Background: an optimization exercise with open tools, aiming at small area, a short achievable clock period and few clock cycles. Do not read the settings as production practice. Only simulation tests tie the RTL to the original design; equivalence was not proved. Not every run is shown, and edits may drop behaviour that the tests do not exercise.

**Run 1: routed metal per tile**

Bar = 200 µm. The die is cut into 28 by 28 equal tiles; black is low, pale yellow is high, scaled to the fullest tile. Values are wire area over tile area, all layers added.
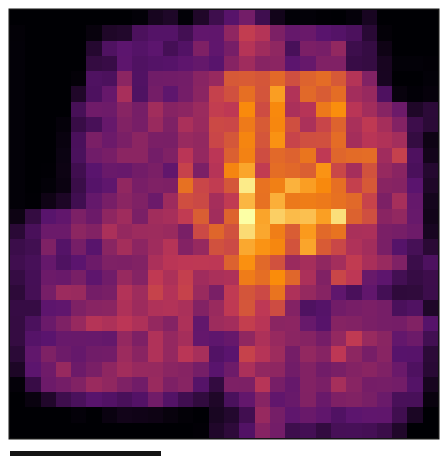
**Run 1: where the registers sit**

Bar = 200 µm.
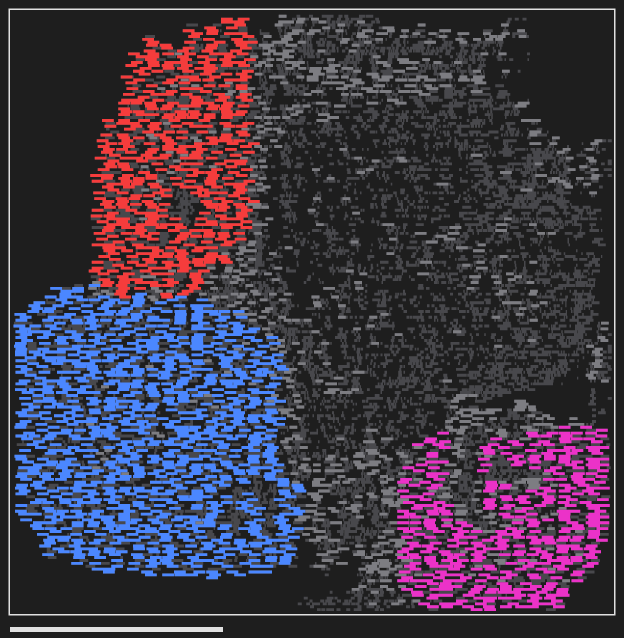
**Run 1: finished layout with every layer on**

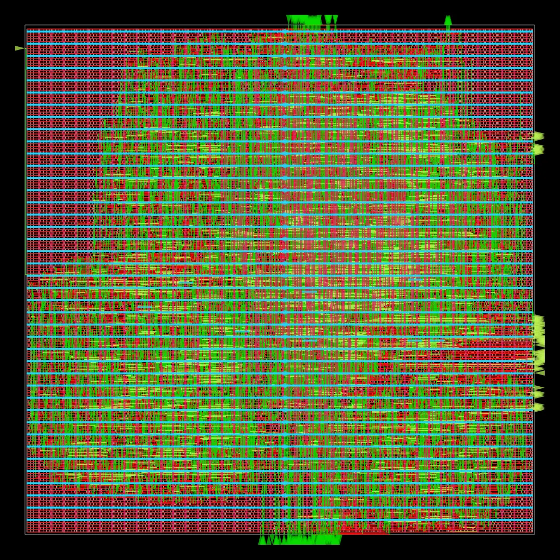
--- design/flow/design.v ---
`timescale 10ns / 10ns
module block_ram #(
    parameter DATA = 8,
    parameter SIZE = 65_536,
    localparam ADDR = $clog2(SIZE)
) (
    input clk,
    input write_enable,
    input [DATA - 1:0] data,
    input [ADDR - 1:0] addr,
    output [DATA - 1:0] data_out
);
    logic [DATA - 1:0] mem [SIZE - 1:0];
    logic [DATA - 1:0] out;
    always @ (posedge clk) begin
        if (write_enable) begin
            mem[addr] <= data;
        end
        out <= mem[addr];
    end
    assign data_out = out;
endmodule
`timescale 10ns / 10ns
module arrayblock #(
    parameter ARR_SIZE = 1024,
    localparam ADDR = $clog2(ARR_SIZE)
) (
    input clk,
    input rst,
    input write,
    input trigger,
    input [ADDR - 1:0] addr,
    input [31:0] writevalue,
    output [31:0] readvalue,
    output done
);
    logic [31:0] read_out;
    logic [31:0] write_in;
    logic [ADDR - 1:0] mem_addr;
    logic writing;
    block_ram #(
        .DATA(32),
        .SIZE(ARR_SIZE)
    ) arrmem (
        .clk(clk),
        .write_enable(writing),
        .data(write_in),
        .addr(mem_addr),
        .data_out(read_out)
    );
    logic [1:0] state;
    const logic [1:0] IDLE  = 2'b00;
    const logic [1:0] READ  = 2'b01;
    const logic [1:0] WRITE = 2'b10;
    logic is_done;
    always @ (posedge clk) begin
        case (state)
            IDLE: begin
                writing <= 0;
                is_done <= 0;
            end
            WRITE: begin
                state <= IDLE;
                is_done <= 1;
            end
            READ: begin
                state <= IDLE;
                is_done <= 1;
            end
            default: begin end
        endcase
        if (trigger) begin
            mem_addr <= addr;
            if (write) begin
                writing <= 1;
                state <= WRITE;
                write_in <= writevalue;
            end
            else begin
                writing <= 0;
                state <= READ;
            end
        end
        if (rst) begin
            state <= IDLE;
            write_in <= 32'h0000_0000;
            writing <= 0;
            is_done <= 0;
        end
    end
    assign readvalue[31:0] = read_out[31:0];
    assign done = is_done;
endmodule
`timescale 10ns / 10ns
module stack #(
    parameter STACKDATA = 32,
    parameter STACKSIZE = 65_536
) (
    input clk,
    input rst,
    input push,
    input trigger,
    input [STACKDATA - 1:0] writevalue,
    output [STACKDATA - 1:0] readvalue,
    output done
);
    logic writing;
    logic [STACKDATA - 1:0] word_in;
    logic [STACKDATA - 1:0] word_out;
    logic [15:0] addr;
    block_ram #(
        .DATA(STACKDATA),
        .SIZE(STACKSIZE)
    ) memory (
        .clk(clk),
        .write_enable(writing),
        .data(word_in),
        .addr(addr),
        .data_out(word_out)
    );
    logic [15:0] top_of_stack;
    logic [1:0] state;
    const logic [1:0] IDLE  = 2'b00;
    const logic [1:0] WRITE = 2'b01;
    const logic [1:0] READ  = 2'b10;
    logic is_done;
    always @ (posedge clk) begin
        case (state)
            IDLE: begin
                writing <= 0;
                is_done <= 0;
            end
            WRITE: begin
                top_of_stack <= top_of_stack + 1;
                state <= IDLE;
                is_done <= 1;
            end
            READ: begin
                top_of_stack <= top_of_stack - 1;
                state <= IDLE;
                is_done <= 1;
            end
            default: begin end
        endcase
        if (trigger) begin
            if (push) begin
                writing <= 1;
                state <= WRITE;
                word_in <= writevalue;
                addr <= top_of_stack;
            end
            else begin
                writing <= 0;
                state <= READ;
                addr <= top_of_stack - 1;
            end
        end
        if (rst) begin
            state <= IDLE;
            addr <= 16'h0000;
            top_of_stack <= 16'h0000;
            word_in <= 32'h0000_0000;
            writing <= 0;
            is_done <= 0;
        end
    end
    assign readvalue[STACKDATA - 1:0] = word_out[STACKDATA - 1:0];
    assign done = is_done;
endmodule
`timescale 10ns / 10ns
module alu(
    input [31:0] operand_a,
    input [31:0] operand_b,
    input [3:0] op_select,
    output logic [31:0] result
);
    const logic [3:0] IADD = 4'b0000;
    const logic [3:0] ISUB = 4'b0001;
    const logic [3:0] IMUL = 4'b0010;
    const logic [3:0] INEG = 4'b0101;
    const logic [3:0] ISHL = 4'b1100;
    const logic [3:0] ISHR = 4'b1101;
    const logic [3:0] IAND = 4'b1111;
    const logic [3:0] IOR  = 4'b1000;
    const logic [3:0] IXOR = 4'b1001;
    always_comb
        begin
            case (op_select)
                IADD: begin
                    result = operand_a + operand_b;
                end
                ISUB: begin
                    result = operand_a - operand_b;
                end
                IMUL: begin
                    result = operand_a[15:0] * operand_b[15:0];
                end
                IAND: begin
                    result = operand_a & operand_b;
                end
                IOR: begin
                    result = operand_a | operand_b;
                end
                IXOR: begin
                    result = operand_a ^ operand_b;
                end
                INEG: begin
                    result = ~operand_a + 1;
                end
                ISHL: begin
                    result = operand_a << (operand_b & 32'h0000_001f);
                end
                ISHR: begin
                    result = operand_a >> (operand_b & 32'h0000_001f);
                end
                default: begin
                    result = 32'hXXXX;
                end
            endcase
        end
endmodule
`timescale 10ns / 10ns
module divmod #(
    parameter WIDTH = 32
) (
    input clk,
    input rst,
    input trigger,
    output done,
    input [WIDTH - 1:0] a,
    input [WIDTH - 1:0] b,
    output [WIDTH - 1:0] q,
    output [WIDTH - 1:0] r
);
    logic calc, is_done;
    logic [WIDTH - 1:0] divisor;
    logic [WIDTH - 1:0] quot, rem, quot_next;
    logic [WIDTH:0] acc, acc_next;
    logic [$clog2(WIDTH) - 1:0] iter;
    always_comb begin
        if (acc >= { 1'b0, divisor }) begin
            acc_next = acc - divisor;
            { acc_next, quot_next } = { acc_next[WIDTH - 1:0], quot, 1'b1 };
        end else begin
            { acc_next, quot_next } = { acc, quot } << 1;
        end
    end
    always @ (posedge clk) begin
        if (is_done) begin
            is_done <= 0;
        end
        if (calc) begin
            if (iter == WIDTH - 1) begin
                is_done <= 1;
                calc <= 0;
                quot <= quot_next;
                rem <= acc_next[WIDTH:1];
            end else begin
                iter <= iter + 1;
                acc <= acc_next;
                quot <= quot_next;
            end
        end
        if (rst) begin
            calc <= 0;
            is_done <= 0;
        end
        if (trigger) begin
            calc <= 1;
            iter <= 0;
            divisor <= b;
            { acc, quot } <= { { WIDTH { 1'b0 } }, a, 1'b0 };
        end
    end
    assign q = quot;
    assign r = rem;
    assign done = is_done;
endmodule
localparam NOP = 8'h00;
localparam ICONST_M1 = 8'h02;
localparam ICONST_0  = 8'h03;
localparam ICONST_1  = 8'h04;
localparam ICONST_2  = 8'h05;
localparam ICONST_3  = 8'h06;
localparam ICONST_4  = 8'h07;
localparam ICONST_5  = 8'h08;
localparam BIPUSH = 8'h10;
localparam SIPUSH = 8'h11;
localparam LDC = 8'h12;
localparam ILOAD = 8'h15;
localparam ILOAD_0 = 8'h1a;
localparam ILOAD_1 = 8'h1b;
localparam ILOAD_2 = 8'h1c;
localparam ILOAD_3 = 8'h1d;
localparam ALOAD_0 = 8'h2a;
localparam ALOAD_1 = 8'h2b;
localparam ALOAD_2 = 8'h2c;
localparam ALOAD_3 = 8'h2d;
localparam IALOAD = 8'h2e;
localparam BALOAD = 8'h33;
localparam ISTORE = 8'h36;
localparam ISTORE_0 = 8'h3b;
localparam ISTORE_1 = 8'h3c;
localparam ISTORE_2 = 8'h3d;
localparam ISTORE_3 = 8'h3e;
localparam ASTORE_0 = 8'h4b;
localparam ASTORE_1 = 8'h4c;
localparam ASTORE_2 = 8'h4d;
localparam ASTORE_3 = 8'h4e;
localparam IASTORE = 8'h4f;
localparam BASTORE = 8'h54;
localparam POP = 8'h57;
localparam DUP = 8'h59;
localparam IADD = 8'h60;  
localparam ISUB = 8'h64;  
localparam IMUL = 8'h68;  
localparam IDIV = 8'h6c;  
localparam IREM = 8'h70;  
localparam INEG = 8'h74;  
localparam ISHL = 8'h78;  
localparam ISHR = 8'h7a;  
localparam IAND = 8'h7e;  
localparam IOR  = 8'h80;  
localparam IXOR = 8'h82;  
localparam IINC = 8'h84;  
localparam IFEQ = 8'h99;
localparam IFNE = 8'h9a;
localparam IFLT = 8'h9b;
localparam IFGE = 8'h9c;
localparam IFGT = 8'h9d;
localparam IFLE = 8'h9e;
localparam IF_ICMPEQ = 8'h9f;
localparam IF_ICMPNE = 8'ha0;
localparam IF_ICMPLT = 8'ha1;
localparam IF_ICMPGE = 8'ha2;
localparam IF_ICMPGT = 8'ha3;
localparam IF_ICMPLE = 8'ha4;
localparam GOTO = 8'ha7;
localparam IRETURN = 8'hac;
localparam ARETURN = 8'hb0;
localparam RETURN  = 8'hb1;
localparam INVOKESTATIC = 8'hb8;
localparam NEWARRAY = 8'hbc;
localparam EQ = 3'b000;
localparam NE = 3'b001;
localparam LT = 3'b010;
localparam LE = 3'b011;
localparam GE = 3'b100;
localparam GT = 3'b101;
`timescale 10ns / 10ns
module decoder(
    input [7:0] opcode,
    output [3:0] aluop,
    output isaluop,
    output isdivrem,
    output iscmp,
    output [3:0] cmptype,
    output isargpush,
    output isconstpush,
    output [2:0] constval,
    output isgoto,
    output islvaread,
    output islvawrite,
    output [1:0] lvaindex,
    output isnewarray,
    output isarrread,
    output isarrwrite,
    output ispop,
    output isdup,
    output isldc,
    output isiinc,
    output [1:0] argc,        
    output [1:0] stackargs,   
    output stackwb            
);
    logic [3:0] alu_op;
    logic is_aluop;
    logic is_divrem;
    logic is_cmp;
    logic [3:0] cmp_type;
    logic is_constpush;
    logic [31:0] const_val;
    logic is_argpush;
    logic is_goto;
    logic is_lvaread;
    logic is_lvawrite;
    logic [1:0] lva_index;
    logic is_newarray;
    logic is_arrread;
    logic is_arrwrite;
    logic is_pop;
    logic is_dup;
    logic is_ldc;
    logic is_iinc;
    logic [1:0] arg_c;
    logic [1:0] stack_args;
    logic stack_wb;
    always @ (opcode) begin
        alu_op = 4'h0;
        is_aluop = 0;
        is_divrem = 0;
        is_cmp = 0;
        cmp_type = 4'h0;
        is_argpush = 0;
        is_goto = 0;
        is_lvaread = 0;
        is_lvawrite = 0;
        lva_index = 2'b00;
        is_newarray = 0;
        is_arrread = 0;
        is_arrwrite = 0;
        is_pop = 0;
        is_dup = 0;
        is_ldc = 0;
        is_iinc = 0;
        arg_c = 2'b00;
        stack_args = 2'b00;
        stack_wb = 0;
        is_constpush = 0;
        const_val = 3'b000;
        casez (opcode)
            NOP: begin end  
              8'h0?: begin
                is_constpush = 1;
                case (opcode[3:0])
                    4'h2: begin const_val = 3'b111; end  
                    4'h3: begin const_val = 3'b000; end  
                    4'h4: begin const_val = 3'b001; end  
                    4'h5: begin const_val = 3'b010; end  
                    4'h6: begin const_val = 3'b011; end  
                    4'h7: begin const_val = 3'b100; end  
                    4'h8: begin const_val = 3'b101; end  
                    default: begin end
                endcase
                stack_wb = 1;
            end
            SIPUSH: begin
                is_argpush = 1;
                arg_c = 2'b10;
                stack_wb = 1;
            end
            BIPUSH: begin
                is_argpush = 1;
                arg_c = 2'b01;
                stack_wb = 1;
            end
            LDC: begin
                is_ldc = 1;
                arg_c = 2'b01;
                stack_wb = 1;
            end
            ILOAD: begin
                is_lvaread = 1;
                arg_c = 2'b01;
                stack_wb = 1;
            end
              8'h1?: begin
                is_lvaread = 1;
                case (opcode[3:0])
                    4'ha: begin lva_index = 2'b00; end  
                    4'hb: begin lva_index = 2'b01; end  
                    4'hc: begin lva_index = 2'b10; end  
                    4'hd: begin lva_index = 2'b11; end  
                    default: begin end
                endcase
                stack_wb = 1;
            end
            IALOAD: begin
                is_arrread = 1;
                stack_args = 2'b10;
                stack_wb = 1;
            end
              8'h2?: begin
                is_lvaread = 1;
                case (opcode[3:0])
                    4'ha: begin lva_index = 2'b00; end  
                    4'hb: begin lva_index = 2'b01; end  
                    4'hc: begin lva_index = 2'b10; end  
                    4'hd: begin lva_index = 2'b11; end  
                    default: begin end
                endcase
                stack_wb = 1;
            end
            BALOAD: begin
                is_arrread = 1;
                stack_args = 2'b10;
                stack_wb = 1;
            end
            ISTORE: begin
                is_lvawrite = 1;
                arg_c = 2'b01;
                stack_args = 2'b01;
            end
              8'h3?: begin
                is_lvawrite = 1;
                case (opcode[3:0])
                    4'hb: begin lva_index = 2'b00; end  
                    4'hc: begin lva_index = 2'b01; end  
                    4'hd: begin lva_index = 2'b10; end  
                    4'he: begin lva_index = 2'b11; end  
                    default: begin end
                endcase
                stack_args = 2'b01;
            end
            IASTORE: begin
                is_arrwrite = 1;
                stack_args = 2'b11;
            end
              8'h4?: begin
                is_lvawrite = 1;
                case (opcode[3:0])
                    4'hb: begin lva_index = 2'b00; end  
                    4'hc: begin lva_index = 2'b01; end  
                    4'hd: begin lva_index = 2'b10; end  
                    4'he: begin lva_index = 2'b11; end  
                    default: begin end
                endcase
                stack_args = 2'b01;
            end
            BASTORE: begin
                is_arrwrite = 1;
                stack_args = 2'b11;
            end
            POP: begin
                is_pop = 1;
                stack_args = 2'b01;
            end
            DUP: begin
                is_dup = 1;
                stack_args = 2'b01;
            end
              8'h6?: begin
                alu_op = {opcode[7], opcode[4], opcode[3], opcode[2]};
                is_aluop = 1;
                stack_args = 2'b10;
                stack_wb = 1;
                if (opcode == IDIV) begin
                    is_divrem = 1;
                end
            end
            INEG: begin
                alu_op = 4'b0101;
                is_aluop = 1;
                stack_args = 2'b01;
                stack_wb = 1;
            end
              8'h7?: begin
                if (opcode[3]) begin  
                    alu_op = {~opcode[7], opcode[4], opcode[2], opcode[1]};
                end
                else begin  
                    alu_op = {opcode[7], opcode[4], opcode[3], opcode[2]};
                    is_divrem = 1;
                end
                is_aluop = 1;
                stack_args = 2'b10;
                stack_wb = 1;
            end
            IINC: begin
                is_iinc = 1;
                arg_c = 2'b10;
            end
              8'h8?: begin
                alu_op = {opcode[7], opcode[4], opcode[2], opcode[1]};
                is_aluop = 1;
                stack_args = 2'b10;
                stack_wb = 1;
            end
            GOTO: begin
                arg_c = 2'b10;
                is_goto = 1;
            end
            IRETURN: begin end
            ARETURN: begin end
            RETURN: begin end
            NEWARRAY: begin
                is_newarray = 1;
                arg_c = 2'b01;
                stack_args = 2'b01;
                stack_wb = 1;
            end
              8'b10??????: begin
                if (opcode >= 8'h99 || opcode <= 8'ha4) begin
                    is_cmp = 1;
                    case (opcode[3:0])
                        4'h9: begin
                            stack_args = 2'b01;
                            cmp_type[2:0] = EQ;
                        end
                        4'ha: begin
                            stack_args = 2'b01;
                            cmp_type[2:0] = NE;
                        end
                        4'hb: begin
                            stack_args = 2'b01;
                            cmp_type[2:0] = LT;
                        end
                        4'hc: begin
                            stack_args = 2'b01;
                            cmp_type[2:0] = GE;
                        end
                        4'hd: begin
                            stack_args = 2'b01;
                            cmp_type[2:0] = GT;
                        end
                        4'he: begin
                            stack_args = 2'b01;
                            cmp_type[2:0] = LE;
                        end
                        4'hf: begin
                            stack_args = 2'b10;
                            cmp_type[3] = 1;
                            cmp_type[2:0] = EQ;
                        end
                        4'h0: begin
                            stack_args = 2'b10;
                            cmp_type[3] = 1;
                            cmp_type[2:0] = NE;
                        end
                        4'h1: begin
                            stack_args = 2'b10;
                            cmp_type[3] = 1;
                            cmp_type[2:0] = LT;
                        end
                        4'h2: begin
                            stack_args = 2'b10;
                            cmp_type[3] = 1;
                            cmp_type[2:0] = GE;
                        end
                        4'h3: begin
                            stack_args = 2'b10;
                            cmp_type[3] = 1;
                            cmp_type[2:0] = GT;
                        end
                        4'h4: begin
                            stack_args = 2'b10;
                            cmp_type[3] = 1;
                            cmp_type[2:0] = LE;
                        end
                        default: begin end
                    endcase
                    arg_c = 2'b10;
                end
            end
            default: begin
                alu_op = 4'hX;
            end
        endcase
    end
    assign aluop = alu_op;
    assign isaluop = is_aluop;
    assign isdivrem = is_divrem;
    assign iscmp = is_cmp;
    assign cmptype = cmp_type;
    assign isargpush = is_argpush;
    assign isgoto = is_goto;
    assign islvaread = is_lvaread;
    assign islvawrite = is_lvawrite;
    assign lvaindex = lva_index;
    assign isnewarray = is_newarray;
    assign isarrread = is_arrread;
    assign isarrwrite = is_arrwrite;
    assign ispop = is_pop;
    assign isdup = is_dup;
    assign isldc = is_ldc;
    assign isiinc = is_iinc;
    assign argc = arg_c;
    assign stackargs = stack_args;
    assign stackwb = stack_wb;
    assign isconstpush = is_constpush;
    assign constval = const_val;
endmodule
`timescale 10ns / 10ns
module control(
    input clk,
    input rst,
    input [7:0] op_code,             
    input [7:0] arg1,                
    input [7:0] arg2,                
    output [15:0] offset,            
    output op_done,                  
    input [31:0] ldconst,            
    output lvaop,                    
    output lvatrigger,               
    output [7:0] lvaindex,           
    input [31:0] lvaread,            
    output [31:0] lvawrite,          
    input lvadone,                   
    input lvamove,                   
    output lvamovedone,              
    output arrop,                    
    output arrtrigger,               
    output [15:0] arraddr,           
    input [31:0] arrreadvalue,       
    output [31:0] arrwritevalue,     
    input arrdone,                   
    output evalpush,                 
    output evaltrigger,              
    input [31:0] evalread,           
    output [31:0] evalwrite,         
    input evaldone,                  
    output idle                      
);
    logic done;                      
    logic [3:0] aluop;               
    logic isaluop;                   
    logic isdivrem;                  
    logic iscmp;                     
    logic [3:0] cmptype;             
    logic isconstpush;               
    logic [2:0] constval;            
    logic isargpush;                 
    logic isgoto;                    
    logic islvaread;                 
    logic islvawrite;                
    logic [1:0] lvadecodedindex;     
    logic isnewarray;                
    logic isarrread;                 
    logic isarrwrite;                
    logic ispop;                     
    logic isdup;                     
    logic isldc;                     
    logic islvainc;                  
    logic [1:0] argc;                
    logic [1:0] stackargs;           
    logic stackwb;                   
    decoder decoder (
        .opcode(op_code),
        .aluop(aluop),
        .isaluop(isaluop),
        .isdivrem(isdivrem),
        .iscmp(iscmp),
        .cmptype(cmptype),
        .isconstpush(isconstpush),
        .constval(constval),
        .isargpush(isargpush),
        .isgoto(isgoto),
        .islvaread(islvaread),
        .islvawrite(islvawrite),
        .lvaindex(lvadecodedindex),
        .isnewarray(isnewarray),
        .isarrread(isarrread),
        .isarrwrite(isarrwrite),
        .ispop(ispop),
        .isdup(isdup),
        .isldc(isldc),
        .isiinc(islvainc),
        .argc(argc),
        .stackargs(stackargs),
        .stackwb(stackwb)
    );
    logic [31:0] operand_a;          
    logic [31:0] operand_b;          
    logic [31:0] result;          
    alu alu (
        .operand_a(operand_a),
        .operand_b(operand_b),
        .op_select(aluop),
        .result(result)
    );
    logic divtrigger, divdone;
    logic [31:0] divquot, divrem;
    divmod #(
        .WIDTH(32)
    ) divider (
        .clk(clk),
        .rst(rst),
        .trigger(divtrigger),
        .done(divdone),
        .a(operand_a),
        .b(operand_b),
        .q(divquot),
        .r(divrem)
    );
    logic [1:0] stackarg_counter;    
    logic [1:0] stackwrite_counter;  
    logic [3:0] state;
    const logic [3:0] IDLE        = 4'b0000;
    const logic [3:0] FETCH       = 4'b0001;
    const logic [3:0] DECODE      = 4'b0010;
    const logic [3:0] S_LOAD      = 4'b0011;
    const logic [3:0] DIV_WAIT    = 4'b0100;
    const logic [3:0] LVA_START   = 4'b0101;
    const logic [3:0] LVA_WAIT    = 4'b0110;
    const logic [3:0] LVA_INC     = 4'b0111;
    const logic [3:0] LVA_INCWAIT = 4'b1000;
    const logic [3:0] ARR_START   = 4'b1001;
    const logic [3:0] ARR_WAIT    = 4'b1010;
    const logic [3:0] DUP_START   = 4'b1011;
    const logic [3:0] DUP_WAIT    = 4'b1100;
    const logic [3:0] COMP        = 4'b1101;
    const logic [3:0] EXEC        = 4'b1110;
    const logic [3:0] WRITE       = 4'b1111;
    const logic [1:0] FETCH_WAIT = 2'b11;
    logic [1:0] fetch_wait;
    logic [15:0] pc_offset;          
    logic [31:0] compvalue;          
    logic jump;                      
    logic stack_push;                
    logic [31:0] stack_write;        
    logic stack_trigger;             
    logic lva_op;                    
    logic [7:0] lva_index;           
    logic [31:0] lva_write;          
    logic lva_trigger;               
    logic arr_op;                    
    logic [15:0] arr_addr;           
    logic [31:0] arr_write;          
    logic arr_trigger;               
    logic [2:0] lvamove_state;
    const logic [2:0] LVAMOVE_IDLE      = 3'b000;
    const logic [2:0] LVAMOVE_STACKLOAD = 3'b001;
    const logic [2:0] LVAMOVE_STACKWAIT = 3'b010;
    const logic [2:0] LVAMOVE_WRITE     = 3'b011;
    const logic [2:0] LVAMOVE_WAIT      = 3'b100;
    logic lvamove_done;
    always @ (posedge clk) begin
        if (lvamove) begin
            lvamove_state <= LVAMOVE_STACKLOAD;
        end
        if (lvamove_state != LVAMOVE_IDLE) begin
            case (lvamove_state)
                LVAMOVE_STACKLOAD: begin
                    stack_push <= 0;
                    stack_trigger <= 1;
                    lvamove_state <= LVAMOVE_STACKWAIT;
                end
                LVAMOVE_STACKWAIT: begin
                    if (evaldone) begin
                        lva_op <= 1;
                        lvamove_state <= LVAMOVE_WRITE;
                        lva_write[31:0] <= evalread[31:0];
                    end
                    stack_trigger <= 0;
                end
                LVAMOVE_WRITE: begin
                    lva_trigger <= 1;
                    lvamove_state <= LVAMOVE_WAIT;
                end
                LVAMOVE_WAIT: begin
                    if (lvadone) begin
                        lvamove_done <= 1;
                        lvamove_state <= LVAMOVE_IDLE;
                    end
                    lva_op <= 0;
                    lva_trigger <= 0;
                end
                default: begin
                end
            endcase
        end
        else begin
            lvamove_done <= 0;
        end
        case (state)
            IDLE: begin
                done <= 0;
                jump <= 0;
                if (fetch_wait == 0) begin
                    if (op_code != NOP &&
                        op_code != INVOKESTATIC &&
                        op_code != IRETURN && 
                        op_code != ARETURN && 
                        op_code != RETURN) 
                    begin
                        state <= FETCH;
                    end
                    else begin
                        state <= IDLE;
                    end
                end
                fetch_wait <= fetch_wait - 1;
            end
            FETCH: begin
                if (isconstpush || isargpush || isgoto || islvaread || isldc || islvainc) begin
                    state <= DECODE;
                end
                else if (isaluop || iscmp || islvawrite || isnewarray || isarrread || isarrwrite || ispop || isdup) begin
                    state <= DECODE;
                    stackarg_counter <= stackargs;
                end
            end
            DECODE: begin
                if (isconstpush || isargpush || isgoto || isldc) begin
                    state <= EXEC;
                end
                if (isaluop || iscmp || ispop || isdup || islvawrite || isnewarray || isarrread || isarrwrite) begin
                    stack_push <= 0;
                    stack_trigger <= 1;
                    stackarg_counter <= stackarg_counter - 1;
                    state <= S_LOAD;
                end
                if (isgoto) begin
                    jump <= 1;
                end
                if (islvaread || islvawrite || islvainc) begin
                    if (argc > 2'b00) begin
                        lva_index <= arg1;
                    end
                    else begin
                        lva_index <= { { 6 { 1'b0 } }, lvadecodedindex };
                    end
                    if (islvaread || islvainc) begin
                        lva_op <= 0;
                        state <= LVA_START;
                    end
                end
            end
            S_LOAD: begin
                if (evaldone) begin
                    case (stackarg_counter)
                        2'b11: begin
                            stackarg_counter <= stackarg_counter - 1;
                        end
                        2'b10: begin
                            if (isarrwrite) begin
                                operand_b[31:0] <= evalread[31:0];
                            end
                            stack_push <= 0;
                            stack_trigger <= 1;
                            stackarg_counter <= stackarg_counter - 1;
                        end
                        2'b01: begin
                            if (isaluop || iscmp) begin
                                operand_b[31:0] <= evalread[31:0];
                            end
                            if (isarrread || isarrwrite) begin
                                operand_a[15:0] <= evalread[15:0];
                            end
                            stack_push <= 0;
                            stack_trigger <= 1;
                            stackarg_counter <= stackarg_counter - 1;
                        end
                        2'b00: begin
                            if (isaluop || iscmp) begin
                                operand_a[31:0] <= evalread[31:0];
                            end
                            if (iscmp) begin
                                compvalue[31:0] <= cmptype[3] ? operand_b : 32'h0000_0000;
                                state <= COMP;
                            end
                            else if (islvawrite) begin
                                lva_op <= 1;
                                operand_a[31:0] <= evalread[31:0];
                                state <= LVA_START;
                            end
                            else if (isarrread || isarrwrite) begin
                                arr_op <= isarrwrite;
                                state <= ARR_START;
                            end
                            else if (isnewarray) begin
                                stack_write[31:0] <= 32'h0000_0000;
                                state <= EXEC;
                            end
                            else if (isdup) begin
                                operand_a[31:0] <= evalread[31:0];
                                stackwrite_counter <= 2'b10;
                                state <= DUP_START;
                            end
                            else begin
                                if (isdivrem) begin
                                    divtrigger <= 1;
                                    state <= DIV_WAIT;
                                end else begin
                                    state <= EXEC;
                                end
                            end
                        end
                        default: begin end
                    endcase
                end
                else begin
                    stack_trigger <= 0;
                end
            end
            DIV_WAIT: begin
                divtrigger <= 0;
                if (divdone) begin
                    if (op_code == IDIV) begin
                        stack_write[31:0] <= divquot[31:0];
                    end else if (op_code == IREM) begin
                        stack_write[31:0] <= divrem[31:0];
                    end
                    stack_push <= 1;
                    state <= WRITE;
                    stack_trigger <= 1;
                end
            end
            LVA_START: begin
                lva_trigger <= 1;
                if (islvaread || islvainc) begin
                    state <= LVA_WAIT;
                end
                else if (islvawrite) begin
                    lva_write[31:0] <= operand_a[31:0];
                    state <= LVA_WAIT;
                end
            end
            LVA_WAIT: begin
                if (lvadone) begin
                    if (islvaread || islvawrite) begin
                        state <= EXEC;
                    end
                    else if (islvainc) begin
                        lva_write[31:0] <= lvaread[31:0] + arg2[7:0];
                        lva_op <= 1;
                        state <= LVA_INC;
                    end
                end
                lva_trigger <= 0;
            end
            LVA_INC: begin
                lva_trigger <= 1;
                state <= LVA_INCWAIT;
            end
            LVA_INCWAIT: begin
                if (lvadone) begin
                    lva_op <= 0;
                    state <= EXEC;
                end
                lva_trigger <= 0;
            end
            ARR_START: begin
                arr_write[31:0] <= operand_b[31:0];
                arr_addr[15:0] <= operand_a[15:0];
                arr_trigger <= 1;
                state <= ARR_WAIT;
            end
            ARR_WAIT: begin
                if (arrdone) begin
                    arr_op <= 0;
                    state <= EXEC;
                end
                arr_trigger <= 0;
            end
            DUP_START: begin
                if (stackwrite_counter == 2'b00) begin
                    state <= IDLE;
                    done <= 1;
                    fetch_wait <= FETCH_WAIT;
                end
                else begin
                    stack_push <= 1;
                    stack_write[31:0] <= operand_a[31:0];
                    stack_trigger <= 1;
                    state <= DUP_WAIT;
                end
            end
            DUP_WAIT: begin
                if (evaldone) begin
                    stackwrite_counter <= stackwrite_counter - 1;
                    state <= DUP_START;
                end
                stack_trigger <= 0;
            end
            COMP: begin  
                case (cmptype[2:0])
                    EQ: begin
                        jump <= operand_a == compvalue;
                    end
                    NE: begin
                        jump <= operand_a != compvalue;
                    end
                    LT: begin
                        if (operand_a[31] == 1 && compvalue[31] == 0) begin
                            jump <= 1;
                        end
                        else if (operand_a[31] == 0 && compvalue[31] == 1) begin
                            jump <= 0;
                        end
                        else begin
                            jump <= operand_a < compvalue;
                        end
                    end
                    LE: begin
                        if (operand_a[31] == 1 && compvalue[31] == 0) begin
                            jump <= 1;
                        end
                        else if (operand_a[31] == 0 && compvalue[31] == 1) begin
                            jump <= 0;
                        end
                        else begin
                            jump <= operand_a <= compvalue;
                        end
                    end
                    GE: begin
                        if (operand_a[31] == 1 && compvalue[31] == 0) begin
                            jump <= 0;
                        end
                        else if (operand_a[31] == 0 && compvalue[31] == 1) begin
                            jump <= 1;
                        end
                        else begin
                            jump <= operand_a >= compvalue;
                        end
                    end
                    GT: begin
                        if (operand_a[31] == 1 && compvalue[31] == 0) begin
                            jump <= 0;
                        end
                        else if (operand_a[31] == 0 && compvalue[31] == 1) begin
                            jump <= 1;
                        end
                        else begin
                            jump <= operand_a > compvalue;
                        end
                    end
                    default: begin end
                endcase
                state <= EXEC;
            end
            EXEC: begin
                if (isconstpush) begin
                    if (constval[2:0] == 3'b111) begin
                        stack_write[31:0] <= 32'hffff_ffff;
                    end
                    else begin
                        stack_write[31:0] <= { { 29 { 1'b0 } }, constval[2:0] };
                    end
                end
                if (isaluop) begin
                    stack_write[31:0] <= result[31:0];
                end
                if (isargpush) begin
                    if (argc == 2'b01) begin
                        stack_write[31:0] <= { { 24 { arg1[7] } }, arg1[7:0] };
                    end
                    else if (argc == 2'b10) begin
                        stack_write[31:0] <= { { 16 { arg1[7] } }, arg1[7:0], arg2[7:0] };
                    end
                end
                if (islvaread) begin
                    stack_write[31:0] <= lvaread[31:0];
                end
                if (isarrread) begin
                    stack_write[31:0] <= arrreadvalue[31:0];
                end
                if (isldc) begin
                    stack_write[31:0] <= ldconst[31:0];
                end
                if (stackwb) begin
                    stack_push <= 1;
                    state <= WRITE;
                    stack_trigger <= 1;
                end
                else begin
                    state <= IDLE;
                    done <= 1;
                    fetch_wait <= FETCH_WAIT;
                end
            end
            WRITE: begin
                if (stackwb) begin
                    if (evaldone) begin
                        state <= IDLE;
                        done <= 1;
                        fetch_wait <= FETCH_WAIT;
                    end
                    else begin
                        stack_trigger <= 0;
                    end
                end
            end
            default: begin end
        endcase
        if (jump) begin
            pc_offset <= {arg1, arg2};
        end
        else begin
            pc_offset <= argc + 1;
        end
        if (rst) begin
            state <= IDLE;
            pc_offset <= 16'h0000;
            compvalue <= 32'h0000_0000;
            jump <= 0;
            operand_a <= 32'h0000_0000;
            operand_b <= 32'h0000_0000;
            lvamove_state <= LVAMOVE_IDLE;
            lvamove_done <= 0;
            arr_op <= 0;
            arr_addr <= 16'h0000;
            arr_write <= 32'h0000_0000;
            arr_trigger <= 0;
            lva_op <= 0;
            lva_index <= 16'h0000;
            lva_write <= 32'h0000_0000;
            lva_trigger <= 0;
            stack_push <= 0;
            stack_write <= 32'h0000_0000;
            stack_trigger <= 0;
            fetch_wait <= FETCH_WAIT;
            done <= 0;
            divtrigger <= 0;
        end
    end
    assign op_done = done;
    assign idle = (state == IDLE) && (fetch_wait == 0);
    assign lvaindex = lva_index;
    assign lvaop = lva_op;
    assign lvawrite = lva_write;
    assign lvatrigger = lva_trigger;
    assign lvamovedone = lvamove_done;
    assign arrop = arr_op;
    assign arrtrigger = arr_trigger;
    assign arraddr = arr_addr;
    assign arrwritevalue = arr_write;
    assign evalpush = stack_push;
    assign evaltrigger = stack_trigger;
    assign evalwrite = stack_write;
    assign offset = pc_offset;
endmodule
`timescale 10ns / 10ns
module cpu(
    input clk,
    input rst,
    input [7:0] op_code,             
    input [7:0] arg1,                
    input [7:0] arg2,                
    input [31:0] dataparams,         
    output [15:0] dataindex,         
    output [15:0] program_counter,   
    output arr_trigger,              
    output arr_write,                
    output [15:0] arr_addr,          
    output [31:0] arr_wdata,         
    input [31:0] arr_rdata,          
    input arr_done,                  
    output halted                    
);
    logic arrwrite;                  
    logic arrtrigger;                
    logic [15:0] arraddr;            
    logic [31:0] arrwritevalue;      
    logic [31:0] arrreadvalue;       
    logic arrdone;                   
    assign arr_trigger = arrtrigger;
    assign arr_write = arrwrite;
    assign arr_addr = arraddr;
    assign arr_wdata = arrwritevalue;
    assign arrreadvalue = arr_rdata;
    assign arrdone = arr_done;
    logic lvawrite;                 
    logic lvatrigger;               
    logic [15:0] lvaaddr;           
    logic [31:0] lvain;             
    logic [31:0] lvaout;            
    logic lvadone;                  
    arrayblock #(
        .ARR_SIZE(32)
    ) localvars (
        .clk(clk),
        .rst(rst),
        .write(lvawrite),
        .trigger(lvatrigger),
        .addr(lvaaddr),
        .writevalue(lvain),
        .readvalue(lvaout),
        .done(lvadone)
    );
    logic [7:0] lvaindex;           
    logic [15:0] lvaoffset;         
    logic opdone;                   
    logic [15:0] offset;            
    logic [31:0] ldconst;
    logic evalpush;                  
    logic evaltrigger;               
    logic [31:0] evalread;           
    logic [31:0] evalwrite;          
    logic evaldone;                  
    logic lvamove;                   
    logic lvamovedone;               
    logic ctlidle;                   
    control control_unit (
        .clk(clk),
        .rst(rst),
        .op_code(op_code),
        .arg1(arg1),
        .arg2(arg2),
        .ldconst(ldconst),
        .lvadone(lvadone),
        .lvaread(lvaout),
        .lvawrite(lvain),
        .lvaindex(lvaindex),
        .lvaop(lvawrite),
        .lvatrigger(lvatrigger),
        .lvamove(lvamove),
        .lvamovedone(lvamovedone),
        .arrop(arrwrite),
        .arrtrigger(arrtrigger),
        .arraddr(arraddr),
        .arrwritevalue(arrwritevalue),
        .arrreadvalue(arrreadvalue),
        .arrdone(arrdone),
        .evalpush(evalpush),
        .evaltrigger(evaltrigger),
        .evalread(evalread),
        .evalwrite(evalwrite),
        .evaldone(evaldone),
        .offset(offset),
        .op_done(opdone),
        .idle(ctlidle)
    );
    logic callpush;                  
    logic calltrigger;               
    logic [39:0] callwrite;          
    logic [39:0] callread;           
    logic calldone;                  
    stack #(
        .STACKDATA(40),
        .STACKSIZE(16)
    ) callstack (
        .clk(clk),
        .rst(rst),
        .push(callpush),
        .trigger(calltrigger),
        .writevalue(callwrite),
        .readvalue(callread),
        .done(calldone)
    );
    stack #(
        .STACKDATA(32),
        .STACKSIZE(16)
    ) eval_stack (
        .clk(clk),
        .rst(rst),
        .push(evalpush),
        .trigger(evaltrigger),
        .writevalue(evalwrite),
        .readvalue(evalread),
        .done(evaldone)
    );
    logic [3:0] invoke_state;
    const logic [3:0] IDLE        = 4'b0000;
    const logic [3:0] LOADPARAMS  = 4'b0001;
    const logic [3:0] PARAMWAIT   = 4'b0010;
    const logic [3:0] FETCHPARAMS = 4'b0011;
    const logic [3:0] LVALOAD     = 4'b0100;
    const logic [3:0] LVAMOVE     = 4'b0101;
    const logic [3:0] LVAWAIT     = 4'b0110;
    const logic [3:0] LVADONE     = 4'b0111;
    const logic [3:0] CS_PUSH     = 4'b1000;
    const logic [3:0] CS_WAIT     = 4'b1001;
    const logic [3:0] INVOKE      = 4'b1010;
    const logic [3:0] RET         = 4'b1011;
    const logic [3:0] INVOKEDONE  = 4'b1100;
    logic [15:0] pc;                 
    logic [15:0] data_index;         
    logic [15:0] codeaddr;           
    logic [7:0] argcount;            
    logic [7:0] lvamax;              
    logic [7:0] lvamax_caller;       
    always @ (posedge clk) begin
        if (opdone) begin
            pc <= pc + offset;
        end
        if (op_code != INVOKESTATIC) begin
            lvaaddr <= lvaoffset - lvamax + lvaindex;
        end
        if (op_code == LDC) begin
            data_index[15:0] <= { 8'h00, arg1 };
            ldconst[31:0] <= dataparams[31:0];
        end
        case (invoke_state)
            IDLE: begin
                invoke_state <= IDLE;
            end
            LOADPARAMS: begin
                data_index[15:0] <= { arg1, arg2 };
                lvamax_caller[7:0] <= lvamax[7:0];
                invoke_state <= PARAMWAIT;
            end
            PARAMWAIT: begin
                invoke_state <= FETCHPARAMS;
            end
            FETCHPARAMS: begin
                codeaddr[15:0] <= dataparams[31:16];
                argcount[7:0] <= dataparams[15:8];
                lvamax[7:0] <= dataparams[7:0];
                invoke_state <= LVALOAD;
            end
            LVALOAD: begin
                lvaoffset <= lvaoffset + lvamax;
                invoke_state <= LVAMOVE;
            end
            LVAMOVE: begin
                if (argcount > 0) begin
                    lvamove <= 1;
                    lvaaddr <= lvaoffset - lvamax + argcount - 1;
                    invoke_state <= LVAWAIT;
                end
                else begin
                    invoke_state <= LVADONE;
                end
            end
            LVAWAIT: begin
                if (lvamovedone) begin
                    argcount <= argcount - 1;
                    invoke_state <= LVAMOVE;
                end
                lvamove <= 0;
            end
            LVADONE: begin
                invoke_state <= CS_PUSH;
            end
            CS_PUSH: begin
                callwrite[39:24] = pc + 3;
                callwrite[23:0] = { lvamax_caller, lvaoffset - lvamax };
                callpush <= 1;
                calltrigger <= 1;
                invoke_state <= CS_WAIT;
            end
            CS_WAIT: begin
                if (calldone) begin
                    callpush <= 0;
                    invoke_state <= INVOKE;
                end
                calltrigger <= 0;
            end
            INVOKE: begin
                pc <= codeaddr;
                invoke_state <= INVOKEDONE;
            end
            RET: begin
                if (calldone) begin
                    pc <= callread[39:24];
                    lvamax[7:0] <= callread[23:16];
                    lvaoffset <= callread[15:0];
                    invoke_state <= INVOKEDONE;
                end
                calltrigger <= 0;
            end
            INVOKEDONE: begin
                invoke_state <= IDLE;
            end
            default: begin
            end
        endcase
        if (op_code == INVOKESTATIC) begin
            if (invoke_state == IDLE) begin
                invoke_state <= LOADPARAMS;
            end
        end
        if (op_code == IRETURN || op_code == ARETURN || op_code == RETURN) begin
            if (invoke_state == IDLE) begin
                callpush <= 0;
                calltrigger <= 1;
                invoke_state <= RET;
            end
        end     
        if (rst) begin
            pc <= 16'h0000;
            data_index <= 16'h0000;
            lvaoffset <= 16'h0000;
            lvamax <= 8'h00;
            invoke_state <= PARAMWAIT;
            lvamove <= 0;
            callpush <= 0;
            calltrigger <= 0;
        end
    end
    logic halt_r;
    always @ (posedge clk) begin
        if (rst) begin
            halt_r <= 0;
        end
        else if (ctlidle && op_code == NOP && invoke_state == IDLE) begin
            halt_r <= 1;
        end
    end
    assign halted = halt_r;
    assign program_counter = pc;
    assign dataindex = data_index;
endmodule
--- design/flow/run.sh ---
#!/bin/bash
# synth_recipe.tcl (not shown) runs the flow's synth.tcl, then flattens the netlist and writes it again
# the make line also repeats each setting of config.mk as NAME=value (left out here)
make -C /OpenROAD-flow-scripts/flow DESIGN_CONFIG=/design/flow/config.mk WORK_HOME=/design/flow/orfs CLKGATE_MAP_FILE= SYNTH_SCRIPT=/design/flow/synth_recipe.tcl finish
--- design/flow/config.mk ---
export PLATFORM = sky130hd
export DESIGN_NAME = cpu
export DESIGN_NICKNAME = cpu
export VERILOG_FILES = /design/flow/design.v
export SDC_FILE = /design/flow/constraint.sdc
export NUM_CORES = 4
export LEC_CHECK = 0
export CAP_MARGIN = 20
export CORE_MARGIN = 2
export CORE_UTILIZATION = 40
export PLACE_DENSITY = 0.6
export SLEW_MARGIN = 20
--- design/flow/constraint.sdc ---
create_clock -name core_clock -period 9.0 [get_ports {clk}]
set_input_delay 1.8000 -clock core_clock [delete_from_list [all_inputs] [get_ports {clk}]]
set_output_delay 1.8000 -clock core_clock [all_outputs]
set_load 0.01 [all_outputs]
==> results.cfg, run 1 <==
[setup_path]
start_kind = register
path_depth = 25
setup.worst_path.class = register to register
r2r.worst_path.cells = 25
reg2reg_from = control_unit.operand_a[5]
cpPeakStageDelay_ns = 0.79
r2r_slack_ns = 1.00
critPathLaunch = control_unit.operand_a[5]
required_ns = 9.87
worstSetupEndpointType = register
path_common_cell = fa_1
reg2reg_to = control_unit.stack_write[20]
cp_top_family = adder cells
crit_path_end = control_unit.stack_write[20]

[detailed_routing]
wl_met2_mm = 214
wl_met3_mm = 39.3
via_per_inst = 6.13
ant_nets = 0
drt_first_pass_iters = 6
top_layer = met5
route.detailed.drc = 0
met1_length_mm = 189

[cts]
hold_buffers = 0
cts_max_level = 5
cts_resized = 0
post_cts_buffers = 0
clock_path_buffers = 4
clk_pin_slew_ns = 0.07
cts.sink_count = 2695
cts_root_buf = clkbuf_16

[logic_synthesis]
synth_compound_area_frac = 0.0888
ys_seq_area_frac = 0.594
synth_xor_area_frac = 0.0131
synthAdderAreaFrac = 0.0655
ys_top_cells_by_area = edfxtp_1 51%, mux4_2 11%, dfxtp_1 8.7%
netlist_instances = 9361
yosysWarnings = 14
synth_most_common_cell = edfxtp_1
syn-mean-instance-area_um2 = 13.6
synthSimpleGateAreaFrac = 0.0793
ys_ff_latch = 2695
synth_top_area_frac = 0.507
synth_top_family_by_area = multiplexers
yosys.area.top_type = edfxtp_1
yosys.cell_types.count = 106

[sta]
slew_headroom = 0.147
setup_viol = 0
whs_ns = 0.417
hold_viol = 0
finalMaxSlewViolations = 0
period_needed_ns = 8.00
period_share = 0.889
tightest_slew_ns = 1.27
skew_ns = 0.0719
finalWorstSetupSlack_ns = 1.00
grt_setup_unrepaired = false

[cells_and_area]
inv_count = 493
seq_cell_count = 2695
ff_latch_area_mm2 = 0.0755
final_common_cell = edfxtp_1
nClkBuffers = 414
nets = 10157
fin_area_mm2 = 0.144
diodes = 19
buffers = 462
largest_cell_class = flip-flops and latches
multi_input_area_share = 0.333
multi_input_area_mm2 = 0.0481
syn_to_final_growth_pct = 13.7
drive_gt1_frac = 0.163
buffer_area_frac = 0.0274

[floorplanning]
io_pins = 174
nWellTaps = 4160
die_area_mm2 = 0.322
core_area_mm2 = 0.315

[place]
hpwlAfterDp_mm = 319
place_inst = 13386
port_buffers = 173
place.gp.congestion = 1.04
dp_slack_ns = 1.07

[status]
status = complete, no violations

[grt]
grt_first_pass_wirelength_mm = 660
grtUsageMet3 = 0.0505
antenna_found_initial = 42
grtUsageMet2 = 0.445
grt_start_max_net_pins = 143
grt-ovfl-total = 0
grt_usage = 0.289

[min_path]
holdPathStages = 0

[run]
drv_cap = 0
Testbench counts for the RTL of run 1, summed over its fixed seeds: cycles 1,468,194.
-- 'routed metal per tile' (at the start) --
emptiest ninth of the die = top left
mean over tiles = 0.25
tiles over half the peak = 19%
densest ninth of the die = middle
fullest tile = 0.77
nearly empty tiles = 14%
wire length per cell: 33.9 µm
DR vias: 85455
wirelength, routed: 473 mm

-- 'where the registers sit' (at the start) --
blue -> `localvars.arrmem.mem`  # placed flops 1024
red -> `eval_stack.memory.mem`  # placed flops 512
magenta -> `callstack.memory.mem`  # placed flops 416, where bottom right
not coloured = 743

-- 'finished layout with every layer on' (at the start) --
Non-Filler Instances: 13945
Core Rows: 206
fin util: 0.458

**Run 1: metal 2**

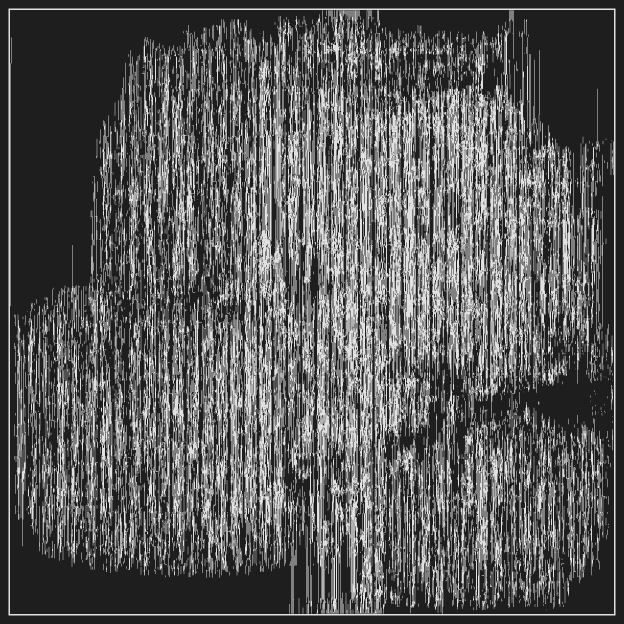

--- run 2 (changed files replaced; the others as in run 1) ---
==> design/flow/design.v <==
`timescale 10ns / 10ns
module cpu(
    input clk,
    input rst,
    input [7:0] op_code,
    input [7:0] arg1,
    input [7:0] arg2,
    input [31:0] dataparams,
    output [15:0] dataindex,
    output [15:0] program_counter,
    output arr_trigger,
    output arr_write,
    output [15:0] arr_addr,
    output [31:0] arr_wdata,
    input [31:0] arr_rdata,
    input arr_done,
    output halted
);
    localparam [1:0] S_BOOT0 = 2'd0, S_BOOT1 = 2'd1, S_RUN = 2'd2, S_HALT = 2'd3;
    reg [1:0] st;
    reg [1:0] ph;                    
    reg [15:0] cur_pc;               
    reg [15:0] tgt_r;                
    reg take_r;                      
    reg busy;                        
    reg [31:0] T, N;                 
    reg [31:0] sram [0:13];          
    reg [3:0] p;                     
    reg [31:0] lva [0:31];           
    reg [4:0] fb, ftop;              
    reg [20:0] cs [0:14];            
    reg [3:0] csp;
    reg [15:0] inv_addr;             
    reg [7:0] mcnt;                  
    reg [31:0] Q;                    
    reg [5:0] dcnt;                  
    function [32:0] kadd32(input [31:0] a, input [31:0] b, input cin);
        reg [31:0] g, pp, G, P, c;
        integer k, d;
        begin
            g = a & b;
            pp = a ^ b;
            G = g;
            P = pp;
            for (d = 1; d < 32; d = d * 2)
                for (k = 31; k >= d; k = k - 1) begin
                    G[k] = G[k] | (P[k] & G[k - d]);
                    P[k] = P[k] & P[k - d];
                end
            c[0] = cin;
            for (k = 1; k < 32; k = k + 1)
                c[k] = G[k - 1] | (P[k - 1] & cin);
            kadd32 = {G[31] | (P[31] & cin), pp ^ c};
        end
    endfunction
    function [15:0] kadd16(input [15:0] a, input [15:0] b);
        reg [15:0] g, pp, G, P, c;
        integer k, d;
        begin
            g = a & b;
            pp = a ^ b;
            G = g;
            P = pp;
            for (d = 1; d < 16; d = d * 2)
                for (k = 15; k >= d; k = k - 1) begin
                    G[k] = G[k] | (P[k] & G[k - d]);
                    P[k] = P[k] & P[k - d];
                end
            c[0] = 1'b0;
            for (k = 1; k < 16; k = k + 1)
                c[k] = G[k - 1];
            kadd16 = pp ^ c;
        end
    endfunction
    function [31:0] mul16(input [15:0] a, input [15:0] b);
        reg [31:0] c1_0, c1_1, c1_2, c1_3, c1_4, c2_0, c2_1, c2_2, c3_0, c3_1, c4_0, c4_1, c5_0, c6_0, r0, r1, r10, r11, r12, r13, r14, r15, r2, r3, r4, r5, r6, r7, r8, r9, s1_0, s1_1, s1_2, s1_3, s1_4, s2_0, s2_1, s2_2, s3_0, s3_1, s4_0, s4_1, s5_0, s6_0;
        reg [32:0] sum;
        begin
            r0 = b[0] ? ({16'd0, a} << 0) : 32'd0;
            r1 = b[1] ? ({16'd0, a} << 1) : 32'd0;
            r2 = b[2] ? ({16'd0, a} << 2) : 32'd0;
            r3 = b[3] ? ({16'd0, a} << 3) : 32'd0;
            r4 = b[4] ? ({16'd0, a} << 4) : 32'd0;
            r5 = b[5] ? ({16'd0, a} << 5) : 32'd0;
            r6 = b[6] ? ({16'd0, a} << 6) : 32'd0;
            r7 = b[7] ? ({16'd0, a} << 7) : 32'd0;
            r8 = b[8] ? ({16'd0, a} << 8) : 32'd0;
            r9 = b[9] ? ({16'd0, a} << 9) : 32'd0;
            r10 = b[10] ? ({16'd0, a} << 10) : 32'd0;
            r11 = b[11] ? ({16'd0, a} << 11) : 32'd0;
            r12 = b[12] ? ({16'd0, a} << 12) : 32'd0;
            r13 = b[13] ? ({16'd0, a} << 13) : 32'd0;
            r14 = b[14] ? ({16'd0, a} << 14) : 32'd0;
            r15 = b[15] ? ({16'd0, a} << 15) : 32'd0;
            s1_0 = r0 ^ r1 ^ r2;
            c1_0 = ((r0 & r1) | (r0 & r2) | (r1 & r2)) << 1;
            s1_1 = r3 ^ r4 ^ r5;
            c1_1 = ((r3 & r4) | (r3 & r5) | (r4 & r5)) << 1;
            s1_2 = r6 ^ r7 ^ r8;
            c1_2 = ((r6 & r7) | (r6 & r8) | (r7 & r8)) << 1;
            s1_3 = r9 ^ r10 ^ r11;
            c1_3 = ((r9 & r10) | (r9 & r11) | (r10 & r11)) << 1;
            s1_4 = r12 ^ r13 ^ r14;
            c1_4 = ((r12 & r13) | (r12 & r14) | (r13 & r14)) << 1;
            s2_0 = s1_0 ^ c1_0 ^ s1_1;
            c2_0 = ((s1_0 & c1_0) | (s1_0 & s1_1) | (c1_0 & s1_1)) << 1;
            s2_1 = c1_1 ^ s1_2 ^ c1_2;
            c2_1 = ((c1_1 & s1_2) | (c1_1 & c1_2) | (s1_2 & c1_2)) << 1;
            s2_2 = s1_3 ^ c1_3 ^ s1_4;
            c2_2 = ((s1_3 & c1_3) | (s1_3 & s1_4) | (c1_3 & s1_4)) << 1;
            s3_0 = s2_0 ^ c2_0 ^ s2_1;
            c3_0 = ((s2_0 & c2_0) | (s2_0 & s2_1) | (c2_0 & s2_1)) << 1;
            s3_1 = c2_1 ^ s2_2 ^ c2_2;
            c3_1 = ((c2_1 & s2_2) | (c2_1 & c2_2) | (s2_2 & c2_2)) << 1;
            s4_0 = s3_0 ^ c3_0 ^ s3_1;
            c4_0 = ((s3_0 & c3_0) | (s3_0 & s3_1) | (c3_0 & s3_1)) << 1;
            s4_1 = c3_1 ^ c1_4 ^ r15;
            c4_1 = ((c3_1 & c1_4) | (c3_1 & r15) | (c1_4 & r15)) << 1;
            s5_0 = s4_0 ^ c4_0 ^ s4_1;
            c5_0 = ((s4_0 & c4_0) | (s4_0 & s4_1) | (c4_0 & s4_1)) << 1;
            s6_0 = s5_0 ^ c5_0 ^ c4_1;
            c6_0 = ((s5_0 & c5_0) | (s5_0 & c4_1) | (c5_0 & c4_1)) << 1;
            sum = kadd32(s6_0, c6_0, 1'b0);
            mul16 = sum[31:0];
        end
    endfunction
    localparam [7:0]
        OP_NOP = 8'h00, OP_BIPUSH = 8'h10, OP_SIPUSH = 8'h11, OP_LDC = 8'h12,
        OP_ILOAD = 8'h15, OP_IALOAD = 8'h2e, OP_BALOAD = 8'h33, OP_ISTORE = 8'h36,
        OP_IASTORE = 8'h4f, OP_BASTORE = 8'h54, OP_POP = 8'h57, OP_DUP = 8'h59,
        OP_IADD = 8'h60, OP_ISUB = 8'h64, OP_IMUL = 8'h68, OP_IDIV = 8'h6c,
        OP_IREM = 8'h70, OP_INEG = 8'h74, OP_ISHL = 8'h78, OP_ISHR = 8'h7a,
        OP_IAND = 8'h7e, OP_IOR = 8'h80, OP_IXOR = 8'h82, OP_IINC = 8'h84,
        OP_GOTO = 8'ha7, OP_IRETURN = 8'hac, OP_ARETURN = 8'hb0, OP_RETURN = 8'hb1,
        OP_INVOKE = 8'hb8, OP_NEWARRAY = 8'hbc;
    wire [7:0] op = op_code;
    wire d_iconst  = (op >= 8'h02) && (op <= 8'h08);
    wire d_iload_n = (op >= 8'h1a && op <= 8'h1d) || (op >= 8'h2a && op <= 8'h2d);
    wire d_istore_n = (op >= 8'h3b && op <= 8'h3e) || (op >= 8'h4b && op <= 8'h4e);
    wire d_if      = (op >= 8'h99) && (op <= 8'h9e);
    wire d_ificmp  = (op >= 8'h9f) && (op <= 8'ha4);
    wire d_iload   = d_iload_n || op == OP_ILOAD;
    wire d_istore  = d_istore_n || op == OP_ISTORE;
    wire d_iaload  = op == OP_IALOAD || op == OP_BALOAD;
    wire d_iastore = op == OP_IASTORE || op == OP_BASTORE;
    wire d_ret     = op == OP_IRETURN || op == OP_ARETURN || op == OP_RETURN;
    wire d_div     = op == OP_IDIV || op == OP_IREM;
    wire d_alu2    = op == OP_IADD || op == OP_ISUB || op == OP_IMUL || op == OP_ISHL ||
                     op == OP_ISHR || op == OP_IAND || op == OP_IOR || op == OP_IXOR;
    reg [1:0] len;
    always @(*) begin
        if (op == OP_SIPUSH || op == OP_IINC || d_if || d_ificmp || op == OP_GOTO || op == OP_INVOKE)
            len = 2'd3;
        else if (op == OP_BIPUSH || op == OP_LDC || op == OP_ILOAD || op == OP_ISTORE || op == OP_NEWARRAY)
            len = 2'd2;
        else
            len = 2'd1;
    end
    reg [4:0] lidx;
    always @(*) begin
        if (op == OP_ILOAD || op == OP_ISTORE || op == OP_IINC)
            lidx = arg1[4:0];
        else if (d_iload_n)
            lidx = {3'b000, op[1:0] ^ 2'b10};
        else
            lidx = {3'b000, op[1:0] + 2'b01};
    end
    wire [3:0] pm1 = p - 4'd1;
    wire [3:0] pm2 = p - 4'd2;
    reg rd_sel2;
    wire [31:0] rd = sram[rd_sel2 ? pm2 : pm1];
    wire [4:0] laddr = fb + lidx;
    wire [31:0] lrd = lva[laddr];
    wire [20:0] cs_top = cs[csp - 4'd1];
    wire t_eqz = (T == 32'd0);
    wire t_ltz = T[31];
    wire nt_eq = (N == T);
    wire [32:0] nt_sub = kadd32(N, ~T, 1'b1);
    wire nt_lt = (N[31] != T[31]) ? N[31] : !nt_sub[32];
    reg cond;
    always @(*) begin
        case (op)
            8'h99: cond = t_eqz;
            8'h9a: cond = !t_eqz;
            8'h9b: cond = t_ltz;
            8'h9c: cond = !t_ltz;
            8'h9d: cond = !t_ltz && !t_eqz;
            8'h9e: cond = t_ltz || t_eqz;
            8'h9f: cond = nt_eq;
            8'ha0: cond = !nt_eq;
            8'ha1: cond = nt_lt;
            8'ha2: cond = !nt_lt;
            8'ha3: cond = !nt_lt && !nt_eq;
            default: cond = nt_lt || nt_eq;
        endcase
    end
    reg [4:0] msb_n, msb_t;
    integer i;
    always @(*) begin
        msb_n = 5'd0;
        msb_t = 5'd0;
        for (i = 0; i < 32; i = i + 1) begin
            if (N[i]) msb_n = i[4:0];
            if (T[i]) msb_t = i[4:0];
        end
    end
    wire div_zero = (N == 32'd0) || (msb_n < msb_t);    
    wire [4:0] dshift = msb_n - msb_t;
    wire [31:0] sh_in  = d_div ? T : N;
    wire [4:0]  sh_amt = d_div ? dshift : T[4:0];
    wire [31:0] shl = sh_in << sh_amt;
    wire [31:0] shr = N >> T[4:0];
    wire [32:0] sum_add = kadd32(N, T, 1'b0);
    reg [31:0] alu;
    always @(*) begin
        case (op)
            OP_IADD: alu = sum_add[31:0];
            OP_ISUB: alu = nt_sub[31:0];
            OP_IMUL: alu = mul16(N[15:0], T[15:0]);
            OP_ISHL: alu = shl;
            OP_ISHR: alu = shr;
            OP_IAND: alu = N & T;
            OP_IOR:  alu = N | T;
            default: alu = N ^ T;
        endcase
    end
    wire [32:0] dsub1 = kadd32(N, ~T, 1'b1);
    wire dge1 = dsub1[32];
    wire [31:0] dr1 = dge1 ? dsub1[31:0] : N;
    wire [31:0] dd1 = {1'b0, T[31:1]};
    wire [32:0] dsub2 = kadd32(dr1, ~dd1, 1'b1);
    wire dge2 = dsub2[32];
    wire [31:0] dr2 = dge2 ? dsub2[31:0] : dr1;
    wire [31:0] dd2 = {2'b00, T[31:2]};
    wire dtwo = (dcnt >= 6'd2);
    wire [31:0] dr_n = dtwo ? dr2 : dr1;
    wire [31:0] dd_n = dtwo ? dd2 : dd1;
    wire [31:0] dq_n = dtwo ? {Q[29:0], dge1, dge2} : {Q[30:0], dge1};
    wire dlast = (dcnt <= 6'd2);
    reg [15:0] pc_out;
    reg [1:0] st_n, ph_n;
    reg [31:0] T_n, N_n;
    reg [3:0] p_n;
    reg s_we;
    reg l_we;
    reg [4:0] l_wa;
    reg [31:0] l_wd;
    reg c_push, c_pop;
    reg [4:0] fb_n, ftop_n;
    reg take_n;
    reg trig, awr;
    reg [15:0] aaddr;
    reg halt_now;
    reg [15:0] inv_addr_n;
    reg [7:0] mcnt_n;
    reg [31:0] Q_n;
    reg [5:0] dcnt_n;
    wire [32:0] inc_sum = kadd32(lrd, {24'd0, arg2}, 1'b0);
    wire [32:0] neg_t = kadd32(32'd0, ~T, 1'b1);
    wire can_trig = !busy || arr_done;
    wire [15:0] pc_p1 = kadd16(cur_pc, 16'd1);
    wire [15:0] pc_p2 = kadd16(cur_pc, 16'd2);
    wire [15:0] pc_p3 = kadd16(cur_pc, 16'd3);
    wire [15:0] seq_pc = (len == 2'd3) ? pc_p3 : (len == 2'd2) ? pc_p2 : pc_p1;
    always @(*) begin
        pc_out = cur_pc;
        st_n = st;
        ph_n = 2'd0;
        T_n = T;
        N_n = N;
        p_n = p;
        s_we = 1'b0;
        rd_sel2 = 1'b0;
        l_we = 1'b0;
        l_wa = laddr;
        l_wd = T;
        c_push = 1'b0;
        c_pop = 1'b0;
        fb_n = fb;
        ftop_n = ftop;
        take_n = take_r;
        trig = 1'b0;
        awr = 1'b0;
        aaddr = T[15:0];
        halt_now = 1'b0;
        inv_addr_n = inv_addr;
        mcnt_n = mcnt;
        Q_n = Q;
        dcnt_n = dcnt;
        case (st)
            S_BOOT0: begin
                pc_out = 16'h0000;
                st_n = S_BOOT1;
            end
            S_BOOT1: begin
                pc_out = dataparams[31:16];
                fb_n = 5'd0;
                ftop_n = dataparams[4:0];
                st_n = S_RUN;
            end
            S_HALT: begin
                pc_out = cur_pc;
            end
            default: begin
                pc_out = seq_pc;
                if (op == OP_NOP) begin
                    pc_out = cur_pc;
                    if (can_trig) begin
                        halt_now = 1'b1;
                        st_n = S_HALT;
                    end
                end
                else if (d_iconst || op == OP_BIPUSH || op == OP_SIPUSH || d_iload) begin
                    s_we = 1'b1;
                    N_n = T;
                    p_n = p + 4'd1;
                    if (d_iconst)
                        T_n = {{24{op == 8'h02}}, op - 8'd3};
                    else if (op == OP_BIPUSH)
                        T_n = {{24{arg1[7]}}, arg1};
                    else if (op == OP_SIPUSH)
                        T_n = {{16{arg1[7]}}, arg1, arg2};
                    else
                        T_n = lrd;
                end
                else if (op == OP_LDC) begin
                    if (ph == 2'd0) begin
                        pc_out = cur_pc;
                        ph_n = 2'd1;
                    end else begin
                        s_we = 1'b1;
                        N_n = T;
                        p_n = p + 4'd1;
                        T_n = dataparams;
                    end
                end
                else if (d_istore) begin
                    l_we = 1'b1;
                    T_n = N;
                    N_n = rd;
                    p_n = pm1;
                end
                else if (op == OP_IINC) begin
                    l_we = 1'b1;
                    l_wd = inc_sum[31:0];
                end
                else if (d_alu2) begin
                    T_n = alu;
                    N_n = rd;
                    p_n = pm1;
                end
                else if (op == OP_INEG) begin
                    T_n = neg_t[31:0];
                end
                else if (op == OP_POP) begin
                    T_n = N;
                    N_n = rd;
                    p_n = pm1;
                end
                else if (op == OP_DUP) begin
                    s_we = 1'b1;
                    N_n = T;
                    p_n = p + 4'd1;
                end
                else if (op == OP_NEWARRAY) begin
                    T_n = 32'd0;
                end
                else if (op == OP_GOTO) begin
                    if (ph == 2'd0) begin
                        pc_out = cur_pc;
                        ph_n = 2'd1;
                    end else begin
                        pc_out = tgt_r;
                    end
                end
                else if (d_if) begin
                    if (ph == 2'd0) begin
                        T_n = N;
                        N_n = rd;
                        p_n = pm1;
                        if (cond) begin
                            pc_out = cur_pc;
                            ph_n = 2'd1;
                        end
                    end else begin
                        pc_out = tgt_r;
                    end
                end
                else if (d_ificmp) begin
                    if (ph == 2'd0) begin
                        take_n = cond;
                        T_n = rd;
                        p_n = pm1;
                        pc_out = cur_pc;
                        ph_n = 2'd1;
                    end else begin
                        N_n = rd;
                        p_n = pm1;
                        pc_out = take_r ? tgt_r : seq_pc;
                    end
                end
                else if (d_iaload) begin
                    pc_out = cur_pc;
                    if (ph == 2'd0) begin
                        ph_n = 2'd0;
                        if (can_trig) begin
                            trig = 1'b1;
                            N_n = rd;
                            p_n = pm1;
                            ph_n = 2'd1;
                        end
                    end else begin
                        ph_n = 2'd1;
                        if (arr_done) begin
                            T_n = arr_rdata;
                            pc_out = seq_pc;
                            ph_n = 2'd0;
                        end
                    end
                end
                else if (d_iastore) begin
                    aaddr = N[15:0];
                    awr = 1'b1;
                    if (ph == 2'd0) begin
                        pc_out = cur_pc;
                        if (can_trig) begin
                            trig = 1'b1;
                            rd_sel2 = 1'b1;
                            T_n = rd;
                            p_n = pm2;
                            ph_n = 2'd1;
                        end
                    end else begin
                        N_n = rd;
                        p_n = pm1;
                    end
                end
                else if (d_div) begin
                    if (ph == 2'd0) begin
                        if (div_zero) begin
                            T_n = (op == OP_IREM) ? N : 32'd0;
                            N_n = rd;
                            p_n = pm1;
                        end else begin
                            pc_out = cur_pc;
                            ph_n = 2'd1;
                            T_n = shl;
                            Q_n = 32'd0;
                            dcnt_n = {1'b0, dshift} + 6'd1;
                        end
                    end else begin
                        Q_n = dq_n;
                        dcnt_n = dcnt - (dtwo ? 6'd2 : 6'd1);
                        if (dlast) begin
                            T_n = (op == OP_IREM) ? dr_n : dq_n;
                            N_n = rd;
                            p_n = pm1;
                        end else begin
                            pc_out = cur_pc;
                            ph_n = 2'd1;
                            T_n = dd_n;
                            N_n = dr_n;
                        end
                    end
                end
                else if (d_ret) begin
                    pc_out = cs_top[20:5];
                    fb_n = cs_top[4:0];
                    ftop_n = fb;
                    c_pop = 1'b1;
                end
                else if (op == OP_INVOKE) begin
                    pc_out = cur_pc;
                    if (ph == 2'd0) begin
                        c_push = 1'b1;
                        ph_n = 2'd1;
                    end else if (ph == 2'd1) begin
                        inv_addr_n = dataparams[31:16];
                        fb_n = ftop;
                        ftop_n = ftop + dataparams[4:0];
                        if (dataparams[15:8] == 8'd0) begin
                            pc_out = dataparams[31:16];
                        end else begin
                            l_we = 1'b1;
                            l_wa = ftop + dataparams[12:8] - 5'd1;
                            T_n = N;
                            N_n = rd;
                            p_n = pm1;
                            mcnt_n = dataparams[15:8] - 8'd1;
                            if (dataparams[15:8] == 8'd1)
                                pc_out = dataparams[31:16];
                            else
                                ph_n = 2'd2;
                        end
                    end else begin
                        l_we = 1'b1;
                        l_wa = fb + mcnt[4:0] - 5'd1;
                        T_n = N;
                        N_n = rd;
                        p_n = pm1;
                        mcnt_n = mcnt - 8'd1;
                        if (mcnt == 8'd1)
                            pc_out = inv_addr;
                        else
                            ph_n = 2'd2;
                    end
                end
            end
        endcase
    end
    always @(posedge clk) begin
        cur_pc <= pc_out;
        tgt_r <= kadd16(cur_pc, {arg1, arg2});
        ph <= ph_n;
        st <= st_n;
        T <= T_n;
        N <= N_n;
        p <= p_n;
        fb <= fb_n;
        ftop <= ftop_n;
        take_r <= take_n;
        inv_addr <= inv_addr_n;
        mcnt <= mcnt_n;
        Q <= Q_n;
        dcnt <= dcnt_n;
        busy <= (busy && !arr_done) || trig;
        if (c_push)
            csp <= csp + 4'd1;
        else if (c_pop)
            csp <= csp - 4'd1;
        if (rst) begin
            st <= S_BOOT0;
            ph <= 2'd0;
            p <= 4'd14;
            csp <= 4'd0;
            busy <= 1'b0;
            cur_pc <= 16'h0000;
        end
    end
    always @(posedge clk) begin
        if (s_we && p < 4'd14)
            sram[p] <= N;
        if (l_we && !rst)
            lva[l_wa] <= l_wd;
        if (c_push && !rst)
            cs[csp] <= {seq_pc, fb};
    end
    assign program_counter = pc_out;
    assign dataindex = (st == S_RUN) ? ((op == OP_LDC) ? {8'h00, arg1} : {arg1, arg2}) : 16'h0000;
    assign halted = (st == S_HALT) || halt_now;
    assign arr_trigger = trig;
    assign arr_write = awr;
    assign arr_addr = aaddr;
    assign arr_wdata = T;
endmodule
==> design/flow/config.mk <==
export PLATFORM = sky130hd
export DESIGN_NAME = cpu
export DESIGN_NICKNAME = cpu
export VERILOG_FILES = /design/flow/design.v
export SDC_FILE = /design/flow/constraint.sdc
export NUM_CORES = 4
export LEC_CHECK = 0
export ABC_CLOCK_PERIOD_IN_PS = 5000
export CAP_MARGIN = 20
export CORE_MARGIN = 2
export CORE_UTILIZATION = 40
export PLACE_DENSITY = 0.6
export SETUP_SLACK_MARGIN = 3
export SLEW_MARGIN = 20
**Run 2: metal 2**

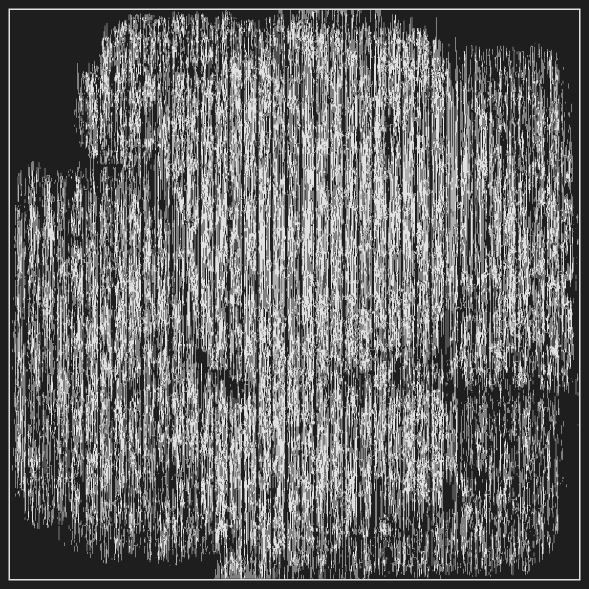
nets with wire on the layer = 9429
longest straight run = 181 µm
DR vias: 94987
wirelength, routed: 573 mm
met2 Use GR: 0.562

==> run 2 against run 1 <==
Compared with the run above: critical path type is now register to output pin; worst setup slack got worse by 0.070 ns; cell area decreased by 1.5%; still clean on timing, DRC and antenna; flip-flop and latch count decreased by 727; non-clock buffer count increased by 1071; routed wire length increased by 21%; area after synthesis decreased by 11%; critical path depth decreased by 1; sequential share of layout area decreased by 11 points; clock skew increased by 0.020 ns; fmax decreased by 0.87%; final cell count increased by 3.0%.
==> results.cfg, run 2 <==
[logic_synthesis]
ys_top_cells_by_area = edfxtp_1 51%, mux4_2 8.4%, fa_1 3.7%
yosys.cell_types.count = 134
synth_xor_area_frac = 0.0171
synthSimpleGateAreaFrac = 0.104
synth-edff-count = 1923
synth_compound_area_frac = 0.129
netlist_instances = 9318
syn-mean-instance-area_um2 = 12.1
synthAdderAreaFrac = 0.0694
synth_top_family_by_area = compound AO/OA/AOI/OAI gates
ys_ff_latch = 1968
yosysWarnings = 1
yosys.area.top_type = edfxtp_1
synth_most_common_cell = edfxtp_1

[setup_path]
critPathLaunch = T[9]
cp_top_family = compound AO/OA/AOI/OAI gates
path_depth = 24
r2r_slack_ns = 1.09
required_ns = 7.20
start_kind = register
cpPeakStageDelay_ns = 0.56
path_common_cell = buf_4
reg2reg_to = T[30]
setup.worst_path.class = register to output pin
crit_path_end = program_counter[8]
worstSetupEndpointType = output pin
reg2reg_from = N[3]
r2r.worst_path.cells = 35

[cells_and_area]
seq_cell_count = 1968
layout_common_cells = 1923 x edfxtp_1, 1021 x buf_4, 854 x nand2_1
fin_area_mm2 = 0.142
syn_to_final_growth_pct = 25.8
ff_latch_area_mm2 = 0.0587
final_common_cell = edfxtp_1
buffer_area_frac = 0.107
utilization = 0.505
largest_reg_flops = 1024
multi_input_area_mm2 = 0.0549
buffers = 1533
multi_input_area_share = 0.386
nets = 11011
drive_gt1_frac = 0.281
inv_count = 442
final_cells = 14362

[sta]
whs_ns = 0.551
finalWorstSetupSlack_ns = 0.933
setup_viol = 0
skew_ns = 0.0918
period_share = 0.896
hold_viol = 0
tightest_slew_ns = 1.40
finalMaxSlewViolations = 0

[cts]
cts.sink_count = 1968
post_cts_buffers = 144
cts_root_buf = clkbuf_16
clock_path_buffers = 4
cts_resized = 576
hold_buffers = 0
cts_max_level = 4

[grt]
grt_start_max_net_pins = 77
grt_first_pass_wirelength_mm = 754
grtUsageMet3 = 0.0927
antenna_found_initial = 64
grt-ovfl-total = 0
grt_pass1_vias = 87781

[floorplanning]
core_area_mm2 = 0.282
die_area_mm2 = 0.287
io_pins = 174
nWellTaps = 3743
rows = 195

[min_path]
holdPathStages = 2
hold_end = st[1]

[place]
dp_slack_ns = -0.198
place_inst = 13510
port_buffers = 173
place.gp.congestion = 1.10

[status]
status = complete, no violations

[detailed_routing]
wl_met3_mm = 64.5
via_per_inst = 6.61
met1_length_mm = 217
route.detailed.drc = 0
drt_first_pass_iters = 7
top_layer = met5

[run]
drv_cap = 0
Testbench counts for the RTL of run 2, summed over its fixed seeds: cycles 141,372.
**Run 2: routed metal per tile**

Bar = 200 µm. The die is cut into 27 by 27 equal tiles; black is low, pale yellow is high, scaled to the fullest tile. Values are wire area over tile area, all layers added.
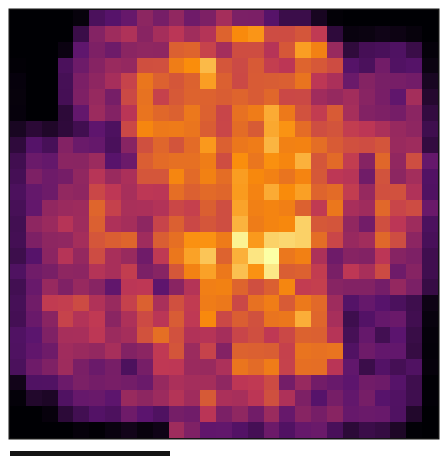
nearly empty tiles = 7.1%
emptiest ninth of the die = top left
mean over tiles = 0.35
tiles over half the peak = 38%
wire length per cell: 39.9 µm
Tot GR Track Use: 0.382

**Run 2: finished layout with every layer on**

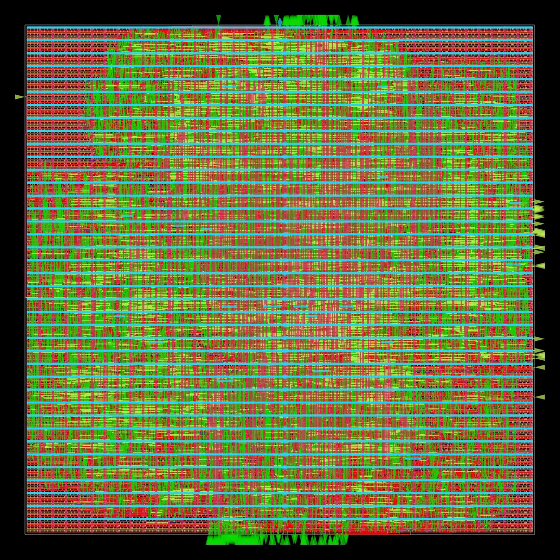

## Run 3: what changed since run 2
--- a/design/flow/design.v
+++ b/design/flow/design.v
@@ -23,5 +23,9 @@
     reg [15:0] tgt_r;                
-    reg take_r;                      
     reg busy;                        
-    reg [31:0] T, N;                 
+    reg squash;                      
+    reg dz;                          
+    reg [31:0] T_r, N;               
+    reg byp_dp;                      
+    reg rd_wait;                     
+    wire [31:0] T = byp_dp ? dataparams : rd_wait ? arr_rdata : T_r;
     reg [31:0] sram [0:13];          
@@ -169,4 +173,5 @@
     wire [3:0] pm2 = p - 4'd2;
-    reg rd_sel2;
-    wire [31:0] rd = sram[rd_sel2 ? pm2 : pm1];
+    wire [3:0] pm3 = p - 4'd3;
+    wire [31:0] rd  = sram[d_iastore ? pm2 : pm1];
+    wire [31:0] rdb = sram[d_iastore ? pm3 : pm2];
     wire [4:0] laddr = fb + lidx;
@@ -206,3 +211,3 @@
     end
-    wire div_zero = (N == 32'd0) || (msb_n < msb_t);    
+    wire div_zero = !nt_sub[32];                         
     wire [4:0] dshift = msb_n - msb_t;
@@ -249,3 +254,2 @@
     reg [4:0] fb_n, ftop_n;
-    reg take_n;
     reg trig, awr;
@@ -257,2 +261,3 @@
     reg [5:0] dcnt_n;
+    reg byp_dp_n, rd_wait_n, squash_n, dz_n;
     wire [32:0] inc_sum = kadd32(lrd, {24'd0, arg2}, 1'b0);
@@ -272,3 +277,6 @@
         s_we = 1'b0;
-        rd_sel2 = 1'b0;
+        byp_dp_n = 1'b0;
+        rd_wait_n = rd_wait && !arr_done;
+        squash_n = 1'b0;
+        dz_n = dz;
         l_we = 1'b0;
@@ -280,3 +288,2 @@
         ftop_n = ftop;
-        take_n = take_r;
         trig = 1'b0;
@@ -305,3 +312,11 @@
                 pc_out = seq_pc;
-                if (op == OP_NOP) begin
+                if (squash) begin
+                    pc_out = tgt_r;
+                end
+                else if (rd_wait && !arr_done) begin
+                    pc_out = cur_pc;
+                    T_n = T_r;
+                    ph_n = ph;
+                end
+                else if (op == OP_NOP) begin
                     pc_out = cur_pc;
@@ -326,11 +341,6 @@
                 else if (op == OP_LDC) begin
-                    if (ph == 2'd0) begin
-                        pc_out = cur_pc;
-                        ph_n = 2'd1;
-                    end else begin
-                        s_we = 1'b1;
-                        N_n = T;
-                        p_n = p + 4'd1;
-                        T_n = dataparams;
-                    end
+                    s_we = 1'b1;
+                    N_n = T;
+                    p_n = p + 4'd1;
+                    byp_dp_n = 1'b1;
                 end
@@ -368,52 +378,24 @@
                 else if (op == OP_GOTO) begin
-                    if (ph == 2'd0) begin
-                        pc_out = cur_pc;
-                        ph_n = 2'd1;
-                    end else begin
-                        pc_out = tgt_r;
-                    end
+                    squash_n = 1'b1;
                 end
                 else if (d_if) begin
-                    if (ph == 2'd0) begin
-                        T_n = N;
-                        N_n = rd;
-                        p_n = pm1;
-                        if (cond) begin
-                            pc_out = cur_pc;
-                            ph_n = 2'd1;
-                        end
-                    end else begin
-                        pc_out = tgt_r;
-                    end
+                    T_n = N;
+                    N_n = rd;
+                    p_n = pm1;
+                    squash_n = cond;
                 end
                 else if (d_ificmp) begin
-                    if (ph == 2'd0) begin
-                        take_n = cond;
-                        T_n = rd;
-                        p_n = pm1;
-                        pc_out = cur_pc;
-                        ph_n = 2'd1;
-                    end else begin
-                        N_n = rd;
-                        p_n = pm1;
-                        pc_out = take_r ? tgt_r : seq_pc;
-                    end
+                    T_n = rd;
+                    N_n = rdb;
+                    p_n = pm2;
+                    squash_n = cond;
                 end
                 else if (d_iaload) begin
-                    pc_out = cur_pc;
-                    if (ph == 2'd0) begin
-                        ph_n = 2'd0;
-                        if (can_trig) begin
-                            trig = 1'b1;
-                            N_n = rd;
-                            p_n = pm1;
-                            ph_n = 2'd1;
-                        end
+                    if (can_trig) begin
+                        trig = 1'b1;
+                        N_n = rd;
+                        p_n = pm1;
+                        rd_wait_n = 1'b1;
                     end else begin
-                        ph_n = 2'd1;
-                        if (arr_done) begin
-                            T_n = arr_rdata;
-                            pc_out = seq_pc;
-                            ph_n = 2'd0;
-                        end
+                        pc_out = cur_pc;
                     end
@@ -423,14 +405,9 @@
                     awr = 1'b1;
-                    if (ph == 2'd0) begin
-                        pc_out = cur_pc;
-                        if (can_trig) begin
-                            trig = 1'b1;
-                            rd_sel2 = 1'b1;
-                            T_n = rd;
-                            p_n = pm2;
-                            ph_n = 2'd1;
-                        end
+                    if (can_trig) begin
+                        trig = 1'b1;
+                        T_n = rd;
+                        N_n = rdb;
+                        p_n = pm3;
                     end else begin
-                        N_n = rd;
-                        p_n = pm1;
+                        pc_out = cur_pc;
                     end
@@ -439,13 +416,8 @@
                     if (ph == 2'd0) begin
-                        if (div_zero) begin
-                            T_n = (op == OP_IREM) ? N : 32'd0;
-                            N_n = rd;
-                            p_n = pm1;
-                        end else begin
-                            pc_out = cur_pc;
-                            ph_n = 2'd1;
-                            T_n = shl;
-                            Q_n = 32'd0;
-                            dcnt_n = {1'b0, dshift} + 6'd1;
-                        end
+                        pc_out = cur_pc;
+                        ph_n = 2'd1;
+                        T_n = shl;
+                        Q_n = 32'd0;
+                        dz_n = div_zero;
+                        dcnt_n = {1'b0, dshift} + 6'd1;
                     end else begin
@@ -453,4 +425,7 @@
                         dcnt_n = dcnt - (dtwo ? 6'd2 : 6'd1);
-                        if (dlast) begin
-                            T_n = (op == OP_IREM) ? dr_n : dq_n;
+                        if (dlast || dz) begin
+                            if (dz)
+                                T_n = (op == OP_IREM) ? N : 32'd0;
+                            else
+                                T_n = (op == OP_IREM) ? dr_n : dq_n;
                             N_n = rd;
@@ -515,3 +490,7 @@
         st <= st_n;
-        T <= T_n;
+        T_r <= T_n;
+        byp_dp <= byp_dp_n;
+        rd_wait <= rd_wait_n;
+        squash <= squash_n;
+        dz <= dz_n;
         N <= N_n;
@@ -520,3 +499,2 @@
         ftop <= ftop_n;
-        take_r <= take_n;
         inv_addr <= inv_addr_n;
@@ -536,2 +514,5 @@
             busy <= 1'b0;
+            byp_dp <= 1'b0;
+            rd_wait <= 1'b0;
+            squash <= 1'b0;
             cur_pc <= 16'h0000;
**Run 3: finished layout with every layer on**

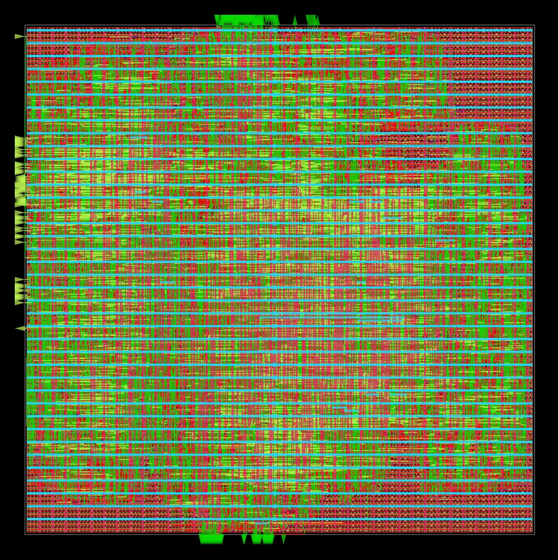
Core Rows: 196
fin util: 0.526
Final Cell Area: 0.150 mm²
I/O pins: 174
Die W: 539 µm

**Run 3: where the registers sit**

Bar = 200 µm.
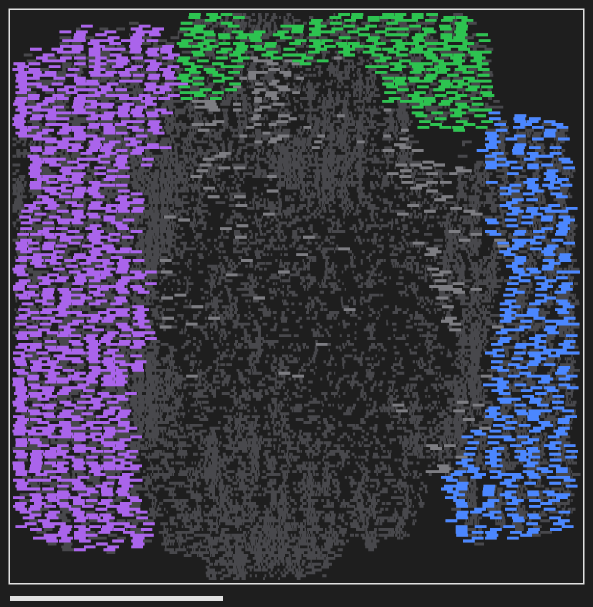
green -> `cs`  # placed flops 315
purple -> `lva`  # placed flops 1024, where a vertical strip on the left
blue -> `sram`  # placed flops 448
fraction of area in registers: 0.392
register area: 0.0587 mm²

==> run 3 against run 2 <==
Compared with the run above: the layout now fails its checks (max-capacitance violations, max-slew violations); clock skew up 0.11 ns; critical endpoint is now T_r[24]; hold slack better by 0.020 ns; cell area is 5.3% higher; first-iteration DRC count down 2.5%; non-clock buffer count increased by 570; final cell count rose by 4.4%; synthesized cell count up 0.64%; worst setup slack lost 0.023 ns; global-route usage decreased by 1.2 points.
==> results.cfg, run 3 <==
[sta]
hold_viol = 0
whs_ns = 0.570
period_needed_ns = 8.09
tightest_slew_ns = 1.55
slew_headroom = -0.0313
finalMaxSlewViolations = 59
finalWorstSetupSlack_ns = 0.911

[logic_synthesis]
synthAdderAreaFrac = 0.0689
synth_top_family_by_area = multiplexers
synth_most_common_cell = edfxtp_1
yosys.cell_types.count = 120
yosys.area.top_type = edfxtp_1
netlist_instances = 9378
synth_compound_area_frac = 0.126
ys_ff_latch = 1971
synthSimpleGateAreaFrac = 0.0948
ys_seq_area_frac = 0.513
synth_xor_area_frac = 0.0168
ys_top_cells_by_area = edfxtp_1 50%, mux4_2 10%, fa_1 3.7%
syn-mean-instance-area_um2 = 12.2
synth-edff-count = 1923

[place]
dp_slack_ns = -1.41
place_inst = 14053
hpwlAfterDp_mm = 391
place.gp.congestion = 1.11

[detailed_routing]
wl_per_cell_um = 37.9
drt_first_pass_iters = 6
top_layer = met5
via_per_inst = 6.51
ant_nets = 0
met1_length_mm = 207
route.detailed.drc = 0
wirelength_mm = 569
wl_met3_mm = 67.3
wl_met2_mm = 249
vias = 97635

[setup_path]
crit_path_end = T_r[24]
path_common_cell = buf_6
path_depth = 29
reg2reg_from = rd_wait
r2r.worst_path.cells = 29
setup.worst_path.class = input port to register
cpPeakStageDelay_ns = 0.60
r2r_slack_ns = 1.14
reg2reg_to = T_r[24]
required_ns = 9.65
start_kind = input port
cp_top_family = adder cells
worstSetupEndpointType = register

[grt]
grt_first_pass_wirelength_mm = 747
grt_pass1_vias = 90697
grt-ovfl-total = 0
grt_start_max_net_pins = 82
grtUsageMet3 = 0.103
grtUsageMet2 = 0.558
grt_usage = 0.370

[cts]
cts_root_buf = clkbuf_16
clock_path_buffers = 4
hold_buffers = 0
cts.sink_count = 1971
cts_resized = 581
post_cts_buffers = 128
cts_max_level = 4

[cells_and_area]
buffer_area_frac = 0.131
syn_to_final_growth_pct = 30.8
largest_reg_flops = 1024
multi_input_area_share = 0.387
drive_gt1_frac = 0.347
buffers = 2103
largest_cell_class = flip-flops and latches
final_cells = 15000
layout_common_cells = 1923 x edfxtp_1, 1533 x buf_4, 843 x nand2_1
diodes = 26
nClkBuffers = 252
final_common_cell = edfxtp_1
seq_cell_count = 1971
inv_count = 437

[run]
drv_cap = 1

[status]
status = complete, but fails checks
so.violations = max-capacitance violations, max-slew violations

[min_path]
holdPathStages = 2
hold_end = st[0]

[floorplanning]
nWellTaps = 3762
die_area_mm2 = 0.290
Testbench counts for the RTL of run 3, summed over its fixed seeds: cycles 128,525.
**Run 3: routed metal per tile**

Bar = 200 µm. The die is cut into 27 by 27 equal tiles; black is low, pale yellow is high, scaled to the fullest tile. Values are wire area over tile area, all layers added.
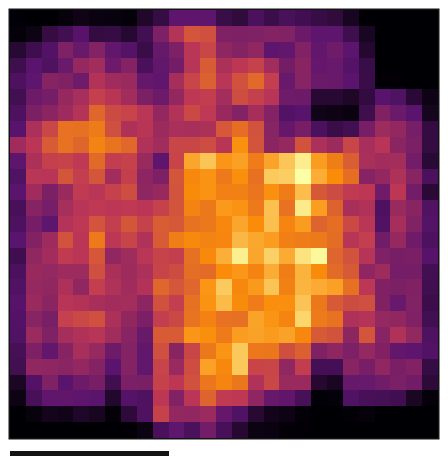

## Run 4: what changed since run 3
--- a/design/flow/design.v
+++ b/design/flow/design.v
@@ -78,5 +78,4 @@
     endfunction
-    function [31:0] mul16(input [15:0] a, input [15:0] b);
+    function [63:0] mulcs(input [15:0] a, input [15:0] b);
         reg [31:0] c1_0, c1_1, c1_2, c1_3, c1_4, c2_0, c2_1, c2_2, c3_0, c3_1, c4_0, c4_1, c5_0, c6_0, r0, r1, r10, r11, r12, r13, r14, r15, r2, r3, r4, r5, r6, r7, r8, r9, s1_0, s1_1, s1_2, s1_3, s1_4, s2_0, s2_1, s2_2, s3_0, s3_1, s4_0, s4_1, s5_0, s6_0;
-        reg [32:0] sum;
         begin
@@ -126,4 +125,3 @@
             c6_0 = ((s5_0 & c5_0) | (s5_0 & c4_1) | (c5_0 & c4_1)) << 1;
-            sum = kadd32(s6_0, c6_0, 1'b0);
-            mul16 = sum[31:0];
+            mulcs = {c6_0, s6_0};
         end
@@ -151,3 +149,3 @@
     wire d_div     = op == OP_IDIV || op == OP_IREM;
-    wire d_alu2    = op == OP_IADD || op == OP_ISUB || op == OP_IMUL || op == OP_ISHL ||
+    wire d_alu2    = op == OP_IADD || op == OP_ISUB || op == OP_ISHL ||
                      op == OP_ISHR || op == OP_IAND || op == OP_IOR || op == OP_IXOR;
@@ -223,3 +221,2 @@
             OP_ISUB: alu = nt_sub[31:0];
-            OP_IMUL: alu = mul16(N[15:0], T[15:0]);
             OP_ISHL: alu = shl;
@@ -239,7 +236,12 @@
     wire [31:0] dd2 = {2'b00, T[31:2]};
-    wire dtwo = (dcnt >= 6'd2);
-    wire [31:0] dr_n = dtwo ? dr2 : dr1;
-    wire [31:0] dd_n = dtwo ? dd2 : dd1;
-    wire [31:0] dq_n = dtwo ? {Q[29:0], dge1, dge2} : {Q[30:0], dge1};
-    wire dlast = (dcnt <= 6'd2);
+    wire [32:0] dsub3 = kadd32(dr2, ~dd2, 1'b1);
+    wire dge3 = dsub3[32];
+    wire [31:0] dr3 = dge3 ? dsub3[31:0] : dr2;
+    wire [31:0] dd3 = {3'b000, T[31:3]};
+    wire dthree = (dcnt >= 6'd3);
+    wire dtwo = (dcnt == 6'd2);
+    wire [31:0] dr_n = dthree ? dr3 : dtwo ? dr2 : dr1;
+    wire [31:0] dd_n = dthree ? dd3 : dtwo ? dd2 : dd1;
+    wire [31:0] dq_n = dthree ? {Q[28:0], dge1, dge2, dge3} : dtwo ? {Q[29:0], dge1, dge2} : {Q[30:0], dge1};
+    wire dlast = (dcnt <= 6'd3);
     reg [15:0] pc_out;
@@ -262,3 +264,5 @@
     reg byp_dp_n, rd_wait_n, squash_n, dz_n;
-    wire [32:0] inc_sum = kadd32(lrd, {24'd0, arg2}, 1'b0);
+    wire [32:0] inc_sum = kadd32(Q, {24'd0, arg2}, 1'b0);
+    wire [63:0] mul_cs = mulcs(N[15:0], T[15:0]);
+    wire [32:0] mul_sum = kadd32(T_r, Q, 1'b0);
     wire [32:0] neg_t = kadd32(32'd0, ~T, 1'b1);
@@ -353,4 +357,22 @@
                 else if (op == OP_IINC) begin
-                    l_we = 1'b1;
-                    l_wd = inc_sum[31:0];
+                    if (ph == 2'd0) begin
+                        pc_out = cur_pc;
+                        ph_n = 2'd1;
+                        Q_n = lrd;
+                    end else begin
+                        l_we = 1'b1;
+                        l_wd = inc_sum[31:0];
+                    end
+                end
+                else if (op == OP_IMUL) begin
+                    if (ph == 2'd0) begin
+                        pc_out = cur_pc;
+                        ph_n = 2'd1;
+                        T_n = mul_cs[31:0];
+                        Q_n = mul_cs[63:32];
+                    end else begin
+                        T_n = mul_sum[31:0];
+                        N_n = rd;
+                        p_n = pm1;
+                    end
                 end
@@ -424,3 +446,3 @@
                         Q_n = dq_n;
-                        dcnt_n = dcnt - (dtwo ? 6'd2 : 6'd1);
+                        dcnt_n = dcnt - (dthree ? 6'd3 : dtwo ? 6'd2 : 6'd1);
                         if (dlast || dz) begin
--- a/design/flow/config.mk
+++ b/design/flow/config.mk
@@ -8,3 +8,3 @@
 export ABC_CLOCK_PERIOD_IN_PS = 5000
-export CAP_MARGIN = 20
+export CAP_MARGIN = 35
 export CORE_MARGIN = 2
@@ -12,3 +12,3 @@
 export PLACE_DENSITY = 0.6
-export SETUP_SLACK_MARGIN = 3
-export SLEW_MARGIN = 20
+export SETUP_SLACK_MARGIN = 2
+export SLEW_MARGIN = 35
**Run 4: routed metal per tile**

Bar = 200 µm. The die is cut into 28 by 28 equal tiles; black is low, pale yellow is high, scaled to the fullest tile. Values are wire area over tile area, all layers added.
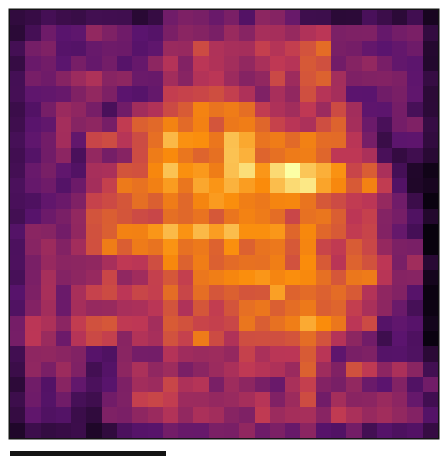
tiles over half the peak = 36%
mean over tiles = 0.41
fullest tile = 0.95
densest ninth of the die = middle
DR vias: 110689
Tot GR Track Use: 0.451
wirelength, routed: 700 mm
wire length per cell: 42.4 µm

**Run 4: metal 2**

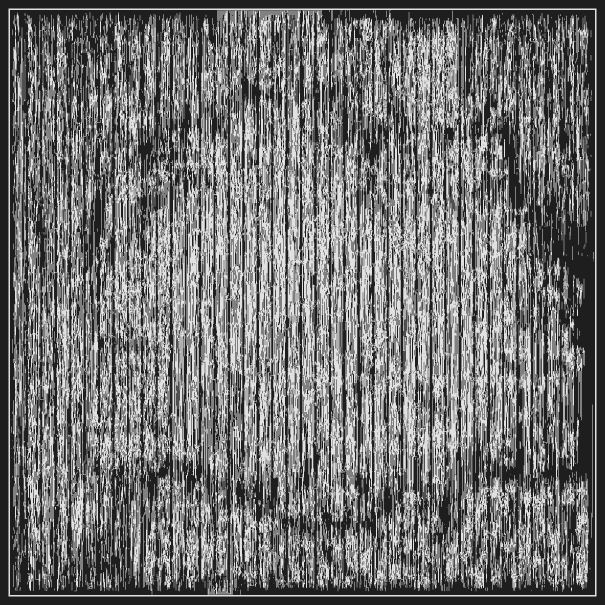
nets with wire on the layer = 11178
share of all routed wire = 41%
main direction = vertical

==> run 4 against run 3 <==
Compared with the run above: global-route usage rose by 8.2 points; area after synthesis increased by 4.3%; register-to-register slack worse by 1.9 ns; critical path depth increased by 13; sequential share of layout area decreased by 0.58 points; the layout fails its checks (negative setup slack); synthesized cell count up 15%.
==> results.cfg, run 4 <==
[logic_synthesis]
yosysWarnings = 1
synth_xor_area_frac = 0.0182
ys_seq_area_frac = 0.492
synth-edff-count = 1924
netlist_instances = 10784
synth_compound_area_frac = 0.148
syn_area_mm2 = 0.119
synth_top_family_by_area = compound AO/OA/AOI/OAI gates
synth_top_area_frac = 0.484
yosys.cell_types.count = 135
synth_most_common_cell = edfxtp_1
yosys.area.top_type = edfxtp_1
syn-mean-instance-area_um2 = 11.1
synthSimpleGateAreaFrac = 0.127
ys_top_cells_by_area = edfxtp_1 48%, mux4_2 6.8%, nand2_1 4.7%
synthAdderAreaFrac = 0.0700

[detailed_routing]
ant_nets = 0
drt_first_pass_iters = 10
wl_met2_mm = 290
top_layer = met5
wl_met3_mm = 82.8
initialDrtViolationCount = 18424
via_per_inst = 6.70
met1_length_mm = 266
route.detailed.drc = 0

[cells_and_area]
seq_share = 0.387
seq_cell_count = 1972
final_cells = 16531
fin_area_mm2 = 0.152
buffer_area_frac = 0.129
nets = 13027
nClkBuffers = 256
ff_latch_area_mm2 = 0.0587
utilization = 0.512
final_common_cell = edfxtp_1
multi_input_area_mm2 = 0.0603
drive_gt1_frac = 0.283
largest_cell_class = multi-input gates
largest_reg_flops = 1024
diodes = 46
inv_count = 434
buffers = 2212
multi_input_area_share = 0.397
syn_to_final_growth_pct = 27.4
layout_common_cells = 1924 x edfxtp_1, 1771 x buf_4, 1448 x nand2_1

[cts]
cts.sink_count = 1972
clk_pin_slew_ns = 0.06
cts_max_level = 4
cts_root_buf = clkbuf_16
hold_buffers = 0
cts_resized = 519
clock_path_buffers = 4

[place]
place_inst = 15940
place_area_mm2 = 0.140
port_buffers = 173
place.gp.congestion = 1.14
dp_slack_ns = -2.47
hpwlAfterDp_mm = 519

[status]
so.violations = negative setup slack
status = complete, but fails checks

[setup_path]
setup.worst_path.class = input port to register
r2r.worst_path.cells = 42
r2r_slack_ns = -0.72
required_ns = 9.76
reg2reg_from = T_r[4]
cpPeakStageDelay_ns = 0.79
reg2reg_to = T_r[0]
path_depth = 42
critPathLaunch = arr_rdata[4]
crit_path_end = T_r[0]
start_kind = input port
cp_top_family = compound AO/OA/AOI/OAI gates
worstSetupEndpointType = register

[run]
drv_cap = 0

[sta]
tightest_slew_ns = 1.20
period_share = 1.10
grt_setup_unrepaired = true
setup_viol = 65
finalWorstSetupSlack_ns = -0.915
whs_ns = 0.579
finalMaxSlewViolations = 0
period_needed_ns = 9.91
hold_viol = 0
slew_headroom = 0.198

[floorplanning]
core_area_mm2 = 0.297
nWellTaps = 3939
start_util = 0.402
io_pins = 174
die_w_um = 550
rows = 200
die_area_mm2 = 0.303

[min_path]
holdPathStages = 2
hold_end = st[0]

[grt]
grt_pass1_vias = 104207
grtUsageMet3 = 0.131
grt_first_pass_wirelength_mm = 924
grt_start_max_net_pins = 102
grt-ovfl-total = 0
grtUsageMet2 = 0.641
Testbench counts for the RTL of run 4, summed over its fixed seeds: cycles 129,690.
**Run 4: where the registers sit**

Bar = 200 µm.
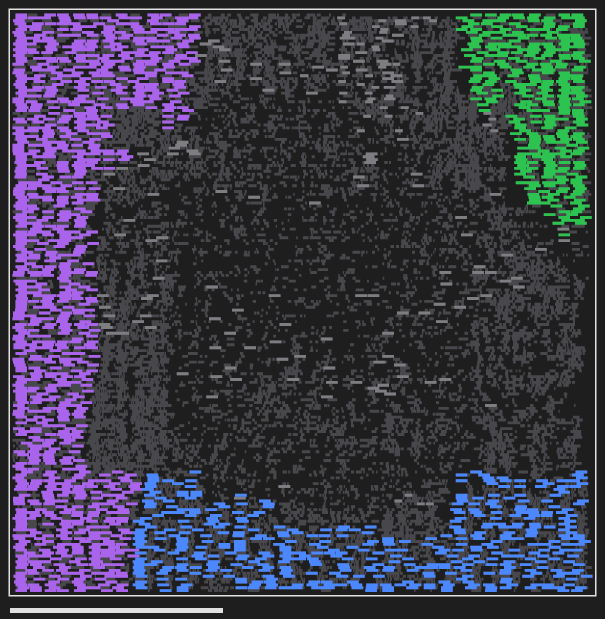

## Run 5: what changed since run 4
--- a/design/flow/design.v
+++ b/design/flow/design.v
@@ -165,5 +165,5 @@
         else if (d_iload_n)
-            lidx = {3'b000, op[1:0] ^ 2'b10};
+            lidx = {3'b000, ~op[1], op[0]};
         else
-            lidx = {3'b000, op[1:0] + 2'b01};
+            lidx = {3'b000, op[1] ^ op[0], ~op[0]};
     end
@@ -199,15 +199,24 @@
     end
-    reg [4:0] msb_n, msb_t;
-    integer i;
-    always @(*) begin
-        msb_n = 5'd0;
-        msb_t = 5'd0;
-        for (i = 0; i < 32; i = i + 1) begin
-            if (N[i]) msb_n = i[4:0];
-            if (T[i]) msb_t = i[4:0];
+    function [4:0] msb32(input [31:0] x);
+        reg [15:0] y16;
+        reg [7:0] y8;
+        reg [3:0] y4;
+        reg [1:0] y2;
+        begin
+            msb32[4] = |x[31:16];
+            y16 = msb32[4] ? x[31:16] : x[15:0];
+            msb32[3] = |y16[15:8];
+            y8 = msb32[3] ? y16[15:8] : y16[7:0];
+            msb32[2] = |y8[7:4];
+            y4 = msb32[2] ? y8[7:4] : y8[3:0];
+            msb32[1] = |y4[3:2];
+            y2 = msb32[1] ? y4[3:2] : y4[1:0];
+            msb32[0] = y2[1];
         end
-    end
-    wire div_zero = !nt_sub[32];                         
+    endfunction
+    wire [4:0] msb_n = msb32(N);
+    wire [4:0] msb_t = msb32(T_r);
+    wire div_zero = !dsub1[32];                          
     wire [4:0] dshift = msb_n - msb_t;
-    wire [31:0] sh_in  = d_div ? T : N;
+    wire [31:0] sh_in  = d_div ? T_r : N;
     wire [4:0]  sh_amt = d_div ? dshift : T[4:0];
@@ -228,6 +237,6 @@
     end
-    wire [32:0] dsub1 = kadd32(N, ~T, 1'b1);
+    wire [32:0] dsub1 = kadd32(N, ~T_r, 1'b1);
     wire dge1 = dsub1[32];
     wire [31:0] dr1 = dge1 ? dsub1[31:0] : N;
-    wire [31:0] dd1 = {1'b0, T[31:1]};
+    wire [31:0] dd1 = {1'b0, T_r[31:1]};
     wire [32:0] dsub2 = kadd32(dr1, ~dd1, 1'b1);
@@ -235,3 +244,3 @@
     wire [31:0] dr2 = dge2 ? dsub2[31:0] : dr1;
-    wire [31:0] dd2 = {2'b00, T[31:2]};
+    wire [31:0] dd2 = {2'b00, T_r[31:2]};
     wire [32:0] dsub3 = kadd32(dr2, ~dd2, 1'b1);
@@ -239,3 +248,3 @@
     wire [31:0] dr3 = dge3 ? dsub3[31:0] : dr2;
-    wire [31:0] dd3 = {3'b000, T[31:3]};
+    wire [31:0] dd3 = {3'b000, T_r[31:3]};
     wire dthree = (dcnt >= 6'd3);
@@ -246,3 +255,3 @@
     wire dlast = (dcnt <= 6'd3);
-    reg [15:0] pc_out;
+    reg [15:0] pc_ref;
     reg [1:0] st_n, ph_n;
@@ -273,4 +282,41 @@
     wire [15:0] seq_pc = (len == 2'd3) ? pc_p3 : (len == 2'd2) ? pc_p2 : pc_p1;
+    reg [31:0] iconst_val;
+    always @(*) begin
+        case (op[3:0])
+            4'h2: iconst_val = 32'hffff_ffff;
+            4'h4: iconst_val = 32'd1;
+            4'h5: iconst_val = 32'd2;
+            4'h6: iconst_val = 32'd3;
+            4'h7: iconst_val = 32'd4;
+            4'h8: iconst_val = 32'd5;
+            default: iconst_val = 32'd0;
+        endcase
+    end
+    wire f_nop   = (op == OP_NOP);
+    wire f_arr   = d_iaload || d_iastore;
+    wire f_two   = (op == OP_IINC) || (op == OP_IMUL);
+    wire f_inv   = (op == OP_INVOKE);
+    wire div_fin = (ph != 2'd0) && (dlast || dz);
+    wire inv_dp  = f_inv && (ph == 2'd1) && (dataparams[15:9] == 7'd0);
+    wire inv_r   = f_inv && (ph == 2'd2) && (mcnt == 8'd1);
+    wire p_hold  = f_nop || (f_arr && !can_trig) || (f_two && ph == 2'd0) ||
+                   (d_div && !div_fin) || (f_inv && !inv_dp && !inv_r);
+    wire p_adv3  = (len == 2'd3) && !f_inv && !(op == OP_IINC && ph == 2'd0);
+    wire p_adv2  = (len == 2'd2);
+    wire p_adv1  = !(p_hold || p_adv2 || p_adv3 || d_ret || inv_dp || inv_r);
+    wire [15:0] pc_run = ({16{p_adv1}} & pc_p1) | ({16{p_adv2}} & pc_p2) | ({16{p_adv3}} & pc_p3) |
+                         ({16{p_hold}} & cur_pc) | ({16{d_ret}} & cs_top[20:5]) |
+                         ({16{inv_dp}} & dataparams[31:16]) | ({16{inv_r}} & inv_addr);
+    wire [15:0] pc_reg = squash ? tgt_r : cur_pc;
+    reg [15:0] pc_out;
     always @(*) begin
-        pc_out = cur_pc;
+        case (st)
+            S_BOOT0: pc_out = 16'h0000;
+            S_BOOT1: pc_out = dataparams[31:16];
+            S_HALT:  pc_out = cur_pc;
+            default: pc_out = (squash || (rd_wait && !arr_done)) ? pc_reg : pc_run;
+        endcase
+    end
+    always @(*) begin
+        pc_ref = cur_pc;
         st_n = st;
@@ -302,3 +348,3 @@
             S_BOOT0: begin
-                pc_out = 16'h0000;
+                pc_ref = 16'h0000;
                 st_n = S_BOOT1;
@@ -306,3 +352,3 @@
             S_BOOT1: begin
-                pc_out = dataparams[31:16];
+                pc_ref = dataparams[31:16];
                 fb_n = 5'd0;
@@ -312,11 +358,11 @@
             S_HALT: begin
-                pc_out = cur_pc;
+                pc_ref = cur_pc;
             end
             default: begin
-                pc_out = seq_pc;
+                pc_ref = seq_pc;
                 if (squash) begin
-                    pc_out = tgt_r;
+                    pc_ref = tgt_r;
                 end
                 else if (rd_wait && !arr_done) begin
-                    pc_out = cur_pc;
+                    pc_ref = cur_pc;
                     T_n = T_r;
@@ -325,3 +371,3 @@
                 else if (op == OP_NOP) begin
-                    pc_out = cur_pc;
+                    pc_ref = cur_pc;
                     if (can_trig) begin
@@ -336,3 +382,3 @@
                     if (d_iconst)
-                        T_n = {{24{op == 8'h02}}, op - 8'd3};
+                        T_n = iconst_val;
                     else if (op == OP_BIPUSH)
@@ -358,3 +404,3 @@
                     if (ph == 2'd0) begin
-                        pc_out = cur_pc;
+                        pc_ref = cur_pc;
                         ph_n = 2'd1;
@@ -368,3 +414,3 @@
                     if (ph == 2'd0) begin
-                        pc_out = cur_pc;
+                        pc_ref = cur_pc;
                         ph_n = 2'd1;
@@ -421,3 +467,3 @@
                     end else begin
-                        pc_out = cur_pc;
+                        pc_ref = cur_pc;
                     end
@@ -433,3 +479,3 @@
                     end else begin
-                        pc_out = cur_pc;
+                        pc_ref = cur_pc;
                     end
@@ -437,4 +483,7 @@
                 else if (d_div) begin
-                    if (ph == 2'd0) begin
-                        pc_out = cur_pc;
+                    if (ph == 2'd0 && (byp_dp || rd_wait)) begin
+                        pc_ref = cur_pc;
+                    end
+                    else if (ph == 2'd0) begin
+                        pc_ref = cur_pc;
                         ph_n = 2'd1;
@@ -455,3 +504,3 @@
                         end else begin
-                            pc_out = cur_pc;
+                            pc_ref = cur_pc;
                             ph_n = 2'd1;
@@ -463,3 +512,3 @@
                 else if (d_ret) begin
-                    pc_out = cs_top[20:5];
+                    pc_ref = cs_top[20:5];
                     fb_n = cs_top[4:0];
@@ -469,3 +518,3 @@
                 else if (op == OP_INVOKE) begin
-                    pc_out = cur_pc;
+                    pc_ref = cur_pc;
                     if (ph == 2'd0) begin
@@ -478,3 +527,3 @@
                         if (dataparams[15:8] == 8'd0) begin
-                            pc_out = dataparams[31:16];
+                            pc_ref = dataparams[31:16];
                         end else begin
@@ -487,3 +536,3 @@
                             if (dataparams[15:8] == 8'd1)
-                                pc_out = dataparams[31:16];
+                                pc_ref = dataparams[31:16];
                             else
@@ -499,3 +548,3 @@
                         if (mcnt == 8'd1)
-                            pc_out = inv_addr;
+                            pc_ref = inv_addr;
                         else
==> design/flow/flow/run.sh (new file) <==
#!/bin/bash
# Standard layout, with the port buffers made of plain buf cells instead of
# the delay-buffer cells buffer_ports picks by default.
set -euo pipefail
bash standard.sh BUFFER_PORTS_ARGS="-buffer_cell sky130_fd_sc_hd__buf_4" finish > standard.log 2>&1
==> design/flow/standard.sh (new file) <==
#!/bin/bash
# synth_recipe.tcl (not shown) runs the flow's synth.tcl, then flattens the netlist and writes it again
# the make line also repeats each setting of config.mk as NAME=value (left out here)
make -C /OpenROAD-flow-scripts/flow DESIGN_CONFIG=/design/flow/config.mk WORK_HOME=/design/flow/orfs CLKGATE_MAP_FILE= SYNTH_SCRIPT=/design/flow/synth_recipe.tcl "${@:-finish}"
removed: design/flow/run.sh
**Run 5: where the registers sit**

Bar = 200 µm.
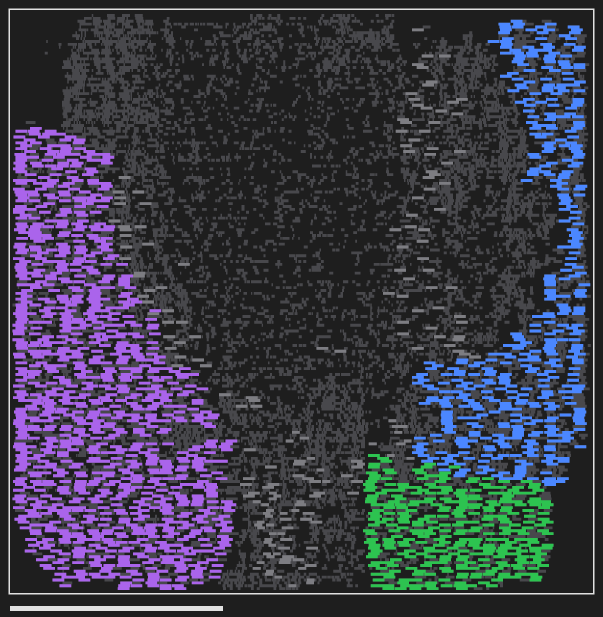
blue -> `sram`  # placed flops 448, where a vertical strip on the right
green -> `cs`  # placed flops 315, where bottom right
purple -> `lva`  # placed flops 1024

==> run 5 against run 4 <==
Compared with the run above: now clean on timing, DRC and antenna; critical endpoint is now T_r[21]; flip-flop and latch count did not move; critical path depth shrank 10; clock-buffer cell count down 11; highest routed layer unchanged.
==> results.cfg, run 5 <==
[status]
status = complete, no violations

[sta]
period_share = 0.918
setup_viol = 0
slew_headroom = 0.211
whs_ns = 0.565
grt_setup_unrepaired = true
finalWorstSetupSlack_ns = 0.739

[detailed_routing]
vias = 99159
route.detailed.drc = 0
ant_nets = 0
via_per_inst = 6.62
wirelength_mm = 610
drt_first_pass_iters = 7
met1_length_mm = 234
wl_per_cell_um = 40.8

[logic_synthesis]
synth_top_area_frac = 0.489
synth_most_common_cell = edfxtp_1
synth_xor_area_frac = 0.0194
yosys.cell_types.count = 126
netlist_instances = 9970
ys_top_cells_by_area = edfxtp_1 49%, mux4_2 9.3%, mux2i_1 4.0%
yosys.area.top_type = edfxtp_1

[setup_path]
critPathLaunch = T_r[31]
r2r_slack_ns = 0.74
setup.worst_path.class = register to register
path_depth = 32
start_kind = register

[cells_and_area]
layout_common_cells = 1924 x edfxtp_1, 1256 x buf_4, 929 x nand2_1
buffers = 1380
inv_count = 454
largest_reg_flops = 1024
seq_share = 0.414
ff_latch_area_mm2 = 0.0587

[place]
place_area_mm2 = 0.132
port_buffers = 173

[cts]
hold_buffers = 0
clk_pin_slew_ns = 0.07
cts_resized = 273

[grt]
grt-ovfl-total = 0
grtUsageMet3 = 0.0973

[floorplanning]
core_area_mm2 = 0.294
start_util = 0.402
Testbench counts for the RTL of run 5, summed over its fixed seeds: cycles 129,690.
**Run 5: finished layout with every layer on**

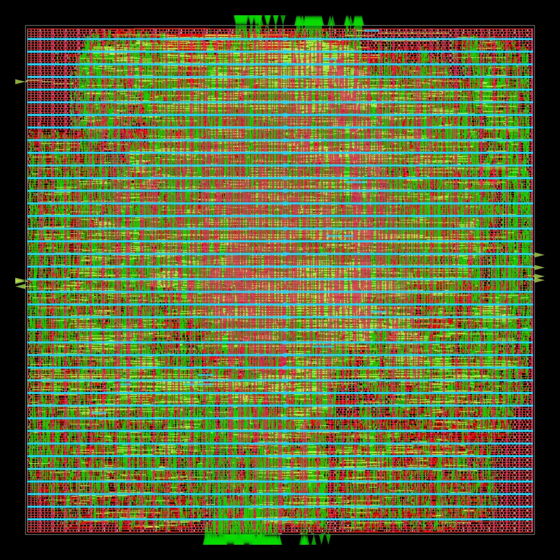
die area: 0.300 mm²
Die W: 548 µm
Non-Filler Instances: 14969
Core Rows: 199

**Run 5: routed metal per tile**

Bar = 200 µm. The die is cut into 27 by 27 equal tiles; black is low, pale yellow is high, scaled to the fullest tile. Values are wire area over tile area, all layers added.
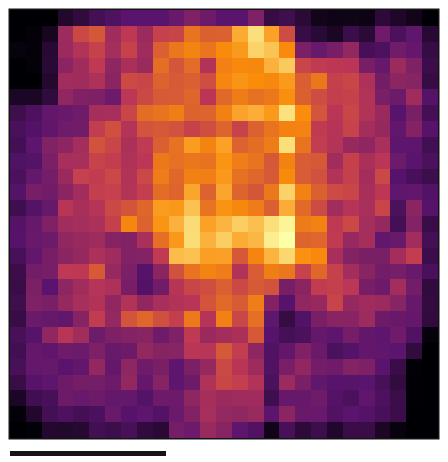

## Run 6: what changed since run 5
--- a/design/flow/design.v
+++ b/design/flow/design.v
@@ -26,2 +26,3 @@
     reg dz;                          
+    reg [4:0] dsh;                   
     reg [31:0] T_r, N;               
@@ -221,3 +222,3 @@
     wire [31:0] sh_in  = d_div ? T_r : N;
-    wire [4:0]  sh_amt = d_div ? dshift : T[4:0];
+    wire [4:0]  sh_amt = d_div ? dsh : T[4:0];
     wire [31:0] shl = sh_in << sh_amt;
@@ -245,12 +246,7 @@
     wire [31:0] dd2 = {2'b00, T_r[31:2]};
-    wire [32:0] dsub3 = kadd32(dr2, ~dd2, 1'b1);
-    wire dge3 = dsub3[32];
-    wire [31:0] dr3 = dge3 ? dsub3[31:0] : dr2;
-    wire [31:0] dd3 = {3'b000, T_r[31:3]};
-    wire dthree = (dcnt >= 6'd3);
-    wire dtwo = (dcnt == 6'd2);
-    wire [31:0] dr_n = dthree ? dr3 : dtwo ? dr2 : dr1;
-    wire [31:0] dd_n = dthree ? dd3 : dtwo ? dd2 : dd1;
-    wire [31:0] dq_n = dthree ? {Q[28:0], dge1, dge2, dge3} : dtwo ? {Q[29:0], dge1, dge2} : {Q[30:0], dge1};
-    wire dlast = (dcnt <= 6'd3);
+    wire dtwo = (dcnt >= 6'd2);
+    wire [31:0] dr_n = dtwo ? dr2 : dr1;
+    wire [31:0] dd_n = dtwo ? dd2 : dd1;
+    wire [31:0] dq_n = dtwo ? {Q[29:0], dge1, dge2} : {Q[30:0], dge1};
+    wire dlast = (dcnt <= 6'd2);
     reg [15:0] pc_ref;
@@ -273,2 +269,3 @@
     reg byp_dp_n, rd_wait_n, squash_n, dz_n;
+    reg [4:0] dsh_n;
     wire [32:0] inc_sum = kadd32(Q, {24'd0, arg2}, 1'b0);
@@ -298,23 +295,34 @@
     wire f_inv   = (op == OP_INVOKE);
-    wire div_fin = (ph != 2'd0) && (dlast || dz);
-    wire inv_dp  = f_inv && (ph == 2'd1) && (dataparams[15:9] == 7'd0);
-    wire inv_r   = f_inv && (ph == 2'd2) && (mcnt == 8'd1);
-    wire p_hold  = f_nop || (f_arr && !can_trig) || (f_two && ph == 2'd0) ||
-                   (d_div && !div_fin) || (f_inv && !inv_dp && !inv_r);
-    wire p_adv3  = (len == 2'd3) && !f_inv && !(op == OP_IINC && ph == 2'd0);
-    wire p_adv2  = (len == 2'd2);
-    wire p_adv1  = !(p_hold || p_adv2 || p_adv3 || d_ret || inv_dp || inv_r);
-    wire [15:0] pc_run = ({16{p_adv1}} & pc_p1) | ({16{p_adv2}} & pc_p2) | ({16{p_adv3}} & pc_p3) |
-                         ({16{p_hold}} & cur_pc) | ({16{d_ret}} & cs_top[20:5]) |
-                         ({16{inv_dp}} & dataparams[31:16]) | ({16{inv_r}} & inv_addr);
-    wire [15:0] pc_reg = squash ? tgt_r : cur_pc;
-    reg [15:0] pc_out;
+    reg k_iinc, k_imul, k_div, k_inv;
+    always @(posedge clk) begin
+        k_iinc <= (op == OP_IINC);
+        k_imul <= (op == OP_IMUL);
+        k_div <= d_div;
+        k_inv <= f_inv;
+    end
+    wire div_fin = (ph == 2'd1 && dz) || (ph == 2'd2 && dlast);
+    wire inv_dp  = (ph == 2'd1) && (dataparams[15:9] == 7'd0);
+    wire inv_r   = (ph == 2'd2) && (mcnt == 8'd1);
+    wire rd_stall = rd_wait && !arr_done;
+    reg [15:0] pc_alt;
     always @(*) begin
-        case (st)
-            S_BOOT0: pc_out = 16'h0000;
-            S_BOOT1: pc_out = dataparams[31:16];
-            S_HALT:  pc_out = cur_pc;
-            default: pc_out = (squash || (rd_wait && !arr_done)) ? pc_reg : pc_run;
-        endcase
+        if (st == S_BOOT0)      pc_alt = 16'h0000;
+        else if (st == S_BOOT1) pc_alt = dataparams[31:16];
+        else if (st == S_HALT)  pc_alt = cur_pc;
+        else if (squash)        pc_alt = tgt_r;
+        else if (rd_stall)      pc_alt = cur_pc;
+        else if (k_iinc)        pc_alt = pc_p3;
+        else if (k_imul)        pc_alt = pc_p1;
+        else if (k_div)         pc_alt = div_fin ? pc_p1 : cur_pc;
+        else if (k_inv)         pc_alt = inv_dp ? dataparams[31:16] : inv_r ? inv_addr : cur_pc;
+        else                    pc_alt = cur_pc;
     end
+    wire use_alt = (st != S_RUN) || squash || rd_stall || (ph != 2'd0);
+    wire c_hold = f_nop || f_two || d_div || f_inv || (f_arr && !can_trig);
+    wire c_l2   = (len == 2'd2);
+    wire c_l3   = (len == 2'd3) && (op != OP_IINC) && !f_inv;
+    wire c_l1   = !(c_hold || c_l2 || c_l3 || d_ret);
+    wire [15:0] pc_dec = ({16{c_l1}} & pc_p1) | ({16{c_l2}} & pc_p2) | ({16{c_l3}} & pc_p3) |
+                         ({16{c_hold}} & cur_pc) | ({16{d_ret}} & cs_top[20:5]);
+    wire [15:0] pc_out = use_alt ? pc_alt : pc_dec;
     always @(*) begin
@@ -331,2 +339,3 @@
         dz_n = dz;
+        dsh_n = dsh;
         l_we = 1'b0;
@@ -489,9 +498,14 @@
                         ph_n = 2'd1;
-                        T_n = shl;
                         Q_n = 32'd0;
                         dz_n = div_zero;
+                        dsh_n = dshift;
                         dcnt_n = {1'b0, dshift} + 6'd1;
+                    end
+                    else if (ph == 2'd1 && !dz) begin
+                        pc_ref = cur_pc;
+                        ph_n = 2'd2;
+                        T_n = shl;
                     end else begin
                         Q_n = dq_n;
-                        dcnt_n = dcnt - (dthree ? 6'd3 : dtwo ? 6'd2 : 6'd1);
+                        dcnt_n = dcnt - (dtwo ? 6'd2 : 6'd1);
                         if (dlast || dz) begin
@@ -505,3 +519,3 @@
                             pc_ref = cur_pc;
-                            ph_n = 2'd1;
+                            ph_n = 2'd2;
                             T_n = dd_n;
@@ -566,2 +580,3 @@
         dz <= dz_n;
+        dsh <= dsh_n;
         N <= N_n;
@@ -600,7 +615,7 @@
     assign program_counter = pc_out;
-    assign dataindex = (st == S_RUN) ? ((op == OP_LDC) ? {8'h00, arg1} : {arg1, arg2}) : 16'h0000;
+    assign dataindex = (st == S_RUN) ? (op[7] ? {arg1, arg2} : {8'h00, arg1}) : 16'h0000;
     assign halted = (st == S_HALT) || halt_now;
     assign arr_trigger = trig;
-    assign arr_write = awr;
-    assign arr_addr = aaddr;
+    assign arr_write = op[6];
+    assign arr_addr = op[6] ? N[15:0] : T[15:0];
     assign arr_wdata = T;
**Run 6: routed metal per tile**

Bar = 200 µm. The die is cut into 27 by 27 equal tiles; black is low, pale yellow is high, scaled to the fullest tile. Values are wire area over tile area, all layers added.
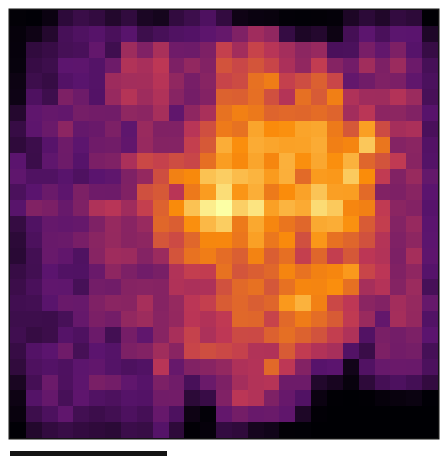
mean over tiles = 0.38
fullest tile = 1.0
densest ninth of the die = middle
nearly empty tiles = 4.9%
tiles over half the peak = 29%

**Run 6: finished layout with every layer on**

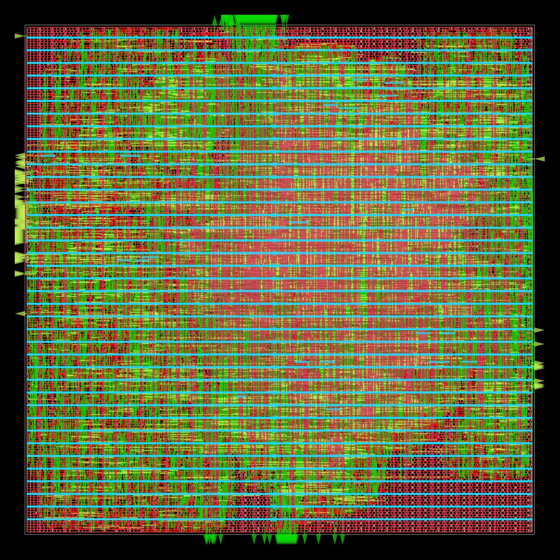
die area: 0.299 mm²
Final Cell Area: 0.137 mm²

==> run 6 against run 5 <==
Compared with the run above: clock-buffer cell count up 8; register-to-register slack better by 1.0 ns; non-clock buffer count down 448; fmax up 14%; largest cell class unchanged; routed wire length up 4.4%; still clean; global-route usage up 2.0 points; worst setup slack better by 1.0 ns.
==> results.cfg, run 6 <==
[cts]
cts_max_level = 4
clk_pin_slew_ns = 0.08
cts.sink_count = 1981

[detailed_routing]
wl_met3_mm = 75.1
vias = 99929
met1_length_mm = 227
wl_met2_mm = 270

[logic_synthesis]
yosysWarnings = 1
ys_seq_area_frac = 0.501
synth_xor_area_frac = 0.0172
synth_compound_area_frac = 0.144
ys_top_cells_by_area = edfxtp_1 49%, mux4_2 9.4%, fa_1 3.6%
synth_top_family_by_area = compound AO/OA/AOI/OAI gates
synthAdderAreaFrac = 0.0714

[setup_path]
required_ns = 9.72
start_kind = register
r2r_slack_ns = 1.77
r2r.worst_path.cells = 25
setup.worst_path.class = register to register
worstSetupEndpointType = register

[cells_and_area]
largest_cell_class = flip-flops and latches
syn_to_final_growth_pct = 16.2
final_common_cell = edfxtp_1
ff_latch_area_mm2 = 0.0590
layout_common_cells = 1929 x edfxtp_1, 904 x nand2_1, 845 x buf_4

[grt]
grt_first_pass_wirelength_mm = 846
grtUsageMet2 = 0.605
grt-ovfl-total = 0

[sta]
finalWorstSetupSlack_ns = 1.77
grt_setup_unrepaired = true
hold_viol = 0
period_share = 0.804

[floorplanning]
nWellTaps = 3919
core_area_mm2 = 0.293

[place]
hpwlAfterDp_mm = 455
port_buffers = 173
place_area_mm2 = 0.128

[min_path]
holdPathStages = 2

[run]
drv_cap = 0

[status]
status = complete, no violations
Testbench counts for the RTL of run 6, summed over its fixed seeds: cycles 135,839.
## Run 7: what changed since run 6
--- a/design/flow/config.mk
+++ b/design/flow/config.mk
@@ -7,7 +7,6 @@
 export LEC_CHECK = 0
-export ABC_CLOCK_PERIOD_IN_PS = 5000
 export CAP_MARGIN = 35
 export CORE_MARGIN = 2
-export CORE_UTILIZATION = 40
-export PLACE_DENSITY = 0.6
+export CORE_UTILIZATION = 60
+export PLACE_DENSITY = 0.75
 export SETUP_SLACK_MARGIN = 2
==> run 7 against run 6 <==
Compared with the run above: the flow now stops in 5_1_grt; synthesized cell count stayed put; area after synthesis stayed put.
==> results.cfg, run 7 <==
[logic_synthesis]
synth_xor_area_frac = 0.0172
synthSimpleGateAreaFrac = 0.0974
yosys.cell_types.count = 125
synth_compound_area_frac = 0.144
ys_top_cells_by_area = edfxtp_1 49%, mux4_2 9.4%, fa_1 3.6%
ys_seq_area_frac = 0.501
synth_top_family_by_area = compound AO/OA/AOI/OAI gates
synth_top_area_frac = 0.492
yosys.area.top_type = edfxtp_1
netlist_instances = 9894
synth_most_common_cell = edfxtp_1
syn_area_mm2 = 0.118
synthAdderAreaFrac = 0.0714
yosysWarnings = 1

[place]
place_area_mm2 = 0.125
place_inst = 12558
place.gp.congestion = 1.28
dp_slack_ns = 0.650
hpwlAfterDp_mm = 439
port_buffers = 173

[floorplanning]
start_util = 0.604
die_h_um = 447
die_w_um = 447
rows = 162
io_pins = 174

[status]
status = aborted with a tool error
error_message = [ERROR GRT-0232] Routing congestion too high. Check the congestion heatmap in the GUI.
haltStage = 5_1_grt

[grt]
grtUsageMet3 = 0.711
grt_usage = 0.823
grt_start_max_net_pins = 81
grtUsageMet2 = 0.938
grt-ovfl-total = 97

[cts]
hold_buffers = 0
cts.sink_count = 1981
cts_root_buf = clkbuf_16
cts_resized = 77
clock_path_buffers = 3
cts_max_level = 4
post_cts_buffers = 43
## Run 8: what changed since run 7
--- a/design/flow/design.v
+++ b/design/flow/design.v
@@ -271,3 +271,3 @@
     wire [32:0] inc_sum = kadd32(Q, {24'd0, arg2}, 1'b0);
-    wire [63:0] mul_cs = mulcs(N[15:0], T[15:0]);
+    wire [63:0] mul_cs = mulcs(N[15:0], T_r[15:0]);
     wire [32:0] mul_sum = kadd32(T_r, Q, 1'b0);
@@ -422,3 +422,6 @@
                 else if (op == OP_IMUL) begin
-                    if (ph == 2'd0) begin
+                    if (ph == 2'd0 && (byp_dp || rd_wait)) begin
+                        pc_ref = cur_pc;
+                    end
+                    else if (ph == 2'd0) begin
                         pc_ref = cur_pc;
@@ -616,4 +619,5 @@
     assign dataindex = (st == S_RUN) ? (op[7] ? {arg1, arg2} : {8'h00, arg1}) : 16'h0000;
-    assign halted = (st == S_HALT) || halt_now;
-    assign arr_trigger = trig;
+    wire run_ok = (st == S_RUN) && !squash && !rd_stall;
+    assign halted = (st == S_HALT) || (run_ok && f_nop && can_trig);
+    assign arr_trigger = run_ok && f_arr && can_trig;
     assign arr_write = op[6];
--- a/design/flow/config.mk
+++ b/design/flow/config.mk
@@ -7,6 +7,7 @@
 export LEC_CHECK = 0
+export ABC_CLOCK_PERIOD_IN_PS = 5000
 export CAP_MARGIN = 35
 export CORE_MARGIN = 2
-export CORE_UTILIZATION = 60
-export PLACE_DENSITY = 0.75
+export CORE_UTILIZATION = 40
+export PLACE_DENSITY = 0.6
 export SETUP_SLACK_MARGIN = 2
**Run 8: routed metal per tile**

Bar = 200 µm. The die is cut into 27 by 27 equal tiles; black is low, pale yellow is high, scaled to the fullest tile. Values are wire area over tile area, all layers added.
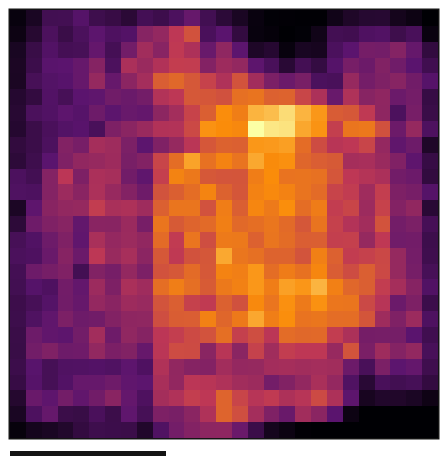
fullest tile = 1.0
mean over tiles = 0.39
nearly empty tiles = 3.2%
densest ninth of the die = middle
tiles over half the peak = 31%

==> run 8 against run 7 <==
Compared with the run above: the run now finishes clean; area after synthesis is 0.82% higher; synthesized cell count grew 1.9%.
==> results.cfg, run 8 <==
[status]
status = complete, no violations

[sta]
grt_setup_unrepaired = false
finalWorstSetupSlack_ns = 1.94
hold_viol = 0
finalMaxSlewViolations = 0
period_share = 0.784

[floorplanning]
die_w_um = 549
start_util = 0.401
core_area_mm2 = 0.296
rows = 200

[setup_path]
reg2reg_to = T_r[10]
r2r.worst_path.cells = 24
worstSetupEndpointType = register
r2r_slack_ns = 1.94
crit_path_end = T_r[10]

[logic_synthesis]
yosys.cell_types.count = 127
synth_xor_area_frac = 0.0189
synth-edff-count = 1929
synthAdderAreaFrac = 0.0726
syn_area_mm2 = 0.119
ys_ff_latch = 1981
synth_top_family_by_area = compound AO/OA/AOI/OAI gates
ys_top_cells_by_area = edfxtp_1 49%, mux4_2 9.1%, ha_1 3.7%

[cts]
clk_pin_slew_ns = 0.07
clock_path_buffers = 4
cts_root_buf = clkbuf_16
hold_buffers = 0

[grt]
grt_start_max_net_pins = 90
grt_pass1_vias = 97019
grtUsageMet2 = 0.628
antenna_found_initial = 104
grt_usage = 0.428
grt-ovfl-total = 0

[detailed_routing]
wl_per_cell_um = 44.4
route.detailed.drc = 0
wirelength_mm = 654
met1_length_mm = 230

[cells_and_area]
diodes = 73
syn_to_final_growth_pct = 16.2
nClkBuffers = 249
layout_common_cells = 1929 x edfxtp_1, 1080 x nand2_1, 923 x buf_4
fin_area_mm2 = 0.138
multi_input_area_share = 0.411
inv_count = 444

[run]
drv_cap = 0

[place]
hpwlAfterDp_mm = 466
port_buffers = 173
dp_slack_ns = 0.478
place_inst = 14245

[min_path]
holdPathStages = 2
Testbench counts for the RTL of run 8, summed over its fixed seeds: cycles 136,365.
**Run 8: where the registers sit**

Bar = 200 µm.
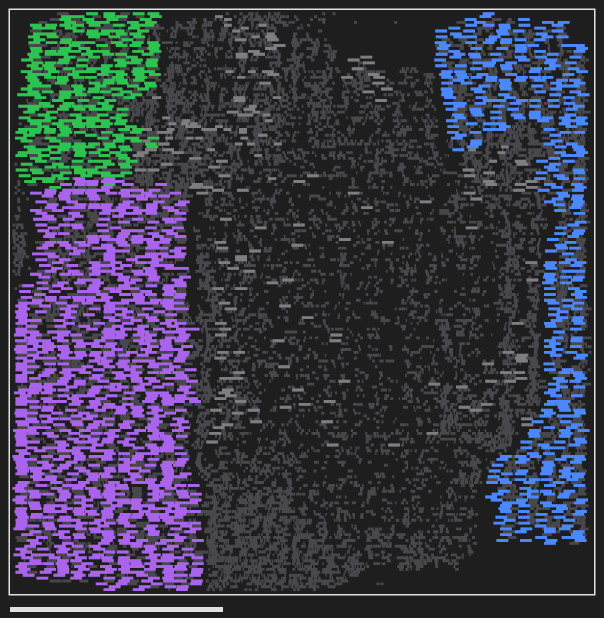
purple -> `lva`  # placed flops 1024
green -> `cs`  # placed flops 315, where top left
blue -> `sram`  # placed flops 448, where a vertical strip on the right

**Run 8: metal 2**

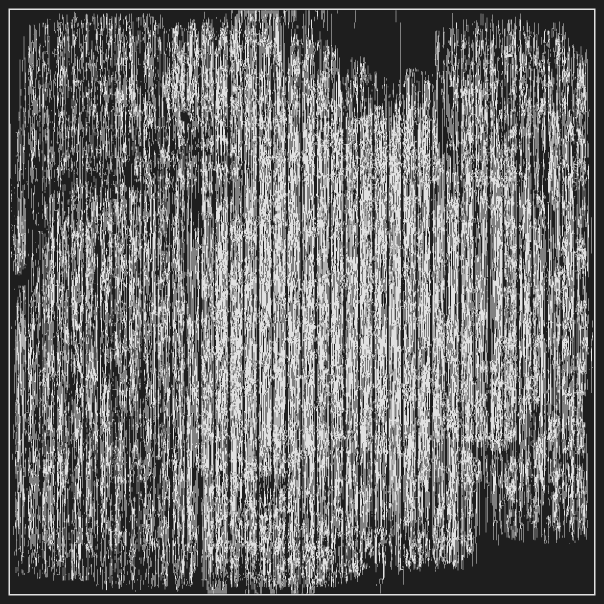

## Run 9: what changed since run 8
--- a/design/flow/config.mk
+++ b/design/flow/config.mk
@@ -7,3 +7,2 @@
 export LEC_CHECK = 0
-export ABC_CLOCK_PERIOD_IN_PS = 5000
 export CAP_MARGIN = 35
@@ -12,3 +11,3 @@
 export PLACE_DENSITY = 0.6
-export SETUP_SLACK_MARGIN = 2
+export SETUP_SLACK_MARGIN = 1
 export SLEW_MARGIN = 35
**Run 9: metal 2**

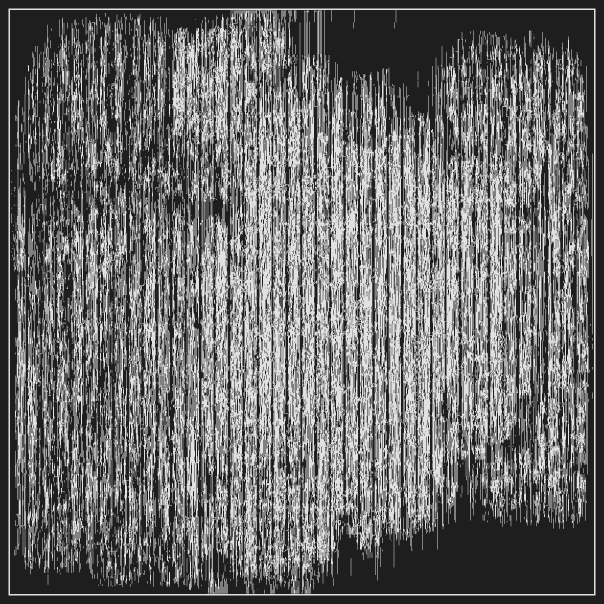
longest straight run = 176 µm
share of all routed wire = 42%
DR vias: 100931
met2 Use GR: 0.592
wirelength, routed: 624 mm

==> run 9 against run 8 <==
Compared with the run above: cell area fell by 1.0%; final cell count shrank 0.74%; synthesized cell count unchanged; sequential share of layout area rose by 0.44 points; global-route usage is 2.0 points lower; clock skew shrank 0.0085 ns; area after synthesis is the same; clock-buffer cell count up 5; core utilization fell by 0.47 points.
==> results.cfg, run 9 <==
[logic_synthesis]
yosys.cell_types.count = 127
ys_seq_area_frac = 0.497
synth_compound_area_frac = 0.139
syn_area_mm2 = 0.119
synth_xor_area_frac = 0.0189
yosysWarnings = 1
yosys.area.top_type = edfxtp_1
netlist_instances = 10085
synth-edff-count = 1929
synthAdderAreaFrac = 0.0726
synthSimpleGateAreaFrac = 0.0987
synth_top_family_by_area = compound AO/OA/AOI/OAI gates
synth_most_common_cell = edfxtp_1

[cts]
cts_max_level = 4
clk_pin_slew_ns = 0.07
hold_buffers = 0
cts.sink_count = 1981
cts_root_buf = clkbuf_16

[sta]
tightest_slew_ns = 1.15
hold_viol = 0
period_share = 0.874
grt_setup_unrepaired = false

[min_path]
holdPathStages = 2

[detailed_routing]
wl_per_cell_um = 42.6
via_per_inst = 6.89
wl_met3_mm = 74.5
drt_first_pass_iters = 10
route.detailed.drc = 0
met1_length_mm = 220

[floorplanning]
rows = 200
nWellTaps = 3939
io_pins = 174
die_w_um = 549
die_h_um = 549

[cells_and_area]
largest_reg_flops = 1024
diodes = 69
final_common_cell = edfxtp_1
final_cells = 14644
largest_cell_class = flip-flops and latches
nets = 11109
buffers = 899
fin_area_mm2 = 0.137
utilization = 0.461
seq_cell_count = 1981
seq_share = 0.432
drive_gt1_frac = 0.193

[setup_path]
critPathLaunch = N[16]
crit_path_end = dcnt[5]
setup.worst_path.class = register to register
cpPeakStageDelay_ns = 0.78
path_common_cell = nand2_1
r2r.worst_path.cells = 17
reg2reg_to = dcnt[5]
worstSetupEndpointType = register
start_kind = register

[place]
hpwlAfterDp_mm = 445
place.gp.congestion = 1.18
port_buffers = 173

[run]
drv_cap = 0

[grt]
grt_usage = 0.408
grt-ovfl-total = 0
grt_first_pass_wirelength_mm = 837
grt_start_max_net_pins = 101

[status]
status = complete, no violations
**Run 9: routed metal per tile**

Bar = 200 µm. The die is cut into 27 by 27 equal tiles; black is low, pale yellow is high, scaled to the fullest tile. Values are wire area over tile area, all layers added.
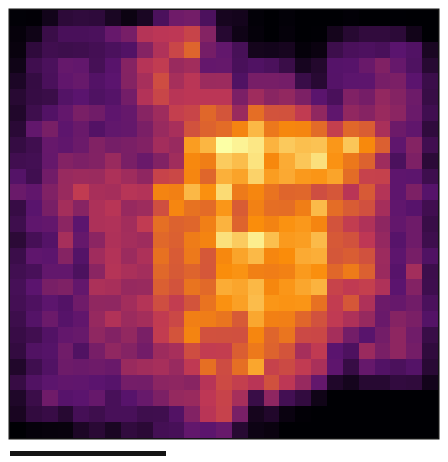
densest ninth of the die = middle
mean over tiles = 0.38
tiles over half the peak = 30%
nearly empty tiles = 7.0%
fullest tile = 0.99

**Run 9: where the registers sit**

Bar = 200 µm.
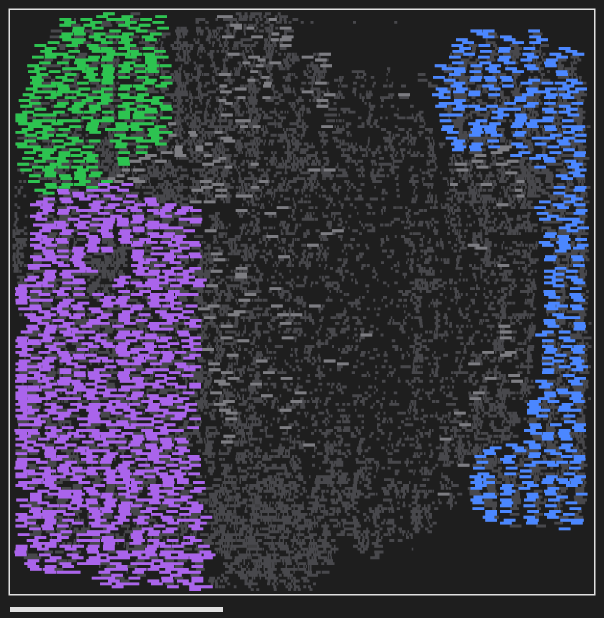

## Run 10: what changed since run 9
--- a/design/flow/design.v
+++ b/design/flow/design.v
@@ -311,4 +311,2 @@
         else if (st == S_HALT)  pc_alt = cur_pc;
-        else if (squash)        pc_alt = tgt_r;
-        else if (rd_stall)      pc_alt = cur_pc;
         else if (k_iinc)        pc_alt = pc_p3;
@@ -319,3 +317,3 @@
     end
-    wire use_alt = (st != S_RUN) || squash || rd_stall || (ph != 2'd0);
+    wire use_alt = (st != S_RUN) || (ph != 2'd0);
     wire c_hold = f_nop || f_two || d_div || f_inv || (f_arr && !can_trig);
@@ -326,3 +324,4 @@
                          ({16{c_hold}} & cur_pc) | ({16{d_ret}} & cs_top[20:5]);
-    wire [15:0] pc_out = use_alt ? pc_alt : pc_dec;
+    wire [15:0] pc_y = use_alt ? pc_alt : pc_dec;
+    wire [15:0] pc_out = squash ? tgt_r : rd_stall ? cur_pc : pc_y;
     always @(*) begin
@@ -504,3 +503,2 @@
                         dsh_n = dshift;
-                        dcnt_n = {1'b0, dshift} + 6'd1;
                     end
@@ -510,2 +508,3 @@
                         T_n = shl;
+                        dcnt_n = {1'b0, dsh} + 6'd1;
                     end else begin
--- a/design/flow/config.mk
+++ b/design/flow/config.mk
@@ -7,2 +7,3 @@
 export LEC_CHECK = 0
+export ABC_CLOCK_PERIOD_IN_PS = 5000
 export CAP_MARGIN = 35
@@ -11,3 +12,3 @@
 export PLACE_DENSITY = 0.6
-export SETUP_SLACK_MARGIN = 1
+export SETUP_SLACK_MARGIN = 2
 export SLEW_MARGIN = 35
**Run 10: where the registers sit**

Bar = 200 µm.
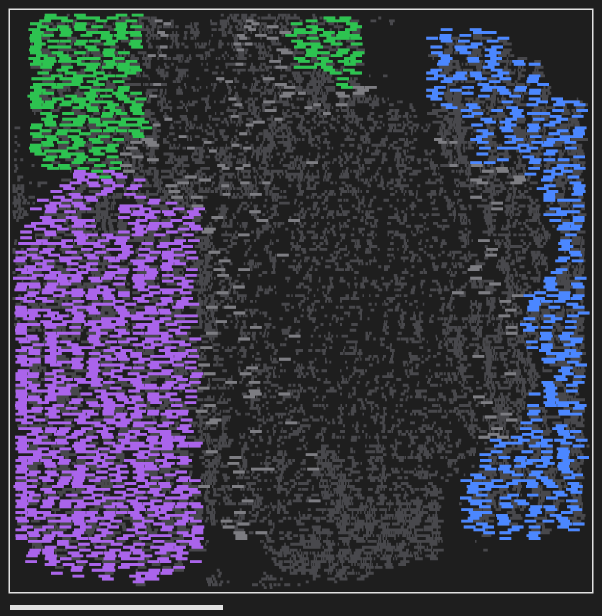
green -> `cs`  # placed flops 315
purple -> `lva`  # placed flops 1024
blue -> `sram`  # placed flops 448, where a vertical strip on the right
register area: 0.0590 mm²
fin util: 0.467

==> run 10 against run 9 <==
Compared with the run above: largest cell class unchanged; hold slack worse by 0.024 ns; highest routed layer unchanged; clock skew down 0.0013 ns; critical path depth unchanged; global-route usage down 1.3 points; fmax up 12%; final cell count down 2.1%; critical endpoint is now T_r[27]; clock-buffer cell count down 8; first-iteration DRC count down 4.6%; sequential share of layout area down 0.19 points; still clean on timing, DRC and antenna; synthesized cell count down 3.6%; cell area up 0.45%.
==> results.cfg, run 10 <==
[cells_and_area]
seq_share = 0.430
drive_gt1_frac = 0.210
diodes = 65
final_common_cell = edfxtp_1
layout_common_cells = 1929 x edfxtp_1, 843 x buf_4, 772 x nand2_1
multi_input_area_mm2 = 0.0562
nets = 10818

[grt]
grtUsageMet2 = 0.575
grt_usage = 0.395
grt_pass1_vias = 91992

[detailed_routing]
drt_first_pass_iters = 18
wl_met3_mm = 70.9
via_per_inst = 6.78
wl_met2_mm = 258
vias = 97218
wl_per_cell_um = 42.1

[sta]
finalWorstSetupSlack_ns = 1.96
period_share = 0.782
slew_headroom = 0.223
skew_ns = 0.0817

[min_path]
hold_end = st[0]

[cts]
post_cts_buffers = 28
cts_resized = 37
cts_max_level = 4
cts.sink_count = 1981
clk_pin_slew_ns = 0.07

[logic_synthesis]
synthSimpleGateAreaFrac = 0.0850
syn_area_mm2 = 0.118
synth-edff-count = 1929
yosysWarnings = 1
ys_seq_area_frac = 0.499
synth_most_common_cell = edfxtp_1

[setup_path]
crit_path_end = T_r[27]
start_kind = register
path_common_cell = buf_4

[floorplanning]
rows = 199

[place]
port_buffers = 173
place.gp.congestion = 1.15

[status]
status = complete, no violations
Testbench counts for the RTL of run 10, summed over its fixed seeds: cycles 136,365.
**Run 10: finished layout with every layer on**

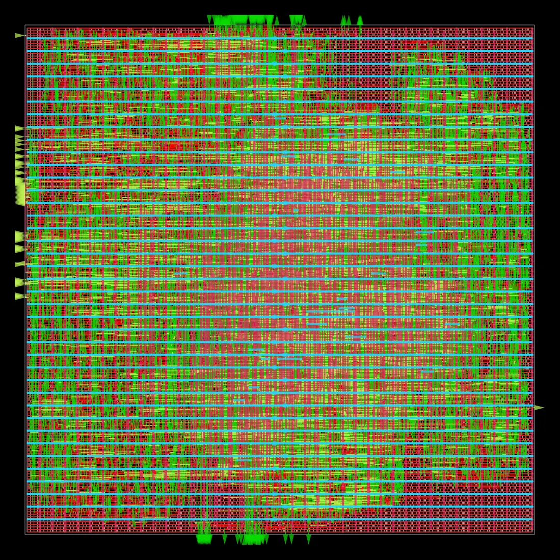
die area: 0.300 mm²
Die W: 547 µm
wirelength, routed: 604 mm
die height: 547 µm
Non-Filler Instances: 14331

**Run 10: routed metal per tile**

Bar = 200 µm. The die is cut into 27 by 27 equal tiles; black is low, pale yellow is high, scaled to the fullest tile. Values are wire area over tile area, all layers added.
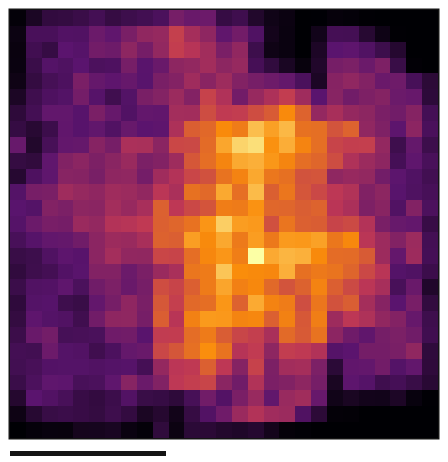

## Run 11: what changed since run 10
--- a/design/flow/design.v
+++ b/design/flow/design.v
@@ -270,5 +270,5 @@
     reg [4:0] dsh_n;
-    wire [32:0] inc_sum = kadd32(Q, {24'd0, arg2}, 1'b0);
+    wire [32:0] inc_sum = kadd32(lrd, {24'd0, arg2}, 1'b0);
     wire [63:0] mul_cs = mulcs(N[15:0], T_r[15:0]);
-    wire [32:0] mul_sum = kadd32(T_r, Q, 1'b0);
+    wire [32:0] mul_sum = kadd32(mul_cs[31:0], mul_cs[63:32], 1'b0);
     wire [32:0] neg_t = kadd32(32'd0, ~T, 1'b1);
@@ -293,8 +293,6 @@
     wire f_arr   = d_iaload || d_iastore;
-    wire f_two   = (op == OP_IINC) || (op == OP_IMUL);
+    wire f_mulw  = (op == OP_IMUL) && (byp_dp || rd_wait);
     wire f_inv   = (op == OP_INVOKE);
-    reg k_iinc, k_imul, k_div, k_inv;
+    reg k_div, k_inv;
     always @(posedge clk) begin
-        k_iinc <= (op == OP_IINC);
-        k_imul <= (op == OP_IMUL);
         k_div <= d_div;
@@ -311,4 +309,4 @@
         else if (st == S_HALT)  pc_alt = cur_pc;
-        else if (k_iinc)        pc_alt = pc_p3;
-        else if (k_imul)        pc_alt = pc_p1;
+        else if (squash)        pc_alt = tgt_r;
+        else if (rd_stall)      pc_alt = cur_pc;
         else if (k_div)         pc_alt = div_fin ? pc_p1 : cur_pc;
@@ -317,6 +315,6 @@
     end
-    wire use_alt = (st != S_RUN) || (ph != 2'd0);
-    wire c_hold = f_nop || f_two || d_div || f_inv || (f_arr && !can_trig);
+    wire use_alt = (st != S_RUN) || squash || rd_stall || (ph != 2'd0);
+    wire c_hold = f_nop || f_mulw || d_div || f_inv || (f_arr && !can_trig);
     wire c_l2   = (len == 2'd2);
-    wire c_l3   = (len == 2'd3) && (op != OP_IINC) && !f_inv;
+    wire c_l3   = (len == 2'd3) && !f_inv;
     wire c_l1   = !(c_hold || c_l2 || c_l3 || d_ret);
@@ -324,4 +322,3 @@
                          ({16{c_hold}} & cur_pc) | ({16{d_ret}} & cs_top[20:5]);
-    wire [15:0] pc_y = use_alt ? pc_alt : pc_dec;
-    wire [15:0] pc_out = squash ? tgt_r : rd_stall ? cur_pc : pc_y;
+    wire [15:0] pc_out = use_alt ? pc_alt : pc_dec;
     always @(*) begin
@@ -411,20 +408,8 @@
                 else if (op == OP_IINC) begin
-                    if (ph == 2'd0) begin
-                        pc_ref = cur_pc;
-                        ph_n = 2'd1;
-                        Q_n = lrd;
-                    end else begin
-                        l_we = 1'b1;
-                        l_wd = inc_sum[31:0];
-                    end
+                    l_we = 1'b1;
+                    l_wd = inc_sum[31:0];
                 end
                 else if (op == OP_IMUL) begin
-                    if (ph == 2'd0 && (byp_dp || rd_wait)) begin
+                    if (byp_dp || rd_wait) begin
                         pc_ref = cur_pc;
-                    end
-                    else if (ph == 2'd0) begin
-                        pc_ref = cur_pc;
-                        ph_n = 2'd1;
-                        T_n = mul_cs[31:0];
-                        Q_n = mul_cs[63:32];
                     end else begin
@@ -503,2 +488,3 @@
                         dsh_n = dshift;
+                        dcnt_n = {1'b0, dshift} + 6'd1;
                     end
@@ -508,3 +494,2 @@
                         T_n = shl;
-                        dcnt_n = {1'b0, dsh} + 6'd1;
                     end else begin
**Run 11: routed metal per tile**

Bar = 200 µm. The die is cut into 27 by 27 equal tiles; black is low, pale yellow is high, scaled to the fullest tile. Values are wire area over tile area, all layers added.
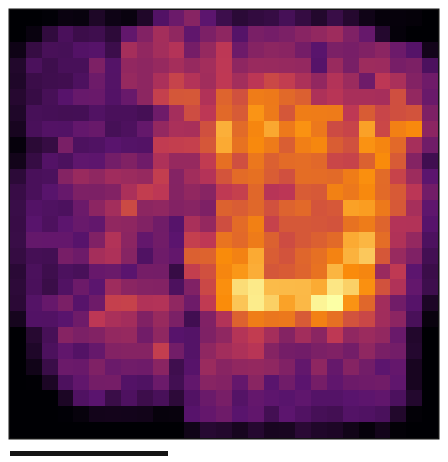
mean over tiles = 0.35
nearly empty tiles = 6.6%
fullest tile = 0.95
tiles over half the peak = 27%
wirelength, routed: 577 mm
wire length per cell: 40.7 µm
DR vias: 95249

==> run 11 against run 10 <==
Compared with the run above: core utilization grew 2.2 points; flip-flop and latch count shrank 3; first-iteration DRC count shrank 8.2%; critical path type is now input port to register; highest routed layer unchanged; critical path depth grew 16.
==> results.cfg, run 11 <==
[logic_synthesis]
yosys.area.top_type = edfxtp_1
yosys.cell_types.count = 121
ys_seq_area_frac = 0.507
synth_top_family_by_area = multiplexers
synth_compound_area_frac = 0.126
ys_top_cells_by_area = edfxtp_1 50%, mux4_2 10%, mux2i_1 4.9%
synthAdderAreaFrac = 0.0735
ys_ff_latch = 1978
synth_xor_area_frac = 0.0171
syn-mean-instance-area_um2 = 12.5
synth_top_area_frac = 0.499
synthSimpleGateAreaFrac = 0.0804
syn_area_mm2 = 0.116
yosysWarnings = 1
netlist_instances = 9303
synth_most_common_cell = edfxtp_1
synth-edff-count = 1928

[floorplanning]
die_area_mm2 = 0.295
nWellTaps = 3781
die_h_um = 543
io_pins = 174
die_w_um = 543
start_util = 0.403
rows = 197
core_area_mm2 = 0.288

[sta]
slew_headroom = 0.257
skew_ns = 0.0713
whs_ns = 0.596
period_needed_ns = 7.47
grt_setup_unrepaired = true
finalMaxSlewViolations = 0
period_share = 0.830
setup_viol = 0
hold_viol = 0
tightest_slew_ns = 1.11

[setup_path]
start_kind = input port
r2r.worst_path.cells = 28
reg2reg_to = T_r[27]
path_depth = 33
crit_path_end = lva[5][20]
cpPeakStageDelay_ns = 0.85
critPathLaunch = op_code[1]
r2r_slack_ns = 1.64
worst_path_max_delay_cell = fa_4
required_ns = 9.64
worstSetupEndpointType = register
path_common_cell = buf_6
reg2reg_from = T_r[6]
cp_top_family = buffers and inverters
setup.worst_path.class = input port to register

[min_path]
hold_end = st[0]
holdPathStages = 2

[cts]
clock_path_buffers = 4
clk_pin_slew_ns = 0.06
cts_root_buf = clkbuf_16
cts_tree = done
hold_buffers = 0
post_cts_buffers = 134
cts_resized = 368
cts.sink_count = 1978

[cells_and_area]
ff_latch_area_mm2 = 0.0589
layout_common_cells = 1928 x edfxtp_1, 1042 x buf_4, 666 x nor2_1
largest_reg_flops = 1024
multi_input_area_mm2 = 0.0566
final_cells = 14183
multi_input_area_share = 0.401
inv_count = 475
seq_cell_count = 1978
syn_to_final_growth_pct = 21.4
final_common_cell = edfxtp_1
diodes = 49
nets = 10832
largest_cell_class = flip-flops and latches
drive_gt1_frac = 0.272
buffers = 1288
buffer_area_frac = 0.0856
nClkBuffers = 260
fin_area_mm2 = 0.141

[grt]
grtUsageMet2 = 0.561
grt_pass1_vias = 90518
grt_start_max_net_pins = 86
grtUsageMet3 = 0.110
grt-ovfl-total = 0
grt_usage = 0.381
antenna_found_initial = 68
grt_first_pass_wirelength_mm = 772

[detailed_routing]
via_per_inst = 6.72
wl_met2_mm = 247
initialDrtViolationCount = 13504
route.detailed.drc = 0
drt_first_pass_iters = 7
ant_nets = 0
met1_length_mm = 216
wl_met3_mm = 63.4
top_layer = met5

[place]
dp_slack_ns = 0.0334
hpwlAfterDp_mm = 397
place.gp.congestion = 1.08
place_inst = 13439
place_area_mm2 = 0.127

[status]
status = complete, no violations

[run]
drv_cap = 0
Testbench counts for the RTL of run 11, summed over its fixed seeds: cycles 130,903.
**Run 11: where the registers sit**

Bar = 200 µm.
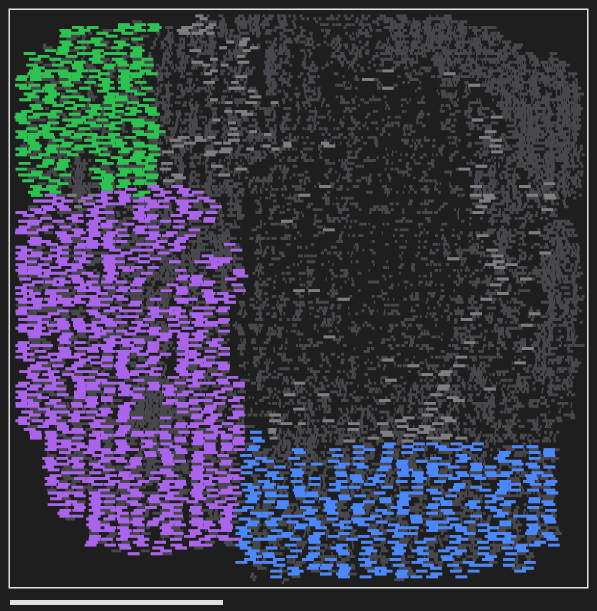
green -> `cs`  # placed flops 315, where top left
purple -> `lva`  # placed flops 1024
blue -> `sram`  # placed flops 448
fin util: 0.489
fraction of area in registers: 0.418

**Run 11: finished layout with every layer on**

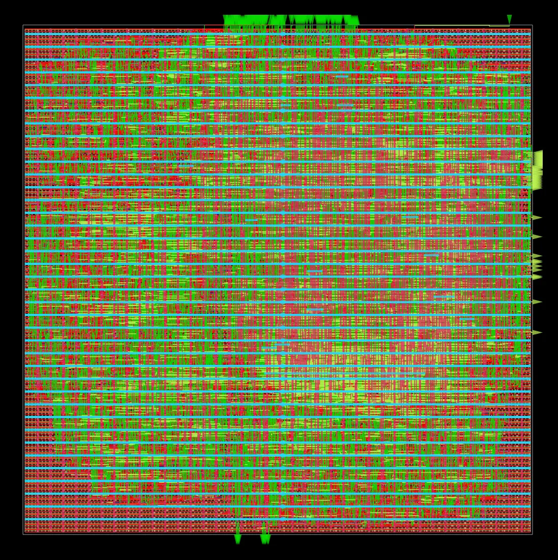

## Run 12: what changed since run 11
--- a/design/flow/design.v
+++ b/design/flow/design.v
@@ -238,15 +238,40 @@
     end
-    wire [32:0] dsub1 = kadd32(N, ~T_r, 1'b1);
+    reg [32:0] M3;
+    wire [32:0] dsub1 = kadd32(N, ~T_r, 1'b1);                  
+    wire [32:0] dsubh = kadd32(N, ~{1'b0, T_r[31:1]}, 1'b1);    
+    wire [32:0] dsub3 = kadd32(N, ~M3[31:0], 1'b1);             
+    wire dgeh = dsubh[32];
     wire dge1 = dsub1[32];
-    wire [31:0] dr1 = dge1 ? dsub1[31:0] : N;
-    wire [31:0] dd1 = {1'b0, T_r[31:1]};
-    wire [32:0] dsub2 = kadd32(dr1, ~dd1, 1'b1);
-    wire dge2 = dsub2[32];
-    wire [31:0] dr2 = dge2 ? dsub2[31:0] : dr1;
-    wire [31:0] dd2 = {2'b00, T_r[31:2]};
+    wire dge3 = !M3[32] && dsub3[32];
     wire dtwo = (dcnt >= 6'd2);
-    wire [31:0] dr_n = dtwo ? dr2 : dr1;
-    wire [31:0] dd_n = dtwo ? dd2 : dd1;
-    wire [31:0] dq_n = dtwo ? {Q[29:0], dge1, dge2} : {Q[30:0], dge1};
+    reg [31:0] dr_n;
+    reg [1:0] ddig;
+    always @(*) begin
+        if (!dtwo) begin
+            ddig = {1'b0, dge1};
+            dr_n = dge1 ? dsub1[31:0] : N;
+        end else if (dge3) begin
+            ddig = 2'd3;
+            dr_n = dsub3[31:0];
+        end else if (dge1) begin
+            ddig = 2'd2;
+            dr_n = dsub1[31:0];
+        end else if (dgeh) begin
+            ddig = 2'd1;
+            dr_n = dsubh[31:0];
+        end else begin
+            ddig = 2'd0;
+            dr_n = N;
+        end
+    end
+    wire [31:0] dd_n = dtwo ? {2'b00, T_r[31:2]} : {1'b0, T_r[31:1]};
+    wire [31:0] dq_n = dtwo ? {Q[29:0], ddig} : {Q[30:0], ddig[0]};
     wire dlast = (dcnt <= 6'd2);
+    wire [32:0] m3_init = kadd32(shl, {1'b0, shl[31:1]}, 1'b0);
+    always @(posedge clk) begin
+        if (d_div && ph == 2'd1)
+            M3 <= m3_init;
+        else if (d_div && ph == 2'd2)
+            M3 <= {2'b00, M3[32:2]};
+    end
     reg [15:0] pc_ref;
@@ -270,5 +295,5 @@
     reg [4:0] dsh_n;
-    wire [32:0] inc_sum = kadd32(lrd, {24'd0, arg2}, 1'b0);
+    wire [32:0] inc_sum = kadd32(Q, {24'd0, arg2}, 1'b0);
     wire [63:0] mul_cs = mulcs(N[15:0], T_r[15:0]);
-    wire [32:0] mul_sum = kadd32(mul_cs[31:0], mul_cs[63:32], 1'b0);
+    wire [32:0] mul_sum = kadd32(T_r, Q, 1'b0);
     wire [32:0] neg_t = kadd32(32'd0, ~T, 1'b1);
@@ -293,6 +318,8 @@
     wire f_arr   = d_iaload || d_iastore;
-    wire f_mulw  = (op == OP_IMUL) && (byp_dp || rd_wait);
+    wire f_two   = (op == OP_IINC) || (op == OP_IMUL);
     wire f_inv   = (op == OP_INVOKE);
-    reg k_div, k_inv;
+    reg k_iinc, k_imul, k_div, k_inv;
     always @(posedge clk) begin
+        k_iinc <= (op == OP_IINC);
+        k_imul <= (op == OP_IMUL);
         k_div <= d_div;
@@ -311,2 +338,4 @@
         else if (rd_stall)      pc_alt = cur_pc;
+        else if (k_iinc)        pc_alt = pc_p3;
+        else if (k_imul)        pc_alt = pc_p1;
         else if (k_div)         pc_alt = div_fin ? pc_p1 : cur_pc;
@@ -316,5 +345,5 @@
     wire use_alt = (st != S_RUN) || squash || rd_stall || (ph != 2'd0);
-    wire c_hold = f_nop || f_mulw || d_div || f_inv || (f_arr && !can_trig);
+    wire c_hold = f_nop || f_two || d_div || f_inv || (f_arr && !can_trig);
     wire c_l2   = (len == 2'd2);
-    wire c_l3   = (len == 2'd3) && !f_inv;
+    wire c_l3   = (len == 2'd3) && (op != OP_IINC) && !f_inv;
     wire c_l1   = !(c_hold || c_l2 || c_l3 || d_ret);
@@ -408,8 +437,20 @@
                 else if (op == OP_IINC) begin
-                    l_we = 1'b1;
-                    l_wd = inc_sum[31:0];
+                    if (ph == 2'd0) begin
+                        pc_ref = cur_pc;
+                        ph_n = 2'd1;
+                        Q_n = lrd;
+                    end else begin
+                        l_we = 1'b1;
+                        l_wd = inc_sum[31:0];
+                    end
                 end
                 else if (op == OP_IMUL) begin
-                    if (byp_dp || rd_wait) begin
+                    if (ph == 2'd0 && (byp_dp || rd_wait)) begin
+                        pc_ref = cur_pc;
+                    end
+                    else if (ph == 2'd0) begin
                         pc_ref = cur_pc;
+                        ph_n = 2'd1;
+                        T_n = mul_cs[31:0];
+                        Q_n = mul_cs[63:32];
                     end else begin
**Run 12: finished layout with every layer on**

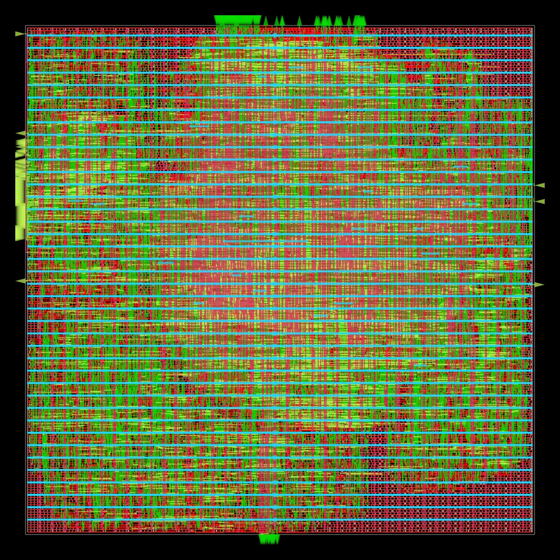
Die W: 558 µm
die height: 558 µm

**Run 12: metal 2**

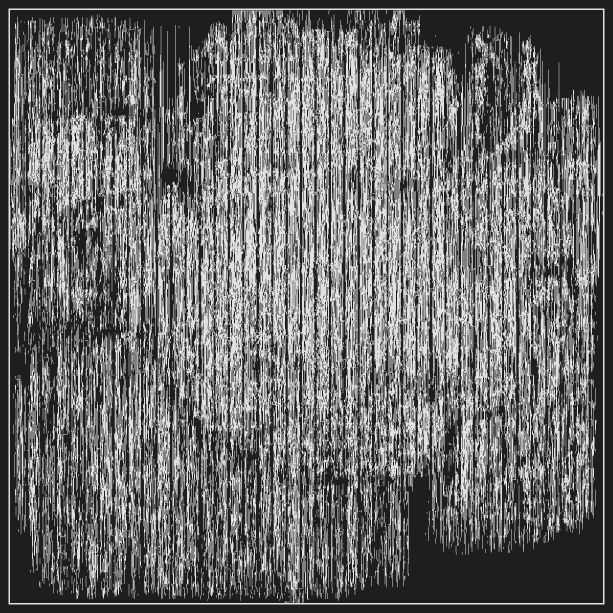
share of all routed wire = 42%
longest straight run = 158 µm
wire length on this layer = 270 mm
nets with wire on the layer = 9946
main direction = vertical

==> run 12 against run 11 <==
Compared with the run above: routed wire length grew 12%; highest routed layer unchanged; via count rose by 9.4%; hold slack worse by 0.078 ns; first-iteration DRC count increased by 20%; register-to-register slack worse by 0.21 ns; critical endpoint is now T_r[23]; still clean on timing, DRC and antenna; final cell count increased by 7.8%.
==> results.cfg, run 12 <==
[floorplanning]
io_pins = 174
core_area_mm2 = 0.305
nWellTaps = 4100

[detailed_routing]
wl_per_cell_um = 42.4
top_layer = met5
met1_length_mm = 244
wl_met3_mm = 76.1

[cells_and_area]
layout_common_cells = 1962 x edfxtp_1, 898 x nand2_1, 835 x buf_4
buffer_area_frac = 0.0574
seq_share = 0.422
largest_cell_class = flip-flops and latches
final_common_cell = edfxtp_1
diodes = 97
multi_input_area_mm2 = 0.0596
nets = 11641

[logic_synthesis]
synth_top_area_frac = 0.481
syn_area_mm2 = 0.123
synth_most_common_cell = edfxtp_1
yosys.area.top_type = edfxtp_1

[status]
status = complete, no violations

[setup_path]
r2r_slack_ns = 1.43
path_common_cell = buf_4
setup.worst_path.class = register to register
r2r.worst_path.cells = 14
cp_top_family = simple AND/OR/NAND/NOR gates
critPathLaunch = rd_wait
reg2reg_from = rd_wait
worstSetupEndpointType = register
reg2reg_to = T_r[23]
path_depth = 14
required_ns = 9.65

[sta]
tightest_slew_ns = 1.13

[min_path]
hold_end = M3[10]

[grt]
grt_usage = 0.408
antenna_found_initial = 108
grt-ovfl-total = 0

[cts]
cts_root_buf = clkbuf_16

[run]
drv_cap = 0
Testbench counts for the RTL of run 12, summed over its fixed seeds: cycles 136,365.
**Run 12: where the registers sit**

Bar = 200 µm.
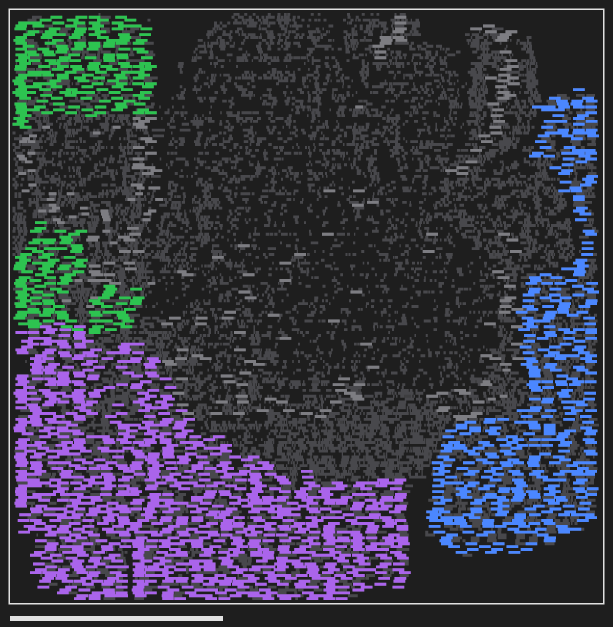

## Run 13: what changed since run 12
--- a/design/flow/design.v
+++ b/design/flow/design.v
@@ -336,4 +336,2 @@
         else if (st == S_HALT)  pc_alt = cur_pc;
-        else if (squash)        pc_alt = tgt_r;
-        else if (rd_stall)      pc_alt = cur_pc;
         else if (k_iinc)        pc_alt = pc_p3;
@@ -344,3 +342,3 @@
     end
-    wire use_alt = (st != S_RUN) || squash || rd_stall || (ph != 2'd0);
+    wire use_alt = (st != S_RUN) || (ph != 2'd0);
     wire c_hold = f_nop || f_two || d_div || f_inv || (f_arr && !can_trig);
@@ -351,3 +349,4 @@
                          ({16{c_hold}} & cur_pc) | ({16{d_ret}} & cs_top[20:5]);
-    wire [15:0] pc_out = use_alt ? pc_alt : pc_dec;
+    wire [15:0] pc_y = use_alt ? pc_alt : pc_dec;
+    wire [15:0] pc_out = squash ? tgt_r : rd_stall ? cur_pc : pc_y;
     always @(*) begin
@@ -529,3 +528,2 @@
                         dsh_n = dshift;
-                        dcnt_n = {1'b0, dshift} + 6'd1;
                     end
@@ -535,2 +533,3 @@
                         T_n = shl;
+                        dcnt_n = {1'b0, dsh} + 6'd1;
                     end else begin
**Run 13: where the registers sit**

Bar = 200 µm.
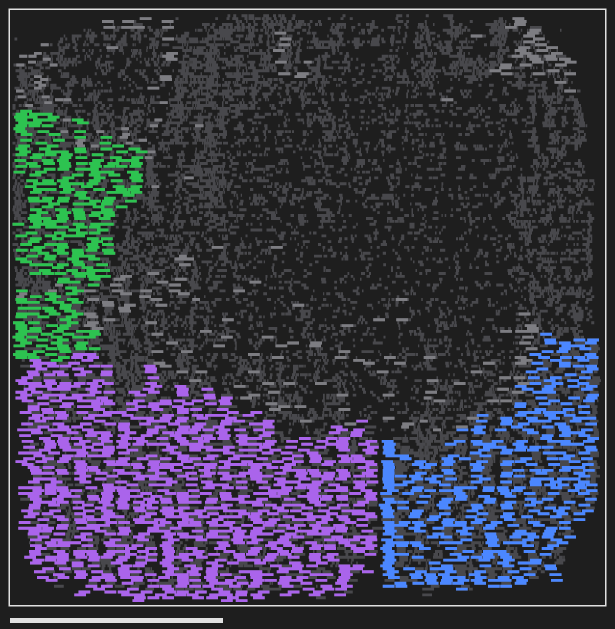
blue -> `sram`  # placed flops 448, where bottom right
purple -> `lva`  # placed flops 1024
green -> `cs`  # placed flops 315
fraction of area in registers: 0.420
fin util: 0.467
register area: 0.0600 mm²

**Run 13: routed metal per tile**

Bar = 200 µm. The die is cut into 28 by 28 equal tiles; black is low, pale yellow is high, scaled to the fullest tile. Values are wire area over tile area, all layers added.
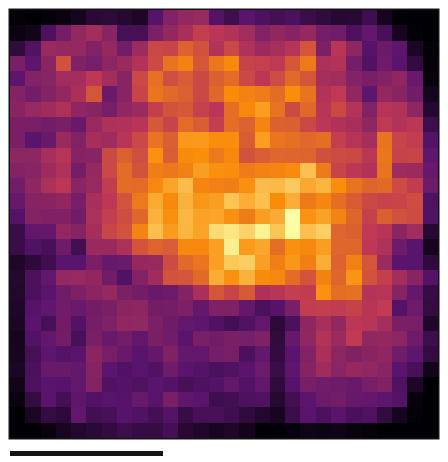
mean over tiles = 0.39
fullest tile = 0.95
densest ninth of the die = middle
nearly empty tiles = 3.4%
DR vias: 106823
wire length per cell: 44.2 µm
wirelength, routed: 677 mm
Tot GR Track Use: 0.421

==> run 13 against run 12 <==
Compared with the run above: still clean on timing, DRC and antenna; synthesized cell count is 0.53% higher; via count is 2.5% higher; hold slack worse by 0.038 ns; area after synthesis is 0.47% higher; global-route usage is 1.3 points higher; sequential share of layout area is 0.16 points lower; non-clock buffer count is 34 higher; fmax is 4.7% higher; clock skew is 0.016 ns higher; critical endpoint is now T_r[1]; highest routed layer unchanged.
==> results.cfg, run 13 <==
[logic_synthesis]
synthAdderAreaFrac = 0.0784
yosys.area.top_type = edfxtp_1
synth_top_family_by_area = compound AO/OA/AOI/OAI gates
synth_top_area_frac = 0.478
netlist_instances = 10515
yosys.cell_types.count = 105
synthSimpleGateAreaFrac = 0.0941
syn_area_mm2 = 0.123
syn-mean-instance-area_um2 = 11.7
ys_ff_latch = 2014
ys_seq_area_frac = 0.487
synth_compound_area_frac = 0.150
yosysWarnings = 1

[detailed_routing]
initialDrtViolationCount = 16650
ant_nets = 0
top_layer = met5

[setup_path]
setup.worst_path.class = input port to register
path_depth = 20
r2r_slack_ns = 1.83
cp_top_family = compound AO/OA/AOI/OAI gates
critPathLaunch = op_code[0]
r2r.worst_path.cells = 17
crit_path_end = T_r[1]
cpPeakStageDelay_ns = 1.08
reg2reg_to = T_r[18]

[grt]
grt-ovfl-total = 0
antenna_found_initial = 108

[sta]
setup_viol = 0
finalMaxSlewViolations = 0
tightest_slew_ns = 1.08
finalWorstSetupSlack_ns = 1.77
period_needed_ns = 7.23
period_share = 0.804

[cts]
cts_tree = done
cts_max_level = 4
clock_path_buffers = 4
cts_root_buf = clkbuf_16
clk_pin_slew_ns = 0.07
hold_buffers = 0
cts.sink_count = 2014

[min_path]
holdPathStages = 2

[floorplanning]
nWellTaps = 4100
core_area_mm2 = 0.306
rows = 203

[cells_and_area]
largest_cell_class = multi-input gates
diodes = 84
buffers = 971
nets = 11704
inv_count = 503
layout_common_cells = 1962 x edfxtp_1, 884 x buf_4, 868 x nand2_1
fin_area_mm2 = 0.143
seq_cell_count = 2014
multi_input_area_share = 0.422
nClkBuffers = 260

[run]
drv_cap = 0

[place]
place.gp.congestion = 1.12
dp_slack_ns = 0.471

[status]
status = complete, no violations
Testbench counts for the RTL of run 13, summed over its fixed seeds: cycles 136,365.
**Run 13: finished layout with every layer on**

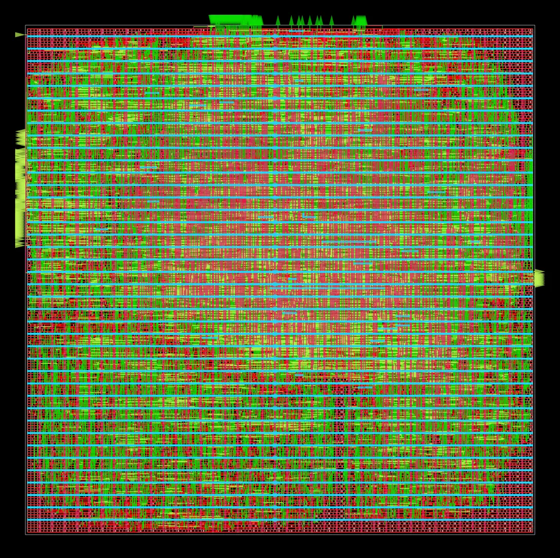

## Run 14: what changed since run 13
--- a/design/flow/config.mk
+++ b/design/flow/config.mk
@@ -7,3 +7,2 @@
 export LEC_CHECK = 0
-export ABC_CLOCK_PERIOD_IN_PS = 5000
 export CAP_MARGIN = 35
@@ -12,3 +11,3 @@
 export PLACE_DENSITY = 0.6
-export SETUP_SLACK_MARGIN = 2
+export SETUP_SLACK_MARGIN = 1
 export SLEW_MARGIN = 35
**Run 14: finished layout with every layer on**

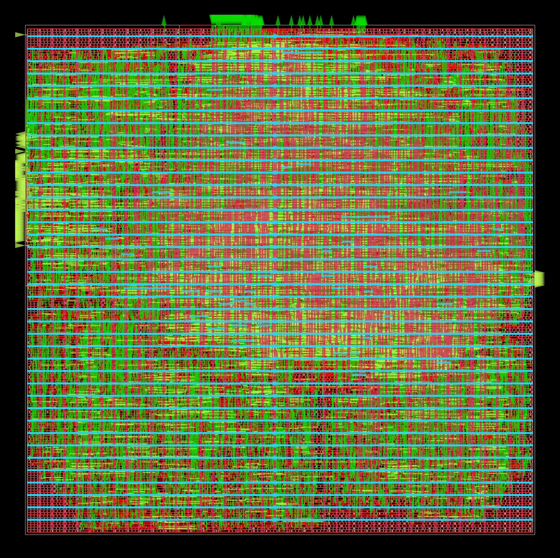
Core Rows: 203
wirelength, routed: 667 mm
die area: 0.312 mm²
die height: 559 µm

**Run 14: where the registers sit**

Bar = 200 µm.
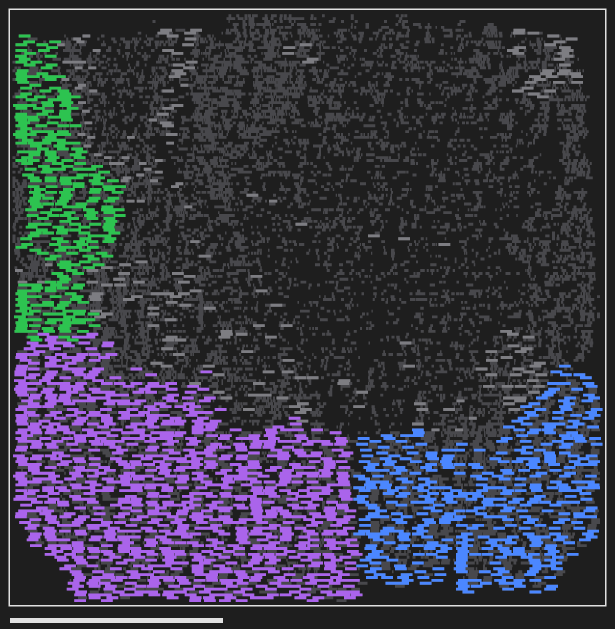
green -> `cs`  # placed flops 315
blue -> `sram`  # placed flops 448, where bottom right
purple -> `lva`  # placed flops 1024
not coloured = 227

==> run 14 against run 13 <==
Compared with the run above: still clean; worst setup slack lost 0.54 ns; sequential share of layout area grew 0.45 points; area after synthesis unchanged; largest cell class is now flip-flops and latches; highest routed layer unchanged.
==> results.cfg, run 14 <==
[logic_synthesis]
synth_xor_area_frac = 0.0199
yosys.cell_types.count = 105
synth_top_area_frac = 0.478
synth-edff-count = 1962
ys_ff_latch = 2014
yosys.area.top_type = edfxtp_1
syn_area_mm2 = 0.123
ys_top_cells_by_area = edfxtp_1 48%, mux4_2 9.6%, ha_1 4.4%
netlist_instances = 10515
syn-mean-instance-area_um2 = 11.7
yosysWarnings = 1

[setup_path]
cpPeakStageDelay_ns = 0.48
r2r_slack_ns = 1.28
crit_path_end = program_counter[8]
start_kind = input port
critPathLaunch = op_code[0]
reg2reg_from = N[15]
r2r.worst_path.cells = 17
path_common_cell = buf_4

[detailed_routing]
wl_met3_mm = 78.1
wl_met2_mm = 277
wl_per_cell_um = 43.7
route.detailed.drc = 0
vias = 105228

[place]
place_area_mm2 = 0.134
port_buffers = 173
dp_slack_ns = 0.475

[cts]
post_cts_buffers = 0
hold_buffers = 0
cts_tree = done
clk_pin_slew_ns = 0.06

[floorplanning]
nWellTaps = 4100
core_area_mm2 = 0.306

[grt]
grtUsageMet3 = 0.135
grt_pass1_vias = 99206

[cells_and_area]
final_cells = 15273
inv_count = 503
largest_reg_flops = 1024
nClkBuffers = 255
ff_latch_area_mm2 = 0.0600
diodes = 76
utilization = 0.462
syn_to_final_growth_pct = 14.7
drive_gt1_frac = 0.188
multi_input_area_share = 0.422

[sta]
skew_ns = 0.116
hold_viol = 0
setup_viol = 0
finalMaxSlewViolations = 0
finalWorstSetupSlack_ns = 1.23

[run]
drv_cap = 0

[status]
status = complete, no violations

==> separate check: timing with driven ports <==
In the flow no input, the clock included, has a driving cell. The finished layouts below were timed again as built, in two steps.
Step 1, drivers: a clkbuf_16 drives clk and a buf_2 each remaining input, both assumed.
Step 2 moves the port delays by t, midway between the first and last clock arrival at a register: inputs arrive t later, outputs are due t later. That takes back most of the time a late clock gives input paths.
a / b / c = no drivers / after step 1 / after step 2; a / b = the first two.
run	t, ns	setup WS [ns]	latest minus earliest clock arrival (ns)
run 1	1.002	1.003 / 1.003 / 1.003	0.089 / 0.089
run 2	0.986	0.933 / 0.840 / 0.311	0.092 / 0.092
run 3	1.018	0.911 / 0.964 / -0.054	0.205 / 0.204
run 4	1.036	-0.915 / -0.831 / -1.867	0.146 / 0.146
run 5	0.988	0.739 / 0.739 / -0.040	0.101 / 0.101
run 6	1.020	1.767 / 1.767 / 0.892	0.106 / 0.106
run 8	1.040	1.944 / 1.944 / 1.192	0.093 / 0.093
run 9	1.046	1.138 / 1.138 / 0.670	0.096 / 0.096
run 10	1.006	1.959 / 1.959 / 1.212	0.104 / 0.105
run 11	0.981	1.526 / 1.588 / 0.607	0.080 / 0.080
run 12	1.032	1.426 / 1.426 / 0.888	0.094 / 0.095
run 13	1.014	1.768 / 1.812 / 0.797	0.103 / 0.103
run 14	1.019	1.226 / 1.099 / 0.447	0.116 / 0.116
The setup slack of run 13, which loses most, moves by +0.044 ns with the drivers and by -0.971 ns with both steps.
